Source: an optimization exercise on an open RTL-to-GDS flow (aim: small area and a short achievable clock period). Production flows keep margins and buffers that such runs may drop.
RTL that was checked went through simulation tests only; none was proved equivalent to the original.
Not every run is shown, and edits may drop behaviour that the tests do not exercise.
For runs 14 to 17, only the layout was checked, not whether the RTL still works.

<file path="flow/design.v">
module izhikevich_neuron #(parameter DT = 16'h0100)
(
    input wire clk,
    input wire rst,
    input wire [15:0] I,
    output reg spike
);
    reg [15:0] v, u;
  wire w3 = v[12] & v[11];
  wire w6 = v[10] & v[9];
  wire w9 = w3 & w6;
  wire w10 = ~v[15];
  wire w13 = v[14] | v[13];
  wire w16 = w13 | w9;
  wire w19 = w10 & w16;
  wire w22 = v[0] & v[2];
  wire w25 = v[0] & v[3];
  wire w28 = v[0] & v[4];
  wire w31 = v[0] & v[5];
  wire w34 = v[0] & v[6];
  wire w37 = v[0] & v[7];
  wire w40 = v[0] & v[8];
  wire w43 = v[0] & v[9];
  wire w46 = v[0] & v[10];
  wire w49 = v[0] & v[11];
  wire w52 = v[0] & v[12];
  wire w55 = v[0] & v[13];
  wire w58 = v[0] & v[14];
  wire w59 = ~v[0];
  wire w62 = v[1] & w59;
  wire w65 = v[1] & v[0];
  wire w68 = v[1] & v[3];
  wire w71 = v[1] & v[4];
  wire w74 = v[1] & v[5];
  wire w77 = v[1] & v[6];
  wire w80 = v[1] & v[7];
  wire w83 = v[1] & v[8];
  wire w86 = v[1] & v[9];
  wire w89 = v[1] & v[10];
  wire w92 = v[1] & v[11];
  wire w95 = v[1] & v[12];
  wire w98 = v[1] & v[13];
  wire w101 = v[1] & v[14];
  wire w102 = ~v[1];
  wire w105 = v[2] & w102;
  wire w108 = v[2] & v[1];
  wire w111 = v[2] & v[4];
  wire w114 = v[2] & v[5];
  wire w117 = v[2] & v[6];
  wire w120 = v[2] & v[7];
  wire w123 = v[2] & v[8];
  wire w126 = v[2] & v[9];
  wire w129 = v[2] & v[10];
  wire w132 = v[2] & v[11];
  wire w135 = v[2] & v[12];
  wire w138 = v[2] & v[13];
  wire w141 = v[2] & v[14];
  wire w142 = ~v[2];
  wire w145 = v[3] & w142;
  wire w148 = v[3] & v[2];
  wire w151 = v[3] & v[5];
  wire w154 = v[3] & v[6];
  wire w157 = v[3] & v[7];
  wire w160 = v[3] & v[8];
  wire w163 = v[3] & v[9];
  wire w166 = v[3] & v[10];
  wire w169 = v[3] & v[11];
  wire w172 = v[3] & v[12];
  wire w175 = v[3] & v[13];
  wire w178 = v[3] & v[14];
  wire w179 = ~v[3];
  wire w182 = v[4] & w179;
  wire w185 = v[4] & v[3];
  wire w188 = v[4] & v[6];
  wire w191 = v[4] & v[7];
  wire w194 = v[4] & v[8];
  wire w197 = v[4] & v[9];
  wire w200 = v[4] & v[10];
  wire w203 = v[4] & v[11];
  wire w206 = v[4] & v[12];
  wire w209 = v[4] & v[13];
  wire w212 = v[4] & v[14];
  wire w213 = ~v[4];
  wire w216 = v[5] & w213;
  wire w219 = v[5] & v[4];
  wire w222 = v[5] & v[7];
  wire w225 = v[5] & v[8];
  wire w228 = v[5] & v[9];
  wire w231 = v[5] & v[10];
  wire w234 = v[5] & v[11];
  wire w237 = v[5] & v[12];
  wire w240 = v[5] & v[13];
  wire w243 = v[5] & v[14];
  wire w244 = ~v[5];
  wire w247 = v[6] & w244;
  wire w250 = v[6] & v[5];
  wire w253 = v[6] & v[8];
  wire w256 = v[6] & v[9];
  wire w259 = v[6] & v[10];
  wire w262 = v[6] & v[11];
  wire w265 = v[6] & v[12];
  wire w268 = v[6] & v[13];
  wire w271 = v[6] & v[14];
  wire w272 = ~v[6];
  wire w275 = v[7] & w272;
  wire w278 = v[7] & v[6];
  wire w281 = v[7] & v[9];
  wire w284 = v[7] & v[10];
  wire w287 = v[7] & v[11];
  wire w290 = v[7] & v[12];
  wire w293 = v[7] & v[13];
  wire w296 = v[7] & v[14];
  wire w297 = ~v[7];
  wire w300 = v[8] & w297;
  wire w303 = v[8] & v[7];
  wire w306 = v[8] & v[10];
  wire w309 = v[8] & v[11];
  wire w312 = v[8] & v[12];
  wire w315 = v[8] & v[13];
  wire w318 = v[8] & v[14];
  wire w319 = ~v[8];
  wire w322 = v[9] & w319;
  wire w325 = v[9] & v[8];
  wire w328 = v[9] & v[11];
  wire w331 = v[9] & v[12];
  wire w334 = v[9] & v[13];
  wire w335 = ~v[9];
  wire w338 = v[10] & w335;
  wire w341 = v[10] & v[9];
  wire w344 = v[10] & v[12];
  wire w345 = ~v[10];
  wire w348 = v[11] & w345;
  wire w351 = v[11] & v[10];
  wire w354 = v[15] & v[0];
  wire w355 = ~w354;
  wire w358 = v[15] & v[1];
  wire w359 = ~w358;
  wire w362 = v[15] & v[2];
  wire w363 = ~w362;
  wire w366 = v[15] & v[3];
  wire w367 = ~w366;
  wire w370 = v[15] & v[4];
  wire w371 = ~w370;
  wire w374 = v[15] & v[5];
  wire w375 = ~w374;
  wire w378 = v[15] & v[6];
  wire w379 = ~w378;
  wire w382 = v[15] & v[7];
  wire w383 = ~w382;
  wire w386 = w52 & w92;
  wire w389 = w52 ^ w92;
  wire fs393 = w55 ^ w95 ^ w132;
  wire fc394 = (w55 & w95) | (w55 & w132) | (w95 & w132);
  wire fs398 = w58 ^ w98 ^ w135;
  wire fc399 = (w58 & w98) | (w58 & w135) | (w98 & w135);
  wire w402 = w169 & w200;
  wire w405 = w169 ^ w200;
  wire w408 = w101 ^ w138;
  wire w409 = ~w408;
  wire w412 = w101 | w138;
  wire fs416 = w172 ^ w203 ^ w231;
  wire fc417 = (w172 & w203) | (w172 & w231) | (w203 & w231);
  wire w420 = w256 & w355;
  wire w423 = w256 ^ w355;
  wire fs427 = w141 ^ w175 ^ w206;
  wire fc428 = (w141 & w175) | (w141 & w206) | (w175 & w206);
  wire fs432 = w234 ^ w259 ^ w281;
  wire fc433 = (w234 & w259) | (w234 & w281) | (w259 & w281);
  wire w436 = w303 & w359;
  wire w439 = w303 ^ w359;
  wire fs443 = w178 ^ w209 ^ w237;
  wire fc444 = (w178 & w209) | (w178 & w237) | (w209 & w237);
  wire fs450 = w262 ^ w284 ^ w363;
  wire fc451 = (w262 & w284) | (w262 & w363) | (w284 & w363);
  wire fs455 = w212 ^ w240 ^ w265;
  wire fc456 = (w212 & w240) | (w212 & w265) | (w240 & w265);
  wire w459 = w287 & w306;
  wire w462 = w287 ^ w306;
  wire fs466 = w243 ^ w268 ^ w290;
  wire fc467 = (w243 & w268) | (w243 & w290) | (w268 & w290);
  wire w470 = w271 & w293;
  wire w473 = w271 ^ w293;
  wire w476 = w40 & w80;
  wire w479 = w40 ^ w80;
  wire fs483 = w43 ^ w83 ^ w120;
  wire fc484 = (w43 & w83) | (w43 & w120) | (w83 & w120);
  wire fs488 = w46 ^ w86 ^ w123;
  wire fc489 = (w46 & w86) | (w46 & w123) | (w86 & w123);
  wire w492 = w157 & w188;
  wire w495 = w157 ^ w188;
  wire fs499 = w49 ^ w89 ^ w126;
  wire fc500 = (w49 & w89) | (w49 & w126) | (w89 & w126);
  wire fs506 = w160 ^ w191 ^ w247;
  wire fc507 = (w160 & w191) | (w160 & w247) | (w191 & w247);
  wire fs511 = w129 ^ w163 ^ w194;
  wire fc512 = (w129 & w163) | (w129 & w194) | (w163 & w194);
  wire fs518 = w222 ^ w250 ^ w389;
  wire fc519 = (w222 & w250) | (w222 & w389) | (w250 & w389);
  wire fs523 = w166 ^ w197 ^ w225;
  wire fc524 = (w166 & w197) | (w166 & w225) | (w197 & w225);
  wire fs530 = w275 ^ w386 ^ fs393;
  wire fc531 = (w275 & w386) | (w275 & fs393) | (w386 & fs393);
  wire fs535 = w228 ^ w253 ^ w278;
  wire fc536 = (w228 & w253) | (w228 & w278) | (w253 & w278);
  wire fs542 = w405 ^ fc394 ^ fs398;
  wire fc543 = (w405 & fc394) | (w405 & fs398) | (fc394 & fs398);
  wire fs549 = w300 ^ w402 ^ w409;
  wire fc550 = (w300 & w402) | (w300 & w409) | (w402 & w409);
  wire fs556 = w423 ^ fc399 ^ fs416;
  wire fc557 = (w423 & fc399) | (w423 & fs416) | (fc399 & fs416);
  wire fs561 = w412 ^ w420 ^ w439;
  wire fc562 = (w412 & w420) | (w412 & w439) | (w420 & w439);
  wire fs566 = fc417 ^ fs427 ^ fs432;
  wire fc567 = (fc417 & fs427) | (fc417 & fs432) | (fs427 & fs432);
  wire fs573 = w322 ^ w436 ^ fc428;
  wire fc574 = (w322 & w436) | (w322 & fc428) | (w436 & fc428);
  wire fs578 = fc433 ^ fs443 ^ fs450;
  wire fc579 = (fc433 & fs443) | (fc433 & fs450) | (fs443 & fs450);
  wire fs585 = w325 ^ w367 ^ w462;
  wire fc586 = (w325 & w367) | (w325 & w462) | (w367 & w462);
  wire fs590 = fc444 ^ fc451 ^ fs455;
  wire fc591 = (fc444 & fc451) | (fc444 & fs455) | (fc451 & fs455);
  wire fs597 = w309 ^ w371 ^ w338;
  wire fc598 = (w309 & w371) | (w309 & w338) | (w371 & w338);
  wire fs604 = w459 ^ fc456 ^ fs466;
  wire fc605 = (w459 & fc456) | (w459 & fs466) | (fc456 & fs466);
  wire fs609 = w312 ^ w328 ^ w341;
  wire fc610 = (w312 & w328) | (w312 & w341) | (w328 & w341);
  wire fs616 = w375 ^ w473 ^ fc467;
  wire fc617 = (w375 & w473) | (w375 & fc467) | (w473 & fc467);
  wire fs621 = w296 ^ w315 ^ w331;
  wire fc622 = (w296 & w315) | (w296 & w331) | (w315 & w331);
  wire fs626 = w379 ^ w348 ^ w470;
  wire fc627 = (w379 & w348) | (w379 & w470) | (w348 & w470);
  wire fs631 = w318 ^ w334 ^ w344;
  wire fc632 = (w318 & w334) | (w318 & w344) | (w334 & w344);
  wire w635 = w351 & w383;
  wire w638 = w351 ^ w383;
  wire w641 = w34 & w74;
  wire w644 = w34 ^ w74;
  wire fs648 = w37 ^ w77 ^ w114;
  wire fc649 = (w37 & w77) | (w37 & w114) | (w77 & w114);
  wire fs653 = w117 ^ w151 ^ w185;
  wire fc654 = (w117 & w151) | (w117 & w185) | (w151 & w185);
  wire fs660 = w154 ^ w216 ^ w476;
  wire fc661 = (w154 & w216) | (w154 & w476) | (w216 & w476);
  wire fs667 = w219 ^ w495 ^ fc484;
  wire fc668 = (w219 & w495) | (w219 & fc484) | (w495 & fc484);
  wire fs674 = w492 ^ fc489 ^ fs499;
  wire fc675 = (w492 & fc489) | (w492 & fs499) | (fc489 & fs499);
  wire fs679 = fc500 ^ fc507 ^ fs511;
  wire fc680 = (fc500 & fc507) | (fc500 & fs511) | (fc507 & fs511);
  wire fs684 = fc512 ^ fs523 ^ fc519;
  wire fc685 = (fc512 & fs523) | (fc512 & fc519) | (fs523 & fc519);
  wire fs691 = fc524 ^ fs535 ^ fc531;
  wire fc692 = (fc524 & fs535) | (fc524 & fc531) | (fs535 & fc531);
  wire fs698 = fc536 ^ fs549 ^ fc543;
  wire fc699 = (fc536 & fs549) | (fc536 & fc543) | (fs549 & fc543);
  wire fs705 = fc550 ^ fs561 ^ fc557;
  wire fc706 = (fc550 & fs561) | (fc550 & fc557) | (fs561 & fc557);
  wire fs712 = fc562 ^ fs573 ^ fc567;
  wire fc713 = (fc562 & fs573) | (fc562 & fc567) | (fs573 & fc567);
  wire fs719 = fs585 ^ fc574 ^ fc579;
  wire fc720 = (fs585 & fc574) | (fs585 & fc579) | (fc574 & fc579);
  wire fs726 = fc586 ^ fs597 ^ fc591;
  wire fc727 = (fc586 & fs597) | (fc586 & fc591) | (fs597 & fc591);
  wire fs733 = fc598 ^ fs609 ^ fc605;
  wire fc734 = (fc598 & fs609) | (fc598 & fc605) | (fs609 & fc605);
  wire fs740 = fc610 ^ fs621 ^ fs626;
  wire fc741 = (fc610 & fs621) | (fc610 & fs626) | (fs621 & fs626);
  wire fs747 = w638 ^ fc622 ^ fc627;
  wire fc748 = (w638 & fc622) | (w638 & fc627) | (fc622 & fc627);
  wire w751 = w28 & w68;
  wire w754 = w28 ^ w68;
  wire fs760 = w31 ^ w71 ^ w145;
  wire fc761 = (w31 & w71) | (w31 & w145) | (w71 & w145);
  wire fs767 = w111 ^ w148 ^ w644;
  wire fc768 = (w111 & w148) | (w111 & w644) | (w148 & w644);
  wire fs774 = w182 ^ w641 ^ fs648;
  wire fc775 = (w182 & w641) | (w182 & fs648) | (w641 & fs648);
  wire fs781 = w479 ^ fc649 ^ fs653;
  wire fc782 = (w479 & fc649) | (w479 & fs653) | (fc649 & fs653);
  wire fs788 = fc654 ^ fs483 ^ fs660;
  wire fc789 = (fc654 & fs483) | (fc654 & fs660) | (fs483 & fs660);
  wire fs795 = fc661 ^ fs488 ^ fs667;
  wire fc796 = (fc661 & fs488) | (fc661 & fs667) | (fs488 & fs667);
  wire fs800 = fs506 ^ fc668 ^ fs674;
  wire fc801 = (fs506 & fc668) | (fs506 & fs674) | (fc668 & fs674);
  wire fs805 = fs518 ^ fc675 ^ fs679;
  wire fc806 = (fs518 & fc675) | (fs518 & fs679) | (fc675 & fs679);
  wire fs812 = fc680 ^ fs530 ^ fs684;
  wire fc813 = (fc680 & fs530) | (fc680 & fs684) | (fs530 & fs684);
  wire fs817 = fc685 ^ fs542 ^ fs691;
  wire fc818 = (fc685 & fs542) | (fc685 & fs691) | (fs542 & fs691);
  wire fs822 = fs556 ^ fc692 ^ fs698;
  wire fc823 = (fs556 & fc692) | (fs556 & fs698) | (fc692 & fs698);
  wire fs829 = fs566 ^ fc699 ^ fs705;
  wire fc830 = (fs566 & fc699) | (fs566 & fs705) | (fc699 & fs705);
  wire fs836 = fs578 ^ fc706 ^ fs712;
  wire fc837 = (fs578 & fc706) | (fs578 & fs712) | (fc706 & fs712);
  wire fs843 = fs590 ^ fc713 ^ fs719;
  wire fc844 = (fs590 & fc713) | (fs590 & fs719) | (fc713 & fs719);
  wire fs850 = fs604 ^ fc720 ^ fs726;
  wire fc851 = (fs604 & fc720) | (fs604 & fs726) | (fc720 & fs726);
  wire fs857 = fs616 ^ fc727 ^ fs733;
  wire fc858 = (fs616 & fc727) | (fs616 & fs733) | (fc727 & fs733);
  wire fs864 = fc617 ^ fs740 ^ fc734;
  wire fc865 = (fc617 & fs740) | (fc617 & fc734) | (fs740 & fc734);
  wire fs871 = fs631 ^ fc741 ^ fs747;
  wire fc872 = (fs631 & fc741) | (fs631 & fs747) | (fc741 & fs747);
  wire w875 = w22 & w65;
  wire w878 = w25 & w105;
  wire w881 = w754 & w108;
  wire w884 = w751 & fs760;
  wire w887 = fc761 & fs767;
  wire w890 = w22 ^ w65;
  wire w893 = w25 ^ w105;
  wire w896 = w754 ^ w108;
  wire w899 = w751 ^ fs760;
  wire w902 = fc761 ^ fs767;
  wire w905 = w890 & w62;
  wire w908 = (w896 & w878) | w881;
  wire w911 = w896 & w893;
  wire w914 = (w902 & w884) | w887;
  wire w917 = w902 & w899;
  wire w922 = (w899 & w908) | w884;
  wire w925 = w899 & w911;
  wire w928 = (w917 & w908) | w914;
  wire w931 = w917 & w911;
  wire w934 = (w893 & w875) | w878;
  wire w939 = (w911 & w875) | w908;
  wire w942 = (w925 & w875) | w922;
  wire w945 = (w931 & w875) | w928;
  wire w948 = fc768 & fs774;
  wire w951 = fc775 & fs781;
  wire w954 = fc782 & fs788;
  wire w957 = fc789 & fs795;
  wire w960 = fc796 & fs800;
  wire w963 = fc801 & fs805;
  wire w966 = fc806 & fs812;
  wire w969 = fc813 & fs817;
  wire w972 = fc818 & fs822;
  wire w975 = fc823 & fs829;
  wire w978 = fc830 & fs836;
  wire w981 = fc837 & fs843;
  wire w984 = fc844 & fs850;
  wire w987 = fc851 & fs857;
  wire w990 = fc858 & fs864;
  wire w993 = fc865 & fs871;
  wire w996 = fc768 ^ fs774;
  wire w999 = fc775 ^ fs781;
  wire w1002 = fc782 ^ fs788;
  wire w1005 = fc789 ^ fs795;
  wire w1008 = fc796 ^ fs800;
  wire w1011 = fc801 ^ fs805;
  wire w1014 = fc806 ^ fs812;
  wire w1017 = fc813 ^ fs817;
  wire w1020 = fc818 ^ fs822;
  wire w1023 = fc823 ^ fs829;
  wire w1026 = fc830 ^ fs836;
  wire w1029 = fc837 ^ fs843;
  wire w1032 = fc844 ^ fs850;
  wire w1035 = fc851 ^ fs857;
  wire w1038 = fc858 ^ fs864;
  wire w1041 = fc865 ^ fs871;
  wire w1046 = (w996 & w945) | w948;
  wire w1049 = (w1002 & w951) | w954;
  wire w1052 = w1002 & w999;
  wire w1055 = (w1008 & w957) | w960;
  wire w1058 = w1008 & w1005;
  wire w1061 = (w1014 & w963) | w966;
  wire w1064 = w1014 & w1011;
  wire w1067 = (w1020 & w969) | w972;
  wire w1070 = w1020 & w1017;
  wire w1073 = (w1026 & w975) | w978;
  wire w1076 = w1026 & w1023;
  wire w1081 = (w1032 & w981) | w984;
  wire w1084 = w1032 & w1029;
  wire w1089 = (w1038 & w987) | w990;
  wire w1092 = w1038 & w1035;
  wire w1095 = (w1052 & w1046) | w1049;
  wire w1098 = (w1064 & w1055) | w1061;
  wire w1101 = w1064 & w1058;
  wire w1104 = (w1076 & w1067) | w1073;
  wire w1107 = w1076 & w1070;
  wire w1112 = (w1092 & w1081) | w1089;
  wire w1115 = w1092 & w1084;
  wire w1118 = (w1101 & w1095) | w1098;
  wire w1121 = (w1115 & w1104) | w1112;
  wire w1124 = w1115 & w1107;
  wire w1127 = (w1124 & w1118) | w1121;
  wire w1132 = (w1107 & w1118) | w1104;
  wire w1137 = (w1058 & w1095) | w1055;
  wire w1140 = (w1070 & w1118) | w1067;
  wire w1143 = (w1084 & w1132) | w1081;
  wire w1148 = (w999 & w1046) | w951;
  wire w1151 = (w1005 & w1095) | w957;
  wire w1154 = (w1011 & w1137) | w963;
  wire w1157 = (w1017 & w1118) | w969;
  wire w1160 = (w1023 & w1140) | w975;
  wire w1165 = (w1029 & w1132) | w981;
  wire w1168 = (w1035 & w1143) | w987;
  wire w1171 = (w1041 & w1127) | w993;
  wire w1174 = w996 ^ w945;
  wire w1177 = w999 ^ w1046;
  wire w1180 = w1002 ^ w1148;
  wire w1183 = w1005 ^ w1095;
  wire w1186 = w1008 ^ w1151;
  wire w1189 = w1011 ^ w1137;
  wire w1192 = w1014 ^ w1154;
  wire w1195 = w1017 ^ w1118;
  wire w1198 = w1020 ^ w1157;
  wire w1201 = w1023 ^ w1140;
  wire w1204 = w1026 ^ w1160;
  wire w1207 = w1029 ^ w1132;
  wire w1210 = w1032 ^ w1165;
  wire w1213 = w1035 ^ w1143;
  wire w1216 = w1038 ^ w1168;
  wire w1219 = w1041 ^ w1127;
  wire w1220 = ~u[1];
  wire w1221 = ~u[2];
  wire w1222 = ~u[3];
  wire w1223 = ~u[4];
  wire w1224 = ~u[5];
  wire w1225 = ~u[6];
  wire w1226 = ~u[7];
  wire w1227 = ~u[8];
  wire w1228 = ~u[9];
  wire w1229 = ~u[10];
  wire w1230 = ~u[11];
  wire w1231 = ~u[12];
  wire w1232 = ~u[13];
  wire w1233 = ~u[14];
  wire w1234 = ~u[15];
  wire w1235 = ~u[0];
  wire w1238 = v[0] & w1220;
  wire w1241 = v[1] & w1221;
  wire w1244 = v[2] & w1222;
  wire w1247 = v[3] & w1223;
  wire w1250 = v[4] & w1224;
  wire w1253 = v[5] & w1225;
  wire w1256 = v[6] & w1226;
  wire w1259 = v[7] & w1227;
  wire w1262 = v[8] & w1228;
  wire w1265 = v[9] & w1229;
  wire w1268 = v[10] & w1230;
  wire w1271 = v[11] & w1231;
  wire w1274 = v[12] & w1232;
  wire w1277 = v[13] & w1233;
  wire w1280 = v[14] & w1234;
  wire w1283 = v[0] ^ w1220;
  wire w1286 = v[1] ^ w1221;
  wire w1289 = v[2] ^ w1222;
  wire w1292 = v[3] ^ w1223;
  wire w1295 = v[4] ^ w1224;
  wire w1298 = v[5] ^ w1225;
  wire w1301 = v[6] ^ w1226;
  wire w1304 = v[7] ^ w1227;
  wire w1307 = v[8] ^ w1228;
  wire w1310 = v[9] ^ w1229;
  wire w1313 = v[10] ^ w1230;
  wire w1316 = v[11] ^ w1231;
  wire w1319 = v[12] ^ w1232;
  wire w1322 = v[13] ^ w1233;
  wire w1325 = v[14] ^ w1234;
  wire w1330 = (w1283 & w1235) | w1238;
  wire w1333 = (w1289 & w1241) | w1244;
  wire w1336 = w1289 & w1286;
  wire w1339 = (w1295 & w1247) | w1250;
  wire w1342 = w1295 & w1292;
  wire w1345 = (w1301 & w1253) | w1256;
  wire w1348 = w1301 & w1298;
  wire w1351 = (w1307 & w1259) | w1262;
  wire w1354 = w1307 & w1304;
  wire w1357 = (w1313 & w1265) | w1268;
  wire w1360 = w1313 & w1310;
  wire w1363 = (w1319 & w1271) | w1274;
  wire w1366 = w1319 & w1316;
  wire w1369 = (w1325 & w1277) | w1280;
  wire w1372 = w1325 & w1322;
  wire w1375 = (w1336 & w1330) | w1333;
  wire w1378 = (w1348 & w1339) | w1345;
  wire w1381 = w1348 & w1342;
  wire w1384 = (w1360 & w1351) | w1357;
  wire w1387 = w1360 & w1354;
  wire w1390 = (w1372 & w1363) | w1369;
  wire w1393 = w1372 & w1366;
  wire w1396 = (w1381 & w1375) | w1378;
  wire w1399 = (w1393 & w1384) | w1390;
  wire w1402 = w1393 & w1387;
  wire w1405 = (w1402 & w1396) | w1399;
  wire w1410 = (w1387 & w1396) | w1384;
  wire w1415 = (w1342 & w1375) | w1339;
  wire w1418 = (w1354 & w1396) | w1351;
  wire w1421 = (w1366 & w1410) | w1363;
  wire w1426 = (w1286 & w1330) | w1241;
  wire w1429 = (w1292 & w1375) | w1247;
  wire w1432 = (w1298 & w1415) | w1253;
  wire w1435 = (w1304 & w1396) | w1259;
  wire w1438 = (w1310 & w1418) | w1265;
  wire w1443 = (w1316 & w1410) | w1271;
  wire w1446 = (w1322 & w1421) | w1277;
  wire w1449 = w1283 ^ w1235;
  wire w1452 = w1286 ^ w1330;
  wire w1455 = w1289 ^ w1426;
  wire w1458 = w1292 ^ w1375;
  wire w1461 = w1295 ^ w1429;
  wire w1464 = w1298 ^ w1415;
  wire w1467 = w1301 ^ w1432;
  wire w1470 = w1304 ^ w1396;
  wire w1473 = w1307 ^ w1435;
  wire w1476 = w1310 ^ w1418;
  wire w1479 = w1313 ^ w1438;
  wire w1482 = w1316 ^ w1410;
  wire w1485 = w1319 ^ w1443;
  wire w1488 = w1322 ^ w1421;
  wire w1491 = w1325 ^ w1446;
  wire w1492 = ~w1219;
  wire w1493 = ~w1219;
  wire w1494 = ~w1219;
  wire fs1498 = u[0] ^ w1174 ^ I[0];
  wire fc1499 = (u[0] & w1174) | (u[0] & I[0]) | (w1174 & I[0]);
  wire fs1503 = w1180 ^ w1189 ^ fs1498;
  wire fc1504 = (w1180 & w1189) | (w1180 & fs1498) | (w1189 & fs1498);
  wire fs1508 = w1449 ^ w1177 ^ I[1];
  wire fc1509 = (w1449 & w1177) | (w1449 & I[1]) | (w1177 & I[1]);
  wire fs1513 = w1183 ^ fc1499 ^ w1192;
  wire fc1514 = (w1183 & fc1499) | (w1183 & w1192) | (fc1499 & w1192);
  wire fs1518 = fs1508 ^ fc1504 ^ fs1513;
  wire fc1519 = (fs1508 & fc1504) | (fs1508 & fs1513) | (fc1504 & fs1513);
  wire fs1523 = v[0] ^ w1452 ^ I[2];
  wire fc1524 = (v[0] & w1452) | (v[0] & I[2]) | (w1452 & I[2]);
  wire fs1528 = w1180 ^ w1186 ^ fc1509;
  wire fc1529 = (w1180 & w1186) | (w1180 & fc1509) | (w1186 & fc1509);
  wire fs1533 = fs1523 ^ w1195 ^ fs1528;
  wire fc1534 = (fs1523 & w1195) | (fs1523 & fs1528) | (w1195 & fs1528);
  wire fs1538 = fc1514 ^ fs1533 ^ fc1519;
  wire fc1539 = (fc1514 & fs1533) | (fc1514 & fc1519) | (fs1533 & fc1519);
  wire fs1543 = v[1] ^ w1455 ^ I[3];
  wire fc1544 = (v[1] & w1455) | (v[1] & I[3]) | (w1455 & I[3]);
  wire fs1548 = w1183 ^ w1189 ^ fc1524;
  wire fc1549 = (w1183 & w1189) | (w1183 & fc1524) | (w1189 & fc1524);
  wire fs1553 = fs1543 ^ fc1529 ^ fs1548;
  wire fc1554 = (fs1543 & fc1529) | (fs1543 & fs1548) | (fc1529 & fs1548);
  wire fs1558 = w1198 ^ fc1534 ^ fs1553;
  wire fc1559 = (w1198 & fc1534) | (w1198 & fs1553) | (fc1534 & fs1553);
  wire fs1563 = v[2] ^ w1458 ^ I[4];
  wire fc1564 = (v[2] & w1458) | (v[2] & I[4]) | (w1458 & I[4]);
  wire fs1568 = w1186 ^ fc1544 ^ w1192;
  wire fc1569 = (w1186 & fc1544) | (w1186 & w1192) | (fc1544 & w1192);
  wire fs1573 = fs1563 ^ fc1549 ^ w1201;
  wire fc1574 = (fs1563 & fc1549) | (fs1563 & w1201) | (fc1549 & w1201);
  wire fs1578 = fs1568 ^ fc1554 ^ fs1573;
  wire fc1579 = (fs1568 & fc1554) | (fs1568 & fs1573) | (fc1554 & fs1573);
  wire fs1583 = v[3] ^ w1461 ^ I[5];
  wire fc1584 = (v[3] & w1461) | (v[3] & I[5]) | (w1461 & I[5]);
  wire fs1588 = w1189 ^ fc1564 ^ fs1583;
  wire fc1589 = (w1189 & fc1564) | (w1189 & fs1583) | (fc1564 & fs1583);
  wire fs1593 = w1195 ^ fc1569 ^ fs1588;
  wire fc1594 = (w1195 & fc1569) | (w1195 & fs1588) | (fc1569 & fs1588);
  wire fs1598 = w1204 ^ fc1574 ^ fs1593;
  wire fc1599 = (w1204 & fc1574) | (w1204 & fs1593) | (fc1574 & fs1593);
  wire fs1603 = v[4] ^ w1464 ^ I[6];
  wire fc1604 = (v[4] & w1464) | (v[4] & I[6]) | (w1464 & I[6]);
  wire fs1608 = fc1584 ^ w1192 ^ fs1603;
  wire fc1609 = (fc1584 & w1192) | (fc1584 & fs1603) | (w1192 & fs1603);
  wire fs1613 = fc1589 ^ w1198 ^ w1207;
  wire fc1614 = (fc1589 & w1198) | (fc1589 & w1207) | (w1198 & w1207);
  wire fs1618 = fs1608 ^ fc1594 ^ fs1613;
  wire fc1619 = (fs1608 & fc1594) | (fs1608 & fs1613) | (fc1594 & fs1613);
  wire fs1623 = v[5] ^ w1467 ^ I[7];
  wire fc1624 = (v[5] & w1467) | (v[5] & I[7]) | (w1467 & I[7]);
  wire fs1628 = fc1604 ^ fs1623 ^ w1195;
  wire fc1629 = (fc1604 & fs1623) | (fc1604 & w1195) | (fs1623 & w1195);
  wire fs1633 = w1201 ^ fc1609 ^ w1210;
  wire fc1634 = (w1201 & fc1609) | (w1201 & w1210) | (fc1609 & w1210);
  wire fs1638 = fs1628 ^ fc1614 ^ fs1633;
  wire fc1639 = (fs1628 & fc1614) | (fs1628 & fs1633) | (fc1614 & fs1633);
  wire fs1643 = v[6] ^ w1470 ^ I[8];
  wire fc1644 = (v[6] & w1470) | (v[6] & I[8]) | (w1470 & I[8]);
  wire fs1648 = fc1624 ^ fs1643 ^ w1198;
  wire fc1649 = (fc1624 & fs1643) | (fc1624 & w1198) | (fs1643 & w1198);
  wire fs1653 = w1204 ^ fc1629 ^ w1213;
  wire fc1654 = (w1204 & fc1629) | (w1204 & w1213) | (fc1629 & w1213);
  wire fs1658 = fs1648 ^ fc1634 ^ fs1653;
  wire fc1659 = (fs1648 & fc1634) | (fs1648 & fs1653) | (fc1634 & fs1653);
  wire fs1663 = v[7] ^ w1473 ^ I[9];
  wire fc1664 = (v[7] & w1473) | (v[7] & I[9]) | (w1473 & I[9]);
  wire fs1668 = fc1644 ^ fs1663 ^ w1201;
  wire fc1669 = (fc1644 & fs1663) | (fc1644 & w1201) | (fs1663 & w1201);
  wire fs1673 = w1207 ^ w1216 ^ fc1649;
  wire fc1674 = (w1207 & w1216) | (w1207 & fc1649) | (w1216 & fc1649);
  wire fs1678 = fs1668 ^ fc1654 ^ fs1673;
  wire fc1679 = (fs1668 & fc1654) | (fs1668 & fs1673) | (fc1654 & fs1673);
  wire fs1683 = v[8] ^ w1476 ^ I[10];
  wire fc1684 = (v[8] & w1476) | (v[8] & I[10]) | (w1476 & I[10]);
  wire fs1688 = fc1664 ^ fs1683 ^ w1204;
  wire fc1689 = (fc1664 & fs1683) | (fc1664 & w1204) | (fs1683 & w1204);
  wire fs1695 = w1210 ^ fc1669 ^ w1494;
  wire fc1696 = (w1210 & fc1669) | (w1210 & w1494) | (fc1669 & w1494);
  wire fs1700 = fs1688 ^ fc1674 ^ fs1695;
  wire fc1701 = (fs1688 & fc1674) | (fs1688 & fs1695) | (fc1674 & fs1695);
  wire w1704 = v[9] ^ w1479;
  wire w1705 = ~w1704;
  wire w1708 = v[9] | w1479;
  wire fs1714 = w1705 ^ I[11] ^ fc1684;
  wire fc1715 = (w1705 & I[11]) | (w1705 & fc1684) | (I[11] & fc1684);
  wire fs1719 = fs1714 ^ w1207 ^ w1213;
  wire fc1720 = (fs1714 & w1207) | (fs1714 & w1213) | (w1207 & w1213);
  wire fs1724 = fc1689 ^ fs1719 ^ fc1696;
  wire fc1725 = (fc1689 & fs1719) | (fc1689 & fc1696) | (fs1719 & fc1696);
  wire fs1731 = v[10] ^ w1482 ^ w1708;
  wire fc1732 = (v[10] & w1482) | (v[10] & w1708) | (w1482 & w1708);
  wire fs1736 = fs1731 ^ I[12] ^ fc1715;
  wire fc1737 = (fs1731 & I[12]) | (fs1731 & fc1715) | (I[12] & fc1715);
  wire fs1741 = w1210 ^ fs1736 ^ w1216;
  wire fc1742 = (w1210 & fs1736) | (w1210 & w1216) | (fs1736 & w1216);
  wire fs1746 = fc1720 ^ fs1741 ^ fc1725;
  wire fc1747 = (fc1720 & fs1741) | (fc1720 & fc1725) | (fs1741 & fc1725);
  wire w1750 = v[11] ^ w1485;
  wire w1751 = ~w1750;
  wire w1754 = v[11] | w1485;
  wire fs1760 = w1751 ^ fc1732 ^ I[13];
  wire fc1761 = (w1751 & fc1732) | (w1751 & I[13]) | (fc1732 & I[13]);
  wire fs1765 = fs1760 ^ fc1737 ^ w1213;
  wire fc1766 = (fs1760 & fc1737) | (fs1760 & w1213) | (fc1737 & w1213);
  wire fs1770 = w1493 ^ fc1742 ^ fs1765;
  wire fc1771 = (w1493 & fc1742) | (w1493 & fs1765) | (fc1742 & fs1765);
  wire w1774 = v[12] ^ w1488;
  wire w1775 = ~w1774;
  wire w1778 = v[12] | w1488;
  wire fs1784 = w1754 ^ w1775 ^ I[14];
  wire fc1785 = (w1754 & w1775) | (w1754 & I[14]) | (w1775 & I[14]);
  wire fs1791 = fc1761 ^ fs1784 ^ w1216;
  wire fc1792 = (fc1761 & fs1784) | (fc1761 & w1216) | (fs1784 & w1216);
  wire fs1796 = fc1766 ^ fs1791 ^ fc1771;
  wire fc1797 = (fc1766 & fs1791) | (fc1766 & fc1771) | (fs1791 & fc1771);
  wire w1800 = v[13] ^ w1778;
  wire w1801 = ~w1800;
  wire w1804 = v[13] | w1778;
  wire fs1810 = w1491 ^ w1801 ^ I[15];
  wire fc1811 = (w1491 & w1801) | (w1491 & I[15]) | (w1801 & I[15]);
  wire fs1817 = fc1785 ^ fs1810 ^ w1492;
  wire fc1818 = (fc1785 & fs1810) | (fc1785 & w1492) | (fs1810 & w1492);
  wire fs1824 = fc1792 ^ fs1817 ^ fc1797;
  wire fc1825 = (fc1792 & fs1817) | (fc1792 & fc1797) | (fs1817 & fc1797);
  wire w1828 = w1174 & w1183;
  wire w1831 = w1177 & w1186;
  wire w1834 = w1174 ^ w1183;
  wire w1837 = w1177 ^ w1186;
  wire w1840 = w1177 & w1174;
  wire w1843 = w1834 & w1180;
  wire w1846 = w1180 & w1840;
  wire w1849 = w1843 & w1840;
  wire w1854 = (w1837 & w1828) | w1831;
  wire w1857 = w1837 & w1849;
  wire w1860 = fc1539 & fs1558;
  wire w1863 = fc1559 & fs1578;
  wire w1866 = fc1579 & fs1598;
  wire w1869 = fc1599 & fs1618;
  wire w1872 = fc1619 & fs1638;
  wire w1875 = fc1639 & fs1658;
  wire w1878 = fc1659 & fs1678;
  wire w1881 = fc1679 & fs1700;
  wire w1884 = fc1701 & fs1724;
  wire w1887 = fc1747 & fs1770;
  wire w1890 = fc1539 ^ fs1558;
  wire w1893 = fc1559 ^ fs1578;
  wire w1896 = fc1579 ^ fs1598;
  wire w1899 = fc1599 ^ fs1618;
  wire w1902 = fc1619 ^ fs1638;
  wire w1905 = fc1639 ^ fs1658;
  wire w1908 = fc1659 ^ fs1678;
  wire w1911 = fc1679 ^ fs1700;
  wire w1914 = fc1701 ^ fs1724;
  wire w1917 = fc1747 ^ fs1770;
  wire w1920 = fs1503 & w1854;
  wire w1923 = fs1538 & fs1518;
  wire w1928 = (w1893 & w1860) | w1863;
  wire w1931 = w1893 & w1890;
  wire w1936 = (w1899 & w1866) | w1869;
  wire w1939 = w1899 & w1896;
  wire w1944 = (w1905 & w1872) | w1875;
  wire w1947 = w1905 & w1902;
  wire w1952 = (w1911 & w1878) | w1881;
  wire w1955 = w1911 & w1908;
  wire w1958 = fs1746 & w1884;
  wire w1961 = fs1746 & w1914;
  wire w1964 = fs1796 & w1887;
  wire w1967 = fs1796 & w1917;
  wire w1970 = w1923 & w1920;
  wire w1975 = (w1939 & w1928) | w1936;
  wire w1978 = w1939 & w1931;
  wire w1983 = (w1955 & w1944) | w1952;
  wire w1986 = w1955 & w1947;
  wire w1991 = (w1967 & w1958) | w1964;
  wire w1994 = w1967 & w1961;
  wire w1997 = (w1978 & w1970) | w1975;
  wire w2002 = (w1994 & w1983) | w1991;
  wire w2005 = w1994 & w1986;
  wire w2008 = (w2005 & w1997) | w2002;
  wire w2013 = (w1986 & w1997) | w1983;
  wire w2018 = (w1931 & w1970) | w1928;
  wire w2021 = (w1947 & w1997) | w1944;
  wire w2026 = (w1961 & w2013) | w1958;
  wire w2029 = fs1518 & w1920;
  wire w2032 = (w1890 & w1970) | w1860;
  wire w2037 = (w1896 & w2018) | w1866;
  wire w2042 = (w1902 & w1997) | w1872;
  wire w2045 = (w1908 & w2021) | w1878;
  wire w2048 = (w1914 & w2013) | w1884;
  wire w2053 = (w1917 & w2026) | w1887;
  wire w2056 = fs1824 & w2008;
  wire w2059 = fs1503 ^ w1854;
  wire w2062 = fs1518 ^ w1920;
  wire w2065 = fs1538 ^ w2029;
  wire w2068 = w1890 ^ w1970;
  wire w2071 = w1893 ^ w2032;
  wire w2074 = w1896 ^ w2018;
  wire w2077 = w1899 ^ w2037;
  wire w2080 = w1902 ^ w1997;
  wire w2083 = w1905 ^ w2042;
  wire w2086 = w1908 ^ w2021;
  wire w2089 = w1911 ^ w2045;
  wire w2092 = w1914 ^ w2013;
  wire w2095 = fs1746 ^ w2048;
  wire w2098 = w1917 ^ w2026;
  wire w2101 = fs1796 ^ w2053;
  wire w2104 = fs1824 ^ w2008;
  wire w2105 = ~w19;
  wire w2108 = u[0] & w2105;
  wire w2111 = w1449 & w2105;
  wire w2114 = w1452 & w2105;
  wire w2117 = w1455 & w2105;
  wire w2120 = w1458 & w2105;
  wire w2123 = w1461 & w2105;
  wire w2126 = w1464 & w2105;
  wire w2129 = w1467 & w2105;
  wire w2132 = w1470 & w2105;
  wire w2135 = w1473 & w2105;
  wire w2138 = w1476 & w2105;
  wire w2141 = w1479 & w2105;
  wire w2144 = w1482 & w2105;
  wire w2147 = w1485 & w2105;
  wire w2150 = w1488 & w2105;
  wire w2153 = w1491 & w2105;
  wire w2154 = ~w2153;
  wire w2155 = ~w2153;
  wire w2156 = ~w2153;
  wire fs2160 = w2108 ^ w2114 ^ w2126;
  wire fc2161 = (w2108 & w2114) | (w2108 & w2126) | (w2114 & w2126);
  wire fs2165 = w2111 ^ w2117 ^ w2129;
  wire fc2166 = (w2111 & w2117) | (w2111 & w2129) | (w2117 & w2129);
  wire fs2170 = u[0] ^ w2114 ^ w2120;
  wire fc2171 = (u[0] & w2114) | (u[0] & w2120) | (w2114 & w2120);
  wire fs2175 = w2132 ^ fs2170 ^ fc2166;
  wire fc2176 = (w2132 & fs2170) | (w2132 & fc2166) | (fs2170 & fc2166);
  wire fs2180 = u[1] ^ w2117 ^ w2123;
  wire fc2181 = (u[1] & w2117) | (u[1] & w2123) | (w2117 & w2123);
  wire fs2185 = fc2171 ^ w2135 ^ fs2180;
  wire fc2186 = (fc2171 & w2135) | (fc2171 & fs2180) | (w2135 & fs2180);
  wire fs2190 = u[2] ^ w2120 ^ w2126;
  wire fc2191 = (u[2] & w2120) | (u[2] & w2126) | (w2120 & w2126);
  wire fs2195 = w2138 ^ fc2181 ^ fs2190;
  wire fc2196 = (w2138 & fc2181) | (w2138 & fs2190) | (fc2181 & fs2190);
  wire fs2200 = u[3] ^ w2123 ^ w2129;
  wire fc2201 = (u[3] & w2123) | (u[3] & w2129) | (w2123 & w2129);
  wire fs2205 = w2141 ^ fc2191 ^ fs2200;
  wire fc2206 = (w2141 & fc2191) | (w2141 & fs2200) | (fc2191 & fs2200);
  wire fs2210 = u[4] ^ w2132 ^ w2126;
  wire fc2211 = (u[4] & w2132) | (u[4] & w2126) | (w2132 & w2126);
  wire fs2215 = w2144 ^ fc2201 ^ fs2210;
  wire fc2216 = (w2144 & fc2201) | (w2144 & fs2210) | (fc2201 & fs2210);
  wire fs2220 = u[5] ^ w2129 ^ w2135;
  wire fc2221 = (u[5] & w2129) | (u[5] & w2135) | (w2129 & w2135);
  wire fs2225 = w2147 ^ fc2211 ^ fs2220;
  wire fc2226 = (w2147 & fc2211) | (w2147 & fs2220) | (fc2211 & fs2220);
  wire fs2230 = u[6] ^ w2132 ^ w2138;
  wire fc2231 = (u[6] & w2132) | (u[6] & w2138) | (w2132 & w2138);
  wire fs2235 = w2150 ^ fs2230 ^ fc2221;
  wire fc2236 = (w2150 & fs2230) | (w2150 & fc2221) | (fs2230 & fc2221);
  wire w2239 = u[7] ^ w2135;
  wire w2240 = ~w2239;
  wire w2243 = u[7] | w2135;
  wire fs2249 = w2141 ^ w2240 ^ fc2231;
  wire fc2250 = (w2141 & w2240) | (w2141 & fc2231) | (w2240 & fc2231);
  wire fs2256 = w2156 ^ fc2236 ^ fs2249;
  wire fc2257 = (w2156 & fc2236) | (w2156 & fs2249) | (fc2236 & fs2249);
  wire w2260 = u[8] ^ w2138;
  wire w2261 = ~w2260;
  wire w2264 = u[8] | w2138;
  wire fs2270 = w2144 ^ w2243 ^ w2261;
  wire fc2271 = (w2144 & w2243) | (w2144 & w2261) | (w2243 & w2261);
  wire fs2277 = fs2270 ^ fc2250 ^ fc2257;
  wire fc2278 = (fs2270 & fc2250) | (fs2270 & fc2257) | (fc2250 & fc2257);
  wire w2281 = u[9] ^ w2141;
  wire w2282 = ~w2281;
  wire w2285 = u[9] | w2141;
  wire fs2291 = w2264 ^ w2147 ^ w2282;
  wire fc2292 = (w2264 & w2147) | (w2264 & w2282) | (w2147 & w2282);
  wire fs2298 = fc2271 ^ fs2291 ^ fc2278;
  wire fc2299 = (fc2271 & fs2291) | (fc2271 & fc2278) | (fs2291 & fc2278);
  wire w2302 = u[10] ^ w2144;
  wire w2303 = ~w2302;
  wire w2306 = u[10] | w2144;
  wire fs2312 = w2150 ^ w2285 ^ w2303;
  wire fc2313 = (w2150 & w2285) | (w2150 & w2303) | (w2285 & w2303);
  wire w2316 = fc2292 & fs2312;
  wire w2319 = fc2292 ^ fs2312;
  wire fs2325 = u[11] ^ w19 ^ w2306;
  wire fc2326 = (u[11] & w19) | (u[11] & w2306) | (w19 & w2306);
  wire fs2330 = w2147 ^ w2155 ^ fs2325;
  wire fc2331 = (w2147 & w2155) | (w2147 & fs2325) | (w2155 & fs2325);
  wire fs2337 = fc2313 ^ w2316 ^ fs2330;
  wire fc2338 = (fc2313 & w2316) | (fc2313 & fs2330) | (w2316 & fs2330);
  wire w2341 = u[12] ^ w2150;
  wire w2342 = ~w2341;
  wire w2345 = u[12] | w2150;
  wire fs2351 = w2342 ^ fc2326 ^ fc2331;
  wire fc2352 = (w2342 & fc2326) | (w2342 & fc2331) | (fc2326 & fc2331);
  wire fs2358 = u[13] ^ w2154 ^ w2345;
  wire fc2359 = (u[13] & w2154) | (u[13] & w2345) | (w2154 & w2345);
  wire w2360 = ~u[14];
  wire w2363 = u[15] ^ u[14];
  wire w2364 = ~w2363;
  wire w2367 = u[15] | u[14];
  wire w2370 = w2108 & w2120;
  wire w2373 = w2111 & w2123;
  wire w2376 = fc2161 & fs2165;
  wire w2379 = w2108 ^ w2120;
  wire w2382 = w2111 ^ w2123;
  wire w2385 = fc2161 ^ fs2165;
  wire w2388 = w2111 & w2108;
  wire w2391 = w2117 & w2114;
  wire w2396 = (w2382 & w2370) | w2373;
  wire w2399 = w2382 & w2379;
  wire w2402 = w2385 & fs2160;
  wire w2405 = w2114 & w2388;
  wire w2408 = w2391 & w2388;
  wire w2411 = fs2160 & w2396;
  wire w2414 = fs2160 & w2399;
  wire w2419 = (w2402 & w2396) | w2376;
  wire w2422 = w2402 & w2399;
  wire w2425 = w2379 & w2408;
  wire w2428 = w2399 & w2408;
  wire w2431 = w2414 & w2408;
  wire w2434 = w2422 & w2408;
  wire w2437 = fc2176 & fs2185;
  wire w2440 = fc2186 & fs2195;
  wire w2443 = fc2196 & fs2205;
  wire w2446 = fc2206 & fs2215;
  wire w2449 = fc2216 & fs2225;
  wire w2452 = fc2226 & fs2235;
  wire w2455 = fc2299 & w2319;
  wire w2458 = fc2338 & fs2351;
  wire w2461 = fc2352 & fs2358;
  wire w2464 = fc2359 & w2360;
  wire w2467 = fc2176 ^ fs2185;
  wire w2470 = fc2186 ^ fs2195;
  wire w2473 = fc2196 ^ fs2205;
  wire w2476 = fc2206 ^ fs2215;
  wire w2479 = fc2216 ^ fs2225;
  wire w2482 = fc2226 ^ fs2235;
  wire w2485 = fc2299 ^ w2319;
  wire w2488 = fc2338 ^ fs2351;
  wire w2491 = fc2352 ^ fs2358;
  wire w2494 = fc2359 ^ w2360;
  wire w2497 = fs2175 & w2419;
  wire w2502 = (w2470 & w2437) | w2440;
  wire w2505 = w2470 & w2467;
  wire w2510 = (w2476 & w2443) | w2446;
  wire w2513 = w2476 & w2473;
  wire w2518 = (w2482 & w2449) | w2452;
  wire w2521 = w2482 & w2479;
  wire w2524 = fs2277 & fs2256;
  wire w2527 = w2485 & fs2298;
  wire w2530 = w2488 & fs2337;
  wire w2533 = (w2494 & w2461) | w2464;
  wire w2536 = w2494 & w2491;
  wire w2539 = (w2505 & w2497) | w2502;
  wire w2544 = (w2521 & w2510) | w2518;
  wire w2547 = w2521 & w2513;
  wire w2550 = w2527 & w2524;
  wire w2553 = (w2536 & w2458) | w2533;
  wire w2556 = w2536 & w2530;
  wire w2559 = (w2547 & w2539) | w2544;
  wire w2562 = (w2556 & w2455) | w2553;
  wire w2565 = w2556 & w2550;
  wire w2568 = (w2565 & w2559) | w2562;
  wire w2573 = (w2550 & w2559) | w2455;
  wire w2578 = (w2513 & w2539) | w2510;
  wire w2581 = w2524 & w2559;
  wire w2584 = (w2530 & w2573) | w2458;
  wire w2589 = (w2467 & w2497) | w2437;
  wire w2592 = (w2473 & w2539) | w2443;
  wire w2597 = (w2479 & w2578) | w2449;
  wire w2600 = fs2256 & w2559;
  wire w2603 = fs2298 & w2581;
  wire w2606 = fs2337 & w2573;
  wire w2609 = (w2491 & w2584) | w2461;
  wire w2612 = w2364 & w2568;
  wire w2615 = fs2175 ^ w2419;
  wire w2618 = w2467 ^ w2497;
  wire w2621 = w2470 ^ w2589;
  wire w2624 = w2473 ^ w2539;
  wire w2627 = w2476 ^ w2592;
  wire w2630 = w2479 ^ w2578;
  wire w2633 = w2482 ^ w2597;
  wire w2636 = fs2256 ^ w2559;
  wire w2639 = fs2277 ^ w2600;
  wire w2642 = fs2298 ^ w2581;
  wire w2645 = w2485 ^ w2603;
  wire w2648 = fs2337 ^ w2573;
  wire w2651 = w2488 ^ w2606;
  wire w2654 = w2491 ^ w2584;
  wire w2657 = w2494 ^ w2609;
  wire w2660 = w2364 ^ w2568;
  wire w2663 = ~w19 & w2059;
  wire w2666 = ~w19 & w2062;
  wire w2669 = ~w19 & w2065;
  wire w2672 = ~w19 & w2068;
  wire w2675 = ~w19 & w2071;
  wire w2678 = ~w19 & w2074;
  wire w2681 = ~w19 & w2077;
  wire w2684 = ~w19 & w2080;
  wire w2687 = w19 | w2083;
  wire w2690 = w19 | w2086;
  wire w2693 = w19 | w2089;
  wire w2696 = w19 | w2092;
  wire w2699 = w19 | w2095;
  wire w2702 = w19 | w2098;
  wire w2705 = ~w19 & w2101;
  wire w2708 = w19 | w2104;
    wire [15:0] v_next = {w2708, w2705, w2702, w2699, w2696, w2693, w2690, w2687, w2684, w2681, w2678, w2675, w2672, w2669, w2666, w2663};
    wire [15:0] u_next = {w2660, w2657, w2654, w2651, w2648, w2645, w2642, w2639, w2636, w2633, w2630, w2627, w2624, w2621, w2618, w2615};
    always @(posedge clk or posedge rst) begin
        if (rst) begin
            v <= 16'hBF00;
            u <= 16'h0000;
            spike <= 1'b0;
        end else begin
            v <= v_next;
            u <= u_next;
            spike <= w19;
        end
    end
endmodule
</file>
<file path="flow/flow/run.sh">
#!/bin/bash
# Layout flow for the hand-mapped datapath.
#  1. the standard synthesis of the RTL (kept for its flip-flops: their
#     names, cell types and reset nets are reused unchanged);
#  2. flow/gen2.py, the same generator that wrote the RTL (same options, see
#     flow/gen_args), writes the same circuit mapped by hand onto sky130 cells:
#     full-adder trees and parallel-prefix adders as designed, instead of
#     Yosys/ABC's re-mapping of them;
#  3. flow/polar.py re-chooses the polarity of the full-adder cells (and picks
#     between a gate and its complement) to drop
#     redundant inverters;
#  4. the standard ORFS flow from floorplan on, with every port buffered by a
#     buf_1 cell.
# Each tool's output goes to a log file of its own in this folder.
set -euo pipefail
W=$(pwd)
R=$W/orfs/results/${FLOW_PLATFORM}/izhikevich_neuron/base
bash standard.sh synth > $W/log_synth.txt 2>&1
cp $R/1_2_yosys.v $W/netlist_standard.v
python3 $W/flow/gen2.py $(cat $W/flow/gen_args) --net $W/netlist_hand.v --std $W/netlist_standard.v > $W/log_gen2.txt 2>&1
python3 $W/flow/polar.py --gates $W/netlist_hand.v $W/netlist_polar.v > $W/log_polar.txt 2>&1
cp $W/netlist_polar.v $R/1_2_yosys.v
touch $R/1_2_yosys.v
export BUFFER_PORTS_ARGS="-buffer_cell sky130_fd_sc_hd__buf_1"
bash standard.sh finish > $W/log_finish.txt 2>&1
</file>
<file path="flow/flow/gen2.py">
#!/usr/bin/env python3
"""Izhikevich neuron datapath generator.

Writes, from one description of the arithmetic (partial products, carry-save
trees of full adders, parallel-prefix carry-propagate adders):
  --rtl FILE   the design, rtl/cordic_iz_design.sv (plain Verilog expressions)
  --net FILE   the same circuit mapped by hand onto sky130_fd_sc_hd cells, for
               the layout flow (needs --std: the standard synthesis netlist,
               whose flip-flop instances are kept exactly as they are).

Next state (bit-exact with the original):
  vsq = (v*v)[23:8]
  v'  = ((41*vsq + 32*(4v + x + K140 + I)) mod 2^21) >> 5,   x = 2v - u
  u'  = ((256u + 81*x) mod 2^24) >> 8
  if v >= 30.0: v' = c, u' = u + d, spike' = 1
"""
import sys, re, argparse

ap = argparse.ArgumentParser()
ap.add_argument('--rtl')
ap.add_argument('--net')
ap.add_argument('--std')
ap.add_argument('--hsl', type=float, default=2.0)
ap.add_argument('--ka', default='sk')
ap.add_argument('--kb', default='sk')
ap.add_argument('--kc', default='bk')
ap.add_argument('--kx', default='bk')
ap.add_argument('--haxor', type=int, default=1)
ap.add_argument('--xpol', type=int, default=1)
ap.add_argument('--redq', default='tdm')
ap.add_argument('--stats', type=int, default=0)
ap.add_argument('--hapol', type=int, default=1)
ap.add_argument('--split', type=int, default=0)
ap.add_argument('--redv', default='tdm')
ap.add_argument('--redu', default='tdm')
args = ap.parse_args()

# ----------------------------------------------------------------------------
# cell library (functions of physical pins)
CELLS = {}
def cell(name, area, outs, ins, f, delay):
    CELLS[name] = dict(area=area, out=outs, ins=ins, f=f, d=delay)
cell('and2_1', 6.256, 'X', ['A', 'B'], lambda a, b: a & b, 0.18)
cell('nand2_1', 3.754, 'Y', ['A', 'B'], lambda a, b: 1 - (a & b), 0.10)
cell('or2_1', 6.256, 'X', ['A', 'B'], lambda a, b: a | b, 0.22)
cell('nor2_1', 3.754, 'Y', ['A', 'B'], lambda a, b: 1 - (a | b), 0.14)
cell('and2b_1', 7.507, 'X', ['A_N', 'B'], lambda a, b: (1 - a) & b, 0.20)
cell('nand2b_1', 6.256, 'Y', ['A_N', 'B'], lambda a, b: a | (1 - b), 0.14)
cell('or2b_1', 7.507, 'X', ['A', 'B_N'], lambda a, b: a | (1 - b), 0.22)
cell('nor2b_1', 6.256, 'Y', ['A', 'B_N'], lambda a, b: (1 - a) & b, 0.16)
cell('xor2_1', 8.758, 'X', ['A', 'B'], lambda a, b: a ^ b, 0.22)
cell('xnor2_1', 8.758, 'Y', ['A', 'B'], lambda a, b: 1 - (a ^ b), 0.20)
cell('a21o_1', 7.507, 'X', ['A1', 'A2', 'B1'], lambda a, b, c: (a & b) | c, 0.20)
cell('a21oi_1', 5.005, 'Y', ['A1', 'A2', 'B1'], lambda a, b, c: 1 - ((a & b) | c), 0.14)
cell('o21a_1', 7.507, 'X', ['A1', 'A2', 'B1'], lambda a, b, c: (a | b) & c, 0.20)
cell('o21ai_1', 5.005, 'Y', ['A1', 'A2', 'B1'], lambda a, b, c: 1 - ((a | b) & c), 0.14)
cell('a21boi_0', 7.507, 'Y', ['A1', 'A2', 'B1_N'], lambda a, b, c: 1 - ((a & b) | (1 - c)), 0.16)
cell('o21bai_1', 7.507, 'Y', ['A1', 'A2', 'B1_N'], lambda a, b, c: 1 - ((a | b) & (1 - c)), 0.16)
cell('nand3_1', 5.005, 'Y', ['A', 'B', 'C'], lambda a, b, c: 1 - (a & b & c), 0.14)
cell('nor3_1', 5.005, 'Y', ['A', 'B', 'C'], lambda a, b, c: 1 - (a | b | c), 0.20)
cell('and3_1', 6.256, 'X', ['A', 'B', 'C'], lambda a, b, c: a & b & c, 0.20)
cell('or3_1', 6.256, 'X', ['A', 'B', 'C'], lambda a, b, c: a | b | c, 0.30)
INV = 'inv_1'
P = 'sky130_fd_sc_hd__'

def tt(f, n):
    return tuple(f(*[(m >> i) & 1 for i in range(n)]) for m in range(1 << n))

import itertools
# index: (n, truth table over physical inputs in given order) -> best (cell, perm)
MAP = {}
for name, c in CELLS.items():
    n = len(c['ins'])
    for perm in itertools.permutations(range(n)):
        # input k of the function goes to pin perm[k]
        def g(*xs, c=c, perm=perm):
            pins = [0] * n
            for k in range(n):
                pins[perm[k]] = xs[k]
            return c['f'](*pins)
        key = (n, tt(g, n))
        old = MAP.get(key)
        if old is None or CELLS[old[0]]['area'] > c['area']:
            MAP[key] = (name, perm)

# ----------------------------------------------------------------------------
class Sig:
    """a logical signal: RTL expression name, physical net, polarity, arrival"""
    def __init__(s, rtl, net, inv, t):
        s.rtl, s.net, s.inv, s.t = rtl, net, inv, t

R = []        # RTL lines
N = []        # netlist cell lines
NETS = []     # declared nets
cnt = [0]
AREA = [0.0]
def new(p):
    cnt[0] += 1
    return f"{p}{cnt[0]}"
def esc(n):
    return n + ' ' if n.startswith('\\') else n
CTX = ['misc']
STATS = {}
def inst(cname, pins):
    STATS[(CTX[0], cname)] = STATS.get((CTX[0], cname), 0) + 1
    AREA[0] += CELLS[cname]['area'] if cname in CELLS else {'inv_1': 3.754, 'fa_1': 20.019, 'ha_1': 12.512}[cname]
    nm = new('_h') + '_'
    ps = ", ".join(f".{p}({esc(n)})" for p, n in pins)
    N.append(f"  {P}{cname} {nm} ({ps});")
def newnet(p='n'):
    n = f"_{new(p)}_"
    NETS.append(n)
    return n

invcache = {}
def phys(s, want_inv):
    """physical net carrying s with polarity want_inv"""
    if s.inv == want_inv:
        return s.net, s.t
    if s.net not in invcache:
        o = newnet('i')
        inst(INV, [('A', s.net), ('Y', o)])
        invcache[s.net] = o
    return invcache[s.net], s.t + 0.07

def const_sig(v):
    return v  # python int 0/1 used as constant

def gate(fn, ins, rtl_expr, want=None):
    """logical function fn over logical inputs ins (Sig); picks a cell for the
    inputs' physical polarities; output polarity free unless want is given"""
    n = len(ins)
    best = None
    for oinv in ([want] if want is not None else [False, True]):
        for flips in itertools.product([0, 1], repeat=n):
            pol = [ins[k].inv ^ flips[k] for k in range(n)]
            def g(*xs):
                ls = [xs[k] ^ pol[k] for k in range(n)]
                return fn(*ls) ^ int(oinv)
            key = (n, tt(g, n))
            if key not in MAP:
                continue
            cname, perm = MAP[key]
            cost = CELLS[cname]['area'] + sum(3.754 for k in range(n) if flips[k] and ins[k].net not in invcache)
            tin = max(ins[k].t + (0.07 if flips[k] else 0) for k in range(n))
            cost += tin * 0.001
            if best is None or cost < best[0]:
                best = (cost, cname, perm, flips, oinv)
    assert best is not None, (rtl_expr, [i.inv for i in ins])
    _, cname, perm, flips, oinv = best
    c = CELLS[cname]
    o = newnet('g')
    pins = []
    tin = 0
    for k in range(n):
        net, t = phys(ins[k], ins[k].inv ^ bool(flips[k]))
        pins.append((c['ins'][perm[k]], net))
        tin = max(tin, t)
    pins.append((c['out'], o))
    inst(cname, pins)
    name = new('w')
    R.append(f"  wire {name} = {rtl_expr};")
    return Sig(name, o, bool(oinv), tin + c['d'])

def AND(a, b):
    if a == 0 or b == 0: return 0
    if a == 1: return b
    if b == 1: return a
    return gate(lambda x, y: x & y, [a, b], f"{a.rtl} & {b.rtl}")
def OR(a, b):
    if a == 1 or b == 1: return 1
    if a == 0: return b
    if b == 0: return a
    return gate(lambda x, y: x | y, [a, b], f"{a.rtl} | {b.rtl}")
def NOT(a):
    if a in (0, 1): return 1 - a
    name = new('w')
    R.append(f"  wire {name} = ~{a.rtl};")
    return Sig(name, a.net, not a.inv, a.t)
def XOR(a, b, want=None):
    if a in (0, 1) and b in (0, 1): return a ^ b
    if a == 0: return b
    if b == 0: return a
    if a == 1: return NOT(b)
    if b == 1: return NOT(a)
    # xor2 / xnor2 on the physical nets, polarity folded in
    o = newnet('x')
    t = max(a.t, b.t)
    if want is None:
        want = (a.inv ^ b.inv) and not args.xpol
    if a.inv ^ b.inv ^ want:
        inst('xnor2_1', [('A', a.net), ('B', b.net), ('Y', o)])
    else:
        inst('xor2_1', [('A', a.net), ('B', b.net), ('X', o)])
    name = new('w')
    R.append(f"  wire {name} = {a.rtl} ^ {b.rtl};")
    return Sig(name, o, want, t + 0.22)
def AO21(a, b, c):   # (a & b) | c
    if c == 1: return 1
    if c == 0: return AND(a, b)
    if a == 0 or b == 0: return c
    if a == 1: return OR(b, c)
    if b == 1: return OR(a, c)
    return gate(lambda x, y, z: (x & y) | z, [a, b, c], f"({a.rtl} & {b.rtl}) | {c.rtl}")
def AND3(a, b, c):
    return gate(lambda x, y, z: x & y & z, [a, b, c], f"{a.rtl} & {b.rtl} & {c.rtl}")

def HA(a, b):
    if a in (0, 1) or b in (0, 1):
        return XOR(a, b), AND(a, b)
    co = AND(a, b)
    return XOR(a, b, co.inv if args.hapol else None), co

def FA(a, b, c):
    ins = [a, b, c]
    consts = [x for x in ins if x in (0, 1)]
    vs = [x for x in ins if x not in (0, 1)]
    if consts:
        k = sum(consts)
        if len(vs) == 2:
            if k == 0: return HA(vs[0], vs[1])
            return NOT(XOR(vs[0], vs[1])), OR(vs[0], vs[1])
        if len(vs) == 1:
            if k == 0: return vs[0], 0
            if k == 1: return NOT(vs[0]), vs[0]
            return vs[0], 1
        return (k & 1), (k >> 1)
    ninv = sum(1 for x in ins if x.inv)
    mode = ninv >= 2
    srt = sorted(ins, key=lambda x: x.t)
    nets = [phys(x, mode) for x in srt]
    s_, co = newnet('s'), newnet('c')
    inst('fa_1', [('A', nets[0][0]), ('B', nets[1][0]), ('CIN', nets[2][0]), ('COUT', co), ('SUM', s_)])
    ts = max(nets[0][1] + 0.55, nets[1][1] + 0.55, nets[2][1] + 0.42)
    tc = max(nets[0][1] + 0.45, nets[1][1] + 0.45, nets[2][1] + 0.32)
    sn, cn = new('fs'), new('fc')
    R.append(f"  wire {sn} = {a.rtl} ^ {b.rtl} ^ {c.rtl};")
    R.append(f"  wire {cn} = ({a.rtl} & {b.rtl}) | ({a.rtl} & {c.rtl}) | ({b.rtl} & {c.rtl});")
    return Sig(sn, s_, mode, ts), Sig(cn, co, mode, tc)

def inp(rtl, t):
    return Sig(rtl, rtl, False, t)

# ----------------------------------------------------------------------------
def tval(x):
    return x.t if x not in (0, 1) else -1.0

def reduce(cols, ncol, const=0, mode='tdm'):
    const %= (1 << ncol)
    for k in range(ncol):
        if (const >> k) & 1:
            cols[k].append(1)
    for k in range(ncol):
        c = cols[k]
        ones = sum(1 for b in c if b == 1)
        rest = [b for b in c if b not in (0, 1)]
        if ones >= 2 and k + 1 < ncol:
            cols[k + 1].extend([1] * (ones // 2))
        cols[k] = rest + ([1] if ones & 1 else [])
    if mode == 'dadda':
        ds = [2]
        while ds[-1] < max(len(c) for c in cols):
            ds.append(int(ds[-1] * 3 // 2))
        for d in reversed(ds[:-1]):
            new_cols = [[] for _ in range(ncol)]
            for k in range(ncol):
                avail = sorted(cols[k], key=tval)
                h = len(avail) + len(new_cols[k])
                while h > d:
                    if h == d + 1 or len(avail) < 3:
                        s_, co = HA(avail[0], avail[1])
                        avail = avail[2:]
                        h -= 1
                    else:
                        s_, co = FA(avail[0], avail[1], avail[2])
                        avail = avail[3:]
                        h -= 2
                    new_cols[k].append(s_)
                    if k + 1 < ncol:
                        new_cols[k + 1].append(co)
                new_cols[k].extend(avail)
            cols[:] = new_cols
    for k in range(ncol):
        c = cols[k]
        while len(c) > 2:
            c.sort(key=tval)
            if len(c) == 3 and tval(c[2]) > max(tval(c[0]), tval(c[1])) + 0.4 * args.hsl:
                s_, co = HA(c[0], c[1])
                c = c[2:]
            else:
                s_, co = FA(c[0], c[1], c[2])
                c = c[3:]
            if s_ != 0:
                c.append(s_)
            if k + 1 < ncol and co != 0:
                cols[k + 1].append(co)
            # fold constant ones again
            ones = sum(1 for b in c if b == 1)
            if ones >= 2:
                c = [b for b in c if b != 1] + ([1] if ones & 1 else [])
                if k + 1 < ncol:
                    cols[k + 1].extend([1] * (ones // 2))
        cols[k] = c
    ra = [c[0] if len(c) > 0 else 0 for c in cols]
    rb = [c[1] if len(c) > 1 else 0 for c in cols]
    return ra, rb

def carry_out(ra, rb):
    """carry out of ra + rb (Sklansky group generate)"""
    n = len(ra)
    G = [AND(a, b) for a, b in zip(ra, rb)]
    Pp = [XOR(a, b) for a, b in zip(ra, rb)]
    d = 1
    while d < n:
        for i in range(n):
            if (i // d) % 2 == 1:
                j = (i // d) * d - 1
                G[i] = AO21(Pp[i], G[j], G[i])
                Pp[i] = AND(Pp[i], Pp[j])
        d *= 2
    return G[n - 1]

def cpa(ra, rb, lo_keep, kind, cin=None):
    if args.split and lo_keep > 0 and cin is None:
        c = carry_out(ra[:lo_keep], rb[:lo_keep])
        return cpa(ra[lo_keep:], rb[lo_keep:], 0, kind, cin=c)
    n = len(ra)
    g = [AND(a, b) for a, b in zip(ra, rb)]
    p = [XOR(a, b) for a, b in zip(ra, rb)]
    if cin is not None:
        g = [cin] + g; p = [0] + p; n += 1; lo_keep += 1
    G = list(g); Pp = list(p)
    def comb(i, j):
        G[i] = AO21(Pp[i], G[j], G[i])
        Pp[i] = AND(Pp[i], Pp[j])
    if kind == 'sk':
        d = 1
        while d < n:
            for i in range(n):
                if (i // d) % 2 == 1:
                    comb(i, (i // d) * d - 1)
            d *= 2
    elif kind == 'bk':
        d = 1
        while d < n:
            for i in range(2 * d - 1, n, 2 * d):
                comb(i, i - d)
            d *= 2
        d //= 2
        while d >= 1:
            for i in range(3 * d - 1, n, 2 * d):
                comb(i, i - d)
            d //= 2
    elif kind == 'rc':
        for i in range(1, n):
            comb(i, i - 1)
    out = []
    for i in range(lo_keep, n):
        out.append(p[i] if i == 0 else XOR(p[i], G[i - 1]))
    return out

# ----------------------------------------------------------------------------
T0 = 0.6
v = [inp(f"v[{i}]", T0) for i in range(16)]
u = [inp(f"u[{i}]", T0) for i in range(16)]
I = [inp(f"I[{i}]", 2.6) for i in range(16)]

# spike condition: v >= 30.0 (signed) = ~v15 & (v14 | v13 | v12&v11&v10&v9)
t1 = AND(AND(v[12], v[11]), AND(v[10], v[9]))
sp = AND(NOT(v[15]), OR(OR(v[14], v[13]), t1))

CTX[0] = 'sqpp'
# squarer: P = v*v mod 2^24 (v = v_low - 2^15 v15)
NS = 24
cols = [[] for _ in range(NS)]
for i in range(15):
    if 2 * i < NS:
        if i >= 1:
            cols[2 * i].append(AND(v[i], NOT(v[i - 1])))
            if 2 * i + 1 < NS:
                cols[2 * i + 1].append(AND(v[i], v[i - 1]))
        else:
            cols[0].append(v[0])
    for j in range(i + 2, 15):
        k = i + j + 1
        if k < NS:
            cols[k].append(AND(v[i], v[j]))
const = 1 << 16
for i in range(8):
    cols[16 + i].append(NOT(AND(v[15], v[i])))
CTX[0] = 'sqtree'
ra, rb = reduce(cols, NS, const, args.redq)
CTX[0] = 'cpa_a'
vsq = cpa(ra, rb, 8, args.ka)

CTX[0] = 'x'
# x = 2v - u = 2v + ~u + 1 ; x[0] = u[0], carry-in ~u[0]
xs = cpa(v[0:15], [NOT(u[i + 1]) for i in range(15)], 0, args.kx, cin=NOT(u[0]))
x = [u[0]] + xs

def addrow(cols, ncol, bits, shift, signed):
    c = 0
    for i, b in enumerate(bits):
        k = i + shift
        if k >= ncol:
            break
        if signed and i == len(bits) - 1:
            cols[k].append(NOT(b))
            c -= 1 << k
        else:
            cols[k].append(b)
    return c

CTX[0] = 'vtree'
# v tree
NV = 21
cols = [[] for _ in range(NV)]
const = 0
const += addrow(cols, NV, vsq, 5, True)
const += addrow(cols, NV, vsq, 3, True)
const += addrow(cols, NV, vsq, 0, True)
addrow(cols, NV, v, 7, False)
addrow(cols, NV, x, 5, False)
addrow(cols, NV, I, 5, False)
const += 0x8C00 << 5
ra, rb = reduce(cols, NV, const, args.redv)
CTX[0] = 'cpa_b'
vn = cpa(ra, rb, 5, args.kb)

CTX[0] = 'utree'
# u tree (x gated off while spiking; then + d)
NU = 24
cols = [[] for _ in range(NU)]
nsp = NOT(sp)
xg = [AND(b, nsp) for b in x]
const = 0
addrow(cols, NU, u, 8, False)
const += addrow(cols, NU, xg, 6, True)
const += addrow(cols, NU, xg, 4, True)
const += addrow(cols, NU, xg, 0, True)
cols[19].append(sp)
ra, rb = reduce(cols, NU, const, args.redu)
CTX[0] = 'cpa_c'
un = cpa(ra, rb, 8, args.kc)

CTX[0] = 'mux'
# next v: c = 0xBF00 while spiking
C = 0xBF00
vnext = []
for i in range(16):
    if (C >> i) & 1:
        vnext.append(gate(lambda a, b: a | b, [sp, vn[i]], f"{sp.rtl} | {vn[i].rtl}", want=False))
    else:
        vnext.append(gate(lambda a, b: (1 - a) & b, [sp, vn[i]], f"~{sp.rtl} & {vn[i].rtl}", want=False))
unext = un

def dnet(s):
    """true-polarity net for a flip-flop D pin"""
    if s in (0, 1):
        raise SystemExit('constant next state')
    return phys(s, False)[0]

# ----------------------------------------------------------------------------
if args.rtl:
    hdr = """// Izhikevich neuron, one forward-Euler step per clock, Q8.8 fixed point.
module izhikevich_neuron #(parameter DT = 16'h0100)
(
    input wire clk,
    input wire rst,
    input wire [15:0] I,
    output reg spike
);
    reg [15:0] v, u;
"""
    def r(s):
        return s.rtl if s not in (0, 1) else f"1'b{s}"
    body = "\n".join(R)
    vn_e = "{" + ", ".join(r(s) for s in reversed(vnext)) + "}"
    un_e = "{" + ", ".join(r(s) for s in reversed(unext)) + "}"
    ftr = f"""
    wire [15:0] v_next = {vn_e};
    wire [15:0] u_next = {un_e};
    always @(posedge clk or posedge rst) begin
        if (rst) begin
            v <= 16'hBF00;
            u <= 16'h0000;
            spike <= 1'b0;
        end else begin
            v <= v_next;
            u <= u_next;
            spike <= {r(sp)};
        end
    end
endmodule
"""
    open(args.rtl, 'w').write(hdr + body + "\n" + ftr)

if args.net:
    std = open(args.std).read()
    flops = re.findall(r'^\s*(sky130_fd_sc_hd__df\w+)\s+(\S+)\s*\((.*?)\);', std, re.S | re.M)
    assert len(flops) == 33, len(flops)
    want = {}
    for i in range(16):
        want[f"\\v[{i}]"] = dnet(vnext[i])
        want[f"\\u[{i}]"] = dnet(unext[i])
    want["spike"] = dnet(sp)
    rnets = set()
    lines = []
    for typ, name, pins in flops:
        pd = dict((p, n.strip()) for p, n in re.findall(r'\.(\w+)\(\s*(.*?)\s*\)', pins, re.S))
        q = pd['Q']
        assert q in want, q
        assert pd['CLK'] == 'clk'
        rn = pd.get('RESET_B', pd.get('SET_B'))
        rnets.add(rn)
        pd['D'] = want.pop(q)
        ps = ", ".join(f".{p}({esc(n)})" for p, n in pd.items())
        lines.append(f"  {typ} {name} ({ps});")
    assert not want
    for rn in rnets:
        # the standard netlist drives the flip-flops' reset pins with ~rst
        m = re.search(r'sky130_fd_sc_hd__(?:clk)?inv_\d+\s+\S+\s*\(\s*\.A\(rst\),\s*\.Y\(' + re.escape(rn.strip()) + r'\s*\)', std)
        assert m, rn
        lines.append(f"  {P}inv_1 _hrst_{len(lines)}_ (.A(rst), .Y({esc(rn)}));")
    out = ["module izhikevich_neuron(clk, rst, I, spike);",
           "  input clk;", "  input rst;", "  input [15:0] I;", "  output spike;",
           "  wire clk;", "  wire rst;", "  wire [15:0] I;", "  wire spike;",
           "  wire [15:0] v;", "  wire [15:0] u;"]
    out = ["module izhikevich_neuron(clk, rst, I, spike);",
           "  input clk;", "  input rst;", "  input [15:0] I;", "  output spike;"]
    for i in range(16):
        out.append(f"  wire \\v[{i}] ;")
        out.append(f"  wire \\u[{i}] ;")
    for rn in rnets:
        out.append(f"  wire {esc(rn)};")
    for n in NETS:
        out.append(f"  wire {n};")
    body = "\n".join(N + lines)
    # netlist refers to v[i]/u[i] as the flip-flop output nets
    body = re.sub(r'\(([vu])\[(\d+)\]\)', r'(\\\1[\2] )', body)
    out.append(body)
    out.append("endmodule")
    open(args.net, 'w').write("\n".join(out) + "\n")

print(f"area (no flops) {AREA[0]:.1f}", file=sys.stderr)
if args.stats:
    for k in sorted(STATS): print(k, STATS[k], file=sys.stderr)
</file>
<file path="flow/flow/gen_args">
--redq dadda --split 1 --ka bk --kb bk
</file>
<file path="flow/flow/polar.py">
#!/usr/bin/env python3
"""Re-choose the polarity of full adders in a mapped sky130 netlist.

A full adder is self-dual: FA(~a,~b,~c) = (~sum, ~cout).  Yosys's extract_fa
leaves many inverters between adder cells; this pass removes every inverter
(except ones driving ports), chooses for each fa cell whether it works on
inverted signals, and re-inserts one inverter per signal that is still needed
in the other polarity.  Registers and all other cells are unchanged.
usage: polar.py in.v out.v
"""
import re, sys, random

GATEFLIP = '--gates' in sys.argv
if GATEFLIP:
    sys.argv.remove('--gates')
src = open(sys.argv[1]).read()
m = re.search(r'^\s*module\s+(\S+)\s*\(', src, re.M)
body_start = src.index(';', m.end()) + 1
end = src.rindex('endmodule')
body = src[body_start:end]

inst_re = re.compile(r'^\s*(sky130_fd_sc_hd__\w+)\s+(\S+)\s*\((.*?)\);\s*$', re.S | re.M)
pin_re = re.compile(r'\.(\w+)\(\s*(.*?)\s*\)\s*(?:,|$)', re.S)
OUTPINS = {'X', 'Y', 'Q', 'Q_N', 'SUM', 'COUT', 'HI', 'LO', 'GCLK'}

cells = []
decl_lines = []
pos = 0
for mm in inst_re.finditer(body):
    pre = body[pos:mm.start()]
    decl_lines.append(pre)
    pos = mm.end()
    typ, name, pins = mm.group(1), mm.group(2), mm.group(3)
    conns = [(p, n) for p, n in pin_re.findall(pins)]
    cells.append([typ, name, conns])
tail = body[pos:]
if 'assign' in ''.join(decl_lines) + tail:
    sys.exit('assign statements not supported')

out_ports = set()
for mm in re.finditer(r'^\s*output\s+(\[(\d+):(\d+)\]\s*)?(\S+?)\s*;', src[:end], re.M):
    if mm.group(1):
        hi, lo = int(mm.group(2)), int(mm.group(3))
        for i in range(min(hi, lo), max(hi, lo) + 1):
            out_ports.add(f"{mm.group(4)}[{i}]")
    else:
        out_ports.add(mm.group(4))

A_ = {'and2_1': 6.256, 'nand2_1': 3.7536, 'or2_1': 6.256, 'nor2_1': 3.7536,
      'and2b_1': 7.5072, 'nand2b_1': 6.256, 'or2b_1': 7.5072, 'nor2b_1': 6.256,
      'xor2_1': 8.7584, 'xnor2_1': 8.7584, 'a21o_1': 7.5072, 'a21oi_1': 5.0048,
      'o21a_1': 7.5072, 'o21ai_1': 5.0048, 'o21ai_0': 5.0048, 'a21bo_1': 10.0096,
      'a21boi_0': 7.5072, 'o21ba_1': 10.0096, 'o21bai_1': 7.5072}
PAIRS = [('and2_1', 'nand2_1'), ('or2_1', 'nor2_1'), ('and2b_1', 'nand2b_1'),
         ('or2b_1', 'nor2b_1'), ('xor2_1', 'xnor2_1'), ('a21o_1', 'a21oi_1'),
         ('o21a_1', 'o21ai_1'), ('o21a_1', 'o21ai_0'), ('a21bo_1', 'a21boi_0'),
         ('o21ba_1', 'o21bai_1')]
COMP = {}
for x, y in PAIRS:
    COMP.setdefault(x, y)
    COMP.setdefault(y, x)
def out_pin(t):
    return 'X' if t in ('and2_1', 'or2_1', 'and2b_1', 'or2b_1', 'xor2_1', 'a21o_1', 'o21a_1', 'a21bo_1', 'o21ba_1') else 'Y'

def is_inv(t):
    return re.fullmatch(r'sky130_fd_sc_hd__(clk)?inv_\d+', t) is not None

driver = {}
for ci, (t, n, conns) in enumerate(cells):
    for p, net in conns:
        if p in OUTPINS:
            driver[net] = (ci, p)

removable = set()
for ci, (t, n, conns) in enumerate(cells):
    if is_inv(t):
        d = dict(conns)
        if d['Y'] not in out_ports:
            removable.add(ci)

def root(net):
    par = 0
    seen = 0
    while net in driver and driver[net][0] in removable:
        ci = driver[net][0]
        net = dict(cells[ci][2])['A']
        par ^= 1
        seen += 1
        if seen > 100:
            sys.exit('inverter loop')
    return net, par

# consumers: (cell index, pin index) -> (root, parity)
fa_idx = [ci for ci, c in enumerate(cells) if c[0].startswith('sky130_fd_sc_hd__fa_')]
fa_set = set(fa_idx)
cons = {}   # root -> list of (ci, parity)
pinref = []
for ci, (t, n, conns) in enumerate(cells):
    if ci in removable:
        continue
    for k, (p, net) in enumerate(conns):
        if p in OUTPINS:
            continue
        r, par = root(net)
        pinref.append((ci, k, r, par))
        cons.setdefault(r, []).append((ci, par))
# output ports that are driven through removable inverters are protected above;
# ports driven directly are roots with a parity-0 "consumer"
for net in out_ports:
    r, par = root(net)
    assert par == 0 and r == net
    cons.setdefault(r, []).append((-1, 0))

gate_idx = []
if GATEFLIP:
    for ci, (t, n, conns) in enumerate(cells):
        short = t[len('sky130_fd_sc_hd__'):]
        if ci not in removable and short in COMP:
            gate_idx.append(ci)
gate_set = set(gate_idx)
def gdelta(ci):
    short = cells[ci][0][len('sky130_fd_sc_hd__'):]
    return A_[COMP[short]] - A_[short]
def drv_fa(r):
    d = driver.get(r)
    if d is not None and (d[0] in fa_set or d[0] in gate_set):
        return d[0]
    return None

flip = {ci: 0 for ci in fa_idx + gate_idx}
def root_cost(r):
    f = drv_fa(r)
    nat = flip[f] if f is not None else 0
    for ci, par in cons.get(r, []):
        need = par ^ (flip[ci] if ci in fa_set else 0)
        if need != nat:
            return 1
    return 0

roots_of_fa = {}
for ci in fa_idx:
    rs = set()
    for p, net in cells[ci][2]:
        if p in OUTPINS:
            rs.add(net)
        else:
            rs.add(root(net)[0])
    roots_of_fa[ci] = rs
all_roots = set(cons)
for ci in gate_idx:
    for p, net in cells[ci][2]:
        if p in OUTPINS:
            roots_of_fa[ci] = {net}
def gcost():
    return sum(gdelta(ci) / 3.7536 for ci in gate_idx if flip[ci])
def total():
    return sum(root_cost(r) for r in all_roots) + gcost()

before = len(removable)
best = total()
random.seed(1)
cur = best
best_flip = dict(flip)
for it in range(60):
    improved = True
    while improved:
        improved = False
        for ci in fa_idx + gate_idx:
            rs = roots_of_fa[ci]
            gd = gdelta(ci) / 3.7536 if ci in gate_set else 0.0
            c0 = sum(root_cost(r) for r in rs) + (gd if flip[ci] else 0.0)
            flip[ci] ^= 1
            c1 = sum(root_cost(r) for r in rs) + (gd if flip[ci] else 0.0)
            if c1 < c0:
                cur += c1 - c0
                improved = True
            else:
                flip[ci] ^= 1
    if cur < best:
        best = cur
        best_flip = dict(flip)
    flip = dict(best_flip)
    cur = best
    pool = fa_idx + gate_idx
    for ci in random.sample(pool, max(1, len(pool) // 10)):
        flip[ci] ^= 1
    cur = total()
flip = best_flip
print(f"polar: {len(fa_idx)} fa cells, {len(gate_idx)} gates, {before} inverters removed, cost {best:.2f}, "
      f"{sum(flip[c] for c in fa_idx)} fa cells and {sum(flip[c] for c in gate_idx)} gates flipped", file=sys.stderr)

def esc(n):
    return n + ' ' if n.startswith('\\') else n

# rewrite
newnets = []
invnet = {}
def inv_of(r):
    if r not in invnet:
        nn = f"_pol{len(invnet)}_"
        invnet[r] = nn
        newnets.append(nn)
    return invnet[r]
for ci, k, r, par in pinref:
    f = drv_fa(r)
    nat = flip[f] if f is not None else 0
    need = par ^ (flip[ci] if ci in fa_set else 0)
    p, net = cells[ci][2][k]
    cells[ci][2][k] = (p, r if need == nat else inv_of(r))
out = [src[:body_start]]
out.append(''.join(decl_lines).rstrip('\n') + '\n')
for nn in newnets:
    out.append(f"  wire {nn};\n")
for ci in gate_idx:
    if flip[ci]:
        t = cells[ci][0]
        short = t[len('sky130_fd_sc_hd__'):]
        nt = 'sky130_fd_sc_hd__' + COMP[short]
        op, np_ = out_pin(short), out_pin(COMP[short])
        cells[ci][0] = nt
        cells[ci][2] = [((np_ if p == op else p), net) for p, net in cells[ci][2]]
for ci, (t, n, conns) in enumerate(cells):
    if ci in removable:
        continue
    pins = ",\n".join(f"    .{p}({esc(net)})" for p, net in conns)
    out.append(f"  {t} {n} (\n{pins}\n  );\n")
for i, (r, nn) in enumerate(invnet.items()):
    out.append(f"  sky130_fd_sc_hd__inv_1 _polinv{i}_ (\n    .A({esc(r)}),\n    .Y({nn})\n  );\n")
out.append(tail)
out.append(src[end:])
open(sys.argv[2], 'w').write(''.join(out))
</file>
<file path="flow/standard.sh">
#!/bin/bash
# synth_recipe.tcl (not shown) runs the flow's synth.tcl, then flattens the netlist and writes it again
# the make line also repeats each setting of config.mk as NAME=value (left out here)
make -C /OpenROAD-flow-scripts/flow DESIGN_CONFIG=/design/flow/config.mk WORK_HOME=/design/flow/orfs CLKGATE_MAP_FILE= SYNTH_SCRIPT=/design/flow/synth_recipe.tcl "${@:-finish}"
</file>
<file path="flow/config.mk">
export PLATFORM = sky130hd
export DESIGN_NAME = izhikevich_neuron
export DESIGN_NICKNAME = izhikevich_neuron
export VERILOG_FILES = /design/flow/design.v
export SDC_FILE = /design/flow/constraint.sdc
export NUM_CORES = 4
export LEC_CHECK = 0
export CAP_MARGIN = 20
export CORE_MARGIN = 2
export CORE_UTILIZATION = 40
export PLACE_DENSITY = 0.6
export SETUP_SLACK_MARGIN = 5
export SLEW_MARGIN = 20
</file>
<file path="flow/constraint.sdc">
create_clock -name core_clock -period 12.0 [get_ports {clk}]
set_input_delay 2.4000 -clock core_clock [delete_from_list [all_inputs] [get_ports {clk}]]
set_output_delay 2.4000 -clock core_clock [all_outputs]
set_load 0.01 [all_outputs]
</file>
==> summary.md, run 1 <==
| Metric | Value |
|---|---|
| Outcome | `complete, no violations` |
| Syn avg cell area | `9.37 um^2` |
| Fin crit share | `54.6%` |
| Drc violations | `0` |
| Nets | `966` |
| Via count | `5050` |
| Final hold viol count | `0` |
| Mapped Area | `7160 um^2` |
| CTS Buffer Depth | `2` |
| Max FO, Critical Path | `18` |
| Most used cell, CP | `fa_1` |
| Largest net degree at the start of global routing | `35` |
| Crit Path Class | `flop to flop` |
| Max Clk Rate | `153 MHz` |
| Number of I/O pins | `19` |
| Vias per std cell | `4.95` |
| Post-Synthesis Cells | `764` |
| Layout cells sized above 1 | `6.03%` |
| Drt wl/cell | `15.7 um` |
| Min Tclk post-route | `6560 ps` |
| Initial antenna violation count | `0` |
| Crit-path cells | `nand2_1 -> fa_1 -> fa_1 -> fa_1 -> xor2_1 -> nand2_1 -> o21ai_1 -> a21oi_2 -> o21ai_1 -> xor2_2 -> fa_1 -> fa_1 -> fa_1 -> fa_1 -> xor2_1 -> nand2_1 -> nor2_1 -> inv_1 -> o21ai_1 -> o21bai_1 -> xor2_1 -> or2_1` |
| CP Data Required Time | `12210 ps` |
| Critical Path End Type | `flop` |
| Number of global-route vias before repair | `5370` |
| Initial Utilization | `41.1%` |
| Max incr delay on CP | `750 ps` |
| Grt ovf | `0` |
| CP Launch Type | `flop` |
| Worst hold path type | `flop to flop` |
| Most frequent cells in the layout | `nand2_1, fa_1, xnor2_1, nor2b_1, inv_1` |
| Antenna violation net count after detailed routing | `0` |
| Buf+Inv Stages, Crit Path | `1` |
| Dpl hpwl | `12700 um` |
| Die Wd | `138 um` |
| Maxcap violations | `0` |
| Cts hold-fix bufs | `0` |
| Post-Syn Nets | `935` |
| Slew headroom | `50.3%` |
| Clock root buffer | `clkbuf_16` |
| DRT Pass-1 Iters | `5` |
| Clk slew on worst S/H paths | `60 ps` |
| Critical Path AT | `6770 ps` |
| # diodes | `0` |
| Slew Viols, Final | `0` |
| Synthesis warning total | `1` |
| Setup-failing EPs final | `0` |
| CTS Buf Count | `5` |
| Commonest non-fill, non-tap cell in the layout | `nand2_1` |
| Die area | `19000 um^2` |
| CTS tree | `done` |
| Worst path slowest cell | `dfstp_4` |
| Setup TNS | `0 ps` |
| H-tree levels | `2` |
| Die height | `138 um` |
| Buffers on Ports | `18` |
| Area growth, synth to finish | `10.3%` |
| Routed wire length | `16000 um` |
| Unrepaired setup endpoints after global routing | `yes` |
| Worst-margin pin slew | `739 ps` |
| # clock sinks | `33` |
| Tot GR Track Use | `18.7%` |
| First-pass GRT wire length | `27400 um` |
| Delay-heaviest family, CP | `adder cells` |
| GPL Wtd Cong | `0.814` |
| First DRT Iteration DRCs | `273` |
-- run 1: worst register-to-register path: stages (launching register included) --
cell	delay (ps)
dfstp_4	750
nand2_1	130
fa_1	570
fa_1	430
fa_1	540
xor2_1	370
nand2_1	130
o21ai_1	180
a21oi_2	80
o21ai_1	250
xor2_2	190
fa_1	440
fa_1	420
fa_1	410
fa_1	420
xor2_1	280
nand2_1	120
nor2_1	160
inv_1	50
o21ai_1	110
o21bai_1	160
xor2_1	90
or2_1	210
-- run 1: sequential cells by signal, summed over array words and instances (netlist names) --
register,cells
v,16
spike,1
u,16
-- run 1: timing repair --
| item | 4_1_cts | 5_1_grt |
|---|---|---|
| buffers inserted | 0 | 4 |
| pin swaps | 0 | 1 |
| gates resized for setup | 8 | 28 |
| endpoints found under the setup margin | 7 | 8 |
-- run 1: cell type report --
cell class	count	area [um^2]
Clock buffer	7	143
Sequential cell	33	870
Timing Repair Buffer	24	113
Inverter	56	210
Multi-Input combinational cell	675	6250
Tap cell	225	282
Fill cell	1675	9520
Clock inverter	1	30.0
-- run 1: metrics by stage --
step	hold WS (ps)	cells	setup WS [ps]	cell area (um^2)
final	633	1021	5440	7900
after global routing	673	1021	4970	7900
after CTS	633	1017	5010	7710
after detailed placement	620	1009	4710	7530
after global placement	620	1009	4840	7530
after floorplan	587	764	5690	7160
-- run 1: layer usage --
layer / wire length, um / track usage (%) / up-vias
li1: - / - / 2408
met1: 7400 / 26.1 / 2551
met2: 8030 / 32.6 / 83
met3: 468 / 2.06 / 8
met4: 97 / 2.21 / 0
met5: 0 / 0 / -
-- run 1: final timing paths --
kind / endpoint / cells after the start / slack [ps] / start
setup / recovery: v[15] / 22 / 5440 / v[10]
hold / removal: u[15] / 2 / 630 / u[15]
setup reg to reg: v[15] / 22 / 5440 / v[10]
hold reg to reg: u[15] / 2 / 630 / u[15]
max in group asynchronous: v[2] / 3 / 9410 / rst
min in group asynchronous: u[12] / 3 / 2190 / rst
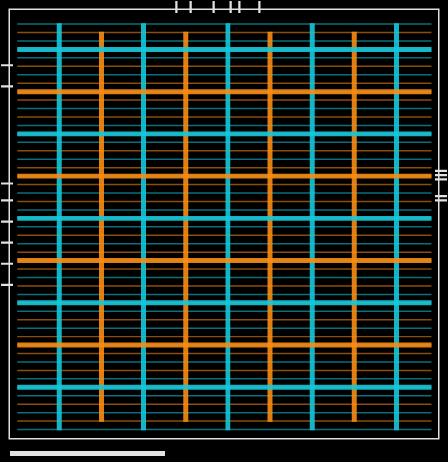
run_1/floorplan.png
The bar under the picture is 50 um long. Pins as bars on the die edge.
legend:
  cyan:
    net: VSS
  orange:
    net: VDD
met1 rails: 49
met4 straps: 9
met5 straps: 9
signal pins: 19
rows: 48

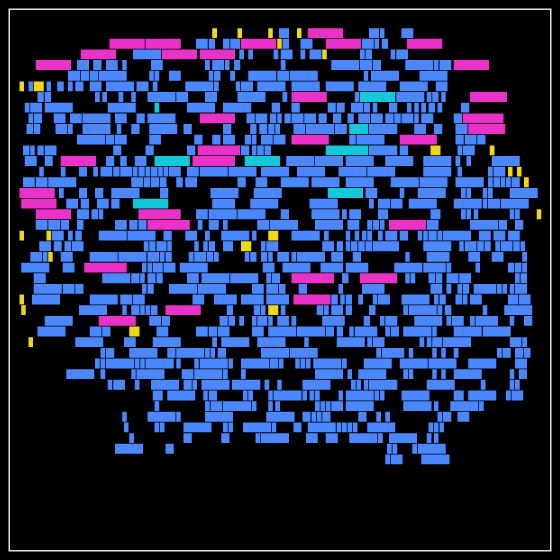
run_1/class_map.png
legend:
  yellow:
    class: remaining buffers and delay cells
    cells: 24
    share_of_their_area: 1.5%
  blue:
    class: remaining logic cells
    cells: 731
    share_of_their_area: 85%
  magenta:
    class: registers
    cells: 33
    share_of_their_area: 11%
  cyan:
    class: clock drivers and dummy loads
    cells: 8
    share_of_their_area: 2.3%
post-layout util: 45.3%
core area: 17400 um^2
Seq area share: 11.0%
Design Area, Final: 7900 um^2
Cell Rows: 48

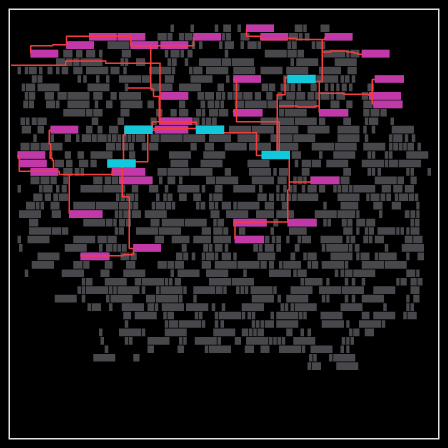
run_1/clock_wires.png
legend:
  red:
    item: clock wires
    length: 637 um
  cyan:
    item: clock-net drivers
    count: 5
  magenta:
    item: flip-flops
    count: 33
routed clock nets: 6
Setup Skew: 7.08 ps
Clk Latency, worst-skew pair: 280 ps

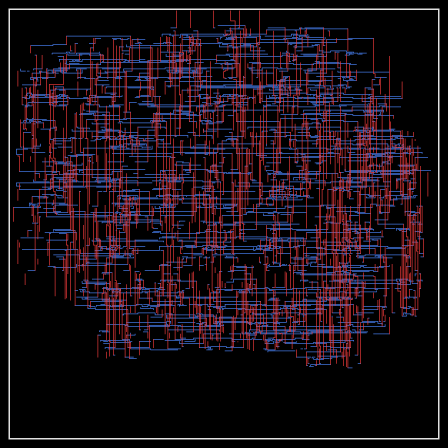
run_1/layers.png
Two of the layers only.
legend:
  red:
    layer: M2
    wire_length: 8030 um
  blue:
    layer: M1
    wire_length: 7400 um

==> inputs of run 2 (changes only) <==
--- a/flow/flow/run.sh
+++ b/flow/flow/run.sh
@@ -11,5 +11,6 @@
 #     redundant inverters;
 #  4. the standard ORFS flow from floorplan on, with every port buffered by a
-#     buf_1 cell.
+#     buf_1 cell and the make settings in flow/make_args (the timing repair's
+#     setup-slack target).
 # Each tool's output goes to a log file of its own in this folder.
 set -euo pipefail
@@ -23,3 +24,4 @@
 touch $R/1_2_yosys.v
 export BUFFER_PORTS_ARGS="-buffer_cell sky130_fd_sc_hd__buf_1"
-bash standard.sh finish > $W/log_finish.txt 2>&1
+# extra make settings for the layout steps (flow/make_args, may be empty)
+bash standard.sh $(cat $W/flow/make_args 2>/dev/null) finish > $W/log_finish.txt 2>&1
--- a/flow/flow/gen2.py
+++ b/flow/flow/gen2.py
@@ -32,4 +32,5 @@
 ap.add_argument('--hapol', type=int, default=1)
 ap.add_argument('--split', type=int, default=0)
+ap.add_argument('--vx', type=int, default=0)
 ap.add_argument('--redv', default='tdm')
 ap.add_argument('--redu', default='tdm')
@@ -362,5 +363,10 @@
 # ----------------------------------------------------------------------------
 T0 = 0.6
-v = [inp(f"v[{i}]", T0) for i in range(16)]
+VC = 0xBF00
+if args.vx:
+    # state register vx = v ^ c: every flip-flop resets to 0
+    v = [Sig(f"v[{i}]", f"vx[{i}]", bool((VC >> i) & 1), T0) for i in range(16)]
+else:
+    v = [inp(f"v[{i}]", T0) for i in range(16)]
 u = [inp(f"u[{i}]", T0) for i in range(16)]
 I = [inp(f"I[{i}]", 2.6) for i in range(16)]
@@ -450,14 +456,14 @@
 for i in range(16):
     if (C >> i) & 1:
-        vnext.append(gate(lambda a, b: a | b, [sp, vn[i]], f"{sp.rtl} | {vn[i].rtl}", want=False))
+        vnext.append(gate(lambda a, b: a | b, [sp, vn[i]], f"{sp.rtl} | {vn[i].rtl}", want=bool(args.vx)))
     else:
         vnext.append(gate(lambda a, b: (1 - a) & b, [sp, vn[i]], f"~{sp.rtl} & {vn[i].rtl}", want=False))
 unext = un
 
-def dnet(s):
-    """true-polarity net for a flip-flop D pin"""
+def dnet(s, inv=False):
+    """net for a flip-flop D pin (inv: the register holds the complement)"""
     if s in (0, 1):
         raise SystemExit('constant next state')
-    return phys(s, False)[0]
+    return phys(s, inv)[0]
 
 # ----------------------------------------------------------------------------
@@ -473,4 +479,7 @@
     reg [15:0] v, u;
 """
+    if args.vx:
+        hdr = hdr.replace("    reg [15:0] v, u;\n", "    // state: vx = v ^ c, so that every register resets to 0\n"
+                          "    reg [15:0] vx, u;\n    wire [15:0] v = vx ^ 16'hBF00;\n")
     def r(s):
         return s.rtl if s not in (0, 1) else f"1'b{s}"
@@ -478,4 +487,5 @@
     vn_e = "{" + ", ".join(r(s) for s in reversed(vnext)) + "}"
     un_e = "{" + ", ".join(r(s) for s in reversed(unext)) + "}"
+    VREG, VRST, VNXT = ("vx", "16'h0000", "v_next ^ 16'hBF00") if args.vx else ("v", "16'hBF00", "v_next")
     ftr = f"""
     wire [15:0] v_next = {vn_e};
@@ -483,9 +493,9 @@
     always @(posedge clk or posedge rst) begin
         if (rst) begin
-            v <= 16'hBF00;
+            {VREG} <= {VRST};
             u <= 16'h0000;
             spike <= 1'b0;
         end else begin
-            v <= v_next;
+            {VREG} <= {VNXT};
             u <= u_next;
             spike <= {r(sp)};
@@ -500,22 +510,32 @@
     flops = re.findall(r'^\s*(sky130_fd_sc_hd__df\w+)\s+(\S+)\s*\((.*?)\);', std, re.S | re.M)
     assert len(flops) == 33, len(flops)
+    # D nets wanted per register bit, keyed by the flip-flop's instance name
+    vname = 'vx' if args.vx else 'v'
     want = {}
     for i in range(16):
-        want[f"\\v[{i}]"] = dnet(vnext[i])
-        want[f"\\u[{i}]"] = dnet(unext[i])
+        if args.vx:
+            want[f"{vname}[{i}]"] = dnet(vnext[i], bool((VC >> i) & 1))
+        else:
+            want[f"{vname}[{i}]"] = dnet(vnext[i])
+        want[f"u[{i}]"] = dnet(unext[i])
     want["spike"] = dnet(sp)
+    qnet = {}
     rnets = set()
     lines = []
     for typ, name, pins in flops:
         pd = dict((p, n.strip()) for p, n in re.findall(r'\.(\w+)\(\s*(.*?)\s*\)', pins, re.S))
-        q = pd['Q']
-        assert q in want, q
+        m = re.fullmatch(r'\\?(\w+(?:\[\d+\])?)\$_DFF_\w+', name.strip())
+        assert m, name
+        key = m.group(1)
+        assert key in want, key
         assert pd['CLK'] == 'clk'
+        qnet[key] = pd['Q']
         rn = pd.get('RESET_B', pd.get('SET_B'))
         rnets.add(rn)
-        pd['D'] = want.pop(q)
+        pd['D'] = want.pop(key)
         ps = ", ".join(f".{p}({esc(n)})" for p, n in pd.items())
         lines.append(f"  {typ} {name} ({ps});")
-    assert not want
+    assert not want, want
+    assert qnet['spike'] == 'spike'
     for rn in rnets:
         # the standard netlist drives the flip-flops' reset pins with ~rst
@@ -529,7 +549,7 @@
     out = ["module izhikevich_neuron(clk, rst, I, spike);",
            "  input clk;", "  input rst;", "  input [15:0] I;", "  output spike;"]
-    for i in range(16):
-        out.append(f"  wire \\v[{i}] ;")
-        out.append(f"  wire \\u[{i}] ;")
+    for k, q in qnet.items():
+        if q != 'spike':
+            out.append(f"  wire {esc(q)};")
     for rn in rnets:
         out.append(f"  wire {esc(rn)};")
@@ -537,6 +557,6 @@
         out.append(f"  wire {n};")
     body = "\n".join(N + lines)
-    # netlist refers to v[i]/u[i] as the flip-flop output nets
-    body = re.sub(r'\(([vu])\[(\d+)\]\)', r'(\\\1[\2] )', body)
+    # the datapath refers to the register outputs as v[i]/vx[i]/u[i]
+    body = re.sub(r'\((vx|v|u)\[(\d+)\]\)', lambda m: '(' + esc(qnet[f"{m.group(1)}[{m.group(2)}]"]) + ')', body)
     out.append(body)
     out.append("endmodule")
==> flow/flow/make_args (new file) <==
SETUP_SLACK_MARGIN=6.5
--- a/flow/config.mk
+++ b/flow/config.mk
@@ -10,4 +10,3 @@
 export CORE_UTILIZATION = 40
 export PLACE_DENSITY = 0.6
-export SETUP_SLACK_MARGIN = 5
 export SLEW_MARGIN = 20
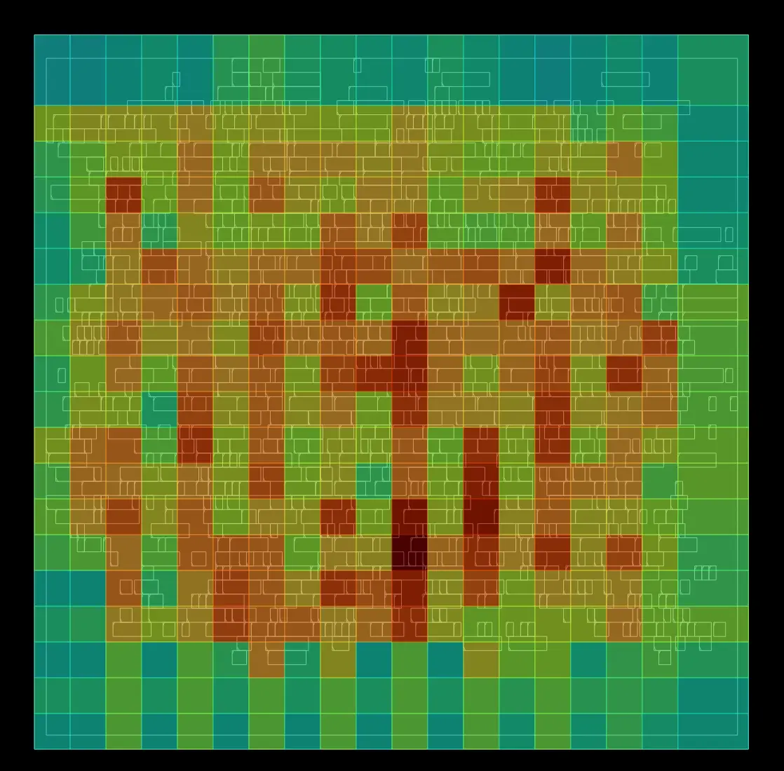
run_2/congestion_map.png
drt wl/cell: 16.8 um
Tot GR Track Use: 20.1%
met3 GRT Util: 2.69%

==> run 2 against run 1 <==
Effect of this change:
- still clean on timing, DRC and antenna
- worst setup slack gained 200 ps
- via count grew 9.9%
- flip-flop and latch count is the same
- worst hold slack gained 2.3 ps
- register-to-register slack gained 200 ps
- critical path depth grew 4
- critical path type unchanged
==> summary.md, run 2 <==
| Metric | Value |
|---|---|
| CTS Buf Count | `5 (unchanged)` |
| First-pass GRT wire length | `28900 um (was 27400 um)` |
| Unrepaired setup endpoints after global routing | `yes (unchanged)` |
| Die height | `138 um (unchanged)` |
| Cts hold-fix bufs | `0 (unchanged)` |
| Layout Cells excl Fill | `1115 (was 1021)` |
| Maxcap violations | `0 (unchanged)` |
| Crit Path Class | `flop to flop (unchanged)` |
| Via count | `5551 (was 5050)` |
| Initial antenna violation count | `0 (unchanged)` |
| Dpl hpwl | `12700 um (about the same)` |
| # clock sinks | `33 (unchanged)` |
| Cell Rows | `48 (unchanged)` |
| DRT Pass-1 Iters | `4 (was 5)` |
| Sequential Area | `888 um^2 (was 870 um^2)` |
| Setup Skew | `8.32 ps (was 7.08 ps)` |
| Max incr delay on CP | `640 ps (was 750 ps)` |
| Vias per std cell | `4.98 (was 4.95)` |
| Post-layout util | `54.4% (was 45.3%)` |
| Worst hold path type | `flop to flop (unchanged)` |
| Largest net degree at the start of global routing | `35 (unchanged)` |
| Setup-failing EPs final | `0 (unchanged)` |
| Layout cells sized above 1 | `30.7% (was 6.03%)` |
| Core area | `17400 um^2 (unchanged)` |
| # diodes | `0 (unchanged)` |
| Post-Syn Nets | `935 (unchanged)` |
| CTS Buffer Depth | `2 (unchanged)` |
| Setup TNS | `0 ps (unchanged)` |
| CP Data Required Time | `12210 ps (about the same)` |
| Fin crit share | `53.0% (was 54.6%)` |
| Worst path slowest cell | `dfstp_4 (unchanged)` |
| Critical Path End Type | `flop (unchanged)` |
| Die Wd | `138 um (unchanged)` |
| GPL Wtd Cong | `0.775 (was 0.814)` |
| Area taken by multi-input logic gates | `6960 um^2 (was 6250 um^2)` |
| Max FO, Critical Path | `4 (was 18)` |
| Most frequent cells in the layout | `nand2_1, fa_1, buf_4, xnor2_1, nor2b_1 (was nand2_1, fa_1, xnor2_1, nor2b_1, inv_1)` |
| Antenna violation net count after detailed routing | `0 (unchanged)` |
| Filler Cell Count | `1530 (was 1675)` |
| CP Launch Type | `flop (unchanged)` |
| Final hold viol count | `0 (unchanged)` |
| Number of I/O pins | `19 (unchanged)` |
| Initial Utilization | `41.1% (unchanged)` |
| Buffers on Ports | `18 (unchanged)` |
| Synthesis warning total | `1 (unchanged)` |
| Mapped Area | `7160 um^2 (unchanged)` |
| Grt ovf | `0 (unchanged)` |
| Outcome | `complete, no violations (unchanged)` |
| Clk Latency, worst-skew pair | `290 ps (was 280 ps)` |
| Dpl cells | `1009 (unchanged)` |
| First DRT Iteration DRCs | `212 (was 273)` |
| Max Clk Rate | `157 MHz (was 153 MHz)` |
| Clock root buffer | `clkbuf_16 (unchanged)` |
| Min Tclk post-route | `6360 ps (was 6560 ps)` |
| H-tree levels | `2 (unchanged)` |
| Die area | `19000 um^2 (unchanged)` |
| Area growth, synth to finish | `32.2% (was 10.3%)` |
| Routed wire length | `18700 um (was 16000 um)` |
| Syn avg cell area | `9.37 um^2 (unchanged)` |
| Slew headroom | `67.6% (was 50.3%)` |
| Post-Synthesis Cells | `764 (unchanged)` |
| Critical Path AT | `6570 ps (was 6770 ps)` |
| Slew Viols, Final | `0 (unchanged)` |
| Worst-margin pin slew | `485 ps (was 739 ps)` |
| Most used cell, CP | `fa_2 (was fa_1)` |
| CTS tree | `done (unchanged)` |
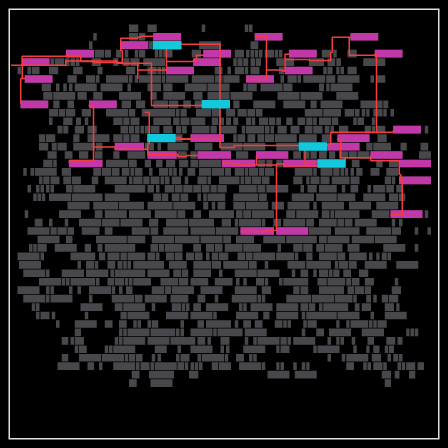
run_2/clock_wires.png
legend:
  cyan:
    item: clock-net drivers
    count: 5
  magenta:
    item: flip-flops
    count: 33
  red:
    item: clock wires
    length: 662 um
routed clock nets: 6

-- run 2: area by class of cell --
type / instances / area share [%]
Multi-Input combinational cell: 675 / 73.6
Clock inverter: 1 / 0.317
Sequential cell: 33 / 9.38
Timing Repair Buffer: 118 / 10.0
Inverter: 56 / 2.22
Clock buffer: 7 / 1.51
Tap cell: 225 / 2.97
-- run 2: worst max-delay path: cells and delay by family (launching register included) --
family | cells | cell delay, ps
xor+xnor | 4 | 720
flops | 1 | 640
buf+inv | 6 | 620
simple gates | 5 | 670
compound gates | 5 | 670
fa+ha+maj | 6 | 2980
-- run 2: path summary, 6_finish.rpt --
check | start | end | slack, ps | cells after the start
setup / recovery | v[12] | v[15] | 5640 | 26
hold / removal | u[15] | u[15] | 630 | 2
setup reg to reg | v[12] | v[15] | 5640 | 26
hold reg to reg | u[15] | u[15] | 630 | 2
max in group asynchronous | rst | v[2] | 9430 | 3
min in group asynchronous | rst | u[14] | 2180 | 3
-- run 2: metrics by stage --
stage | worst slack [ps] | area (um^2) | hold slack (ps)
CTS | 5770 | 8530 | 643
global route | 5380 | 9470 | 663
detailed placement | 5290 | 7740 | 631
finish | 5640 | 9470 | 635
global placement | 5240 | 7740 | 627
floorplan | 6070 | 7370 | 587
-- run 2: repair_timing --
item,4_1_cts,5_1_grt
setup endpoints to repair,18,20
resized for setup,53,120
cloned,0,0
pin swaps,46,94
setup buffers,47,51
-- run 2: per-layer routing --
layer | track usage (%) | share of wire (%)
met5 | 0 | 0
met4 | 2.10 | 1.2
met3 | 2.69 | 3.3
met2 | 35.4 | 52
met1 | 27.5 | 43
==> inputs of run 3 (changes only) <==
==> flow/flow/make_args (replaced) <==
SETUP_SLACK_MARGIN=5.5
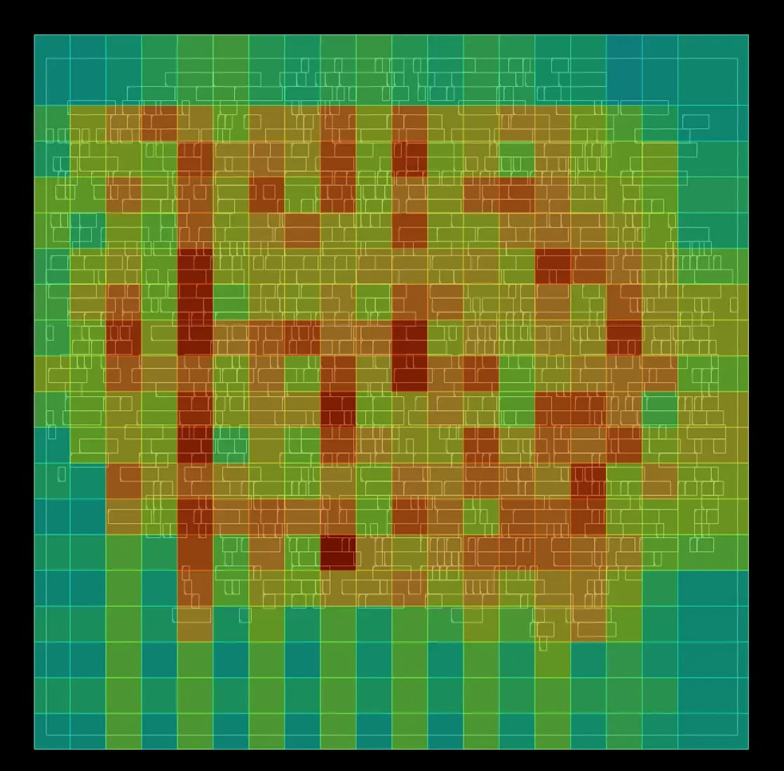
run_3/congestion_map.png
drt wl/cell: 16.8 um
met1 usage: 26.9%
Tot GR Track Use: 19.3%

==> run 3 against run 2 <==
Effect of this change:
- still clean on timing, DRC and antenna
- synthesized cell count unchanged
- count of clock-buffer cells in the layout did not move
- maximum frequency up 0.22%
- sequential share of layout area grew 0.96 points
- routed wire length down 4.8%
- cell count down 5.0%
- via count is 4.1% lower
==> summary.md, run 3 <==
| Metric | Value |
|---|---|
| Outcome | `complete, no violations (unchanged)` |
| H-tree levels | `2 (unchanged)` |
| DRT Pass-1 Iters | `5 (was 4)` |
| GPL Wtd Cong | `0.814 (was 0.775)` |
| Initial Utilization | `41.1% (unchanged)` |
| Mapped Area | `7160 um^2 (unchanged)` |
| Clk slew on worst S/H paths | `60 ps (about the same)` |
| Number of global-route vias before repair | `5464 (was 5732)` |
| Die Wd | `138 um (unchanged)` |
| Clk Latency, worst-skew pair | `280 ps (was 290 ps)` |
| Setup Skew | `6.18 ps (was 8.32 ps)` |
| Synthesis warning total | `1 (unchanged)` |
| Largest regs | `u: 16 flops, v: 16 flops, spike: 1 flops (unchanged)` |
| Worst-margin pin slew | `734 ps (was 485 ps)` |
| Vias per std cell | `5.02 (was 4.98)` |
| CTS Buffer Depth | `2 (unchanged)` |
| Worst flop-to-flop path startpoint | `v[13] (was v[12])` |
| First-pass GRT wire length | `28100 um (was 28900 um)` |
| Area growth, synth to finish | `20.0% (was 32.2%)` |
| Number of I/O pins | `19 (unchanged)` |
| Die area | `19000 um^2 (unchanged)` |
| Reg2Reg Capture Point | `v[13] (was v[15])` |
| Antenna violation net count after detailed routing | `0 (unchanged)` |
| Area taken by multi-input logic gates | `6620 um^2 (was 6960 um^2)` |
| Die height | `138 um (unchanged)` |
| Critical Path End Type | `flop (unchanged)` |
| Post-Syn Nets | `935 (unchanged)` |
| # clock sinks | `33 (unchanged)` |
| CTS Buf Count | `5 (unchanged)` |
| Post-layout util | `49.3% (was 54.4%)` |
| Worst hold path type | `flop to flop (unchanged)` |
| Cell Rows | `48 (unchanged)` |
| Commonest non-fill, non-tap cell in the layout | `nand2_1 (unchanged)` |
| Buffers on Ports | `18 (unchanged)` |
| Final hold viol count | `0 (unchanged)` |
| Max FO, Critical Path | `7 (was 4)` |
| Critical Path AT | `6560 ps (was 6570 ps)` |
| Maxcap violations | `0 (unchanged)` |
| Design Area, Final | `8590 um^2 (was 9470 um^2)` |
| Placed cell areas | `7530 um^2 (was 7740 um^2)` |
| CTS tree | `done (unchanged)` |
| Initial antenna violation count | `0 (unchanged)` |
| Setup-failing EPs final | `0 (unchanged)` |
| Sequential Area | `888 um^2 (unchanged)` |
| Nets | `1004 (was 1060)` |
| Grt ovf | `0 (unchanged)` |
| Max Clk Rate | `158 MHz (was 157 MHz)` |
| Slew Viols, Final | `0 (unchanged)` |
| CP Launch Type | `flop (unchanged)` |
| Filler Cell Count | `1621 (was 1530)` |
| # diodes | `0 (unchanged)` |
| Min-delay src | `u[15] (unchanged)` |
| Clock root buffer | `clkbuf_16 (unchanged)` |
| Min setup slack post-route | `5650 ps (was 5640 ps)` |
| CP Data Required Time | `12210 ps (about the same)` |
| Unrepaired setup endpoints after global routing | `yes (unchanged)` |
| Syn avg cell area | `9.37 um^2 (unchanged)` |
| Worst slack, placed | `4710 ps (was 5290 ps)` |
| Post-Synthesis Cells | `764 (unchanged)` |
| Slew headroom | `50.6% (was 67.6%)` |
| Worst Hold Path Cells | `2 (unchanged)` |
| Largest net degree at the start of global routing | `35 (unchanged)` |
| First DRT Iteration DRCs | `258 (was 212)` |
| Dpl hpwl | `12700 um (about the same)` |
| Core area | `17400 um^2 (unchanged)` |
| Reg2Reg Setup Slack | `5650 ps (was 5640 ps)` |
| Drc violations | `0 (unchanged)` |
| Crit Path Class | `flop to flop (unchanged)` |
| Most frequent cells in the layout | `nand2_1, fa_1, xnor2_1, nor2b_1, inv_1 (was nand2_1, fa_1, buf_4, xnor2_1, nor2b_1)` |
| Setup TNS | `0 ps (unchanged)` |
| Depth of the worst register-to-register path | `25 (was 26)` |
| Fin crit share | `52.9% (was 53.0%)` |
| Hold endpoint | `u[15] (unchanged)` |
| Min Tclk post-route | `6350 ps (was 6360 ps)` |
| Layout cells sized above 1 | `17.3% (was 30.7%)` |
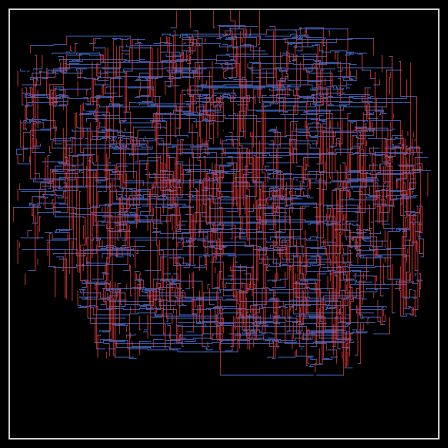
run_3/layers.png
Two of the layers only.
legend:
  red:
    layer: M2
    wire_length: 9140 um
  blue:
    layer: M1
    wire_length: 7780 um
via count: 5321
routed wire length: 17800 um

-- run 3: cell count changes in the layout (fill, tap and decap cells not counted), moves of 6 or more --
| cell | delta |
|---|---|
| buf_12 | -6 |
| nor2b_1 | +9 |
| a21oi_1 | +12 |
| fa_1 | +16 |
| nor2b_2 | -6 |
| nand2_2 | -10 |
| buf_4 | -41 |
| a21oi_2 | -10 |
| buf_6 | -9 |
| nand2_1 | +12 |
| o21ai_1 | +9 |
| fa_2 | -16 |
-- run 3: area by class of cell --
| type | instances | area share, % |
|---|---|---|
| Multi-Input combinational cell | 675 | 77.0 |
| Sequential cell | 33 | 10.3 |
| Timing Repair Buffer | 62 | 4.89 |
| Tap cell | 225 | 3.28 |
| Inverter | 56 | 2.45 |
| Clock buffer | 7 | 1.66 |
| Clock inverter | 1 | 0.350 |
-- run 3: critical path, cell delays in order (launching register included) --
cell and delay [ps]:
dfstp_4 680, clkbuf_4 220, nand2_1 120, xnor2_2 150, fa_1 470, inv_1 60, fa_1 470, fa_2 600
xor2_4 200, a21oi_2 100, o21ai_2 220, a21oi_4 80, o21ai_4 230, xor2_4 210, buf_4 140, fa_1 430
fa_1 630, xor2_2 220, inv_1 90, o21ai_2 190, a21oi_2 100, o21ai_2 100, a21oi_2 80, buf_4 140
xnor2_1 110, or2_1 210
-- run 3: what timing repair did --
| action | 4_1_cts | 5_1_grt |
|---|---|---|
| gates resized for setup | 45 | 72 |
| hold buffers | 0 | 0 |
| gates cloned | 0 | 0 |
| pin swaps | 2 | 41 |
| setup endpoints to repair | 9 | 8 |
| buffers inserted | 14 | 28 |
-- run 3: worst max path at each step --
stage / from / end / slack, ps / cells past startpoint
finish: v[13] / v[13] / 5650 / 25
global route: v[10] / v[13] / 5400 / 23
CTS: v[13] / v[14] / 5510 / 23
detailed placement: v[7] / v[14] / 4710 / 23
global placement: v[0] / v[14] / 4840 / 21
floorplan: v[8] / v[14] / 5690 / 23
-- run 3: routing by layer --
layer / vias up / track usage (%) / wire [um]
met5: - / 0 / 0
met4: 0 / 2.27 / 184
met3: 17 / 2.10 / 698
met2: 114 / 33.7 / 9140
met1: 2725 / 26.9 / 7780
li1: 2465 / - / -
-- run 3: through the flow --
stage / instances / hold WS [ps]
after CTS: 1031 / 633
after global routing: 1059 / 673
after detailed placement: 1009 / 620
after floorplan: 764 / 587
final: 1059 / 633
after global placement: 1009 / 620
==> inputs of run 4 (changes only) <==
--- a/flow/flow/gen2.py
+++ b/flow/flow/gen2.py
@@ -33,4 +33,7 @@
 ap.add_argument('--split', type=int, default=0)
 ap.add_argument('--vx', type=int, default=0)
+ap.add_argument('--redv2', default='dadda')
+ap.add_argument('--dsc', type=float, default=0.42)
+ap.add_argument('--dcc', type=float, default=0.32)
 ap.add_argument('--redv', default='tdm')
 ap.add_argument('--redu', default='tdm')
@@ -233,6 +236,6 @@
     s_, co = newnet('s'), newnet('c')
     inst('fa_1', [('A', nets[0][0]), ('B', nets[1][0]), ('CIN', nets[2][0]), ('COUT', co), ('SUM', s_)])
-    ts = max(nets[0][1] + 0.55, nets[1][1] + 0.55, nets[2][1] + 0.42)
-    tc = max(nets[0][1] + 0.45, nets[1][1] + 0.45, nets[2][1] + 0.32)
+    ts = max(nets[0][1] + 0.55, nets[1][1] + 0.55, nets[2][1] + args.dsc)
+    tc = max(nets[0][1] + 0.45, nets[1][1] + 0.45, nets[2][1] + args.dcc)
     sn, cn = new('fs'), new('fc')
     R.append(f"  wire {sn} = {a.rtl} ^ {b.rtl} ^ {c.rtl};")
@@ -430,5 +433,22 @@
 addrow(cols, NV, I, 5, False)
 const += 0x8C00 << 5
-ra, rb = reduce(cols, NV, const, args.redv)
+if args.redv == 'two':
+    # early rows (v, x, I, constants) to two rows first, then the late vsq rows
+    colse = [[] for _ in range(NV)]
+    ce = 0x8C00 << 5
+    addrow(colse, NV, v, 7, False)
+    addrow(colse, NV, x, 5, False)
+    addrow(colse, NV, I, 5, False)
+    cl = [[] for _ in range(NV)]
+    cl_const = 0
+    cl_const += addrow(cl, NV, vsq, 5, True)
+    cl_const += addrow(cl, NV, vsq, 3, True)
+    cl_const += addrow(cl, NV, vsq, 0, True)
+    ea, eb = reduce(colse, NV, ce + cl_const, 'tdm')
+    for k in range(NV):
+        cl[k] += [b for b in (ea[k], eb[k]) if b != 0]
+    ra, rb = reduce(cl, NV, 0, args.redv2)
+else:
+    ra, rb = reduce(cols, NV, const, args.redv)
 CTX[0] = 'cpa_b'
 vn = cpa(ra, rb, 5, args.kb)
==> flow/flow/make_args (replaced) <==
SETUP_SLACK_MARGIN=5
--- a/flow/config.mk
+++ b/flow/config.mk
@@ -9,4 +9,4 @@
 export CORE_MARGIN = 2
 export CORE_UTILIZATION = 40
-export PLACE_DENSITY = 0.6
+export PLACE_DENSITY = 0.8
 export SLEW_MARGIN = 20
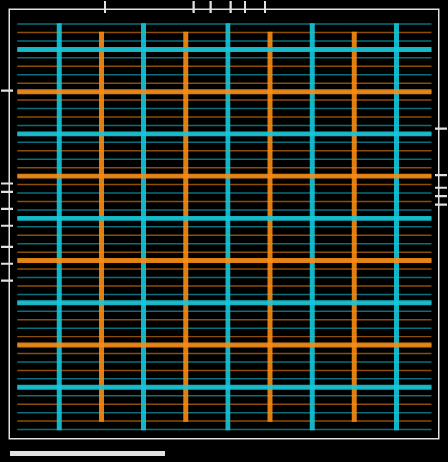
run_4/floorplan.png
The bar under the picture is 50 um long. Pins as bars on the die edge.
legend:
  orange:
    net: VDD
  cyan:
    net: VSS
met5 straps: 9
rows: 48
met4 straps: 9

==> run 4 against run 3 <==
Effect of this change:
- still clean
- sequential share of layout area increased by 0.58 points
- worst setup slack got worse by 320 ps
- worst hold slack about the same
- critical path type unchanged
==> summary.md, run 4 <==
| Metric | Value |
|---|---|
| Max FO, Critical Path | `16 (was 7)` |
| CP Launch Type | `flop (unchanged)` |
| Worst-margin pin slew | `661 ps (was 734 ps)` |
| Final hold viol count | `0 (unchanged)` |
| Die area | `19000 um^2 (unchanged)` |
| Cell Rows | `48 (unchanged)` |
| Slew headroom | `55.5% (was 50.6%)` |
| Dpl hpwl | `12600 um (was 12700 um)` |
| First DRT Iteration DRCs | `354 (was 258)` |
| Clk Latency, worst-skew pair | `290 ps (was 280 ps)` |
| Fin crit share | `55.5% (was 52.9%)` |
| CP Data Required Time | `12220 ps (was 12210 ps)` |
| Max Clk Rate | `150 MHz (was 158 MHz)` |
| CTS Buffer Depth | `2 (unchanged)` |
| Number of global-route vias before repair | `5632 (was 5464)` |
| # diodes | `0 (unchanged)` |
| Worst hold path type | `flop to flop (unchanged)` |
| Hold_ws | `633 ps (about the same)` |
| CTS tree | `done (unchanged)` |
| Outcome | `complete, no violations (unchanged)` |
| H-tree levels | `2 (unchanged)` |
| Buffers on Ports | `18 (unchanged)` |
| Drc violations | `0 (unchanged)` |
| Die height | `138 um (unchanged)` |
| Setup Skew | `5.31 ps (was 6.18 ps)` |
| Area growth, synth to finish | `11.0% (was 20.0%)` |
| Synthesis warning total | `1 (unchanged)` |
| Syn avg cell area | `9.37 um^2 (unchanged)` |
| Unrepaired setup endpoints after global routing | `no (was yes)` |
| Clock root buffer | `clkbuf_16 (unchanged)` |
| Slew Viols, Final | `0 (unchanged)` |
| Max incr delay on CP | `740 ps (was 680 ps)` |
| Antenna violation net count after detailed routing | `0 (unchanged)` |
| Post-Synthesis Cells | `764 (unchanged)` |
| Most frequent cells in the layout | `nand2_1, fa_1, xnor2_1, nor2b_1, inv_1 (unchanged)` |
| CTS Buf Count | `5 (unchanged)` |
| Critical Path AT | `6880 ps (was 6560 ps)` |
| Min Tclk post-route | `6660 ps (was 6350 ps)` |
| Min setup slack post-route | `5340 ps (was 5650 ps)` |
| GPL Wtd Cong | `0.886 (was 0.814)` |
| Most used cell, CP | `fa_1 (unchanged)` |
| Via count | `5246 (was 5321)` |
| Die Wd | `138 um (unchanged)` |
| Initial antenna violation count | `0 (unchanged)` |
| Maxcap violations | `0 (unchanged)` |
| Worst slack, placed | `4700 ps (was 4710 ps)` |
| Mapped Area | `7160 um^2 (unchanged)` |
| Number of I/O pins | `19 (unchanged)` |
| Clk slew on worst S/H paths | `60 ps (about the same)` |
| Drt wl/cell | `15.7 um (was 16.8 um)` |
| Post-Syn Nets | `935 (unchanged)` |
| Nets | `968 (was 1004)` |
| Vias per std cell | `5.13 (was 5.02)` |
| Worst path slowest cell | `dfstp_4 (unchanged)` |
| Commonest non-fill, non-tap cell in the layout | `nand2_1 (unchanged)` |
| Critical Path End Type | `flop (unchanged)` |
| DRT Pass-1 Iters | `5 (unchanged)` |
| Largest regs | `u: 16 flops, v: 16 flops, spike: 1 flops (unchanged)` |
| Setup TNS | `0 ps (unchanged)` |
| Initial Utilization | `41.1% (unchanged)` |
| # clock sinks | `33 (unchanged)` |
| Layout cells sized above 1 | `7.14% (was 17.3%)` |
| Setup-failing EPs final | `0 (unchanged)` |
| Reg2Reg Setup Slack | `5340 ps (was 5650 ps)` |
| First-pass GRT wire length | `27300 um (was 28100 um)` |
| Core area | `17400 um^2 (unchanged)` |
| Grt ovf | `0 (unchanged)` |
| Largest net degree at the start of global routing | `35 (unchanged)` |
| Crit Path Class | `flop to flop (unchanged)` |
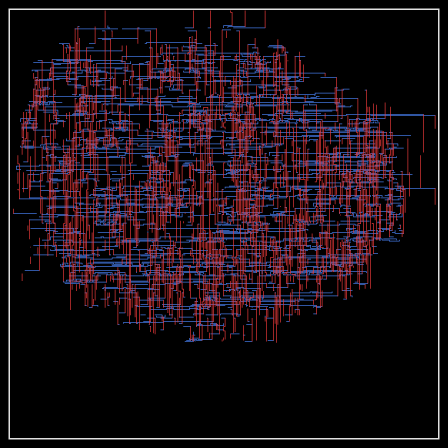
run_4/layers.png
Two of the layers only.
legend:
  blue:
    layer: M1
    wire_length: 6760 um
  red:
    layer: M2
    wire_length: 8040 um
routed wire length: 16000 um
Tot GR Track Use: 18.6%

## run 4: through the flow
stage               cell area [um^2]  util, %  cells
finish                          7950     45.7   1023
global route                    7950     45.7   1023
CTS                             7720     44.3   1017
detailed placement              7530     43.2   1009
global placement                7530     43.2   1009
floorplan                       7160        -    764
## run 4: timing repair
action                                  CTS  global route
endpoints found under the setup margin    6             9
hold buffers                              0             0
pin swaps                                 0             2
setup buffers                             0             6
resized for setup                         9            33
## run 4: worst max-delay path: cells and delay by family, from the launching register on
| kind | cells | cell delay (ps) |
|---|---|---|
| fa+ha+maj | 6 | 2810 |
| buf+inv | 3 | 210 |
| compound gates | 6 | 1020 |
| xor+xnor | 4 | 920 |
| flops | 1 | 740 |
| simple gates | 6 | 880 |
## run 4: final timing paths
path                       startpoint  depth (start not counted)     to
max                             v[12]                         25  v[14]
min                             u[15]                          2  u[15]
max reg2reg                     v[12]                         25  v[14]
min reg2reg                     u[15]                          2  u[15]
max in group asynchronous         rst                          3  v[12]
min in group asynchronous         rst                          3   u[8]
## run 4: layout make-up
type                    count  area [um^2]
well taps                 225          282
multi-input cells         675         6290
fillers                  1619         9460
flip-flops and latches     33          868
clock buffers               7          143
repair buffers             26          128
clock inverters             1         30.0
inverters                  56          210
## run 4: layer usage
| metal | wire length [um] | GRT usage, % | vias up |
|---|---|---|---|
| met2 | 8040 | 31.2 | 160 |
| li1 | - | - | 2401 |
| met1 | 6760 | 25.1 | 2647 |
| met3 | 808 | 2.54 | 38 |
| met4 | 422 | 5.56 | 0 |
| met5 | 0 | 0 | - |
==> inputs of run 5 (changes only) <==
--- a/flow/config.mk
+++ b/flow/config.mk
@@ -9,4 +9,7 @@
 export CORE_MARGIN = 2
 export CORE_UTILIZATION = 40
-export PLACE_DENSITY = 0.8
+export CTS_BUF_LIST = sky130_fd_sc_hd__clkbuf_8
+export CTS_CLUSTER_DIAMETER = 150
+export CTS_CLUSTER_SIZE = 40
+export PLACE_DENSITY = 0.6
 export SLEW_MARGIN = 20
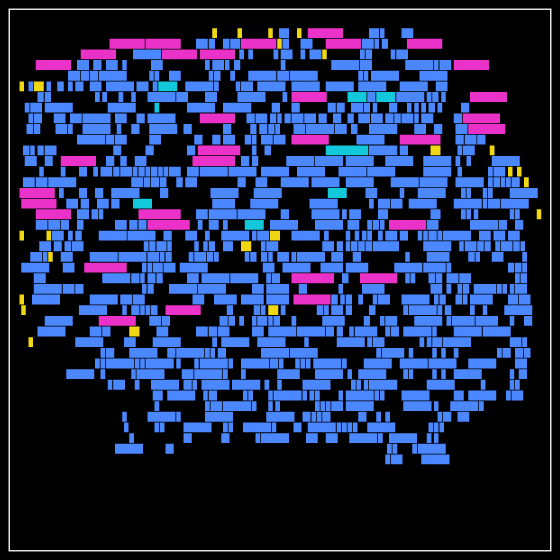
run_5/class_map.png
legend:
  cyan:
    class: clock drivers and dummy loads
    cells: 8
    share_of_their_area: 1.5%
  blue:
    class: remaining logic cells
    cells: 731
    share_of_their_area: 86%
  yellow:
    class: remaining buffers and delay cells
    cells: 24
    share_of_their_area: 1.5%
  magenta:
    class: registers
    cells: 33
    share_of_their_area: 11%
Seq area share: 11.1%
Design Area, Final: 7870 um^2
post-layout util: 45.2%

==> run 5 against run 4 <==
Effect of this change:
- still clean
- utilization decreased by 0.49 points
- via count decreased by 3.5%
- maximum frequency increased by 1.8%
- flip-flop and latch count unchanged
- die area unchanged
- synthesized cell count unchanged
- non-clock buffer count decreased by 2
- area after synthesis unchanged
- sequential share of layout area increased by 0.13 points
- count of clock-buffer cells in the layout decreased by 1
- critical path type unchanged
==> summary.md, run 5 <==
| Metric | Value |
|---|---|
| Die height | `138 um (unchanged)` |
| # diodes | `0 (unchanged)` |
| Setup TNS | `0 ps (unchanged)` |
| Unrepaired setup endpoints after global routing | `no (unchanged)` |
| Worst hold path type | `flop to flop (unchanged)` |
| Number of I/O pins | `19 (unchanged)` |
| Final hold viol count | `0 (unchanged)` |
| Die Wd | `138 um (unchanged)` |
| Maxcap violations | `0 (unchanged)` |
| Area growth, synth to finish | `9.85% (was 11.0%)` |
| Core area | `17400 um^2 (unchanged)` |
| Post-Synthesis Cells | `764 (unchanged)` |
| Min Tclk post-route | `6550 ps (was 6660 ps)` |
| Clock root buffer | `clkbuf_8 (was clkbuf_16)` |
| First-pass GRT wire length | `27500 um (was 27300 um)` |
| Nets | `966 (was 968)` |
| CTS tree | `done (unchanged)` |
| Clk Latency, worst-skew pair | `310 ps (was 290 ps)` |
| # clock sinks | `33 (unchanged)` |
| Via count | `5060 (was 5246)` |
| CTS Buf Count | `5 (unchanged)` |
| Commonest non-fill, non-tap cell in the layout | `nand2_1 (unchanged)` |
| Antenna violation net count after detailed routing | `0 (unchanged)` |
| Met3 GRT Util | `2.06% (was 2.54%)` |
| Delay-heaviest family, CP | `adder cells (unchanged)` |
| Number of global-route vias before repair | `5370 (was 5632)` |
| Drc violations | `0 (unchanged)` |
| Most Used Layer, Global Route | `met2 (unchanged)` |
| Largest net degree at the start of global routing | `35 (unchanged)` |
| Setup Skew | `10.9 ps (was 5.31 ps)` |
| Hold_ws | `631 ps (was 633 ps)` |
| Syn avg cell area | `9.37 um^2 (unchanged)` |
| Worst-margin pin slew | `733 ps (was 661 ps)` |
| Critical Path AT | `6790 ps (was 6880 ps)` |
| Max FO, Critical Path | `14 (was 16)` |
| Max incr delay on CP | `740 ps (about the same)` |
| Clk slew on worst S/H paths | `80 ps (was 60 ps)` |
| Most used cell, CP | `fa_1 (unchanged)` |
| Buf+Inv Stages, Crit Path | `1 (was 3)` |
| Max Clk Rate | `153 MHz (was 150 MHz)` |
| Vias per std cell | `4.96 (was 5.13)` |
| Sequential Area | `870 um^2 (was 868 um^2)` |
| CP Launch Type | `flop (unchanged)` |
| GPL Wtd Cong | `0.814 (was 0.886)` |
| Worst path slowest cell | `dfstp_4 (unchanged)` |
| Tot GR Track Use | `18.9% (was 18.6%)` |
| Grt ovf | `0 (unchanged)` |
| Synthesis warning total | `1 (unchanged)` |
| CP Data Required Time | `12240 ps (was 12220 ps)` |
| Drt wl/cell | `15.8 um (was 15.7 um)` |
| Slew Viols, Final | `0 (unchanged)` |
| Dpl hpwl | `12700 um (was 12600 um)` |
| Outcome | `complete, no violations (unchanged)` |
| Largest regs | `u: 16 flops, v: 16 flops, spike: 1 flops (unchanged)` |
| Crit Path Class | `flop to flop (unchanged)` |
| H-tree levels | `2 (unchanged)` |
| Routed wire length | `16100 um (was 16000 um)` |
| First DRT Iteration DRCs | `289 (was 354)` |
| Critical Path End Type | `flop (unchanged)` |
| Cell Rows | `48 (unchanged)` |
| Post-Syn Nets | `935 (unchanged)` |
| DRT Pass-1 Iters | `7 (was 5)` |
| Layout cells sized above 1 | `6.41% (was 7.14%)` |
| Crit-path cells | `nand2_1 -> fa_1 -> fa_1 -> fa_1 -> fa_1 -> xor2_1 -> nand2_1 -> o21ai_1 -> xor2_2 -> fa_1 -> fa_1 -> fa_1 -> fa_1 -> xor2_1 -> nand2_1 -> nor2_1 -> inv_1 -> o21ai_1 -> o21bai_1 -> xor2_1 -> or2_1` |
| CTS Buffer Depth | `2 (unchanged)` |
| Buffers on Ports | `18 (unchanged)` |
| Mapped Area | `7160 um^2 (unchanged)` |
| Initial Utilization | `41.1% (unchanged)` |
| Filler Cell Count | `1683 (was 1619)` |
| Area taken by multi-input logic gates | `6280 um^2 (was 6290 um^2)` |
| Most frequent cells in the layout | `nand2_1, fa_1, xnor2_1, nor2b_1, inv_1 (unchanged)` |
| Cts hold-fix bufs | `0 (unchanged)` |
| Initial antenna violation count | `0 (unchanged)` |
| Slew headroom | `50.7% (was 55.5%)` |
| Die area | `19000 um^2 (unchanged)` |
| Fin crit share | `54.5% (was 55.5%)` |
| Setup-failing EPs final | `0 (unchanged)` |
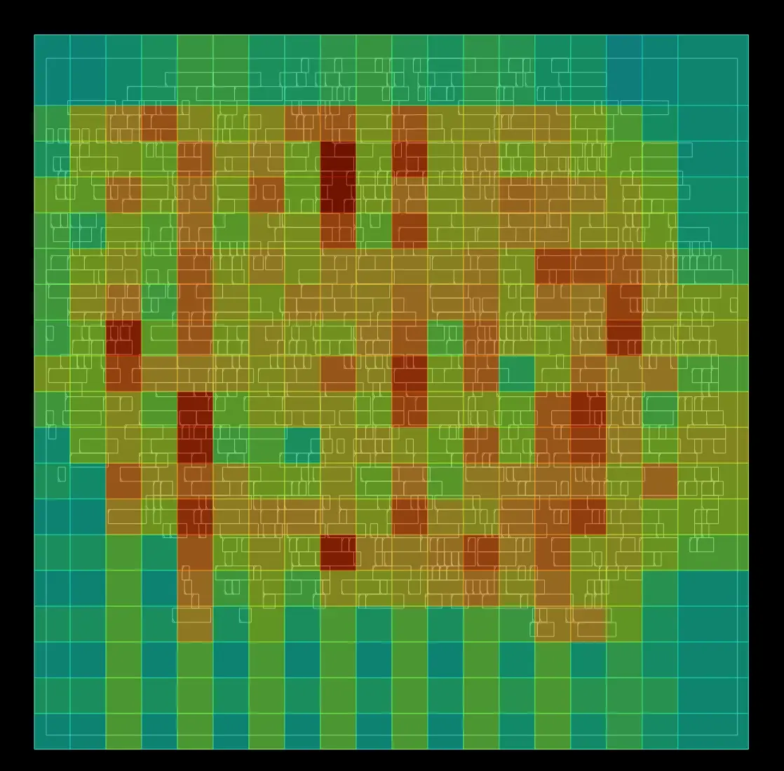
run_5/congestion_map.png
grt met2 use: 32.6%
met1 usage: 26.1%

[run 5: path summary, 6_finish.rpt]
kind / startpoint / endpoint / slack [ps] / cells after the start
max reg2reg: v[13] / v[15] / 5450 / 21
min reg2reg: u[15] / u[15] / 630 / 2
max in group asynchronous: rst / v[4] / 9440 / 3
max: v[13] / v[15] / 5450 / 21
min in group asynchronous: rst / u[12] / 2170 / 3
min: u[15] / u[15] / 630 / 2
[run 5: layout make-up]
type,instances,area share [%]
clock inverter,2,0.429
timing repair buffer,24,1.43
inverter,56,2.67
clock buffer,6,1.05
multi-input combinational,675,79.8
sequential,33,11.1
tap,225,3.58
[run 5: layer usage]
metal  part of all wire, %  up-vias
li1                      -     2407
met1                    46     2558
met2                    50       82
met3                   3.2       13
met4                   1.0        0
met5                     0        -
[run 5: per-stage QoR]
stage          setup slack, ps  utilization [%]  instances  cell area (um^2)
2_1_floorplan             5690                -        764              7160
3_3_place_gp              4840             43.2       1009              7530
3_5_place_dp              4710             43.2       1009              7530
4_1_cts                   5020             43.9       1017              7650
5_1_grt                   4990             45.2       1021              7870
6_report                  5450             45.2       1021              7870
[run 5: repair_timing]
action | in CTS | in global routing
setup endpoints to repair | 7 | 8
resized for setup | 8 | 31
gates cloned | 0 | 0
pin swaps | 0 | 1
setup buffers | 0 | 4
[run 5: worst register-to-register path, delay by kind of cell, from the launching register on]
| family | cells | cell delay, ps |
|---|---|---|
| AOI/OAI and AO/OA | 3 | 530 |
| xor gates and xnor gates | 4 | 830 |
| adders and majority gates | 8 | 3600 |
| buffers and inverters | 1 | 50 |
| DFF | 1 | 740 |
| and+or+nand+nor | 5 | 720 |
==> inputs of run 6 (changes only) <==
--- a/flow/flow/gen2.py
+++ b/flow/flow/gen2.py
@@ -33,4 +33,5 @@
 ap.add_argument('--split', type=int, default=0)
 ap.add_argument('--vx', type=int, default=0)
+ap.add_argument('--opol', type=int, default=0)
 ap.add_argument('--redv2', default='dadda')
 ap.add_argument('--dsc', type=float, default=0.42)
@@ -325,8 +326,8 @@
     return G[n - 1]
 
-def cpa(ra, rb, lo_keep, kind, cin=None):
+def cpa(ra, rb, lo_keep, kind, cin=None, opol=None):
     if args.split and lo_keep > 0 and cin is None:
         c = carry_out(ra[:lo_keep], rb[:lo_keep])
-        return cpa(ra[lo_keep:], rb[lo_keep:], 0, kind, cin=c)
+        return cpa(ra[lo_keep:], rb[lo_keep:], 0, kind, cin=c, opol=opol)
     n = len(ra)
     g = [AND(a, b) for a, b in zip(ra, rb)]
@@ -361,5 +362,5 @@
     out = []
     for i in range(lo_keep, n):
-        out.append(p[i] if i == 0 else XOR(p[i], G[i - 1]))
+        out.append(p[i] if i == 0 else XOR(p[i], G[i - 1], opol))
     return out
 
@@ -377,5 +378,9 @@
 # spike condition: v >= 30.0 (signed) = ~v15 & (v14 | v13 | v12&v11&v10&v9)
 t1 = AND(AND(v[12], v[11]), AND(v[10], v[9]))
-sp = AND(NOT(v[15]), OR(OR(v[14], v[13]), t1))
+if args.opol:
+    _a, _b = NOT(v[15]), OR(OR(v[14], v[13]), t1)
+    sp = gate(lambda a, b: a & b, [_a, _b], f"{_a.rtl} & {_b.rtl}", want=False)
+else:
+    sp = AND(NOT(v[15]), OR(OR(v[14], v[13]), t1))
 
 CTX[0] = 'sqpp'
@@ -405,5 +410,5 @@
 CTX[0] = 'x'
 # x = 2v - u = 2v + ~u + 1 ; x[0] = u[0], carry-in ~u[0]
-xs = cpa(v[0:15], [NOT(u[i + 1]) for i in range(15)], 0, args.kx, cin=NOT(u[0]))
+xs = cpa(v[0:15], [NOT(u[i + 1]) for i in range(15)], 0, args.kx, cin=NOT(u[0]), opol=True if args.opol else None)
 x = [u[0]] + xs
 
@@ -452,5 +457,5 @@
     ra, rb = reduce(cols, NV, const, args.redv)
 CTX[0] = 'cpa_b'
-vn = cpa(ra, rb, 5, args.kb)
+vn = cpa(ra, rb, 5, args.kb, opol=True if args.opol else None)
 
 CTX[0] = 'utree'
==> flow/flow/make_args (replaced) <==
SETUP_SLACK_MARGIN=5.25
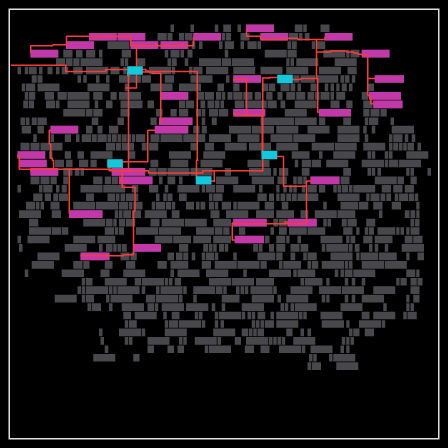
run_6/clock_wires.png
legend:
  red:
    item: clock wires
    length: 683 um
  magenta:
    item: flip-flops
    count: 33
  cyan:
    item: clock-net drivers
    count: 5
routed clock nets: 6

==> run 6 against run 5 <==
Effect of this change:
- still clean
- synthesized cell count is the same
- largest cell class unchanged
- utilization grew 1.2 points
- first-iteration DRC count fell by 8.3%
- via count grew 1.8%
- flip-flop and latch count is the same
==> summary.md, run 6 <==
| Metric | Value |
|---|---|
| Outcome | `complete, no violations (unchanged)` |
| Post-Synthesis Cells | `764 (unchanged)` |
| Max FO, Critical Path | `11 (was 14)` |
| Setup TNS | `0 ps (unchanged)` |
| CP Launch Type | `flop (unchanged)` |
| Most used cell, CP | `fa_1 (unchanged)` |
| Final hold viol count | `0 (unchanged)` |
| Area taken by multi-input logic gates | `6370 um^2 (was 6280 um^2)` |
| CTS Buffer Depth | `2 (unchanged)` |
| Post-Syn Nets | `935 (unchanged)` |
| # clock sinks | `33 (unchanged)` |
| Number of I/O pins | `19 (unchanged)` |
| Unrepaired setup endpoints after global routing | `yes (was no)` |
| Maxcap violations | `0 (unchanged)` |
| Area growth, synth to finish | `12.7% (was 9.85%)` |
| Max incr delay on CP | `660 ps (was 740 ps)` |
| # diodes | `0 (unchanged)` |
| Die area | `19000 um^2 (unchanged)` |
| Largest regs | `u: 16 flops, v: 16 flops, spike: 1 flops (unchanged)` |
| Worst flop-to-flop path startpoint | `v[14] (was v[13])` |
| Worst-margin pin slew | `737 ps (was 733 ps)` |
| Worst hold path type | `flop to flop (unchanged)` |
| Min Tclk post-route | `6430 ps (was 6550 ps)` |
| Slew Viols, Final | `0 (unchanged)` |
| Reg2Reg Setup Slack | `5570 ps (was 5450 ps)` |
| Layout cells sized above 1 | `10.0% (was 6.41%)` |
| Placed cell areas | `7530 um^2 (unchanged)` |
| Grt ovf | `0 (unchanged)` |
| Design Area, Final | `8070 um^2 (was 7870 um^2)` |
| Min-delay src | `u[15] (unchanged)` |
| Nets | `980 (was 966)` |
| Syn avg cell area | `9.37 um^2 (unchanged)` |
| Setup-failing EPs final | `0 (unchanged)` |
| Crit-path cells | `nand2_1 -> fa_1 -> fa_1 -> fa_1 -> fa_1 -> xor2_2 -> a21oi_1 -> o21ai_2 -> a21oi_4 -> o21ai_1 -> xor2_2 -> buf_4 -> fa_1 -> fa_1 -> fa_1 -> nand2_1 -> nor2_1 -> inv_1 -> o21ai_1 -> o21bai_1 -> xor2_1 -> or2_1 (was nand2_1 -> fa_1 -> fa_1 -> fa_1 -> fa_1 -> xor2_1 -> nand2_1 -> o21ai_1 -> xor2_2 -> fa_1 -> fa_1 -> fa_1 -> fa_1 -> xor2_1 -> nand2_1 -> nor2_1 -> inv_1 -> o21ai_1 -> o21bai_1 -> xor2_1 -> or2_1)` |
| Worst path slowest cell | `dfrtp_1 (was dfstp_4)` |
| Cell Rows | `48 (unchanged)` |
| Critical path startpoint | `v[14] (was v[13])` |
| Die height | `138 um (unchanged)` |
| Synthesis warning total | `1 (unchanged)` |
| Mapped Area | `7160 um^2 (unchanged)` |
| CTS Buf Count | `5 (unchanged)` |
| Critical Path End Type | `flop (unchanged)` |
| Crit Path Class | `flop to flop (unchanged)` |
| CTS tree | `done (unchanged)` |
| Dpl hpwl | `12700 um (unchanged)` |
| Filler Cell Count | `1671 (was 1683)` |
| GPL Wtd Cong | `0.814 (unchanged)` |
| Buffers on Ports | `18 (unchanged)` |
| Setup Skew | `11.1 ps (was 10.9 ps)` |
| Largest net degree at the start of global routing | `35 (unchanged)` |
| Critical Path AT | `6670 ps (was 6790 ps)` |
| Max Clk Rate | `156 MHz (was 153 MHz)` |
| Buf+Inv Stages, Crit Path | `2 (was 1)` |
| Delay-heaviest family, CP | `adder cells (unchanged)` |
| Drt wl/cell | `15.7 um (was 15.8 um)` |
| Fin crit share | `53.6% (was 54.5%)` |
| Initial Utilization | `41.1% (unchanged)` |
| First DRT Iteration DRCs | `265 (was 289)` |
| Clk Latency, worst-skew pair | `310 ps (about the same)` |
| Die Wd | `138 um (unchanged)` |
| Drc violations | `0 (unchanged)` |
| Initial antenna violation count | `0 (unchanged)` |
| Antenna violation net count after detailed routing | `0 (unchanged)` |
| Routed wire length | `16300 um (was 16100 um)` |
| First-pass GRT wire length | `27600 um (was 27500 um)` |
| Clock root buffer | `clkbuf_8 (unchanged)` |
| Via count | `5150 (was 5060)` |
| H-tree levels | `2 (unchanged)` |
| Core area | `17400 um^2 (unchanged)` |
| Number of global-route vias before repair | `5402 (was 5370)` |
| Vias per std cell | `4.98 (was 4.96)` |
| Most frequent cells in the layout | `nand2_1, fa_1, xnor2_1, nor2b_1, inv_1 (unchanged)` |
| Sequential Area | `875 um^2 (was 870 um^2)` |
| Slew headroom | `50.4% (was 50.7%)` |
| Commonest non-fill, non-tap cell in the layout | `nand2_1 (unchanged)` |
| CP Data Required Time | `12240 ps (about the same)` |
| Cts hold-fix bufs | `0 (unchanged)` |
| DRT Pass-1 Iters | `7 (unchanged)` |
| Clk slew on worst S/H paths | `80 ps (about the same)` |
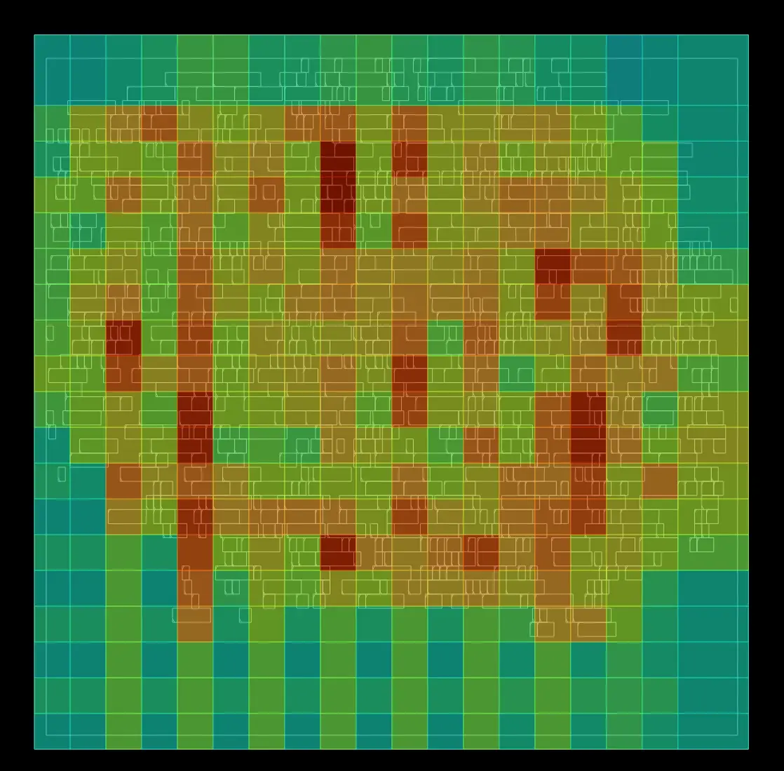
run_6/congestion_map.png
post-layout util: 46.4%
Tot GR Track Use: 19.0%
grt met2 use: 32.7%
met1 usage: 26.3%

-- run 6: tightest hold or removal path, delay by kind of cell, from the launching register on --
kind      cells  cell delay, ps
flops         1             390
xor+xnor      2             210
-- run 6: path summary, 6_finish.rpt --
check                        end  cells after the start
setup / recovery           v[15]                     22
hold / removal             u[15]                      2
min in group asynchronous  u[12]                      3
max in group asynchronous   v[4]                      3
setup reg to reg           v[15]                     22
hold reg to reg            u[15]                      2
-- run 6: final cells by class --
type | instances | area share [%]
clock inverter | 2 | 0.418
inverter | 56 | 2.60
multi-input combinational | 675 | 78.9
sequential | 33 | 10.8
clock buffer | 6 | 1.02
timing repair buffer | 38 | 2.70
tap | 225 | 3.49
-- run 6: timing repair --
action	in CTS	in global routing
setup endpoints to repair	9	9
pin swaps	1	6
gates resized for setup	26	33
setup buffers	1	17
-- run 6: per-layer routing --
metal | wire length [um] | part of all wire [%] | up-vias | track usage, %
li1 | - | - | 2425 | -
met1 | 7370 | 45 | 2611 | 26.3
met2 | 8150 | 50 | 101 | 32.7
met3 | 611 | 3.8 | 13 | 2.06
met4 | 157 | 0.96 | 0 | 3.51
met5 | 0 | 0 | - | 0
-- run 6: metrics by stage --
stage	std cells	setup slack [ps]	util, %	hold slack [ps]
4_1_cts	1018	5230	44.6	636
3_5_place_dp	1009	4710	43.2	620
2_1_floorplan	764	5690	-	587
3_3_place_gp	1009	4840	43.2	620
5_1_grt	1035	5200	46.4	677
6_report	1035	5570	46.4	632
==> inputs of run 7 (changes only) <==
==> flow/flow/make_args (replaced) <==
SETUP_SLACK_MARGIN=4.75
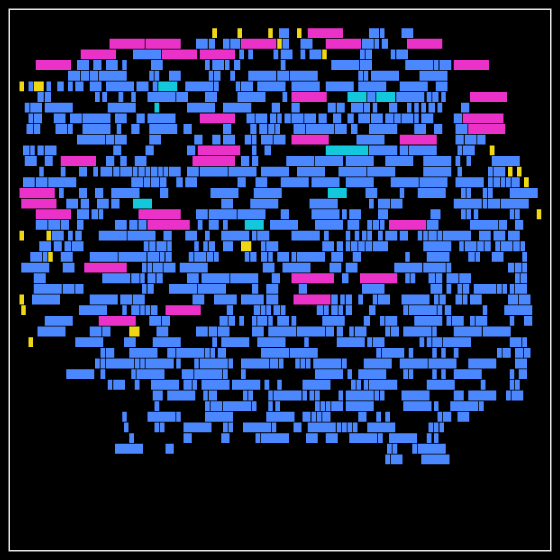
run_7/class_map.png
legend:
  yellow:
    class: remaining buffers and delay cells
    cells: 21
    share_of_their_area: 1.2%
  cyan:
    class: clock drivers and dummy loads
    cells: 8
    share_of_their_area: 1.6%
  magenta:
    class: registers
    cells: 33
    share_of_their_area: 12%
  blue:
    class: remaining logic cells
    cells: 731
    share_of_their_area: 86%

==> run 7 against run 6 <==
Effect of this change:
- synthesized cell count did not move
- utilization fell by 1.8 points
- via count is 1.8% lower
- still clean
- first-iteration DRC count up 6.0%
- non-clock buffer count down 17
- worst hold slack about the same
- design area down 4.0%
- highest routed layer unchanged
- critical path type unchanged
- register-to-register slack got worse by 270 ps
==> summary.md, run 7 <==
| Metric | Value |
|---|---|
| Drt wl/cell | `15.7 um (about the same)` |
| Largest net degree at the start of global routing | `35 (unchanged)` |
| Setup-failing EPs final | `0 (unchanged)` |
| # clock sinks | `33 (unchanged)` |
| Dpl hpwl | `12700 um (unchanged)` |
| Die area | `19000 um^2 (unchanged)` |
| Post-Synthesis Cells | `764 (unchanged)` |
| Critical Path End Type | `flop (unchanged)` |
| # diodes | `0 (unchanged)` |
| Vias per std cell | `4.97 (was 4.98)` |
| Maxcap violations | `0 (unchanged)` |
| Layout cells sized above 1 | `4.54% (was 10.0%)` |
| Synthesis warning total | `1 (unchanged)` |
| Max Clk Rate | `149 MHz (was 156 MHz)` |
| Hold endpoint | `u[15] (unchanged)` |
| Cell Rows | `48 (unchanged)` |
| Largest regs | `u: 16 flops, v: 16 flops, spike: 1 flops (unchanged)` |
| Max FO, Critical Path | `14 (was 11)` |
| Antenna violation net count after detailed routing | `0 (unchanged)` |
| Worst Hold Path Cells | `2 (unchanged)` |
| Commonest non-fill, non-tap cell in the layout | `nand2_1 (unchanged)` |
| CP Launch Type | `flop (unchanged)` |
| Die Wd | `138 um (unchanged)` |
| CP Data Required Time | `12240 ps (about the same)` |
| Die height | `138 um (unchanged)` |
| Final hold viol count | `0 (unchanged)` |
| Clock root buffer | `clkbuf_8 (unchanged)` |
| H-tree levels | `2 (unchanged)` |
| Worst-margin pin slew | `730 ps (was 737 ps)` |
| Setup Skew | `11.2 ps (was 11.1 ps)` |
| Reg2Reg Setup Slack | `5300 ps (was 5570 ps)` |
| Setup TNS | `0 ps (unchanged)` |
| Fin crit share | `55.8% (was 53.6%)` |
| CTS tree | `done (unchanged)` |
| Initial antenna violation count | `0 (unchanged)` |
| Worst hold path type | `flop to flop (unchanged)` |
| Most frequent cells in the layout | `nand2_1, fa_1, xnor2_1, nor2b_1, xor2_1 (was nand2_1, fa_1, xnor2_1, nor2b_1, inv_1)` |
| Depth of the worst register-to-register path | `22 (unchanged)` |
| Outcome | `complete, no violations (unchanged)` |
| Met2 WL post-DR | `7930 um (was 8150 um)` |
| Min Tclk post-route | `6700 ps (was 6430 ps)` |
| Min-delay src | `u[15] (unchanged)` |
| Unrepaired setup endpoints after global routing | `no (was yes)` |
| GPL Wtd Cong | `0.814 (unchanged)` |
| Via count | `5059 (was 5150)` |
| Area growth, synth to finish | `8.28% (was 12.7%)` |
| Initial Utilization | `41.1% (unchanged)` |
| Tot GR Track Use | `18.9% (was 19.0%)` |
| Critical Path AT | `6940 ps (was 6670 ps)` |
| Drc violations | `0 (unchanged)` |
| Routed wire length | `15900 um (was 16300 um)` |
| Worst flop-to-flop path startpoint | `v[13] (was v[14])` |
| Number of I/O pins | `19 (unchanged)` |
| Number of global-route vias before repair | `5365 (was 5402)` |
| Reg2Reg Capture Point | `v[15] (unchanged)` |
| Cts hold-fix bufs | `0 (unchanged)` |
| Grt ovf | `0 (unchanged)` |
| First DRT Iteration DRCs | `281 (was 265)` |
| Core area | `17400 um^2 (unchanged)` |
| Met3 wire length | `545 um (was 611 um)` |
| Post-Syn Nets | `935 (unchanged)` |
| First-pass GRT wire length | `27500 um (was 27600 um)` |
| Hold_ws | `632 ps (about the same)` |
| Filler Cell Count | `1695 (was 1671)` |
| Crit Path Class | `flop to flop (unchanged)` |
| CTS Buf Count | `5 (unchanged)` |
| Top Metal Used | `met4 (unchanged)` |
| Syn avg cell area | `9.37 um^2 (unchanged)` |
| Metal1 wirelength | `7330 um (was 7370 um)` |
| Mapped Area | `7160 um^2 (unchanged)` |
| Clk Latency, worst-skew pair | `310 ps (about the same)` |
| CTS Buffer Depth | `2 (unchanged)` |
| Slew headroom | `50.9% (was 50.4%)` |
| DRT Pass-1 Iters | `8 (was 7)` |
| Slew Viols, Final | `0 (unchanged)` |
| Nets | `963 (was 980)` |
| Clk slew on worst S/H paths | `80 ps (about the same)` |
| Buffers on Ports | `18 (unchanged)` |
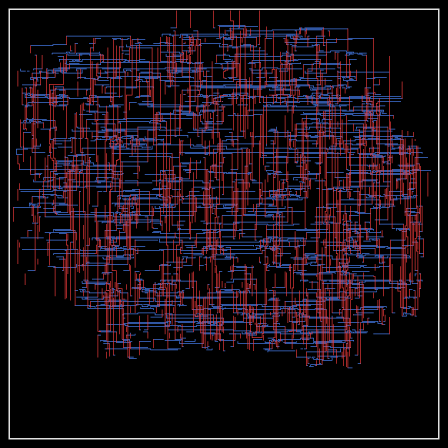
run_7/layers.png
Two of the layers only.
legend:
  blue:
    layer: M1
    wire_length: 7330 um
  red:
    layer: M2
    wire_length: 7930 um

## run 7: cell type report
cell class / count / area [um^2] / area share [%]
Timing Repair Buffer: 21 / 90.1 / 1.16
Tap cell: 225 / 282 / 3.63
Sequential cell: 33 / 870 / 11.2
Clock buffer: 6 / 82.6 / 1.06
Clock inverter: 2 / 33.8 / 0.436
Multi-Input combinational cell: 675 / 6190 / 79.8
Inverter: 56 / 210 / 2.71
## run 7: worst max-delay path, stage by stage, from the launching register on
cell	delay, ps
dfstp_4	740
nand2_1	110
fa_1	470
fa_1	440
fa_1	460
fa_1	550
xor2_2	270
a21oi_1	130
o21ai_1	180
a21oi_1	110
o21ai_1	260
xor2_2	340
fa_1	520
fa_1	440
fa_1	420
xor2_1	270
nand2_1	120
nor2_1	160
inv_1	50
o21ai_1	110
o21bai_1	160
xor2_1	90
or2_1	210
## run 7: worst max path at each step
| stage | startpoint | end | slack [ps] | cells past startpoint |
|---|---|---|---|---|
| final | v[13] | v[15] | 5300 | 22 |
| after floorplan | v[8] | v[14] | 5690 | 23 |
| after detailed placement | v[7] | v[14] | 4710 | 23 |
| after global placement | v[0] | v[14] | 4840 | 21 |
| after global routing | v[10] | v[15] | 4810 | 23 |
| after CTS | v[4] | v[14] | 4760 | 23 |
## run 7: timing repair
| item | in CTS | in global routing |
|---|---|---|
| gates resized for setup | 1 | 25 |
| pin swaps | 0 | 1 |
| buffers inserted | 0 | 1 |
| gates cloned | 0 | 0 |
| setup endpoints to repair | 1 | 9 |
## run 7: routing by layer
layer / global-route usage (%) / vias to the layer above
li1: - / 2410
met1: 26.2 / 2547
met2: 32.8 / 93
met3: 2.02 / 9
met4: 3.17 / 0
met5: 0 / -
## run 7: per-stage QoR
step           utilization, %  std cells  cell area, um^2  worst slack, ps
2_1_floorplan               -        764             7160             5690
3_3_place_gp             43.2       1009             7530             4840
3_5_place_dp             43.2       1009             7530             4710
4_1_cts                  43.9       1017             7650             4760
5_1_grt                  44.5       1018             7750             4810
6_report                 44.5       1018             7750             5300
==> inputs of run 8 (changes only) <==
==> flow/flow/make_args (replaced) <==
SETUP_SLACK_MARGIN=5
--- a/flow/config.mk
+++ b/flow/config.mk
@@ -14,2 +14,3 @@
 export PLACE_DENSITY = 0.6
 export SLEW_MARGIN = 20
+export TNS_END_PERCENT = 5
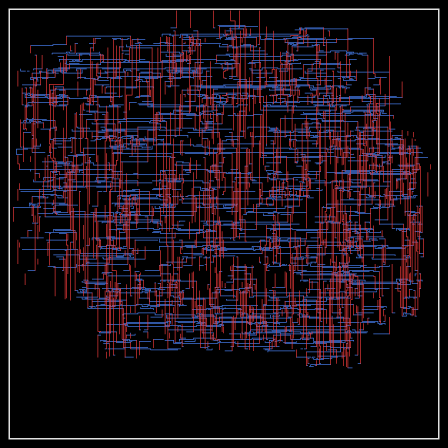
run_8/layers.png
Two of the layers only.
legend:
  blue:
    layer: M1
    wire_length: 7350 um
  red:
    layer: M2
    wire_length: 8030 um

==> run 8 against run 7 <==
Effect of this change:
- clock skew about the same
- worst hold slack worse by 1.6 ps
- worst setup slack improved by 140 ps
- non-clock buffer count grew 3
- count of clock-buffer cells in the layout unchanged
- routed wire length grew 0.75%
- cell count rose by 0.29%
- highest routed layer unchanged
==> summary.md, run 8 <==
| Metric | Value |
|---|---|
| # clock sinks | `33 (unchanged)` |
| First DRT Iteration DRCs | `284 (was 281)` |
| Setup TNS | `0 ps (unchanged)` |
| Critical Path End Type | `flop (unchanged)` |
| Buffers on Ports | `18 (unchanged)` |
| Outcome | `complete, no violations (unchanged)` |
| Core area | `17400 um^2 (unchanged)` |
| Number of global-route vias before repair | `5370 (was 5365)` |
| Largest net degree at the start of global routing | `35 (unchanged)` |
| DRT Pass-1 Iters | `7 (was 8)` |
| Clk Latency, worst-skew pair | `310 ps (about the same)` |
| Max FO, Critical Path | `17 (was 14)` |
| CP Launch Type | `flop (unchanged)` |
| Syn avg cell area | `9.37 um^2 (unchanged)` |
| Vias per std cell | `4.94 (was 4.97)` |
| Grt ovf | `0 (unchanged)` |
| Die height | `138 um (unchanged)` |
| Drc violations | `0 (unchanged)` |
| GPL Wtd Cong | `0.814 (unchanged)` |
| Layout cells sized above 1 | `6.28% (was 4.54%)` |
| Initial antenna violation count | `0 (unchanged)` |
| Cts hold-fix bufs | `0 (unchanged)` |
| CP Data Required Time | `12240 ps (about the same)` |
| Post-Synthesis Cells | `764 (unchanged)` |
| Area growth, synth to finish | `9.75% (was 8.28%)` |
| H-tree levels | `2 (unchanged)` |
| Sequential Area | `870 um^2 (unchanged)` |
| Clock root buffer | `clkbuf_8 (unchanged)` |
| Die area | `19000 um^2 (unchanged)` |
| Synthesis warning total | `1 (unchanged)` |
| Commonest non-fill, non-tap cell in the layout | `nand2_1 (unchanged)` |
| Largest regs | `u: 16 flops, v: 16 flops, spike: 1 flops (unchanged)` |
| Placed cell areas | `7530 um^2 (unchanged)` |
| Drt wl/cell | `15.7 um (about the same)` |
| Routed wire length | `16100 um (was 15900 um)` |
| Filler Cell Count | `1683 (was 1695)` |
| CTS Buffer Depth | `2 (unchanged)` |
| # diodes | `0 (unchanged)` |
| Initial Utilization | `41.1% (unchanged)` |
| Dpl hpwl | `12700 um (unchanged)` |
| Nets | `966 (was 963)` |
| Crit Path Class | `flop to flop (unchanged)` |
| Final hold viol count | `0 (unchanged)` |
| Cell Rows | `48 (unchanged)` |
| Worst-margin pin slew | `733 ps (was 730 ps)` |
| CTS tree | `done (unchanged)` |
| Number of I/O pins | `19 (unchanged)` |
| Max Clk Rate | `152 MHz (was 149 MHz)` |
| Most frequent cells in the layout | `nand2_1, fa_1, xnor2_1, nor2b_1, inv_1 (was nand2_1, fa_1, xnor2_1, nor2b_1, xor2_1)` |
| Critical Path AT | `6800 ps (was 6940 ps)` |
| Antenna violation net count after detailed routing | `0 (unchanged)` |
| Post-layout util | `45.1% (was 44.5%)` |
| Design Area, Final | `7860 um^2 (was 7750 um^2)` |
| Maxcap violations | `0 (unchanged)` |
| Setup Skew | `10.9 ps (was 11.2 ps)` |
| Die Wd | `138 um (unchanged)` |
| Post-Syn Nets | `935 (unchanged)` |
| Fin crit share | `54.7% (was 55.8%)` |
| Hold_ws | `631 ps (was 632 ps)` |
| Area taken by multi-input logic gates | `6270 um^2 (was 6190 um^2)` |
| Worst hold path type | `flop to flop (unchanged)` |
| Setup-failing EPs final | `0 (unchanged)` |
| First-pass GRT wire length | `27500 um (about the same)` |
| Slew Viols, Final | `0 (unchanged)` |
| Slew headroom | `50.7% (was 50.9%)` |
| Unrepaired setup endpoints after global routing | `yes (was no)` |
| Via count | `5048 (was 5059)` |
| Mapped Area | `7160 um^2 (unchanged)` |
| Clk slew on worst S/H paths | `80 ps (about the same)` |
| Tot GR Track Use | `18.9% (about the same)` |
| CTS Buf Count | `5 (unchanged)` |
| Min Tclk post-route | `6560 ps (was 6700 ps)` |
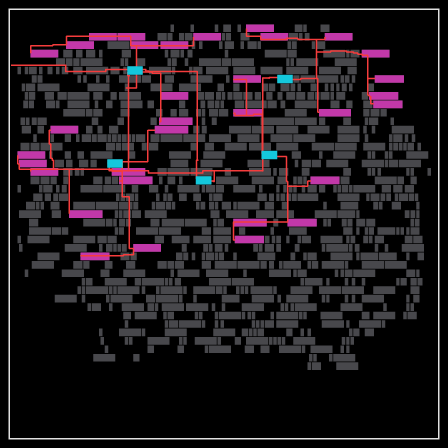
run_8/clock_wires.png
legend:
  red:
    item: clock wires
    length: 674 um
  cyan:
    item: clock-net drivers
    count: 5
  magenta:
    item: flip-flops
    count: 33
routed clock nets: 6

run 8: changes by cell type in the layout (fill, tap and decap cells not counted), sizes merged:
cell / previous run / this run
buf: 21 / 24
run 8: what timing repair did:
action / 4_1_cts / 5_1_grt
pin swaps: 0 / 1
endpoints found under the setup margin: 7 / 8
gates resized for setup: 8 / 30
setup buffers: 0 / 4
run 8: through the flow:
step | setup WS (ps) | cells
2_1_floorplan | 5690 | 764
6_report | 5440 | 1021
4_1_cts | 5020 | 1017
5_1_grt | 4990 | 1021
3_3_place_gp | 4840 | 1009
3_5_place_dp | 4710 | 1009
run 8: final timing paths:
path	from	endpoint	slack, ps	cells past startpoint
max	v[11]	v[14]	5440	21
min	u[15]	u[15]	630	2
min reg2reg	u[15]	u[15]	630	2
max in group asynchronous	rst	v[4]	9440	3
min in group asynchronous	rst	u[12]	2170	3
max reg2reg	v[11]	v[14]	5440	21
run 8: area by class of cell:
class                      count  share of cell area, %
multi-input combinational    675                   79.8
sequential                    33                   11.1
tap                          225                   3.58
inverter                      56                   2.67
timing repair buffer          24                   1.43
clock buffer                   6                   1.05
clock inverter                 2                  0.430
run 8: worst max-delay path, cell delays in order, from the launching register on:
cell and delay (ps):
dfstp_4 760, nand2_1 110, fa_1 570, fa_1 440, fa_1 540, xor2_1 320
nand2_1 140, o21ai_1 270, xor2_2 330, fa_1 490, fa_1 400, fa_1 550
xor2_1 270, inv_1 70, o21ai_1 170, a21oi_1 90, a21boi_4 160, o21ai_1 240
a21oi_1 140, o21ai_1 160, xor2_1 140, nor2b_1 130
run 8: routing by layer:
metal / vias up / track usage (%) / part of all wire, %
met1: 2547 / 26.1 / 46
met4: 0 / 3.40 / 0.93
met2: 83 / 32.6 / 50
li1: 2407 / - / -
met5: - / 0 / 0
met3: 11 / 2.06 / 3.2
==> inputs of run 9 (changes only) <==
==> flow/flow/make_args (replaced) <==
SETUP_SLACK_MARGIN=5.5
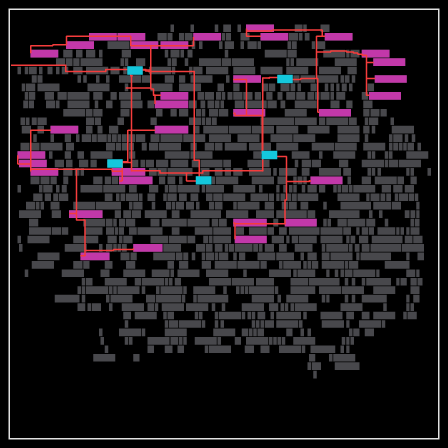
run_9/clock_wires.png
legend:
  magenta:
    item: flip-flops
    count: 33
  red:
    item: clock wires
    length: 668 um
  cyan:
    item: clock-net drivers
    count: 5
routed clock nets: 6
Clk Latency, worst-skew pair: 310 ps
Setup Skew: 10.7 ps

==> run 9 against run 8 <==
Effect of this change:
- flip-flop and latch count did not move
- utilization rose by 4.4 points
- clock skew barely moved
- count of clock-buffer cells in the layout did not move
- first-iteration DRC count fell by 16%
- critical path depth rose by 3
==> summary.md, run 9 <==
| Metric | Value |
|---|---|
| Nets | `1007 (was 966)` |
| CP Data Required Time | `12240 ps (about the same)` |
| CP Launch Type | `flop (unchanged)` |
| Mapped Area | `7160 um^2 (unchanged)` |
| CTS Buf Count | `5 (unchanged)` |
| Delay-heaviest family, CP | `adder cells (unchanged)` |
| Core area | `17400 um^2 (unchanged)` |
| Post-Synthesis Cells | `764 (unchanged)` |
| Worst path slowest cell | `dfstp_4 (unchanged)` |
| Sequential Area | `888 um^2 (was 870 um^2)` |
| Via count | `5319 (was 5048)` |
| Final hold viol count | `0 (unchanged)` |
| Fin crit share | `53.0% (was 54.7%)` |
| First DRT Iteration DRCs | `238 (was 284)` |
| Unrepaired setup endpoints after global routing | `yes (unchanged)` |
| Initial antenna violation count | `0 (unchanged)` |
| Die area | `19000 um^2 (unchanged)` |
| Synthesis warning total | `1 (unchanged)` |
| Min setup slack post-route | `5640 ps (was 5440 ps)` |
| First-pass GRT wire length | `28200 um (was 27500 um)` |
| Layout cells sized above 1 | `18.0% (was 6.28%)` |
| Routed wire length | `17800 um (was 16100 um)` |
| Syn avg cell area | `9.37 um^2 (unchanged)` |
| Reg2Reg Setup Slack | `5640 ps (was 5440 ps)` |
| Largest regs | `u: 16 flops, v: 16 flops, spike: 1 flops (unchanged)` |
| Commonest non-fill, non-tap cell in the layout | `nand2_1 (unchanged)` |
| Dpl hpwl | `12700 um (unchanged)` |
| Max incr delay on CP | `690 ps (was 760 ps)` |
| Drt wl/cell | `16.8 um (was 15.7 um)` |
| Initial Utilization | `41.1% (unchanged)` |
| Slew Viols, Final | `0 (unchanged)` |
| Hold_ws | `639 ps (was 631 ps)` |
| DRT Pass-1 Iters | `6 (was 7)` |
| Critical Path AT | `6600 ps (was 6800 ps)` |
| Largest net degree at the start of global routing | `35 (unchanged)` |
| # diodes | `0 (unchanged)` |
| Filler Cell Count | `1615 (was 1683)` |
| CTS tree | `done (unchanged)` |
| Post-Syn Nets | `935 (unchanged)` |
| Worst-margin pin slew | `730 ps (was 733 ps)` |
| Cts hold-fix bufs | `0 (unchanged)` |
| GPL Wtd Cong | `0.814 (unchanged)` |
| Antenna violation net count after detailed routing | `0 (unchanged)` |
| Area growth, synth to finish | `20.5% (was 9.75%)` |
| Clock root buffer | `clkbuf_8 (unchanged)` |
| Worst slack, placed | `4710 ps (unchanged)` |
| Slew headroom | `50.9% (was 50.7%)` |
| Outcome | `complete, no violations (unchanged)` |
| Critical Path End Type | `flop (unchanged)` |
| Min Tclk post-route | `6360 ps (was 6560 ps)` |
| Max FO, Critical Path | `6 (was 17)` |
| Cell Rows | `48 (unchanged)` |
| # clock sinks | `33 (unchanged)` |
| Vias per std cell | `5.01 (was 4.94)` |
| Tot GR Track Use | `19.5% (was 18.9%)` |
| Setup TNS | `0 ps (unchanged)` |
| Area taken by multi-input logic gates | `6680 um^2 (was 6270 um^2)` |
| Crit Path Class | `flop to flop (unchanged)` |
| Grt ovf | `0 (unchanged)` |
| CTS Buffer Depth | `2 (unchanged)` |
| H-tree levels | `2 (unchanged)` |
| Die height | `138 um (unchanged)` |
| Die Wd | `138 um (unchanged)` |
| Maxcap violations | `0 (unchanged)` |
| Most frequent cells in the layout | `nand2_1, fa_1, xnor2_1, nor2b_1, inv_1 (unchanged)` |
| Setup-failing EPs final | `0 (unchanged)` |
| Clk slew on worst S/H paths | `80 ps (about the same)` |
| Drc violations | `0 (unchanged)` |
| Worst hold path type | `flop to flop (unchanged)` |
| Buffers on Ports | `18 (unchanged)` |
| Buf+Inv Stages, Crit Path | `4 (was 1)` |
| Max Clk Rate | `157 MHz (was 152 MHz)` |
| Number of global-route vias before repair | `5478 (was 5370)` |
| Number of I/O pins | `19 (unchanged)` |
| Crit-path cells | `buf_6 -> nand2_1 -> fa_1 -> fa_1 -> fa_2 -> xor2_4 -> a21oi_2 -> o21ai_1 -> a21oi_2 -> inv_2 -> a21oi_4 -> xnor2_4 -> fa_2 -> fa_1 -> fa_2 -> xor2_2 -> nand2_2 -> nor2_4 -> inv_1 -> o21ai_2 -> a21oi_2 -> buf_4 -> xnor2_1 -> or2_1 (was nand2_1 -> fa_1 -> fa_1 -> fa_1 -> xor2_1 -> nand2_1 -> o21ai_1 -> xor2_2 -> fa_1 -> fa_1 -> fa_1 -> xor2_1 -> inv_1 -> o21ai_1 -> a21oi_1 -> a21boi_4 -> o21ai_1 -> a21oi_1 -> o21ai_1 -> xor2_1 -> nor2b_1)` |
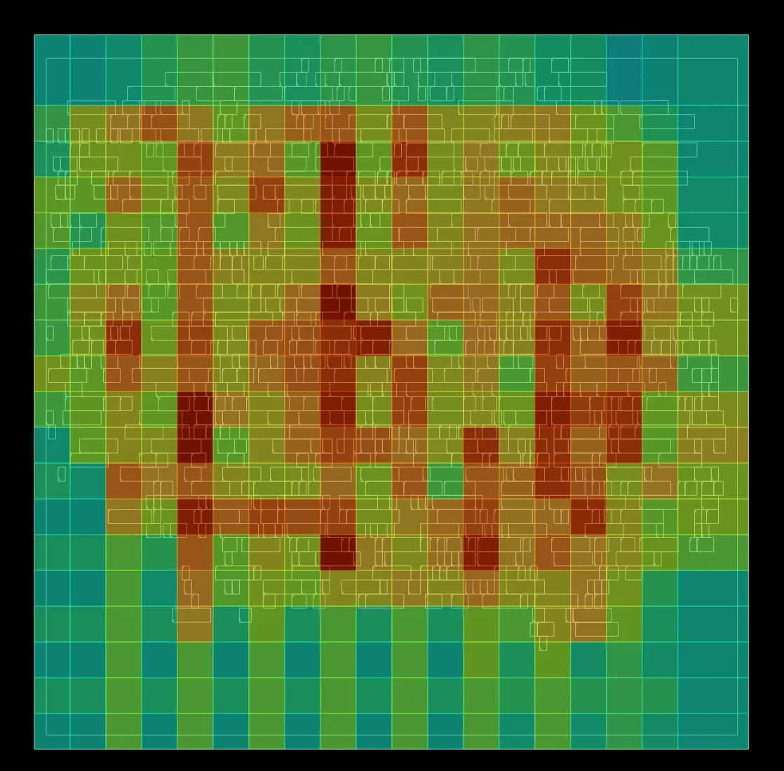
run_9/congestion_map.png
Most Used Layer, Global Route: met2
grt met2 use: 33.6%
met1 usage: 26.8%
post-layout util: 49.6%

[run 9: routing by layer]
layer | global-route usage, % | routed length, um | vias up
met4 | 3.68 | 292 | 0
met5 | 0 | 0 | -
li1 | - | - | 2484
met1 | 26.8 | 7670 | 2694
met2 | 33.6 | 9090 | 120
met3 | 2.28 | 774 | 21
[run 9: path summary, 6_finish.rpt]
kind,startpoint,endpoint,depth (start not counted)
max in group asynchronous,rst,v[6],3
setup reg to reg,v[9],v[13],24
hold reg to reg,u[15],u[15],2
hold / removal,u[15],u[15],2
min in group asynchronous,rst,u[12],3
setup / recovery,v[9],v[13],24
[run 9: layout make-up]
class	instances	share of cell area, %
Clock buffer	6	0.957
Clock inverter	2	0.391
Inverter	56	2.44
Multi-Input combinational cell	675	77.3
Sequential cell	33	10.3
Tap cell	225	3.26
Timing Repair Buffer	65	5.32
[run 9: tightest hold or removal path, stage by stage, from the launching register on]
cell     delay, ps
dfrtp_1        400
xor2_1          90
xnor2_1        120
[run 9: stage by stage]
stage                     cell area [um^2]  std cells  util (%)
after floorplan                       7160        764         -
after global placement                7530       1009      43.2
after detailed placement              7530       1009      43.2
after CTS                             7950       1031      45.7
after global routing                  8630       1062      49.6
final                                 8630       1062      49.6
[run 9: repair_timing]
action | CTS | global route
setup buffers | 14 | 31
gates resized for setup | 41 | 88
pin swaps | 1 | 43
setup endpoints to repair | 9 | 8
==> inputs of run 10 (changes only) <==
==> flow/flow/make_args (replaced) <==
SETUP_SLACK_MARGIN=5
--- a/flow/config.mk
+++ b/flow/config.mk
@@ -14,3 +14,3 @@
 export PLACE_DENSITY = 0.6
 export SLEW_MARGIN = 20
-export TNS_END_PERCENT = 5
+export TNS_END_PERCENT = 30
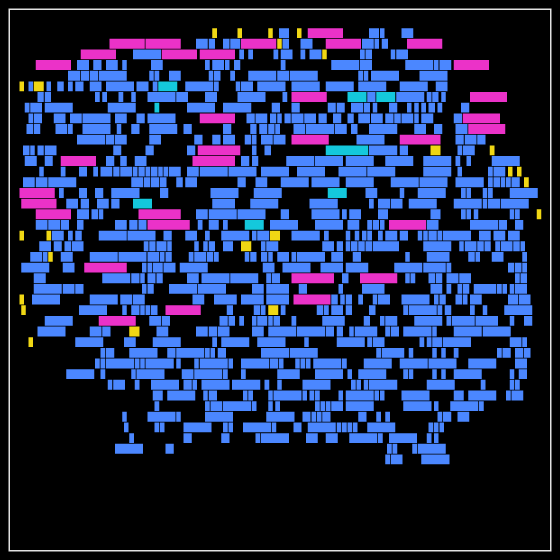
run_10/class_map.png
legend:
  yellow:
    class: remaining buffers and delay cells
    cells: 24
    share_of_their_area: 1.5%
  cyan:
    class: clock drivers and dummy loads
    cells: 8
    share_of_their_area: 1.5%
  blue:
    class: remaining logic cells
    cells: 731
    share_of_their_area: 86%
  magenta:
    class: registers
    cells: 33
    share_of_their_area: 11%

==> run 10 against run 9 <==
Effect of this change:
- still clean
- routed wire length is 9.9% lower
- non-clock buffer count is 41 lower
- die area stayed put
- sequential share of layout area is 0.77 points higher
- design area is 8.9% lower
- clock skew hardly changed
- maximum frequency is 3.1% lower
- count of clock-buffer cells in the layout stayed put
- area after synthesis stayed put
- largest cell class unchanged
==> summary.md, run 10 <==
| Metric | Value |
|---|---|
| Buffers on Ports | `18 (unchanged)` |
| Final hold viol count | `0 (unchanged)` |
| Unrepaired setup endpoints after global routing | `yes (unchanged)` |
| Worst hold path type | `flop to flop (unchanged)` |
| Antenna violation net count after detailed routing | `0 (unchanged)` |
| Clk Latency, worst-skew pair | `310 ps (about the same)` |
| Crit Path Class | `flop to flop (unchanged)` |
| Most used cell, CP | `fa_1` |
| Max FO, Critical Path | `17 (was 6)` |
| Clock root buffer | `clkbuf_8 (unchanged)` |
| Fin crit share | `54.7% (was 53.0%)` |
| CTS tree | `done (unchanged)` |
| Most frequent cells in the layout | `nand2_1, fa_1, xnor2_1, nor2b_1, inv_1 (unchanged)` |
| Die Wd | `138 um (unchanged)` |
| Number of global-route vias before repair | `5370 (was 5478)` |
| Clk slew on worst S/H paths | `80 ps (about the same)` |
| Worst path slowest cell | `dfstp_4 (unchanged)` |
| Vias per std cell | `4.94 (was 5.01)` |
| Via count | `5048 (was 5319)` |
| First-pass GRT wire length | `27500 um (was 28200 um)` |
| Mapped Area | `7160 um^2 (unchanged)` |
| Largest net degree at the start of global routing | `35 (unchanged)` |
| Critical Path End Type | `flop (unchanged)` |
| DRT Pass-1 Iters | `7 (was 6)` |
| Setup Skew | `10.9 ps (was 10.7 ps)` |
| Commonest non-fill, non-tap cell in the layout | `nand2_1 (unchanged)` |
| Post-Synthesis Cells | `764 (unchanged)` |
| # clock sinks | `33 (unchanged)` |
| Slew headroom | `50.7% (was 50.9%)` |
| Core area | `17400 um^2 (unchanged)` |
| Sequential Area | `870 um^2 (was 888 um^2)` |
| Area taken by multi-input logic gates | `6270 um^2 (was 6680 um^2)` |
| Setup TNS | `0 ps (unchanged)` |
| Max Clk Rate | `152 MHz (was 157 MHz)` |
| Min setup slack post-route | `5440 ps (was 5640 ps)` |
| Worst slack, placed | `4710 ps (unchanged)` |
| Filler Cell Count | `1683 (was 1615)` |
| CP Launch Type | `flop (unchanged)` |
| Die area | `19000 um^2 (unchanged)` |
| Routed wire length | `16100 um (was 17800 um)` |
| CTS Buffer Depth | `2 (unchanged)` |
| Dpl hpwl | `12700 um (unchanged)` |
| Grt ovf | `0 (unchanged)` |
| # diodes | `0 (unchanged)` |
| Number of I/O pins | `19 (unchanged)` |
| Maxcap violations | `0 (unchanged)` |
| Setup-failing EPs final | `0 (unchanged)` |
| Initial antenna violation count | `0 (unchanged)` |
| Slew Viols, Final | `0 (unchanged)` |
| Post-Syn Nets | `935 (unchanged)` |
| Drc violations | `0 (unchanged)` |
| GPL Wtd Cong | `0.814 (unchanged)` |
| Largest regs | `u: 16 flops, v: 16 flops, spike: 1 flops (unchanged)` |
| First DRT Iteration DRCs | `284 (was 238)` |
| Syn avg cell area | `9.37 um^2 (unchanged)` |
| Synthesis warning total | `1 (unchanged)` |
| Min Tclk post-route | `6560 ps (was 6360 ps)` |
| Nets | `966 (was 1007)` |
| Cell Rows | `48 (unchanged)` |
| CP Data Required Time | `12240 ps (about the same)` |
| Die height | `138 um (unchanged)` |
| Area growth, synth to finish | `9.75% (was 20.5%)` |
| CTS Buf Count | `5 (unchanged)` |
| Initial Utilization | `41.1% (unchanged)` |
| Worst-margin pin slew | `733 ps (was 730 ps)` |
| Outcome | `complete, no violations (unchanged)` |
| Critical Path AT | `6800 ps (was 6600 ps)` |
| H-tree levels | `2 (unchanged)` |
| Max incr delay on CP | `760 ps (was 690 ps)` |
| Crit-path cells | `nand2_1 -> fa_1 -> fa_1 -> fa_1 -> xor2_1 -> nand2_1 -> o21ai_1 -> xor2_2 -> fa_1 -> fa_1 -> fa_1 -> xor2_1 -> inv_1 -> o21ai_1 -> a21oi_1 -> a21boi_4 -> o21ai_1 -> a21oi_1 -> o21ai_1 -> xor2_1 -> nor2b_1 (was buf_6 -> nand2_1 -> fa_1 -> fa_1 -> fa_2 -> xor2_4 -> a21oi_2 -> o21ai_1 -> a21oi_2 -> inv_2 -> a21oi_4 -> xnor2_4 -> fa_2 -> fa_1 -> fa_2 -> xor2_2 -> nand2_2 -> nor2_4 -> inv_1 -> o21ai_2 -> a21oi_2 -> buf_4 -> xnor2_1 -> or2_1)` |
| Layout cells sized above 1 | `6.28% (was 18.0%)` |
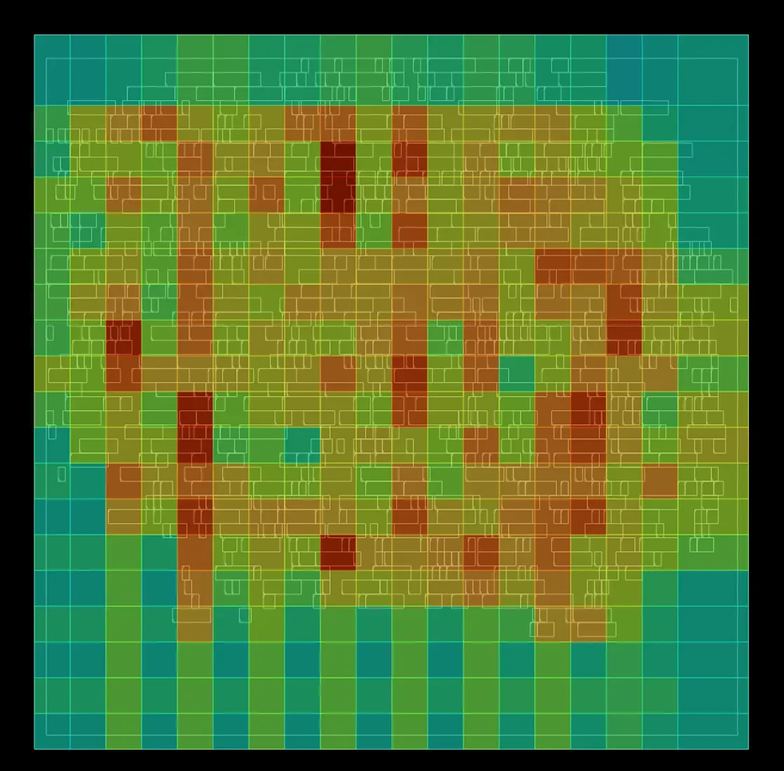
run_10/congestion_map.png
met3 GRT Util: 2.06%
drt wl/cell: 15.7 um
Tot GR Track Use: 18.9%
met1 usage: 26.1%
grt met2 use: 32.6%

## run 10: area by class of cell
| cell class | instances | area share, % |
|---|---|---|
| Multi-Input combinational cell | 675 | 79.8 |
| Timing Repair Buffer | 24 | 1.43 |
| Clock buffer | 6 | 1.05 |
| Inverter | 56 | 2.67 |
| Clock inverter | 2 | 0.430 |
| Tap cell | 225 | 3.58 |
| Sequential cell | 33 | 11.1 |
## run 10: final timing paths
path / from / end / slack [ps] / cells after the start
worst max-delay path: v[11] / v[14] / 5440 / 21
worst min register to register: u[15] / u[15] / 630 / 2
min in group asynchronous: rst / u[12] / 2170 / 3
max in group asynchronous: rst / v[4] / 9440 / 3
worst max register to register: v[11] / v[14] / 5440 / 21
worst min-delay path: u[15] / u[15] / 630 / 2
## run 10: what timing repair did
action                                  in CTS  in global routing
gates resized for setup                      8                 30
hold buffers                                 0                  0
pin swaps                                    0                  1
buffers inserted                             0                  4
endpoints found under the setup margin       7                  8
## run 10: critical path: cells and delay by family, from the launching register on
kind            cells  cell delay, ps
fa+ha+maj           6            2990
compound gates      7            1230
buf+inv             1              70
xor+xnor            4            1060
simple gates        3             380
flops               1             760
## run 10: layer usage
metal,part of all wire (%),global-route usage (%)
met1,46,26.1
met2,50,32.6
met3,3.2,2.06
met4,0.93,3.40
met5,0,0
## run 10: through the flow
step | utilization [%] | instance area (um^2) | instances | hold WS (ps)
floorplan | - | 7160 | 764 | 587
detailed placement | 43.2 | 7530 | 1009 | 620
global placement | 43.2 | 7530 | 1009 | 620
finish | 45.1 | 7860 | 1021 | 631
global route | 45.1 | 7860 | 1021 | 677
CTS | 43.9 | 7650 | 1017 | 636
==> inputs of run 11 (changes only) <==
--- a/flow/config.mk
+++ b/flow/config.mk
@@ -12,5 +12,5 @@
 export CTS_CLUSTER_DIAMETER = 150
 export CTS_CLUSTER_SIZE = 40
+export GPL_TIMING_DRIVEN = 1
 export PLACE_DENSITY = 0.6
 export SLEW_MARGIN = 20
-export TNS_END_PERCENT = 30
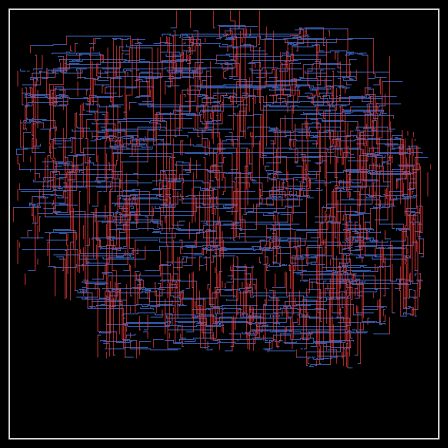
run_11/layers.png
Two of the layers only.
legend:
  red:
    layer: M2
    wire_length: 8040 um
  blue:
    layer: M1
    wire_length: 7360 um
routed wire length: 16100 um
drt wl/cell: 15.8 um
via count: 5060

==> run 11 against run 10 <==
Effect of this change:
- critical endpoint is now v[15]
- worst hold slack unchanged
- utilization barely moved
- maximum frequency is 0.20% higher
- critical path depth stayed put
- first-iteration DRC count is 1.8% higher
- register-to-register slack about the same
- area after synthesis unchanged
==> summary.md, run 11 <==
| Metric | Value |
|---|---|
| Number of I/O pins | `19 (unchanged)` |
| Worst slack, placed | `4710 ps (unchanged)` |
| Dpl hpwl | `12700 um (unchanged)` |
| Fin crit share | `54.5% (was 54.7%)` |
| Maxcap violations | `0 (unchanged)` |
| Min Tclk post-route | `6550 ps (was 6560 ps)` |
| CTS Buf Count | `5 (unchanged)` |
| Initial Utilization | `41.1% (unchanged)` |
| Die height | `138 um (unchanged)` |
| Setup-failing EPs final | `0 (unchanged)` |
| Area growth, synth to finish | `9.85% (was 9.75%)` |
| # clock sinks | `33 (unchanged)` |
| Initial antenna violation count | `0 (unchanged)` |
| Filler Cell Count | `1683 (unchanged)` |
| Die area | `19000 um^2 (unchanged)` |
| Outcome | `complete, no violations (unchanged)` |
| Post-Synthesis Cells | `764 (unchanged)` |
| Antenna violation net count after detailed routing | `0 (unchanged)` |
| Number of global-route vias before repair | `5370 (unchanged)` |
| Cts hold-fix bufs | `0 (unchanged)` |
| Tot GR Track Use | `18.9% (unchanged)` |
| Slew Viols, Final | `0 (unchanged)` |
| Max Clk Rate | `153 MHz (was 152 MHz)` |
| CTS Buffer Depth | `2 (unchanged)` |
| Critical Path End Type | `flop (unchanged)` |
| First DRT Iteration DRCs | `289 (was 284)` |
| # diodes | `0 (unchanged)` |
| CP Data Required Time | `12240 ps (about the same)` |
| Clk Latency, worst-skew pair | `310 ps (about the same)` |
| Clk slew on worst S/H paths | `80 ps (about the same)` |
| Syn avg cell area | `9.37 um^2 (unchanged)` |
| Synthesis warning total | `1 (unchanged)` |
| Final hold viol count | `0 (unchanged)` |
| Core area | `17400 um^2 (unchanged)` |
| Clock root buffer | `clkbuf_8 (unchanged)` |
| Nets | `966 (unchanged)` |
| Critical Path AT | `6790 ps (was 6800 ps)` |
| Mapped Area | `7160 um^2 (unchanged)` |
| Worst-margin pin slew | `733 ps (unchanged)` |
| Crit Path Class | `flop to flop (unchanged)` |
| Worst path slowest cell | `dfstp_4 (unchanged)` |
| Post-Syn Nets | `935 (unchanged)` |
| Cell Rows | `48 (unchanged)` |
| Slew headroom | `50.7% (unchanged)` |
| Unrepaired setup endpoints after global routing | `no (was yes)` |
| Worst hold path type | `flop to flop (unchanged)` |
| GPL Wtd Cong | `0.814 (unchanged)` |
| Commonest non-fill, non-tap cell in the layout | `nand2_1 (unchanged)` |
| Layout cells sized above 1 | `6.41% (was 6.28%)` |
| Largest regs | `u: 16 flops, v: 16 flops, spike: 1 flops (unchanged)` |
| Most frequent cells in the layout | `nand2_1, fa_1, xnor2_1, nor2b_1, inv_1 (unchanged)` |
| Setup TNS | `0 ps (unchanged)` |
| Crit-path cells | `nand2_1 -> fa_1 -> fa_1 -> fa_1 -> fa_1 -> xor2_1 -> nand2_1 -> o21ai_1 -> xor2_2 -> fa_1 -> fa_1 -> fa_1 -> fa_1 -> xor2_1 -> nand2_1 -> nor2_1 -> inv_1 -> o21ai_1 -> o21bai_1 -> xor2_1 -> or2_1 (was nand2_1 -> fa_1 -> fa_1 -> fa_1 -> xor2_1 -> nand2_1 -> o21ai_1 -> xor2_2 -> fa_1 -> fa_1 -> fa_1 -> xor2_1 -> inv_1 -> o21ai_1 -> a21oi_1 -> a21boi_4 -> o21ai_1 -> a21oi_1 -> o21ai_1 -> xor2_1 -> nor2b_1)` |
| Design Area, Final | `7870 um^2 (was 7860 um^2)` |
| Buffers on Ports | `18 (unchanged)` |
| Vias per std cell | `4.96 (was 4.94)` |
| Most used cell, CP | `fa_1 (unchanged)` |
| Grt ovf | `0 (unchanged)` |
| Max incr delay on CP | `740 ps (was 760 ps)` |
| Max FO, Critical Path | `14 (was 17)` |
| Die Wd | `138 um (unchanged)` |
| Min setup slack post-route | `5450 ps (was 5440 ps)` |
| H-tree levels | `2 (unchanged)` |
| CP Launch Type | `flop (unchanged)` |
| CTS tree | `done (unchanged)` |
| Largest net degree at the start of global routing | `35 (unchanged)` |
| Drc violations | `0 (unchanged)` |
| Setup Skew | `10.9 ps (unchanged)` |
| DRT Pass-1 Iters | `7 (unchanged)` |
| First-pass GRT wire length | `27500 um (unchanged)` |
| Placed cell areas | `7530 um^2 (unchanged)` |
| Reg2Reg Setup Slack | `5450 ps (was 5440 ps)` |
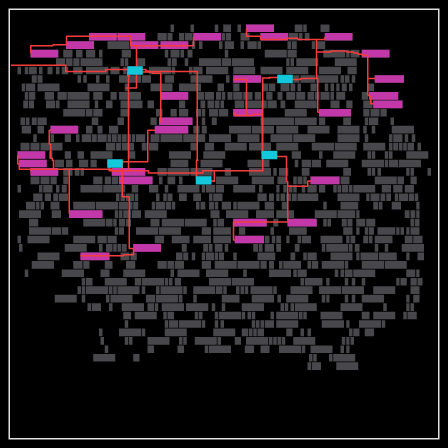
run_11/clock_wires.png
legend:
  red:
    item: clock wires
    length: 674 um
  magenta:
    item: flip-flops
    count: 33
  cyan:
    item: clock-net drivers
    count: 5
routed clock nets: 6

-- run 11: cell type report --
type | instances | area (um^2) | area share, %
repair buffers | 24 | 113 | 1.43
clock inverters | 2 | 33.8 | 0.429
well taps | 225 | 282 | 3.58
flip-flops and latches | 33 | 870 | 11.1
multi-input cells | 675 | 6280 | 79.8
inverters | 56 | 210 | 2.67
clock buffers | 6 | 82.6 | 1.05
-- run 11: metrics by stage --
step                      hold WS (ps)  util, %  std cells
after global routing               677     45.2       1021
after detailed placement           620     43.2       1009
after CTS                          636     43.9       1017
after floorplan                    587        -        764
after global placement             620     43.2       1009
final                              631     45.2       1021
-- run 11: final timing paths --
kind	from	depth (start not counted)	end
max	v[13]	21	v[15]
min	u[15]	2	u[15]
max reg2reg	v[13]	21	v[15]
min reg2reg	u[15]	2	u[15]
max in group asynchronous	rst	3	v[4]
min in group asynchronous	rst	3	u[12]
-- run 11: what timing repair did --
action,4_1_cts,5_1_grt
resized for setup,8,31
buffers inserted,0,4
endpoints found under the setup margin,7,8
pin swaps,0,1
-- run 11: critical path: cells and delay by family (launching register included) --
kind | cells | cell delay [ps]
adders and majority gates | 8 | 3600
xor gates and xnor gates | 4 | 830
DFF | 1 | 740
and+or+nand+nor | 5 | 710
AOI/OAI and AO/OA | 3 | 530
buffers and inverters | 1 | 50
-- run 11: per-layer routing --
layer	up-vias	GRT usage, %	wire length (um)
li1	2407	-	-
met1	2558	26.1	7360
met2	82	32.6	8040
met3	13	2.06	510
met4	0	3.40	168
met5	-	0	0
==> inputs of run 12 (changes only) <==
--- a/flow/config.mk
+++ b/flow/config.mk
@@ -12,5 +12,4 @@
 export CTS_CLUSTER_DIAMETER = 150
 export CTS_CLUSTER_SIZE = 40
-export GPL_TIMING_DRIVEN = 1
-export PLACE_DENSITY = 0.6
+export PLACE_DENSITY = 0.5
 export SLEW_MARGIN = 20
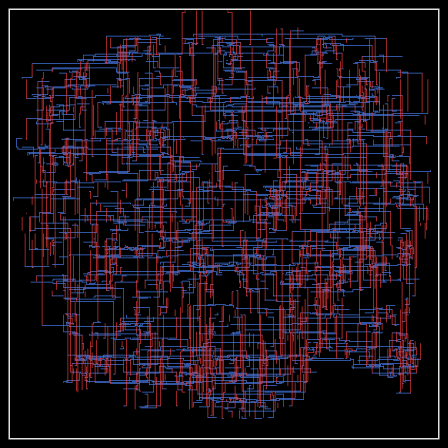
run_12/layers.png
Two of the layers only.
legend:
  blue:
    layer: M1
    wire_length: 7700 um
  red:
    layer: M2
    wire_length: 8210 um

==> run 12 against run 11 <==
Effect of this change:
- still clean on timing, DRC and antenna
- worst hold slack better by 11 ps
- worst setup slack got worse by 85 ps
- via count up 1.2%
==> summary.md, run 12 <==
| Metric | Value |
|---|---|
| CTS Buf Count | `5 (unchanged)` |
| Buffers on Ports | `18 (unchanged)` |
| Worst hold path type | `flop to flop (unchanged)` |
| Fin crit share | `55.3% (was 54.5%)` |
| Critical Path End Type | `flop (unchanged)` |
| Number of global-route vias before repair | `5674 (was 5370)` |
| CP Data Required Time | `12170 ps (was 12240 ps)` |
| Worst-margin pin slew | `640 ps (was 733 ps)` |
| CTS Buffer Depth | `2 (unchanged)` |
| Slew headroom | `57.1% (was 50.7%)` |
| Unrepaired setup endpoints after global routing | `yes (was no)` |
| Area growth, synth to finish | `9.84% (was 9.85%)` |
| Min setup slack post-route | `5370 ps (was 5450 ps)` |
| Met3 wire length | `349 um (was 510 um)` |
| Nets | `967 (was 966)` |
| Tot GR Track Use | `19.5% (was 18.9%)` |
| Most frequent cells in the layout | `nand2_1, fa_1, xnor2_1, nor2b_1, inv_1 (unchanged)` |
| Worst slack, placed | `4640 ps (was 4710 ps)` |
| Synthesis warning total | `1 (unchanged)` |
| Clk slew on worst S/H paths | `90 ps (was 80 ps)` |
| Cts hold-fix bufs | `0 (unchanged)` |
| Delay-heaviest family, CP | `adder cells (unchanged)` |
| Most used cell, CP | `fa_1 (unchanged)` |
| Die height | `138 um (unchanged)` |
| Drt wl/cell | `16.0 um (was 15.8 um)` |
| Reg2Reg Setup Slack | `5370 ps (was 5450 ps)` |
| H-tree levels | `2 (unchanged)` |
| Final hold viol count | `0 (unchanged)` |
| Worst path slowest cell | `dfstp_4 (unchanged)` |
| Routed wire length | `16400 um (was 16100 um)` |
| Worst flop-to-flop path startpoint | `v[8] (was v[13])` |
| Crit-path cells | `nand2_1 -> or2_1 -> fa_1 -> fa_1 -> xor2_1 -> nand2_1 -> o21ai_2 -> inv_1 -> o21ai_2 -> a21oi_1 -> xnor2_2 -> fa_1 -> fa_1 -> fa_1 -> xor2_1 -> nand2_1 -> inv_1 -> a21oi_1 -> a21boi_2 -> o21ai_1 -> a21oi_1 -> o21ai_1 -> xor2_1 -> nor2b_1 (was nand2_1 -> fa_1 -> fa_1 -> fa_1 -> fa_1 -> xor2_1 -> nand2_1 -> o21ai_1 -> xor2_2 -> fa_1 -> fa_1 -> fa_1 -> fa_1 -> xor2_1 -> nand2_1 -> nor2_1 -> inv_1 -> o21ai_1 -> o21bai_1 -> xor2_1 -> or2_1)` |
| Clock root buffer | `clkbuf_8 (unchanged)` |
| Buf+Inv Stages, Crit Path | `2 (was 1)` |
| Depth of the worst register-to-register path | `24 (was 21)` |
| CTS tree | `done (unchanged)` |
| Max incr delay on CP | `780 ps (was 740 ps)` |
| Largest net degree at the start of global routing | `35 (unchanged)` |
| # diodes | `0 (unchanged)` |
| Clk Latency, worst-skew pair | `300 ps (was 310 ps)` |
| Core area | `17400 um^2 (unchanged)` |
| Via count | `5123 (was 5060)` |
| Commonest non-fill, non-tap cell in the layout | `nand2_1 (unchanged)` |
| Metal1 wirelength | `7700 um (was 7360 um)` |
| Slew Viols, Final | `0 (unchanged)` |
| Setup-failing EPs final | `0 (unchanged)` |
| GPL Wtd Cong | `0.823 (was 0.814)` |
| Maxcap violations | `0 (unchanged)` |
| Dpl hpwl | `13500 um (was 12700 um)` |
| Drc violations | `0 (unchanged)` |
| # clock sinks | `33 (unchanged)` |
| Reg2Reg Capture Point | `v[14] (was v[15])` |
| Die area | `19000 um^2 (unchanged)` |
| CP Launch Type | `flop (unchanged)` |
| Setup Skew | `15.8 ps (was 10.9 ps)` |
| Met2 WL post-DR | `8210 um (was 8040 um)` |
| Syn avg cell area | `9.37 um^2 (unchanged)` |
| Initial antenna violation count | `0 (unchanged)` |
| First DRT Iteration DRCs | `206 (was 289)` |
| Initial Utilization | `41.1% (unchanged)` |
| Worst Setup EP | `v[14] (was v[15])` |
| Vias per std cell | `5.01 (was 4.96)` |
| Top Metal Used | `met4 (unchanged)` |
| Min Tclk post-route | `6630 ps (was 6550 ps)` |
| Hold_ws | `642 ps (was 631 ps)` |
| Critical path startpoint | `v[8] (was v[13])` |
| Crit Path Class | `flop to flop (unchanged)` |
| Post-Syn Nets | `935 (unchanged)` |
| Max Clk Rate | `151 MHz (was 153 MHz)` |
| Crit path depth | `24 (was 21)` |
| Outcome | `complete, no violations (unchanged)` |
| Max FO, Critical Path | `19 (was 14)` |
| Largest regs | `u: 16 flops, v: 16 flops, spike: 1 flops (unchanged)` |
| Grt ovf | `0 (unchanged)` |
| Number of I/O pins | `19 (unchanged)` |
| Cell Rows | `48 (unchanged)` |
| Setup TNS | `0 ps (unchanged)` |
| DRT Pass-1 Iters | `4 (was 7)` |
| Die Wd | `138 um (unchanged)` |
| Critical Path AT | `6800 ps (was 6790 ps)` |
| Layout cells sized above 1 | `6.65% (was 6.41%)` |
| Post-Synthesis Cells | `764 (unchanged)` |
| First-pass GRT wire length | `28600 um (was 27500 um)` |
| Antenna violation net count after detailed routing | `0 (unchanged)` |
| Mapped Area | `7160 um^2 (unchanged)` |
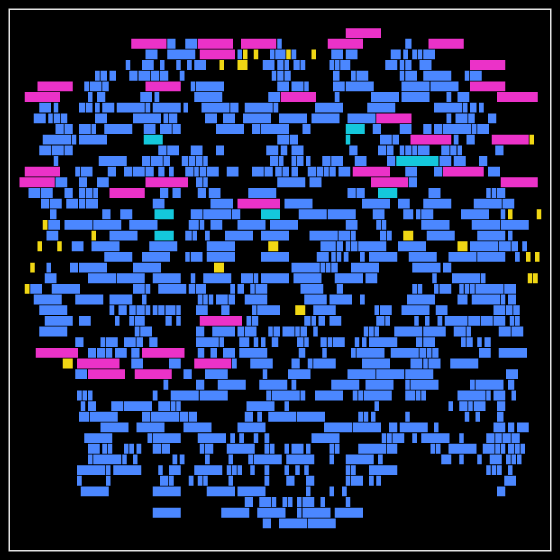
run_12/class_map.png
legend:
  yellow:
    class: remaining buffers and delay cells
    cells: 25
    share_of_their_area: 1.6%
  magenta:
    class: registers
    cells: 33
    share_of_their_area: 12%
  blue:
    class: remaining logic cells
    cells: 731
    share_of_their_area: 85%
  cyan:
    class: clock drivers and dummy loads
    cells: 8
    share_of_their_area: 1.5%

## run 12: layout make-up
cell class	instances	area, um^2
fill	1728	9550
multi-input combinational	675	6260
sequential	33	876
tap	225	282
inverter	56	210
timing repair buffer	25	120
clock buffer	6	82.6
clock inverter	2	33.8
## run 12: what timing repair did
action	4_1_cts	5_1_grt
setup buffers	0	5
setup endpoints to repair	8	8
pin swaps	0	3
gates resized for setup	10	31
## run 12: layer usage
| layer | global-route usage, % | up-vias |
|---|---|---|
| li1 | - | 2399 |
| met1 | 26.7 | 2645 |
| met2 | 33.7 | 66 |
| met3 | 2.28 | 13 |
| met4 | 3.29 | 0 |
| met5 | 0 | - |
## run 12: stage by stage
step           std cells  utilization, %  instance area [um^2]
6_report            1022            45.2                  7870
5_1_grt             1022            45.2                  7870
4_1_cts             1017            44.0                  7670
3_5_place_dp        1009            43.2                  7530
3_3_place_gp        1009            43.2                  7530
2_1_floorplan        764               -                  7160
## run 12: worst min path at each step
stage	startpoint	endpoint	slack, ps	cells after the start
6_report	u[15]	u[15]	640	2
5_1_grt	u[15]	u[15]	670	2
4_1_cts	u[15]	u[15]	640	2
3_5_place_dp	u[15]	u[15]	630	2
3_3_place_gp	u[15]	u[15]	610	2
2_1_floorplan	u[15]	u[15]	590	2
## run 12: worst register-to-register path, cell delays in order, from the launching register on
cell and delay [ps]:
dfstp_4 780, nand2_1 130, or2_1 270, fa_1 450, fa_1 530, xor2_1 270
nand2_1 110, o21ai_2 260, inv_1 90, o21ai_2 190, a21oi_1 130, xnor2_2 240
fa_1 460, fa_1 550, fa_1 450, xor2_1 200, nand2_1 110, inv_1 50
a21oi_1 150, a21boi_2 340, o21ai_1 160, a21oi_1 250, o21ai_1 100, xor2_1 140
nor2b_1 130
==> inputs of run 13 (changes only) <==
--- a/flow/config.mk
+++ b/flow/config.mk
@@ -6,5 +6,5 @@
 export NUM_CORES = 4
 export LEC_CHECK = 0
-export CAP_MARGIN = 20
+export CAP_MARGIN = 5
 export CORE_MARGIN = 2
 export CORE_UTILIZATION = 40
@@ -12,4 +12,4 @@
 export CTS_CLUSTER_DIAMETER = 150
 export CTS_CLUSTER_SIZE = 40
-export PLACE_DENSITY = 0.5
-export SLEW_MARGIN = 20
+export PLACE_DENSITY = 0.6
+export SLEW_MARGIN = 5
==> run 13 against run 12 <==
Effect of this change:
- via count decreased by 1.2%
- flip-flop and latch count unchanged
- highest routed layer unchanged
- critical path type unchanged
- worst hold slack lost 11 ps
- cell count hardly changed
- routed wire length fell by 1.9%
- clock skew shrank 4.9 ps
- maximum frequency up 1.3%
- die area is the same
- worst setup slack improved by 85 ps
- register-to-register slack improved by 90 ps
==> summary.md, run 13 <==
| Metric | Value |
|---|---|
| Min Tclk post-route | `6550 ps (was 6630 ps)` |
| Crit Path Class | `flop to flop (unchanged)` |
| CTS Buffer Depth | `2 (unchanged)` |
| Number of global-route vias before repair | `5370 (was 5674)` |
| Reg2Reg Setup Slack | `5450 ps (was 5370 ps)` |
| Vias per std cell | `4.96 (was 5.01)` |
| Cts hold-fix bufs | `0 (unchanged)` |
| Slew Viols, Final | `0 (unchanged)` |
| H-tree levels | `2 (unchanged)` |
| CTS tree | `done (unchanged)` |
| Antenna violation net count after detailed routing | `0 (unchanged)` |
| CTS Buf Count | `5 (unchanged)` |
| Nets | `966 (was 967)` |
| Setup TNS | `0 ps (unchanged)` |
| Worst path slowest cell | `dfstp_4 (unchanged)` |
| Die Wd | `138 um (unchanged)` |
| Via count | `5060 (was 5123)` |
| Dpl hpwl | `12700 um (was 13500 um)` |
| Commonest non-fill, non-tap cell in the layout | `nand2_1 (unchanged)` |
| Outcome | `complete, no violations (unchanged)` |
| Drc violations | `0 (unchanged)` |
| Hold_ws | `631 ps (was 642 ps)` |
| CP Launch Type | `flop (unchanged)` |
| Cell Rows | `48 (unchanged)` |
| Max incr delay on CP | `740 ps (was 780 ps)` |
| Critical path startpoint | `v[13] (was v[8])` |
| Layout Cells excl Fill | `1021 (was 1022)` |
| Crit path depth | `21 (was 24)` |
| Worst-margin pin slew | `733 ps (was 640 ps)` |
| Layout cells sized above 1 | `6.41% (was 6.65%)` |
| Area growth, synth to finish | `9.85% (was 9.84%)` |
| Worst Setup EP | `v[15] (was v[14])` |
| Core area | `17400 um^2 (unchanged)` |
| Unrepaired setup endpoints after global routing | `no (was yes)` |
| Initial antenna violation count | `0 (unchanged)` |
| Worst hold path type | `flop to flop (unchanged)` |
| Synthesis warning total | `1 (unchanged)` |
| Max Clk Rate | `153 MHz (was 151 MHz)` |
| Clk slew on worst S/H paths | `80 ps (was 90 ps)` |
| Syn avg cell area | `9.37 um^2 (unchanged)` |
| GPL Wtd Cong | `0.814 (was 0.823)` |
| Crit-path cells | `nand2_1 -> fa_1 -> fa_1 -> fa_1 -> fa_1 -> xor2_1 -> nand2_1 -> o21ai_1 -> xor2_2 -> fa_1 -> fa_1 -> fa_1 -> fa_1 -> xor2_1 -> nand2_1 -> nor2_1 -> inv_1 -> o21ai_1 -> o21bai_1 -> xor2_1 -> or2_1 (was nand2_1 -> or2_1 -> fa_1 -> fa_1 -> xor2_1 -> nand2_1 -> o21ai_2 -> inv_1 -> o21ai_2 -> a21oi_1 -> xnor2_2 -> fa_1 -> fa_1 -> fa_1 -> xor2_1 -> nand2_1 -> inv_1 -> a21oi_1 -> a21boi_2 -> o21ai_1 -> a21oi_1 -> o21ai_1 -> xor2_1 -> nor2b_1)` |
| CP Data Required Time | `12240 ps (was 12170 ps)` |
| Buffers on Ports | `18 (unchanged)` |
| Setup Skew | `10.9 ps (was 15.8 ps)` |
| Critical Path End Type | `flop (unchanged)` |
| Largest net degree at the start of global routing | `35 (unchanged)` |
| Dpl cells | `1009 (unchanged)` |
| Max FO, Critical Path | `14 (was 19)` |
| Die height | `138 um (unchanged)` |
| Number of I/O pins | `19 (unchanged)` |
| Depth of the worst register-to-register path | `21 (was 24)` |
| Reg2Reg Capture Point | `v[15] (was v[14])` |
| Maxcap violations | `0 (unchanged)` |
| Critical Path AT | `6790 ps (was 6800 ps)` |
| Largest regs | `u: 16 flops, v: 16 flops, spike: 1 flops (unchanged)` |
| Final hold viol count | `0 (unchanged)` |
| Initial Utilization | `41.1% (unchanged)` |
| Post-Synthesis Cells | `764 (unchanged)` |
| Tot GR Track Use | `18.9% (was 19.5%)` |
| # diodes | `0 (unchanged)` |
| Clock root buffer | `clkbuf_8 (unchanged)` |
| # clock sinks | `33 (unchanged)` |
| Post-Syn Nets | `935 (unchanged)` |
| First-pass GRT wire length | `27500 um (was 28600 um)` |
| Clk Latency, worst-skew pair | `310 ps (was 300 ps)` |
| Drt wl/cell | `15.8 um (was 16.0 um)` |
| Most frequent cells in the layout | `nand2_1, fa_1, xnor2_1, nor2b_1, inv_1 (unchanged)` |
| DRT Pass-1 Iters | `7 (was 4)` |
| Mapped Area | `7160 um^2 (unchanged)` |
| Slew headroom | `50.7% (was 57.1%)` |
| Buf+Inv Stages, Crit Path | `1 (was 2)` |
| Fin crit share | `54.5% (was 55.3%)` |
| Grt ovf | `0 (unchanged)` |
| Routed wire length | `16100 um (was 16400 um)` |
| Die area | `19000 um^2 (unchanged)` |
| Most used cell, CP | `fa_1 (unchanged)` |
| First DRT Iteration DRCs | `289 (was 206)` |
| Worst flop-to-flop path startpoint | `v[13] (was v[8])` |
| Delay-heaviest family, CP | `adder cells (unchanged)` |
| Setup-failing EPs final | `0 (unchanged)` |
==> run 13: worst reg2reg max path, cell delays in order (launching register included) <==
cell      delay, ps
dfstp_4         740
nand2_1         120
fa_1            520
fa_1            390
fa_1            450
fa_1            550
xor2_1          280
nand2_1         120
o21ai_1         260
xor2_2          190
fa_1            440
fa_1            420
fa_1            410
fa_1            420
xor2_1          270
nand2_1         110
nor2_1          160
inv_1            50
o21ai_1         110
o21bai_1        160
xor2_1           90
or2_1           210
==> run 13: repair_timing <==
item	4_1_cts	5_1_grt
gates resized for setup	8	31
pin swaps	0	1
buffers inserted	0	4
endpoints found under the setup margin	7	8
==> run 13: area by class of cell <==
cell class / instances / area (um^2)
Clock buffer: 6 / 82.6
Clock inverter: 2 / 33.8
Fill cell: 1683 / 9550
Inverter: 56 / 210
Multi-Input combinational cell: 675 / 6280
Sequential cell: 33 / 870
Tap cell: 225 / 282
Timing Repair Buffer: 24 / 113
==> run 13: stage by stage <==
step                worst slack [ps]  cell area (um^2)  util [%]
CTS                             5020              7650      43.9
global route                    4990              7870      45.2
finish                          5450              7870      45.2
floorplan                       5690              7160         -
detailed placement              4710              7530      43.2
global placement                4840              7530      43.2
==> run 13: how the worst min path moves through the flow <==
stage	startpoint	to	slack (ps)	cells past startpoint
2_1_floorplan	u[15]	u[15]	590	2
3_3_place_gp	u[15]	u[15]	620	2
5_1_grt	u[15]	u[15]	680	2
3_5_place_dp	u[15]	u[15]	620	2
4_1_cts	u[15]	u[15]	640	2
6_report	u[15]	u[15]	630	2
==> run 13: metal layers <==
metal	global-route usage [%]	part of all wire [%]
met1	26.1	46
met3	2.06	3.2
met2	32.6	50
met4	3.40	1.0
met5	0	0
==> inputs of run 14 (changes only) <==
--- a/flow/design.v
+++ b/flow/design.v
@@ -806,132 +806,132 @@
   wire fs2312 = w2150 ^ w2285 ^ w2303;
   wire fc2313 = (w2150 & w2285) | (w2150 & w2303) | (w2285 & w2303);
-  wire w2316 = fc2292 & fs2312;
-  wire w2319 = fc2292 ^ fs2312;
-  wire fs2325 = u[11] ^ w19 ^ w2306;
-  wire fc2326 = (u[11] & w19) | (u[11] & w2306) | (w19 & w2306);
-  wire fs2330 = w2147 ^ w2155 ^ fs2325;
-  wire fc2331 = (w2147 & w2155) | (w2147 & fs2325) | (w2155 & fs2325);
-  wire fs2337 = fc2313 ^ w2316 ^ fs2330;
-  wire fc2338 = (fc2313 & w2316) | (fc2313 & fs2330) | (w2316 & fs2330);
-  wire w2341 = u[12] ^ w2150;
-  wire w2342 = ~w2341;
-  wire w2345 = u[12] | w2150;
-  wire fs2351 = w2342 ^ fc2326 ^ fc2331;
-  wire fc2352 = (w2342 & fc2326) | (w2342 & fc2331) | (fc2326 & fc2331);
-  wire fs2358 = u[13] ^ w2154 ^ w2345;
-  wire fc2359 = (u[13] & w2154) | (u[13] & w2345) | (w2154 & w2345);
-  wire w2360 = ~u[14];
-  wire w2363 = u[15] ^ u[14];
-  wire w2364 = ~w2363;
-  wire w2367 = u[15] | u[14];
-  wire w2370 = w2108 & w2120;
-  wire w2373 = w2111 & w2123;
-  wire w2376 = fc2161 & fs2165;
-  wire w2379 = w2108 ^ w2120;
-  wire w2382 = w2111 ^ w2123;
-  wire w2385 = fc2161 ^ fs2165;
-  wire w2388 = w2111 & w2108;
-  wire w2391 = w2117 & w2114;
-  wire w2396 = (w2382 & w2370) | w2373;
-  wire w2399 = w2382 & w2379;
-  wire w2402 = w2385 & fs2160;
-  wire w2405 = w2114 & w2388;
-  wire w2408 = w2391 & w2388;
-  wire w2411 = fs2160 & w2396;
-  wire w2414 = fs2160 & w2399;
-  wire w2419 = (w2402 & w2396) | w2376;
-  wire w2422 = w2402 & w2399;
-  wire w2425 = w2379 & w2408;
-  wire w2428 = w2399 & w2408;
-  wire w2431 = w2414 & w2408;
-  wire w2434 = w2422 & w2408;
-  wire w2437 = fc2176 & fs2185;
-  wire w2440 = fc2186 & fs2195;
-  wire w2443 = fc2196 & fs2205;
-  wire w2446 = fc2206 & fs2215;
-  wire w2449 = fc2216 & fs2225;
-  wire w2452 = fc2226 & fs2235;
-  wire w2455 = fc2299 & w2319;
-  wire w2458 = fc2338 & fs2351;
-  wire w2461 = fc2352 & fs2358;
-  wire w2464 = fc2359 & w2360;
-  wire w2467 = fc2176 ^ fs2185;
-  wire w2470 = fc2186 ^ fs2195;
-  wire w2473 = fc2196 ^ fs2205;
-  wire w2476 = fc2206 ^ fs2215;
-  wire w2479 = fc2216 ^ fs2225;
-  wire w2482 = fc2226 ^ fs2235;
-  wire w2485 = fc2299 ^ w2319;
-  wire w2488 = fc2338 ^ fs2351;
-  wire w2491 = fc2352 ^ fs2358;
-  wire w2494 = fc2359 ^ w2360;
-  wire w2497 = fs2175 & w2419;
-  wire w2502 = (w2470 & w2437) | w2440;
-  wire w2505 = w2470 & w2467;
-  wire w2510 = (w2476 & w2443) | w2446;
-  wire w2513 = w2476 & w2473;
-  wire w2518 = (w2482 & w2449) | w2452;
-  wire w2521 = w2482 & w2479;
-  wire w2524 = fs2277 & fs2256;
-  wire w2527 = w2485 & fs2298;
-  wire w2530 = w2488 & fs2337;
-  wire w2533 = (w2494 & w2461) | w2464;
-  wire w2536 = w2494 & w2491;
-  wire w2539 = (w2505 & w2497) | w2502;
-  wire w2544 = (w2521 & w2510) | w2518;
-  wire w2547 = w2521 & w2513;
-  wire w2550 = w2527 & w2524;
-  wire w2553 = (w2536 & w2458) | w2533;
-  wire w2556 = w2536 & w2530;
-  wire w2559 = (w2547 & w2539) | w2544;
-  wire w2562 = (w2556 & w2455) | w2553;
-  wire w2565 = w2556 & w2550;
-  wire w2568 = (w2565 & w2559) | w2562;
-  wire w2573 = (w2550 & w2559) | w2455;
-  wire w2578 = (w2513 & w2539) | w2510;
-  wire w2581 = w2524 & w2559;
-  wire w2584 = (w2530 & w2573) | w2458;
-  wire w2589 = (w2467 & w2497) | w2437;
-  wire w2592 = (w2473 & w2539) | w2443;
-  wire w2597 = (w2479 & w2578) | w2449;
-  wire w2600 = fs2256 & w2559;
-  wire w2603 = fs2298 & w2581;
-  wire w2606 = fs2337 & w2573;
-  wire w2609 = (w2491 & w2584) | w2461;
-  wire w2612 = w2364 & w2568;
-  wire w2615 = fs2175 ^ w2419;
-  wire w2618 = w2467 ^ w2497;
-  wire w2621 = w2470 ^ w2589;
-  wire w2624 = w2473 ^ w2539;
-  wire w2627 = w2476 ^ w2592;
-  wire w2630 = w2479 ^ w2578;
-  wire w2633 = w2482 ^ w2597;
-  wire w2636 = fs2256 ^ w2559;
-  wire w2639 = fs2277 ^ w2600;
-  wire w2642 = fs2298 ^ w2581;
-  wire w2645 = w2485 ^ w2603;
-  wire w2648 = fs2337 ^ w2573;
-  wire w2651 = w2488 ^ w2606;
-  wire w2654 = w2491 ^ w2584;
-  wire w2657 = w2494 ^ w2609;
-  wire w2660 = w2364 ^ w2568;
-  wire w2663 = ~w19 & w2059;
-  wire w2666 = ~w19 & w2062;
-  wire w2669 = ~w19 & w2065;
-  wire w2672 = ~w19 & w2068;
-  wire w2675 = ~w19 & w2071;
-  wire w2678 = ~w19 & w2074;
-  wire w2681 = ~w19 & w2077;
-  wire w2684 = ~w19 & w2080;
-  wire w2687 = w19 | w2083;
-  wire w2690 = w19 | w2086;
-  wire w2693 = w19 | w2089;
-  wire w2696 = w19 | w2092;
-  wire w2699 = w19 | w2095;
-  wire w2702 = w19 | w2098;
-  wire w2705 = ~w19 & w2101;
-  wire w2708 = w19 | w2104;
-    wire [15:0] v_next = {w2708, w2705, w2702, w2699, w2696, w2693, w2690, w2687, w2684, w2681, w2678, w2675, w2672, w2669, w2666, w2663};
-    wire [15:0] u_next = {w2660, w2657, w2654, w2651, w2648, w2645, w2642, w2639, w2636, w2633, w2630, w2627, w2624, w2621, w2618, w2615};
+  wire fs2317 = fc2292 ^ fs2312 ^ fc2299;
+  wire fc2318 = (fc2292 & fs2312) | (fc2292 & fc2299) | (fs2312 & fc2299);
+  wire fs2324 = u[11] ^ w19 ^ w2306;
+  wire fc2325 = (u[11] & w19) | (u[11] & w2306) | (w19 & w2306);
+  wire fs2329 = w2147 ^ w2155 ^ fs2324;
+  wire fc2330 = (w2147 & w2155) | (w2147 & fs2324) | (w2155 & fs2324);
+  wire w2333 = fc2313 & fs2329;
+  wire w2336 = fc2313 ^ fs2329;
+  wire w2339 = u[12] ^ w2150;
+  wire w2340 = ~w2339;
+  wire w2343 = u[12] | w2150;
+  wire fs2349 = w2340 ^ fc2325 ^ fc2330;
+  wire fc2350 = (w2340 & fc2325) | (w2340 & fc2330) | (fc2325 & fc2330);
+  wire fs2356 = u[13] ^ w2154 ^ w2343;
+  wire fc2357 = (u[13] & w2154) | (u[13] & w2343) | (w2154 & w2343);
+  wire w2358 = ~u[14];
+  wire w2361 = u[15] ^ u[14];
+  wire w2362 = ~w2361;
+  wire w2365 = u[15] | u[14];
+  wire w2368 = w2108 & w2120;
+  wire w2371 = w2111 & w2123;
+  wire w2374 = fc2161 & fs2165;
+  wire w2377 = w2108 ^ w2120;
+  wire w2380 = w2111 ^ w2123;
+  wire w2383 = fc2161 ^ fs2165;
+  wire w2386 = w2111 & w2108;
+  wire w2389 = w2117 & w2114;
+  wire w2394 = (w2380 & w2368) | w2371;
+  wire w2397 = w2380 & w2377;
+  wire w2400 = w2383 & fs2160;
+  wire w2403 = w2114 & w2386;
+  wire w2406 = w2389 & w2386;
+  wire w2409 = fs2160 & w2394;
+  wire w2412 = fs2160 & w2397;
+  wire w2417 = (w2400 & w2394) | w2374;
+  wire w2420 = w2400 & w2397;
+  wire w2423 = w2377 & w2406;
+  wire w2426 = w2397 & w2406;
+  wire w2429 = w2412 & w2406;
+  wire w2432 = w2420 & w2406;
+  wire w2435 = fc2176 & fs2185;
+  wire w2438 = fc2186 & fs2195;
+  wire w2441 = fc2196 & fs2205;
+  wire w2444 = fc2206 & fs2215;
+  wire w2447 = fc2216 & fs2225;
+  wire w2450 = fc2226 & fs2235;
+  wire w2453 = fc2318 & w2336;
+  wire w2456 = w2333 & fs2349;
+  wire w2459 = fc2350 & fs2356;
+  wire w2462 = fc2357 & w2358;
+  wire w2465 = fc2176 ^ fs2185;
+  wire w2468 = fc2186 ^ fs2195;
+  wire w2471 = fc2196 ^ fs2205;
+  wire w2474 = fc2206 ^ fs2215;
+  wire w2477 = fc2216 ^ fs2225;
+  wire w2480 = fc2226 ^ fs2235;
+  wire w2483 = fc2318 ^ w2336;
+  wire w2486 = w2333 ^ fs2349;
+  wire w2489 = fc2350 ^ fs2356;
+  wire w2492 = fc2357 ^ w2358;
+  wire w2495 = fs2175 & w2417;
+  wire w2500 = (w2468 & w2435) | w2438;
+  wire w2503 = w2468 & w2465;
+  wire w2508 = (w2474 & w2441) | w2444;
+  wire w2511 = w2474 & w2471;
+  wire w2516 = (w2480 & w2447) | w2450;
+  wire w2519 = w2480 & w2477;
+  wire w2522 = fs2277 & fs2256;
+  wire w2525 = fs2317 & fs2298;
+  wire w2528 = (w2486 & w2453) | w2456;
+  wire w2531 = w2486 & w2483;
+  wire w2534 = (w2492 & w2459) | w2462;
+  wire w2537 = w2492 & w2489;
+  wire w2540 = (w2503 & w2495) | w2500;
+  wire w2545 = (w2519 & w2508) | w2516;
+  wire w2548 = w2519 & w2511;
+  wire w2551 = w2525 & w2522;
+  wire w2554 = (w2537 & w2528) | w2534;
+  wire w2557 = w2537 & w2531;
+  wire w2560 = (w2548 & w2540) | w2545;
+  wire w2563 = w2557 & w2551;
+  wire w2566 = (w2563 & w2560) | w2554;
+  wire w2569 = w2551 & w2560;
+  wire w2574 = (w2511 & w2540) | w2508;
+  wire w2577 = w2522 & w2560;
+  wire w2582 = (w2531 & w2569) | w2528;
+  wire w2587 = (w2465 & w2495) | w2435;
+  wire w2590 = (w2471 & w2540) | w2441;
+  wire w2595 = (w2477 & w2574) | w2447;
+  wire w2598 = fs2256 & w2560;
+  wire w2601 = fs2298 & w2577;
+  wire w2604 = (w2483 & w2569) | w2453;
+  wire w2607 = (w2489 & w2582) | w2459;
+  wire w2610 = w2362 & w2566;
+  wire w2613 = fs2175 ^ w2417;
+  wire w2616 = w2465 ^ w2495;
+  wire w2619 = w2468 ^ w2587;
+  wire w2622 = w2471 ^ w2540;
+  wire w2625 = w2474 ^ w2590;
+  wire w2628 = w2477 ^ w2574;
+  wire w2631 = w2480 ^ w2595;
+  wire w2634 = fs2256 ^ w2560;
+  wire w2637 = fs2277 ^ w2598;
+  wire w2640 = fs2298 ^ w2577;
+  wire w2643 = fs2317 ^ w2601;
+  wire w2646 = w2483 ^ w2569;
+  wire w2649 = w2486 ^ w2604;
+  wire w2652 = w2489 ^ w2582;
+  wire w2655 = w2492 ^ w2607;
+  wire w2658 = w2362 ^ w2566;
+  wire w2661 = ~w19 & w2059;
+  wire w2664 = ~w19 & w2062;
+  wire w2667 = ~w19 & w2065;
+  wire w2670 = ~w19 & w2068;
+  wire w2673 = ~w19 & w2071;
+  wire w2676 = ~w19 & w2074;
+  wire w2679 = ~w19 & w2077;
+  wire w2682 = ~w19 & w2080;
+  wire w2685 = w19 | w2083;
+  wire w2688 = w19 | w2086;
+  wire w2691 = w19 | w2089;
+  wire w2694 = w19 | w2092;
+  wire w2697 = w19 | w2095;
+  wire w2700 = w19 | w2098;
+  wire w2703 = ~w19 & w2101;
+  wire w2706 = w19 | w2104;
+    wire [15:0] v_next = {w2706, w2703, w2700, w2697, w2694, w2691, w2688, w2685, w2682, w2679, w2676, w2673, w2670, w2667, w2664, w2661};
+    wire [15:0] u_next = {w2658, w2655, w2652, w2649, w2646, w2643, w2640, w2637, w2634, w2631, w2628, w2625, w2622, w2619, w2616, w2613};
     always @(posedge clk or posedge rst) begin
         if (rst) begin
==> flow/flow/gen_args (replaced) <==
--redq dadda --split 1 --ka bk --kb bk --hsl 3
--- a/flow/config.mk
+++ b/flow/config.mk
@@ -6,5 +6,5 @@
 export NUM_CORES = 4
 export LEC_CHECK = 0
-export CAP_MARGIN = 5
+export CAP_MARGIN = 20
 export CORE_MARGIN = 2
 export CORE_UTILIZATION = 40
@@ -13,3 +13,3 @@
 export CTS_CLUSTER_SIZE = 40
 export PLACE_DENSITY = 0.6
-export SLEW_MARGIN = 5
+export SLEW_MARGIN = 20
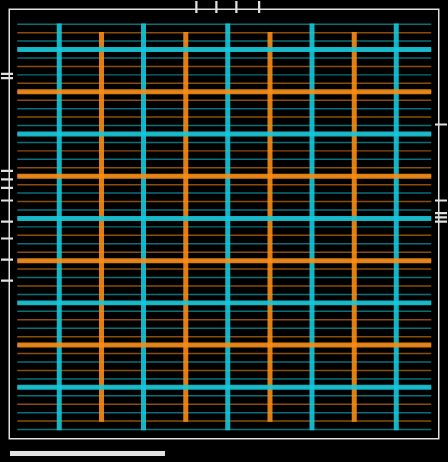
run_14/floorplan.png
The bar under the picture is 50 um long. Pins as bars on the die edge.
legend:
  cyan:
    net: VSS
  orange:
    net: VDD
met4 straps: 9
rows: 48
die height: 138 um
Die Wd: 138 um

==> run 14 against run 13 <==
Effect of this change:
- largest cell class unchanged
- area after synthesis is essentially flat
- die area hardly changed
- routed wire length is essentially flat
- sequential share of layout area about the same
- maximum frequency decreased by 0.89%
- still clean on timing, DRC and antenna
- via count is 0.38% lower
- design area rose by 0.57%
- register-to-register slack got worse by 60 ps
- worst hold slack worse by 11 ps
- global-route usage about the same
- worst setup slack got worse by 58 ps
==> summary.md, run 14 <==
| Metric | Value |
|---|---|
| Outcome | `complete, no violations (unchanged)` |
| Syn avg cell area | `9.38 um^2 (was 9.37 um^2)` |
| Drt wl/cell | `15.7 um (was 15.8 um)` |
| GPL Wtd Cong | `0.861 (was 0.814)` |
| CP Launch Type | `flop (unchanged)` |
| Fin crit share | `55.0% (was 54.5%)` |
| Final hold viol count | `0 (unchanged)` |
| Post-Syn Nets | `935 (unchanged)` |
| Crit Path Class | `flop to flop (unchanged)` |
| Clk slew on worst S/H paths | `80 ps (about the same)` |
| Area taken by multi-input logic gates | `6280 um^2 (about the same)` |
| First DRT Iteration DRCs | `264 (was 289)` |
| Max FO, Critical Path | `14 (unchanged)` |
| Die area | `19000 um^2 (about the same)` |
| Number of I/O pins | `19 (unchanged)` |
| Filler Cell Count | `1715 (was 1683)` |
| CTS tree | `done (unchanged)` |
| Nets | `971 (was 966)` |
| Sequential Area | `876 um^2 (was 870 um^2)` |
| Cell Rows | `48 (unchanged)` |
| Crit-path cells | `nand2_1 -> fa_1 -> fa_1 -> fa_1 -> fa_1 -> xor2_2 -> nand2_1 -> o21ai_1 -> a21oi_1 -> xnor2_2 -> fa_1 -> fa_1 -> xnor2_1 -> inv_1 -> nand2_1 -> inv_1 -> a21oi_1 -> o21ai_2 -> a21oi_1 -> o21ai_1 -> xor2_1 -> nor2b_1 (was nand2_1 -> fa_1 -> fa_1 -> fa_1 -> fa_1 -> xor2_1 -> nand2_1 -> o21ai_1 -> xor2_2 -> fa_1 -> fa_1 -> fa_1 -> fa_1 -> xor2_1 -> nand2_1 -> nor2_1 -> inv_1 -> o21ai_1 -> o21bai_1 -> xor2_1 -> or2_1)` |
| Slew Viols, Final | `0 (unchanged)` |
| DRT Pass-1 Iters | `4 (was 7)` |
| Maxcap violations | `0 (unchanged)` |
| Most frequent cells in the layout | `nand2_1, fa_1, xnor2_1, nor2b_1, inv_1 (unchanged)` |
| Commonest non-fill, non-tap cell in the layout | `nand2_1 (unchanged)` |
| Unrepaired setup endpoints after global routing | `no (unchanged)` |
| Critical Path End Type | `flop (unchanged)` |
| Initial antenna violation count | `0 (unchanged)` |
| Worst-margin pin slew | `589 ps (was 733 ps)` |
| Critical Path AT | `6780 ps (was 6790 ps)` |
| Cts hold-fix bufs | `0 (unchanged)` |
| Worst hold path type | `flop to flop (unchanged)` |
| Largest net degree at the start of global routing | `35 (unchanged)` |
| CP Data Required Time | `12170 ps (was 12240 ps)` |
| Worst path slowest cell | `dfstp_4 (unchanged)` |
| Initial Utilization | `41.1% (about the same)` |
| Core area | `17400 um^2 (unchanged)` |
| Tot GR Track Use | `18.9% (about the same)` |
| Antenna violation net count after detailed routing | `0 (unchanged)` |
| First-pass GRT wire length | `27600 um (was 27500 um)` |
| CTS Buffer Depth | `2 (unchanged)` |
| Mapped Area | `7170 um^2 (was 7160 um^2)` |
| # diodes | `0 (unchanged)` |
| Number of global-route vias before repair | `5464 (was 5370)` |
| # clock sinks | `33 (unchanged)` |
| Max Clk Rate | `151 MHz (was 153 MHz)` |
| Min Tclk post-route | `6600 ps (was 6550 ps)` |
| Vias per std cell | `4.91 (was 4.96)` |
| Largest regs | `u: 16 flops, v: 16 flops, spike: 1 flops (unchanged)` |
| Clock root buffer | `clkbuf_8 (unchanged)` |
| Slew headroom | `60.6% (was 50.7%)` |
| Grt ovf | `0 (unchanged)` |
| Routed wire length | `16100 um (about the same)` |
| Max incr delay on CP | `740 ps (about the same)` |
| Setup-failing EPs final | `0 (unchanged)` |
| Area growth, synth to finish | `10.4% (was 9.85%)` |
| H-tree levels | `2 (unchanged)` |
| Setup TNS | `0 ps (unchanged)` |
| Synthesis warning total | `1 (unchanged)` |
| Buffers on Ports | `18 (unchanged)` |
| Post-Synthesis Cells | `764 (unchanged)` |
| Layout cells sized above 1 | `7.37% (was 6.41%)` |
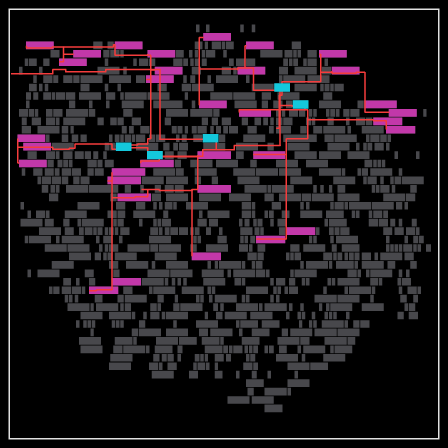
run_14/clock_wires.png
legend:
  magenta:
    item: flip-flops
    count: 33
  red:
    item: clock wires
    length: 712 um
  cyan:
    item: clock-net drivers
    count: 5
routed clock nets: 6
Setup Skew: 7.87 ps
Clk Latency, worst-skew pair: 300 ps

-- run 14: worst paths after layout --
check / startpoint / endpoint / slack, ps / depth (start not counted)
worst max-delay path: v[13] / v[14] / 5400 / 22
worst min-delay path: u[15] / u[15] / 620 / 2
worst max register to register: v[13] / v[14] / 5400 / 22
worst min register to register: u[15] / u[15] / 620 / 2
max in group asynchronous: rst / v[4] / 9430 / 3
min in group asynchronous: rst / u[12] / 2180 / 3
-- run 14: timing repair --
action,in CTS,in global routing
gates resized for setup,10,33
setup endpoints to repair,8,8
buffers inserted,0,8
pin swaps,0,2
endpoints found under the hold margin,0,0
-- run 14: cell type report --
class	instances	share of cell area [%]
well taps	225	3.56
inverters	56	2.66
multi-input cells	675	79.3
repair buffers	29	1.90
clock buffers	6	1.04
clock inverters	2	0.427
flip-flops and latches	33	11.1
-- run 14: tightest hold or removal path: cells and delay by family (launching register included) --
| kind | cells | cell delay [ps] |
|---|---|---|
| XOR/XNOR | 2 | 210 |
| flip-flops | 1 | 380 |
-- run 14: through the flow --
step                utilization, %  setup slack, ps  cell area (um^2)  std cells  hold slack (ps)
floorplan                        -             5690              7170        764              587
global placement              43.3             4670              7540       1010              619
detailed placement            43.3             4630              7540       1010              610
CTS                           44.1             5010              7670       1018              629
global route                  45.4             5010              7910       1026              663
finish                        45.4             5400              7910       1026              620
-- run 14: metal layers --
metal	vias to the layer above	global-route usage, %	wire length (um)
li1	2402	-	-
met1	2546	25.4	6880
met2	84	33.4	8450
met3	9	2.78	678
met4	0	2.04	70
met5	-	0	0
==> run 15: too many edits to list; what changed since run 14 <==
flow/design.v: 947 -> 959 lines; modules unchanged: 0
  izhikevich_neuron: edited, 947 -> 959 lines
--- a/flow/flow/gen2.py
+++ b/flow/flow/gen2.py
@@ -33,5 +33,4 @@
 ap.add_argument('--split', type=int, default=0)
 ap.add_argument('--vx', type=int, default=0)
-ap.add_argument('--opol', type=int, default=0)
 ap.add_argument('--redv2', default='dadda')
 ap.add_argument('--dsc', type=float, default=0.42)
@@ -326,8 +325,8 @@
     return G[n - 1]
 
-def cpa(ra, rb, lo_keep, kind, cin=None, opol=None):
+def cpa(ra, rb, lo_keep, kind, cin=None):
     if args.split and lo_keep > 0 and cin is None:
         c = carry_out(ra[:lo_keep], rb[:lo_keep])
-        return cpa(ra[lo_keep:], rb[lo_keep:], 0, kind, cin=c, opol=opol)
+        return cpa(ra[lo_keep:], rb[lo_keep:], 0, kind, cin=c)
     n = len(ra)
     g = [AND(a, b) for a, b in zip(ra, rb)]
@@ -362,5 +361,5 @@
     out = []
     for i in range(lo_keep, n):
-        out.append(p[i] if i == 0 else XOR(p[i], G[i - 1], opol))
+        out.append(p[i] if i == 0 else XOR(p[i], G[i - 1]))
     return out
 
@@ -378,9 +377,5 @@
 # spike condition: v >= 30.0 (signed) = ~v15 & (v14 | v13 | v12&v11&v10&v9)
 t1 = AND(AND(v[12], v[11]), AND(v[10], v[9]))
-if args.opol:
-    _a, _b = NOT(v[15]), OR(OR(v[14], v[13]), t1)
-    sp = gate(lambda a, b: a & b, [_a, _b], f"{_a.rtl} & {_b.rtl}", want=False)
-else:
-    sp = AND(NOT(v[15]), OR(OR(v[14], v[13]), t1))
+sp = AND(NOT(v[15]), OR(OR(v[14], v[13]), t1))
 
 CTX[0] = 'sqpp'
@@ -410,5 +405,5 @@
 CTX[0] = 'x'
 # x = 2v - u = 2v + ~u + 1 ; x[0] = u[0], carry-in ~u[0]
-xs = cpa(v[0:15], [NOT(u[i + 1]) for i in range(15)], 0, args.kx, cin=NOT(u[0]), opol=True if args.opol else None)
+xs = cpa(v[0:15], [NOT(u[i + 1]) for i in range(15)], 0, args.kx, cin=NOT(u[0]))
 x = [u[0]] + xs
 
@@ -457,5 +452,5 @@
     ra, rb = reduce(cols, NV, const, args.redv)
 CTX[0] = 'cpa_b'
-vn = cpa(ra, rb, 5, args.kb, opol=True if args.opol else None)
+vn = cpa(ra, rb, 5, args.kb)
 
 CTX[0] = 'utree'
==> flow/flow/gen_args (replaced) <==
--redq dadda --split 1 --ka bk --kb sk
--- a/flow/config.mk
+++ b/flow/config.mk
@@ -9,7 +9,4 @@
 export CORE_MARGIN = 2
 export CORE_UTILIZATION = 40
-export CTS_BUF_LIST = sky130_fd_sc_hd__clkbuf_8
-export CTS_CLUSTER_DIAMETER = 150
-export CTS_CLUSTER_SIZE = 40
 export PLACE_DENSITY = 0.6
 export SLEW_MARGIN = 20
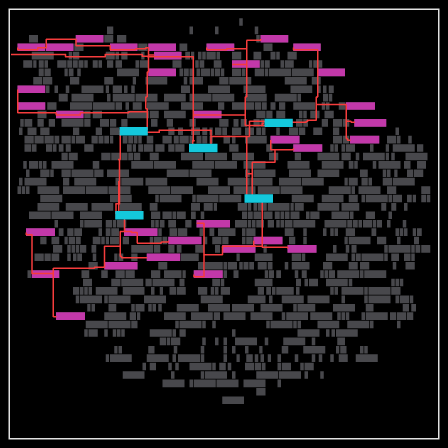
run_15/clock_wires.png
legend:
  magenta:
    item: flip-flops
    count: 33
  cyan:
    item: clock-net drivers
    count: 5
  red:
    item: clock wires
    length: 717 um
routed clock nets: 6
Setup Skew: 4.12 ps
Clk Latency, worst-skew pair: 280 ps

==> run 15 against run 14 <==
Effect of this change:
- first-iteration DRC count decreased by 26%
- critical path depth unchanged
- global-route usage shrank 1.3 points
==> summary.md, run 15 <==
| Metric | Value |
|---|---|
| CTS Buf Count | `5 (unchanged)` |
| Vias per std cell | `4.97 (was 4.91)` |
| Largest regs | `u: 16 flops, v: 16 flops, spike: 1 flops (unchanged)` |
| Setup-failing EPs final | `0 (unchanged)` |
| Outcome | `complete, no violations (unchanged)` |
| Most used cell, CP | `fa_1 (unchanged)` |
| Mapped Area | `7240 um^2 (was 7170 um^2)` |
| Routed wire length | `15800 um (was 16100 um)` |
| Critical Path End Type | `flop (unchanged)` |
| H-tree levels | `2 (unchanged)` |
| Crit-path cells | `nand2_1 -> fa_1 -> fa_1 -> fa_1 -> xor2_1 -> nand2_1 -> o21ai_1 -> a21oi_2 -> o21ai_1 -> xor2_2 -> fa_1 -> fa_1 -> fa_1 -> xnor2_1 -> inv_1 -> nand2_1 -> inv_1 -> a21oi_2 -> o21ai_1 -> o21bai_1 -> xor2_1 -> or2_1 (was nand2_1 -> fa_1 -> fa_1 -> fa_1 -> fa_1 -> xor2_2 -> nand2_1 -> o21ai_1 -> a21oi_1 -> xnor2_2 -> fa_1 -> fa_1 -> xnor2_1 -> inv_1 -> nand2_1 -> inv_1 -> a21oi_1 -> o21ai_2 -> a21oi_1 -> o21ai_1 -> xor2_1 -> nor2b_1)` |
| Synthesis warning total | `1 (unchanged)` |
| GPL Wtd Cong | `0.822 (was 0.861)` |
| Final hold viol count | `0 (unchanged)` |
| Dpl hpwl | `12600 um (was 12900 um)` |
| Unrepaired setup endpoints after global routing | `no (unchanged)` |
| Critical Path AT | `6760 ps (was 6780 ps)` |
| Number of I/O pins | `19 (unchanged)` |
| CTS Buffer Depth | `2 (unchanged)` |
| Worst hold path type | `flop to flop (unchanged)` |
| Tot GR Track Use | `17.6% (was 18.9%)` |
| Antenna violation net count after detailed routing | `0 (unchanged)` |
| CP Launch Type | `flop (unchanged)` |
| Die height | `139 um (was 138 um)` |
| Cts hold-fix bufs | `0 (unchanged)` |
| Post-Syn Nets | `947 (was 935)` |
| Largest net degree at the start of global routing | `35 (unchanged)` |
| Max Clk Rate | `153 MHz (was 151 MHz)` |
| CP Data Required Time | `12210 ps (was 12170 ps)` |
| Area growth, synth to finish | `9.27% (was 10.4%)` |
| Layout Cells excl Fill | `1034 (was 1026)` |
| Slew headroom | `56.0% (was 60.6%)` |
| # diodes | `0 (unchanged)` |
| Delay-heaviest family, CP | `adder cells (unchanged)` |
| Grt ovf | `0 (unchanged)` |
| CTS tree | `done (unchanged)` |
| Drt wl/cell | `15.3 um (was 15.7 um)` |
| Worst-margin pin slew | `655 ps (was 589 ps)` |
| Initial Utilization | `40.6% (was 41.1%)` |
| Min Tclk post-route | `6550 ps (was 6600 ps)` |
| Worst path slowest cell | `dfstp_4 (unchanged)` |
| Maxcap violations | `0 (unchanged)` |
| Fin crit share | `54.6% (was 55.0%)` |
| Crit Path Class | `flop to flop (unchanged)` |
| Most frequent cells in the layout | `nand2_1, fa_1, xnor2_1, nor2b_1, inv_1 (unchanged)` |
| # clock sinks | `33 (unchanged)` |
| Nets | `975 (was 971)` |
| Clk slew on worst S/H paths | `60 ps (was 80 ps)` |
| Commonest non-fill, non-tap cell in the layout | `nand2_1 (unchanged)` |
| Die area | `19200 um^2 (was 19000 um^2)` |
| First DRT Iteration DRCs | `195 (was 264)` |
| Die Wd | `139 um (was 138 um)` |
| Clock root buffer | `clkbuf_16 (was clkbuf_8)` |
| Setup TNS | `0 ps (unchanged)` |
| Via count | `5143 (was 5041)` |
| Buf+Inv Stages, Crit Path | `2 (unchanged)` |
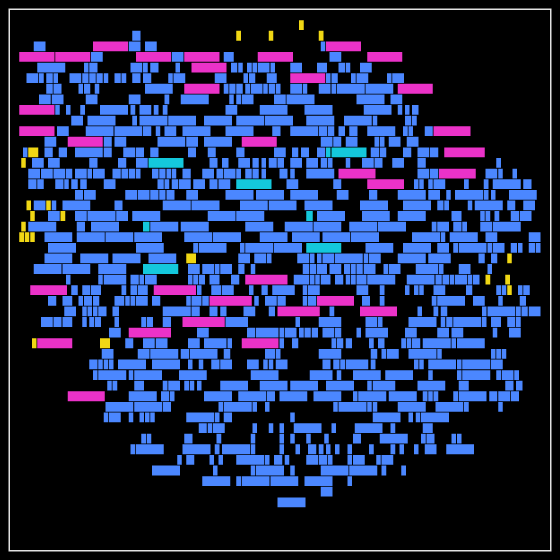
run_15/class_map.png
legend:
  yellow:
    class: remaining buffers and delay cells
    cells: 21
    share_of_their_area: 1.2%
  blue:
    class: remaining logic cells
    cells: 743
    share_of_their_area: 86%
  cyan:
    class: clock drivers and dummy loads
    cells: 8
    share_of_their_area: 1.8%
  magenta:
    class: registers
    cells: 33
    share_of_their_area: 11%
post-layout util: 44.3%
Cell Rows: 49
Seq area share: 11.0%
core area: 17800 um^2
Design Area, Final: 7910 um^2

## run 15: cell type report
class / count / area [um^2]
tap: 229 / 287
fill: 1729 / 9930
clock buffer: 6 / 129
sequential: 33 / 871
multi-input combinational: 687 / 6310
inverter: 56 / 210
timing repair buffer: 21 / 90.1
clock inverter: 2 / 10.0
## run 15: path summary, 6_finish.rpt
check	end	slack [ps]	depth (start not counted)	start
max in group asynchronous	v[2]	9440	3	rst
worst max-delay path	v[15]	5450	22	v[10]
min in group asynchronous	u[15]	2200	3	rst
worst min register to register	u[15]	620	2	u[15]
worst max register to register	v[15]	5450	22	v[10]
worst min-delay path	u[15]	620	2	u[15]
## run 15: repair_timing
item / CTS / global route
endpoints found under the hold margin: 0 / 0
buffers inserted: 0 / 1
pin swaps: 0 / 1
resized for setup: 8 / 26
endpoints found under the setup margin: 8 / 9
## run 15: routing by layer
layer	wire length (um)	share of wire [%]	up-vias	global-route usage [%]
li1	-	-	2436	-
met1	7430	47	2637	24.5
met2	7950	50	62	30.7
met3	326	2.1	8	1.73
met4	80	0.51	0	2.15
met5	0	0	-	0
## run 15: metrics by stage
stage	worst slack [ps]
global placement	4740
CTS	5030
detailed placement	4920
global route	5000
floorplan	5740
finish	5450
## run 15: worst min-delay path: cells and delay by family (launching register included)
kind	cells	cell delay, ps
xor gates and xnor gates	2	210
DFF	1	370
==> inputs of run 16 (changes only) <==
--- a/flow/flow/gen2.py
+++ b/flow/flow/gen2.py
@@ -33,4 +33,5 @@
 ap.add_argument('--split', type=int, default=0)
 ap.add_argument('--vx', type=int, default=0)
+ap.add_argument('--opol', type=int, default=0)
 ap.add_argument('--redv2', default='dadda')
 ap.add_argument('--dsc', type=float, default=0.42)
@@ -325,8 +326,8 @@
     return G[n - 1]
 
-def cpa(ra, rb, lo_keep, kind, cin=None):
+def cpa(ra, rb, lo_keep, kind, cin=None, opol=None):
     if args.split and lo_keep > 0 and cin is None:
         c = carry_out(ra[:lo_keep], rb[:lo_keep])
-        return cpa(ra[lo_keep:], rb[lo_keep:], 0, kind, cin=c)
+        return cpa(ra[lo_keep:], rb[lo_keep:], 0, kind, cin=c, opol=opol)
     n = len(ra)
     g = [AND(a, b) for a, b in zip(ra, rb)]
@@ -361,5 +362,5 @@
     out = []
     for i in range(lo_keep, n):
-        out.append(p[i] if i == 0 else XOR(p[i], G[i - 1]))
+        out.append(p[i] if i == 0 else XOR(p[i], G[i - 1], opol))
     return out
 
@@ -377,5 +378,9 @@
 # spike condition: v >= 30.0 (signed) = ~v15 & (v14 | v13 | v12&v11&v10&v9)
 t1 = AND(AND(v[12], v[11]), AND(v[10], v[9]))
-sp = AND(NOT(v[15]), OR(OR(v[14], v[13]), t1))
+if args.opol:
+    _a, _b = NOT(v[15]), OR(OR(v[14], v[13]), t1)
+    sp = gate(lambda a, b: a & b, [_a, _b], f"{_a.rtl} & {_b.rtl}", want=False)
+else:
+    sp = AND(NOT(v[15]), OR(OR(v[14], v[13]), t1))
 
 CTX[0] = 'sqpp'
@@ -405,5 +410,5 @@
 CTX[0] = 'x'
 # x = 2v - u = 2v + ~u + 1 ; x[0] = u[0], carry-in ~u[0]
-xs = cpa(v[0:15], [NOT(u[i + 1]) for i in range(15)], 0, args.kx, cin=NOT(u[0]))
+xs = cpa(v[0:15], [NOT(u[i + 1]) for i in range(15)], 0, args.kx, cin=NOT(u[0]), opol=True if args.opol else None)
 x = [u[0]] + xs
 
@@ -452,5 +457,5 @@
     ra, rb = reduce(cols, NV, const, args.redv)
 CTX[0] = 'cpa_b'
-vn = cpa(ra, rb, 5, args.kb)
+vn = cpa(ra, rb, 5, args.kb, opol=True if args.opol else None)
 
 CTX[0] = 'utree'
--- a/flow/config.mk
+++ b/flow/config.mk
@@ -9,4 +9,7 @@
 export CORE_MARGIN = 2
 export CORE_UTILIZATION = 40
+export CTS_BUF_LIST = sky130_fd_sc_hd__clkbuf_8
+export CTS_CLUSTER_DIAMETER = 150
+export CTS_CLUSTER_SIZE = 40
 export PLACE_DENSITY = 0.6
 export SLEW_MARGIN = 20
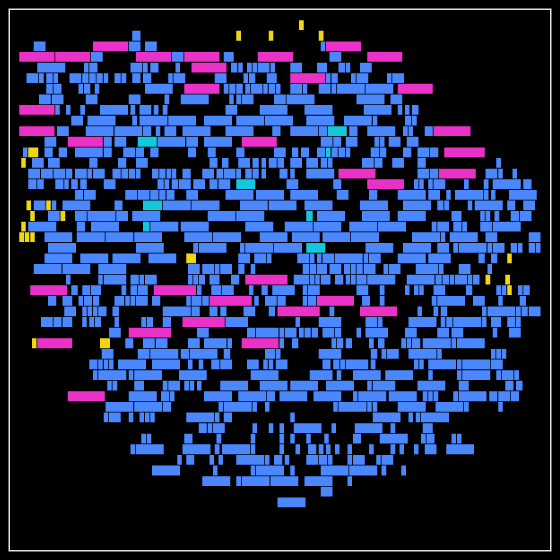
run_16/class_map.png
legend:
  cyan:
    class: clock drivers and dummy loads
    cells: 8
    share_of_their_area: 1.1%
  blue:
    class: remaining logic cells
    cells: 743
    share_of_their_area: 86%
  magenta:
    class: registers
    cells: 33
    share_of_their_area: 12%
  yellow:
    class: remaining buffers and delay cells
    cells: 21
    share_of_their_area: 1.2%

==> run 16 against run 15 <==
Effect of this change:
- still clean on timing, DRC and antenna
- cell count unchanged
- routed wire length shrank 0.54%
- worst setup slack lost 8.8 ps
- flip-flop and latch count is the same
- die area did not move
- sequential share of layout area up 0.079 points
- count of clock-buffer cells in the layout decreased by 1
- critical path depth did not move
- via count barely moved
- area after synthesis unchanged
- critical endpoint unchanged
==> summary.md, run 16 <==
| Metric | Value |
|---|---|
| Outcome | `complete, no violations (unchanged)` |
| Area growth, synth to finish | `8.49% (was 9.27%)` |
| Dpl hpwl | `12600 um (unchanged)` |
| GPL Wtd Cong | `0.822 (unchanged)` |
| CP Data Required Time | `12230 ps (was 12210 ps)` |
| Most frequent cells in the layout | `nand2_1, fa_1, xnor2_1, nor2b_1, inv_1 (unchanged)` |
| # diodes | `0 (unchanged)` |
| Most used cell, CP | `fa_1 (unchanged)` |
| Setup Skew | `7.29 ps (was 4.12 ps)` |
| First DRT Iteration DRCs | `204 (was 195)` |
| Critical Path End Type | `flop (unchanged)` |
| DRT Pass-1 Iters | `4 (was 5)` |
| CTS Buf Count | `5 (unchanged)` |
| CP Launch Type | `flop (unchanged)` |
| CTS tree | `done (unchanged)` |
| Max FO, Critical Path | `18 (unchanged)` |
| Initial Utilization | `40.6% (unchanged)` |
| # clock sinks | `33 (unchanged)` |
| Grt ovf | `0 (unchanged)` |
| Die Wd | `139 um (unchanged)` |
| Final hold viol count | `0 (unchanged)` |
| Commonest non-fill, non-tap cell in the layout | `nand2_1 (unchanged)` |
| Setup TNS | `0 ps (unchanged)` |
| Worst hold path type | `flop to flop (unchanged)` |
| Maxcap violations | `0 (unchanged)` |
| CTS Buffer Depth | `2 (unchanged)` |
| Area taken by multi-input logic gates | `6310 um^2 (unchanged)` |
| Nets | `975 (unchanged)` |
| Placed cell areas | `7610 um^2 (unchanged)` |
| Max Clk Rate | `152 MHz (was 153 MHz)` |
| Slew headroom | `55.8% (was 56.0%)` |
| Core area | `17800 um^2 (unchanged)` |
| H-tree levels | `2 (unchanged)` |
| Largest net degree at the start of global routing | `35 (unchanged)` |
| Vias per std cell | `4.97 (about the same)` |
| Unrepaired setup endpoints after global routing | `no (unchanged)` |
| Fin crit share | `54.7% (was 54.6%)` |
| Mapped Area | `7240 um^2 (unchanged)` |
| Clk Latency, worst-skew pair | `300 ps (was 280 ps)` |
| Cell Rows | `49 (unchanged)` |
| Worst path slowest cell | `dfstp_4 (unchanged)` |
| Synthesis warning total | `1 (unchanged)` |
| Critical Path AT | `6790 ps (was 6760 ps)` |
| Design Area, Final | `7850 um^2 (was 7910 um^2)` |
| Slew Viols, Final | `0 (unchanged)` |
| Number of global-route vias before repair | `5435 (was 5447)` |
| Filler Cell Count | `1734 (was 1729)` |
| Post-layout util | `44.0% (was 44.3%)` |
| Largest regs | `u: 16 flops, v: 16 flops, spike: 1 flops (unchanged)` |
| Post-Syn Nets | `947 (unchanged)` |
| Crit Path Class | `flop to flop (unchanged)` |
| Cts hold-fix bufs | `0 (unchanged)` |
| Drc violations | `0 (unchanged)` |
| Number of I/O pins | `19 (unchanged)` |
| Die height | `139 um (unchanged)` |
| Worst-margin pin slew | `658 ps (was 655 ps)` |
| Syn avg cell area | `9.33 um^2 (unchanged)` |
| Max incr delay on CP | `790 ps (was 780 ps)` |
| Clock root buffer | `clkbuf_8 (was clkbuf_16)` |
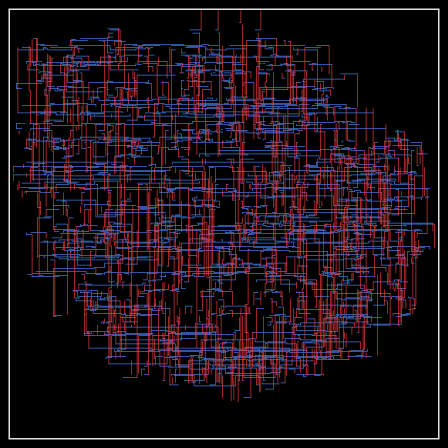
run_16/layers.png
Two of the layers only.
legend:
  red:
    layer: M2
    wire_length: 7870 um
  blue:
    layer: M1
    wire_length: 7390 um
drt wl/cell: 15.2 um
via count: 5142
Tot GR Track Use: 17.5%
routed wire length: 15700 um

==> run 16: final timing paths <==
path / cells after the start / startpoint / endpoint
max in group asynchronous: 3 / rst / v[2]
min: 2 / u[15] / u[15]
min reg2reg: 2 / u[15] / u[15]
max reg2reg: 22 / v[10] / v[15]
max: 22 / v[10] / v[15]
min in group asynchronous: 3 / rst / u[4]
==> run 16: critical path: cells and delay by family (launching register included) <==
family / cells / cell delay [ps]
xor+xnor: 4 / 910
flops: 1 / 790
compound gates: 6 / 1090
buf+inv: 2 / 150
fa+ha+maj: 6 / 2980
simple gates: 4 / 540
==> run 16: per-layer routing <==
layer / part of all wire [%] / track usage, % / vias up
met1: 47 / 24.6 / 2628
li1: - / - / 2436
met2: 50 / 30.5 / 66
met3: 2.1 / 1.73 / 12
met4: 0.73 / 2.15 / 0
met5: 0 / 0 / -
==> run 16: metrics by stage <==
| stage | setup slack, ps | hold WS [ps] | std cells |
|---|---|---|---|
| 2_1_floorplan | 5740 | 587 | 776 |
| 3_5_place_dp | 4920 | 619 | 1025 |
| 5_1_grt | 4990 | 648 | 1034 |
| 3_3_place_gp | 4740 | 612 | 1025 |
| 6_report | 5440 | 624 | 1034 |
| 4_1_cts | 5030 | 632 | 1033 |
==> run 16: final cells by class <==
class	instances	share of cell area [%]
Multi-Input combinational cell	687	80.4
Sequential cell	33	11.1
Tap cell	229	3.65
Inverter	56	2.68
Timing Repair Buffer	21	1.15
Clock buffer	5	0.876
Clock inverter	3	0.175
==> run 16: repair_timing <==
action / in CTS / in global routing
setup buffers: 0 / 1
pin swaps: 0 / 1
endpoints found under the setup margin: 8 / 9
resized for setup: 8 / 26
endpoints found under the hold margin: 0 / 0
## Run 17: large edit since run 16, in outline
flow/design.v: 959 -> 952 lines; modules unchanged: 0
  izhikevich_neuron: edited, 959 -> 952 lines
==> flow/flow/gen_args (replaced) <==
--redq dadda --split 1 --ka bk --kb bk --hsl 1
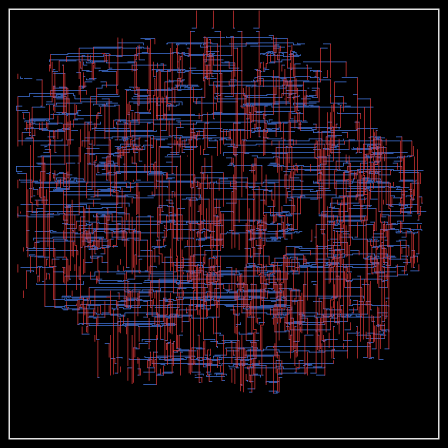
run_17/layers.png
Two of the layers only.
legend:
  blue:
    layer: M1
    wire_length: 6940 um
  red:
    layer: M2
    wire_length: 8250 um
via count: 5067
Tot GR Track Use: 18.5%
drt wl/cell: 15.4 um
routed wire length: 15800 um

==> run 17 against run 16 <==
Effect of this change:
- first-iteration DRC count decreased by 7.8%
- still clean
- worst hold slack better by 11 ps
- routed wire length increased by 0.52%
- sequential share of layout area is 0.10 points lower
- maximum frequency fell by 0.12%
- flip-flop and latch count unchanged
- register-to-register slack hardly changed
- cell count decreased by 0.68%
- count of clock-buffer cells in the layout rose by 1
- worst setup slack worse by 7.8 ps
- design area is 0.92% higher
==> summary.md, run 17 <==
| Metric | Value |
|---|---|
| Most used cell, CP | `fa_1 (unchanged)` |
| Number of global-route vias before repair | `5550 (was 5435)` |
| Clk slew on worst S/H paths | `70 ps (was 80 ps)` |
| Worst path slowest cell | `dfstp_4 (unchanged)` |
| Buf+Inv Stages, Crit Path | `3 (was 2)` |
| Max incr delay on CP | `720 ps (was 790 ps)` |
| Clk Latency, worst-skew pair | `300 ps (about the same)` |
| Post-Syn Nets | `937 (was 947)` |
| Slew Viols, Final | `0 (unchanged)` |
| Worst-margin pin slew | `613 ps (was 658 ps)` |
| Hold endpoint | `u[15] (unchanged)` |
| Largest net degree at the start of global routing | `35 (unchanged)` |
| Setup TNS | `0 ps (unchanged)` |
| Synthesis warning total | `1 (unchanged)` |
| Outcome | `complete, no violations (unchanged)` |
| Maxcap violations | `0 (unchanged)` |
| Filler Cell Count | `1689 (was 1734)` |
| Layout Cells excl Fill | `1027 (was 1034)` |
| Critical Path End Type | `flop (unchanged)` |
| Clock root buffer | `clkbuf_8 (unchanged)` |
| CP Data Required Time | `12230 ps (about the same)` |
| Cell Rows | `48 (was 49)` |
| Cts hold-fix bufs | `0 (unchanged)` |
| Mapped Area | `7170 um^2 (was 7240 um^2)` |
| Min setup slack post-route | `5430 ps (was 5440 ps)` |
| First-pass GRT wire length | `27100 um (about the same)` |
| CP Launch Type | `flop (unchanged)` |
| Nets | `970 (was 975)` |
| Dpl hpwl | `12900 um (was 12600 um)` |
| Initial antenna violation count | `0 (unchanged)` |
| Delay-heaviest family, CP | `adder cells (unchanged)` |
| Area growth, synth to finish | `10.5% (was 8.49%)` |
| Post-layout util | `45.5% (was 44.0%)` |
| Drc violations | `0 (unchanged)` |
| Slew headroom | `58.8% (was 55.8%)` |
| Antenna violation net count after detailed routing | `0 (unchanged)` |
| First DRT Iteration DRCs | `188 (was 204)` |
| Grt ovf | `0 (unchanged)` |
| Initial Utilization | `41.2% (was 40.6%)` |
| # clock sinks | `33 (unchanged)` |
| Worst slack, placed | `4510 ps (was 4920 ps)` |
| CTS tree | `done (unchanged)` |
| Depth of the worst register-to-register path | `24 (was 22)` |
| Die height | `138 um (was 139 um)` |
| Core area | `17400 um^2 (was 17800 um^2)` |
| Number of I/O pins | `19 (unchanged)` |
| Max Clk Rate | `152 MHz (about the same)` |
| Post-Synthesis Cells | `768 (was 776)` |
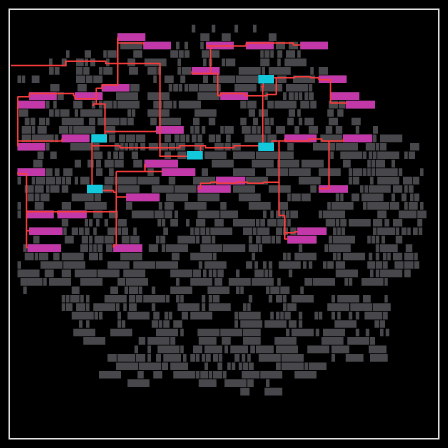
run_17/clock_wires.png
legend:
  magenta:
    item: flip-flops
    count: 33
  cyan:
    item: clock-net drivers
    count: 5
  red:
    item: clock wires
    length: 659 um
routed clock nets: 6
Setup Skew: 6.08 ps

-- run 17: tightest hold or removal path, stage by stage, from the launching register on --
cell and delay (ps):
dfrtp_1 380, xor2_1 90, xnor2_1 130
-- run 17: how the worst max path moves through the flow --
stage / to / cells past startpoint / slack (ps) / from
finish: v[15] / 24 / 5430 / v[13]
global route: v[14] / 24 / 5010 / v[11]
CTS: v[14] / 23 / 5030 / v[6]
floorplan: v[14] / 23 / 5690 / v[8]
global placement: v[14] / 23 / 4610 / v[7]
detailed placement: v[14] / 23 / 4510 / v[7]
-- run 17: through the flow --
| step | cell area (um^2) | hold slack, ps |
|---|---|---|
| floorplan | 7170 | 587 |
| global placement | 7540 | 621 |
| detailed placement | 7540 | 616 |
| CTS | 7660 | 633 |
| global route | 7930 | 650 |
| finish | 7930 | 635 |
-- run 17: metal layers --
| layer | share of wire (%) | routed length (um) | track usage [%] | vias to the layer above |
|---|---|---|---|---|
| met1 | 44 | 6940 | 25.1 | 2572 |
| met2 | 52 | 8250 | 33.2 | 76 |
| met3 | 3.1 | 495 | 2.05 | 6 |
| li1 | - | - | - | 2413 |
| met5 | 0 | 0 | 0 | - |
| met4 | 0.63 | 99 | 2.10 | 0 |
-- run 17: final cells by class --
class                      instances  area, um^2  share of cell area, %
clock inverter                     2        7.51                 0.0947
sequential                        33         871                   11.0
multi-input combinational        680        6350                   80.1
timing repair buffer              26         128                   1.61
tap                              225         282                   3.55
clock buffer                       6        82.6                   1.04
inverter                          55         206                   2.60
-- run 17: repair_timing --
| item | CTS | global route |
|---|---|---|
| pin swaps | 0 | 3 |
| setup endpoints to repair | 8 | 6 |
| buffers inserted | 0 | 6 |
| resized for setup | 11 | 39 |

[re-timing with driven ports]
Ports are ideal in the flow. The routed layouts listed here were re-timed in OpenROAD.
Step 1 sets driving cells, clkbuf_16 on the clock port and buf_2 on the other inputs (assumed; they add their load-dependent delay and slew).
Step 2, shift: input delay + t, output delay - t, t = (earliest + latest rising clock arrival at the registers) / 2. This alone moves slack from input paths to output paths.
Three values: ideal ports, drivers, drivers and shift; two values: the first two.
| run | t (ns) | setup WS [ns] | worst data-port slew with drivers (ns) | pins driven straight from the clock port |
|---|---|---|---|---|
| run 1 | 0.317 | 5.443 / 5.443 / 5.443 | 0.05 | 1 |
| run 2 | 0.319 | 5.639 / 5.639 / 5.639 | 0.04 | 1 |
| run 3 | 0.316 | 5.653 / 5.653 / 5.653 | 0.05 | 1 |
| run 4 | 0.324 | 5.335 / 5.335 / 5.335 | 0.04 | 1 |
| run 5 | 0.336 | 5.454 / 5.454 / 5.454 | 0.05 | 1 |
| run 6 | 0.337 | 5.570 / 5.570 / 5.570 | 0.05 | 1 |
| run 7 | 0.336 | 5.299 / 5.299 / 5.299 | 0.05 | 1 |
| run 8 | 0.336 | 5.441 / 5.441 / 5.441 | 0.05 | 1 |
| run 9 | 0.338 | 5.642 / 5.642 / 5.642 | 0.05 | 1 |
| run 10 | 0.336 | 5.441 / 5.441 / 5.441 | 0.05 | 1 |
| run 11 | 0.336 | 5.454 / 5.454 / 5.454 | 0.05 | 1 |
| run 12 | 0.330 | 5.369 / 5.369 / 5.369 | 0.04 | 1 |
| run 13 | 0.336 | 5.454 / 5.454 / 5.454 | 0.05 | 1 |
| run 14 | 0.325 | 5.396 / 5.396 / 5.396 | 0.05 | 1 |
| run 15 | 0.320 | 5.451 / 5.451 / 5.451 | 0.04 | 1 |
| run 16 | 0.330 | 5.442 / 5.442 / 5.442 | 0.04 | 1 |
| run 17 | 0.326 | 5.434 / 5.434 / 5.434 | 0.04 | 1 |
After both steps every run listed still meets setup and hold.
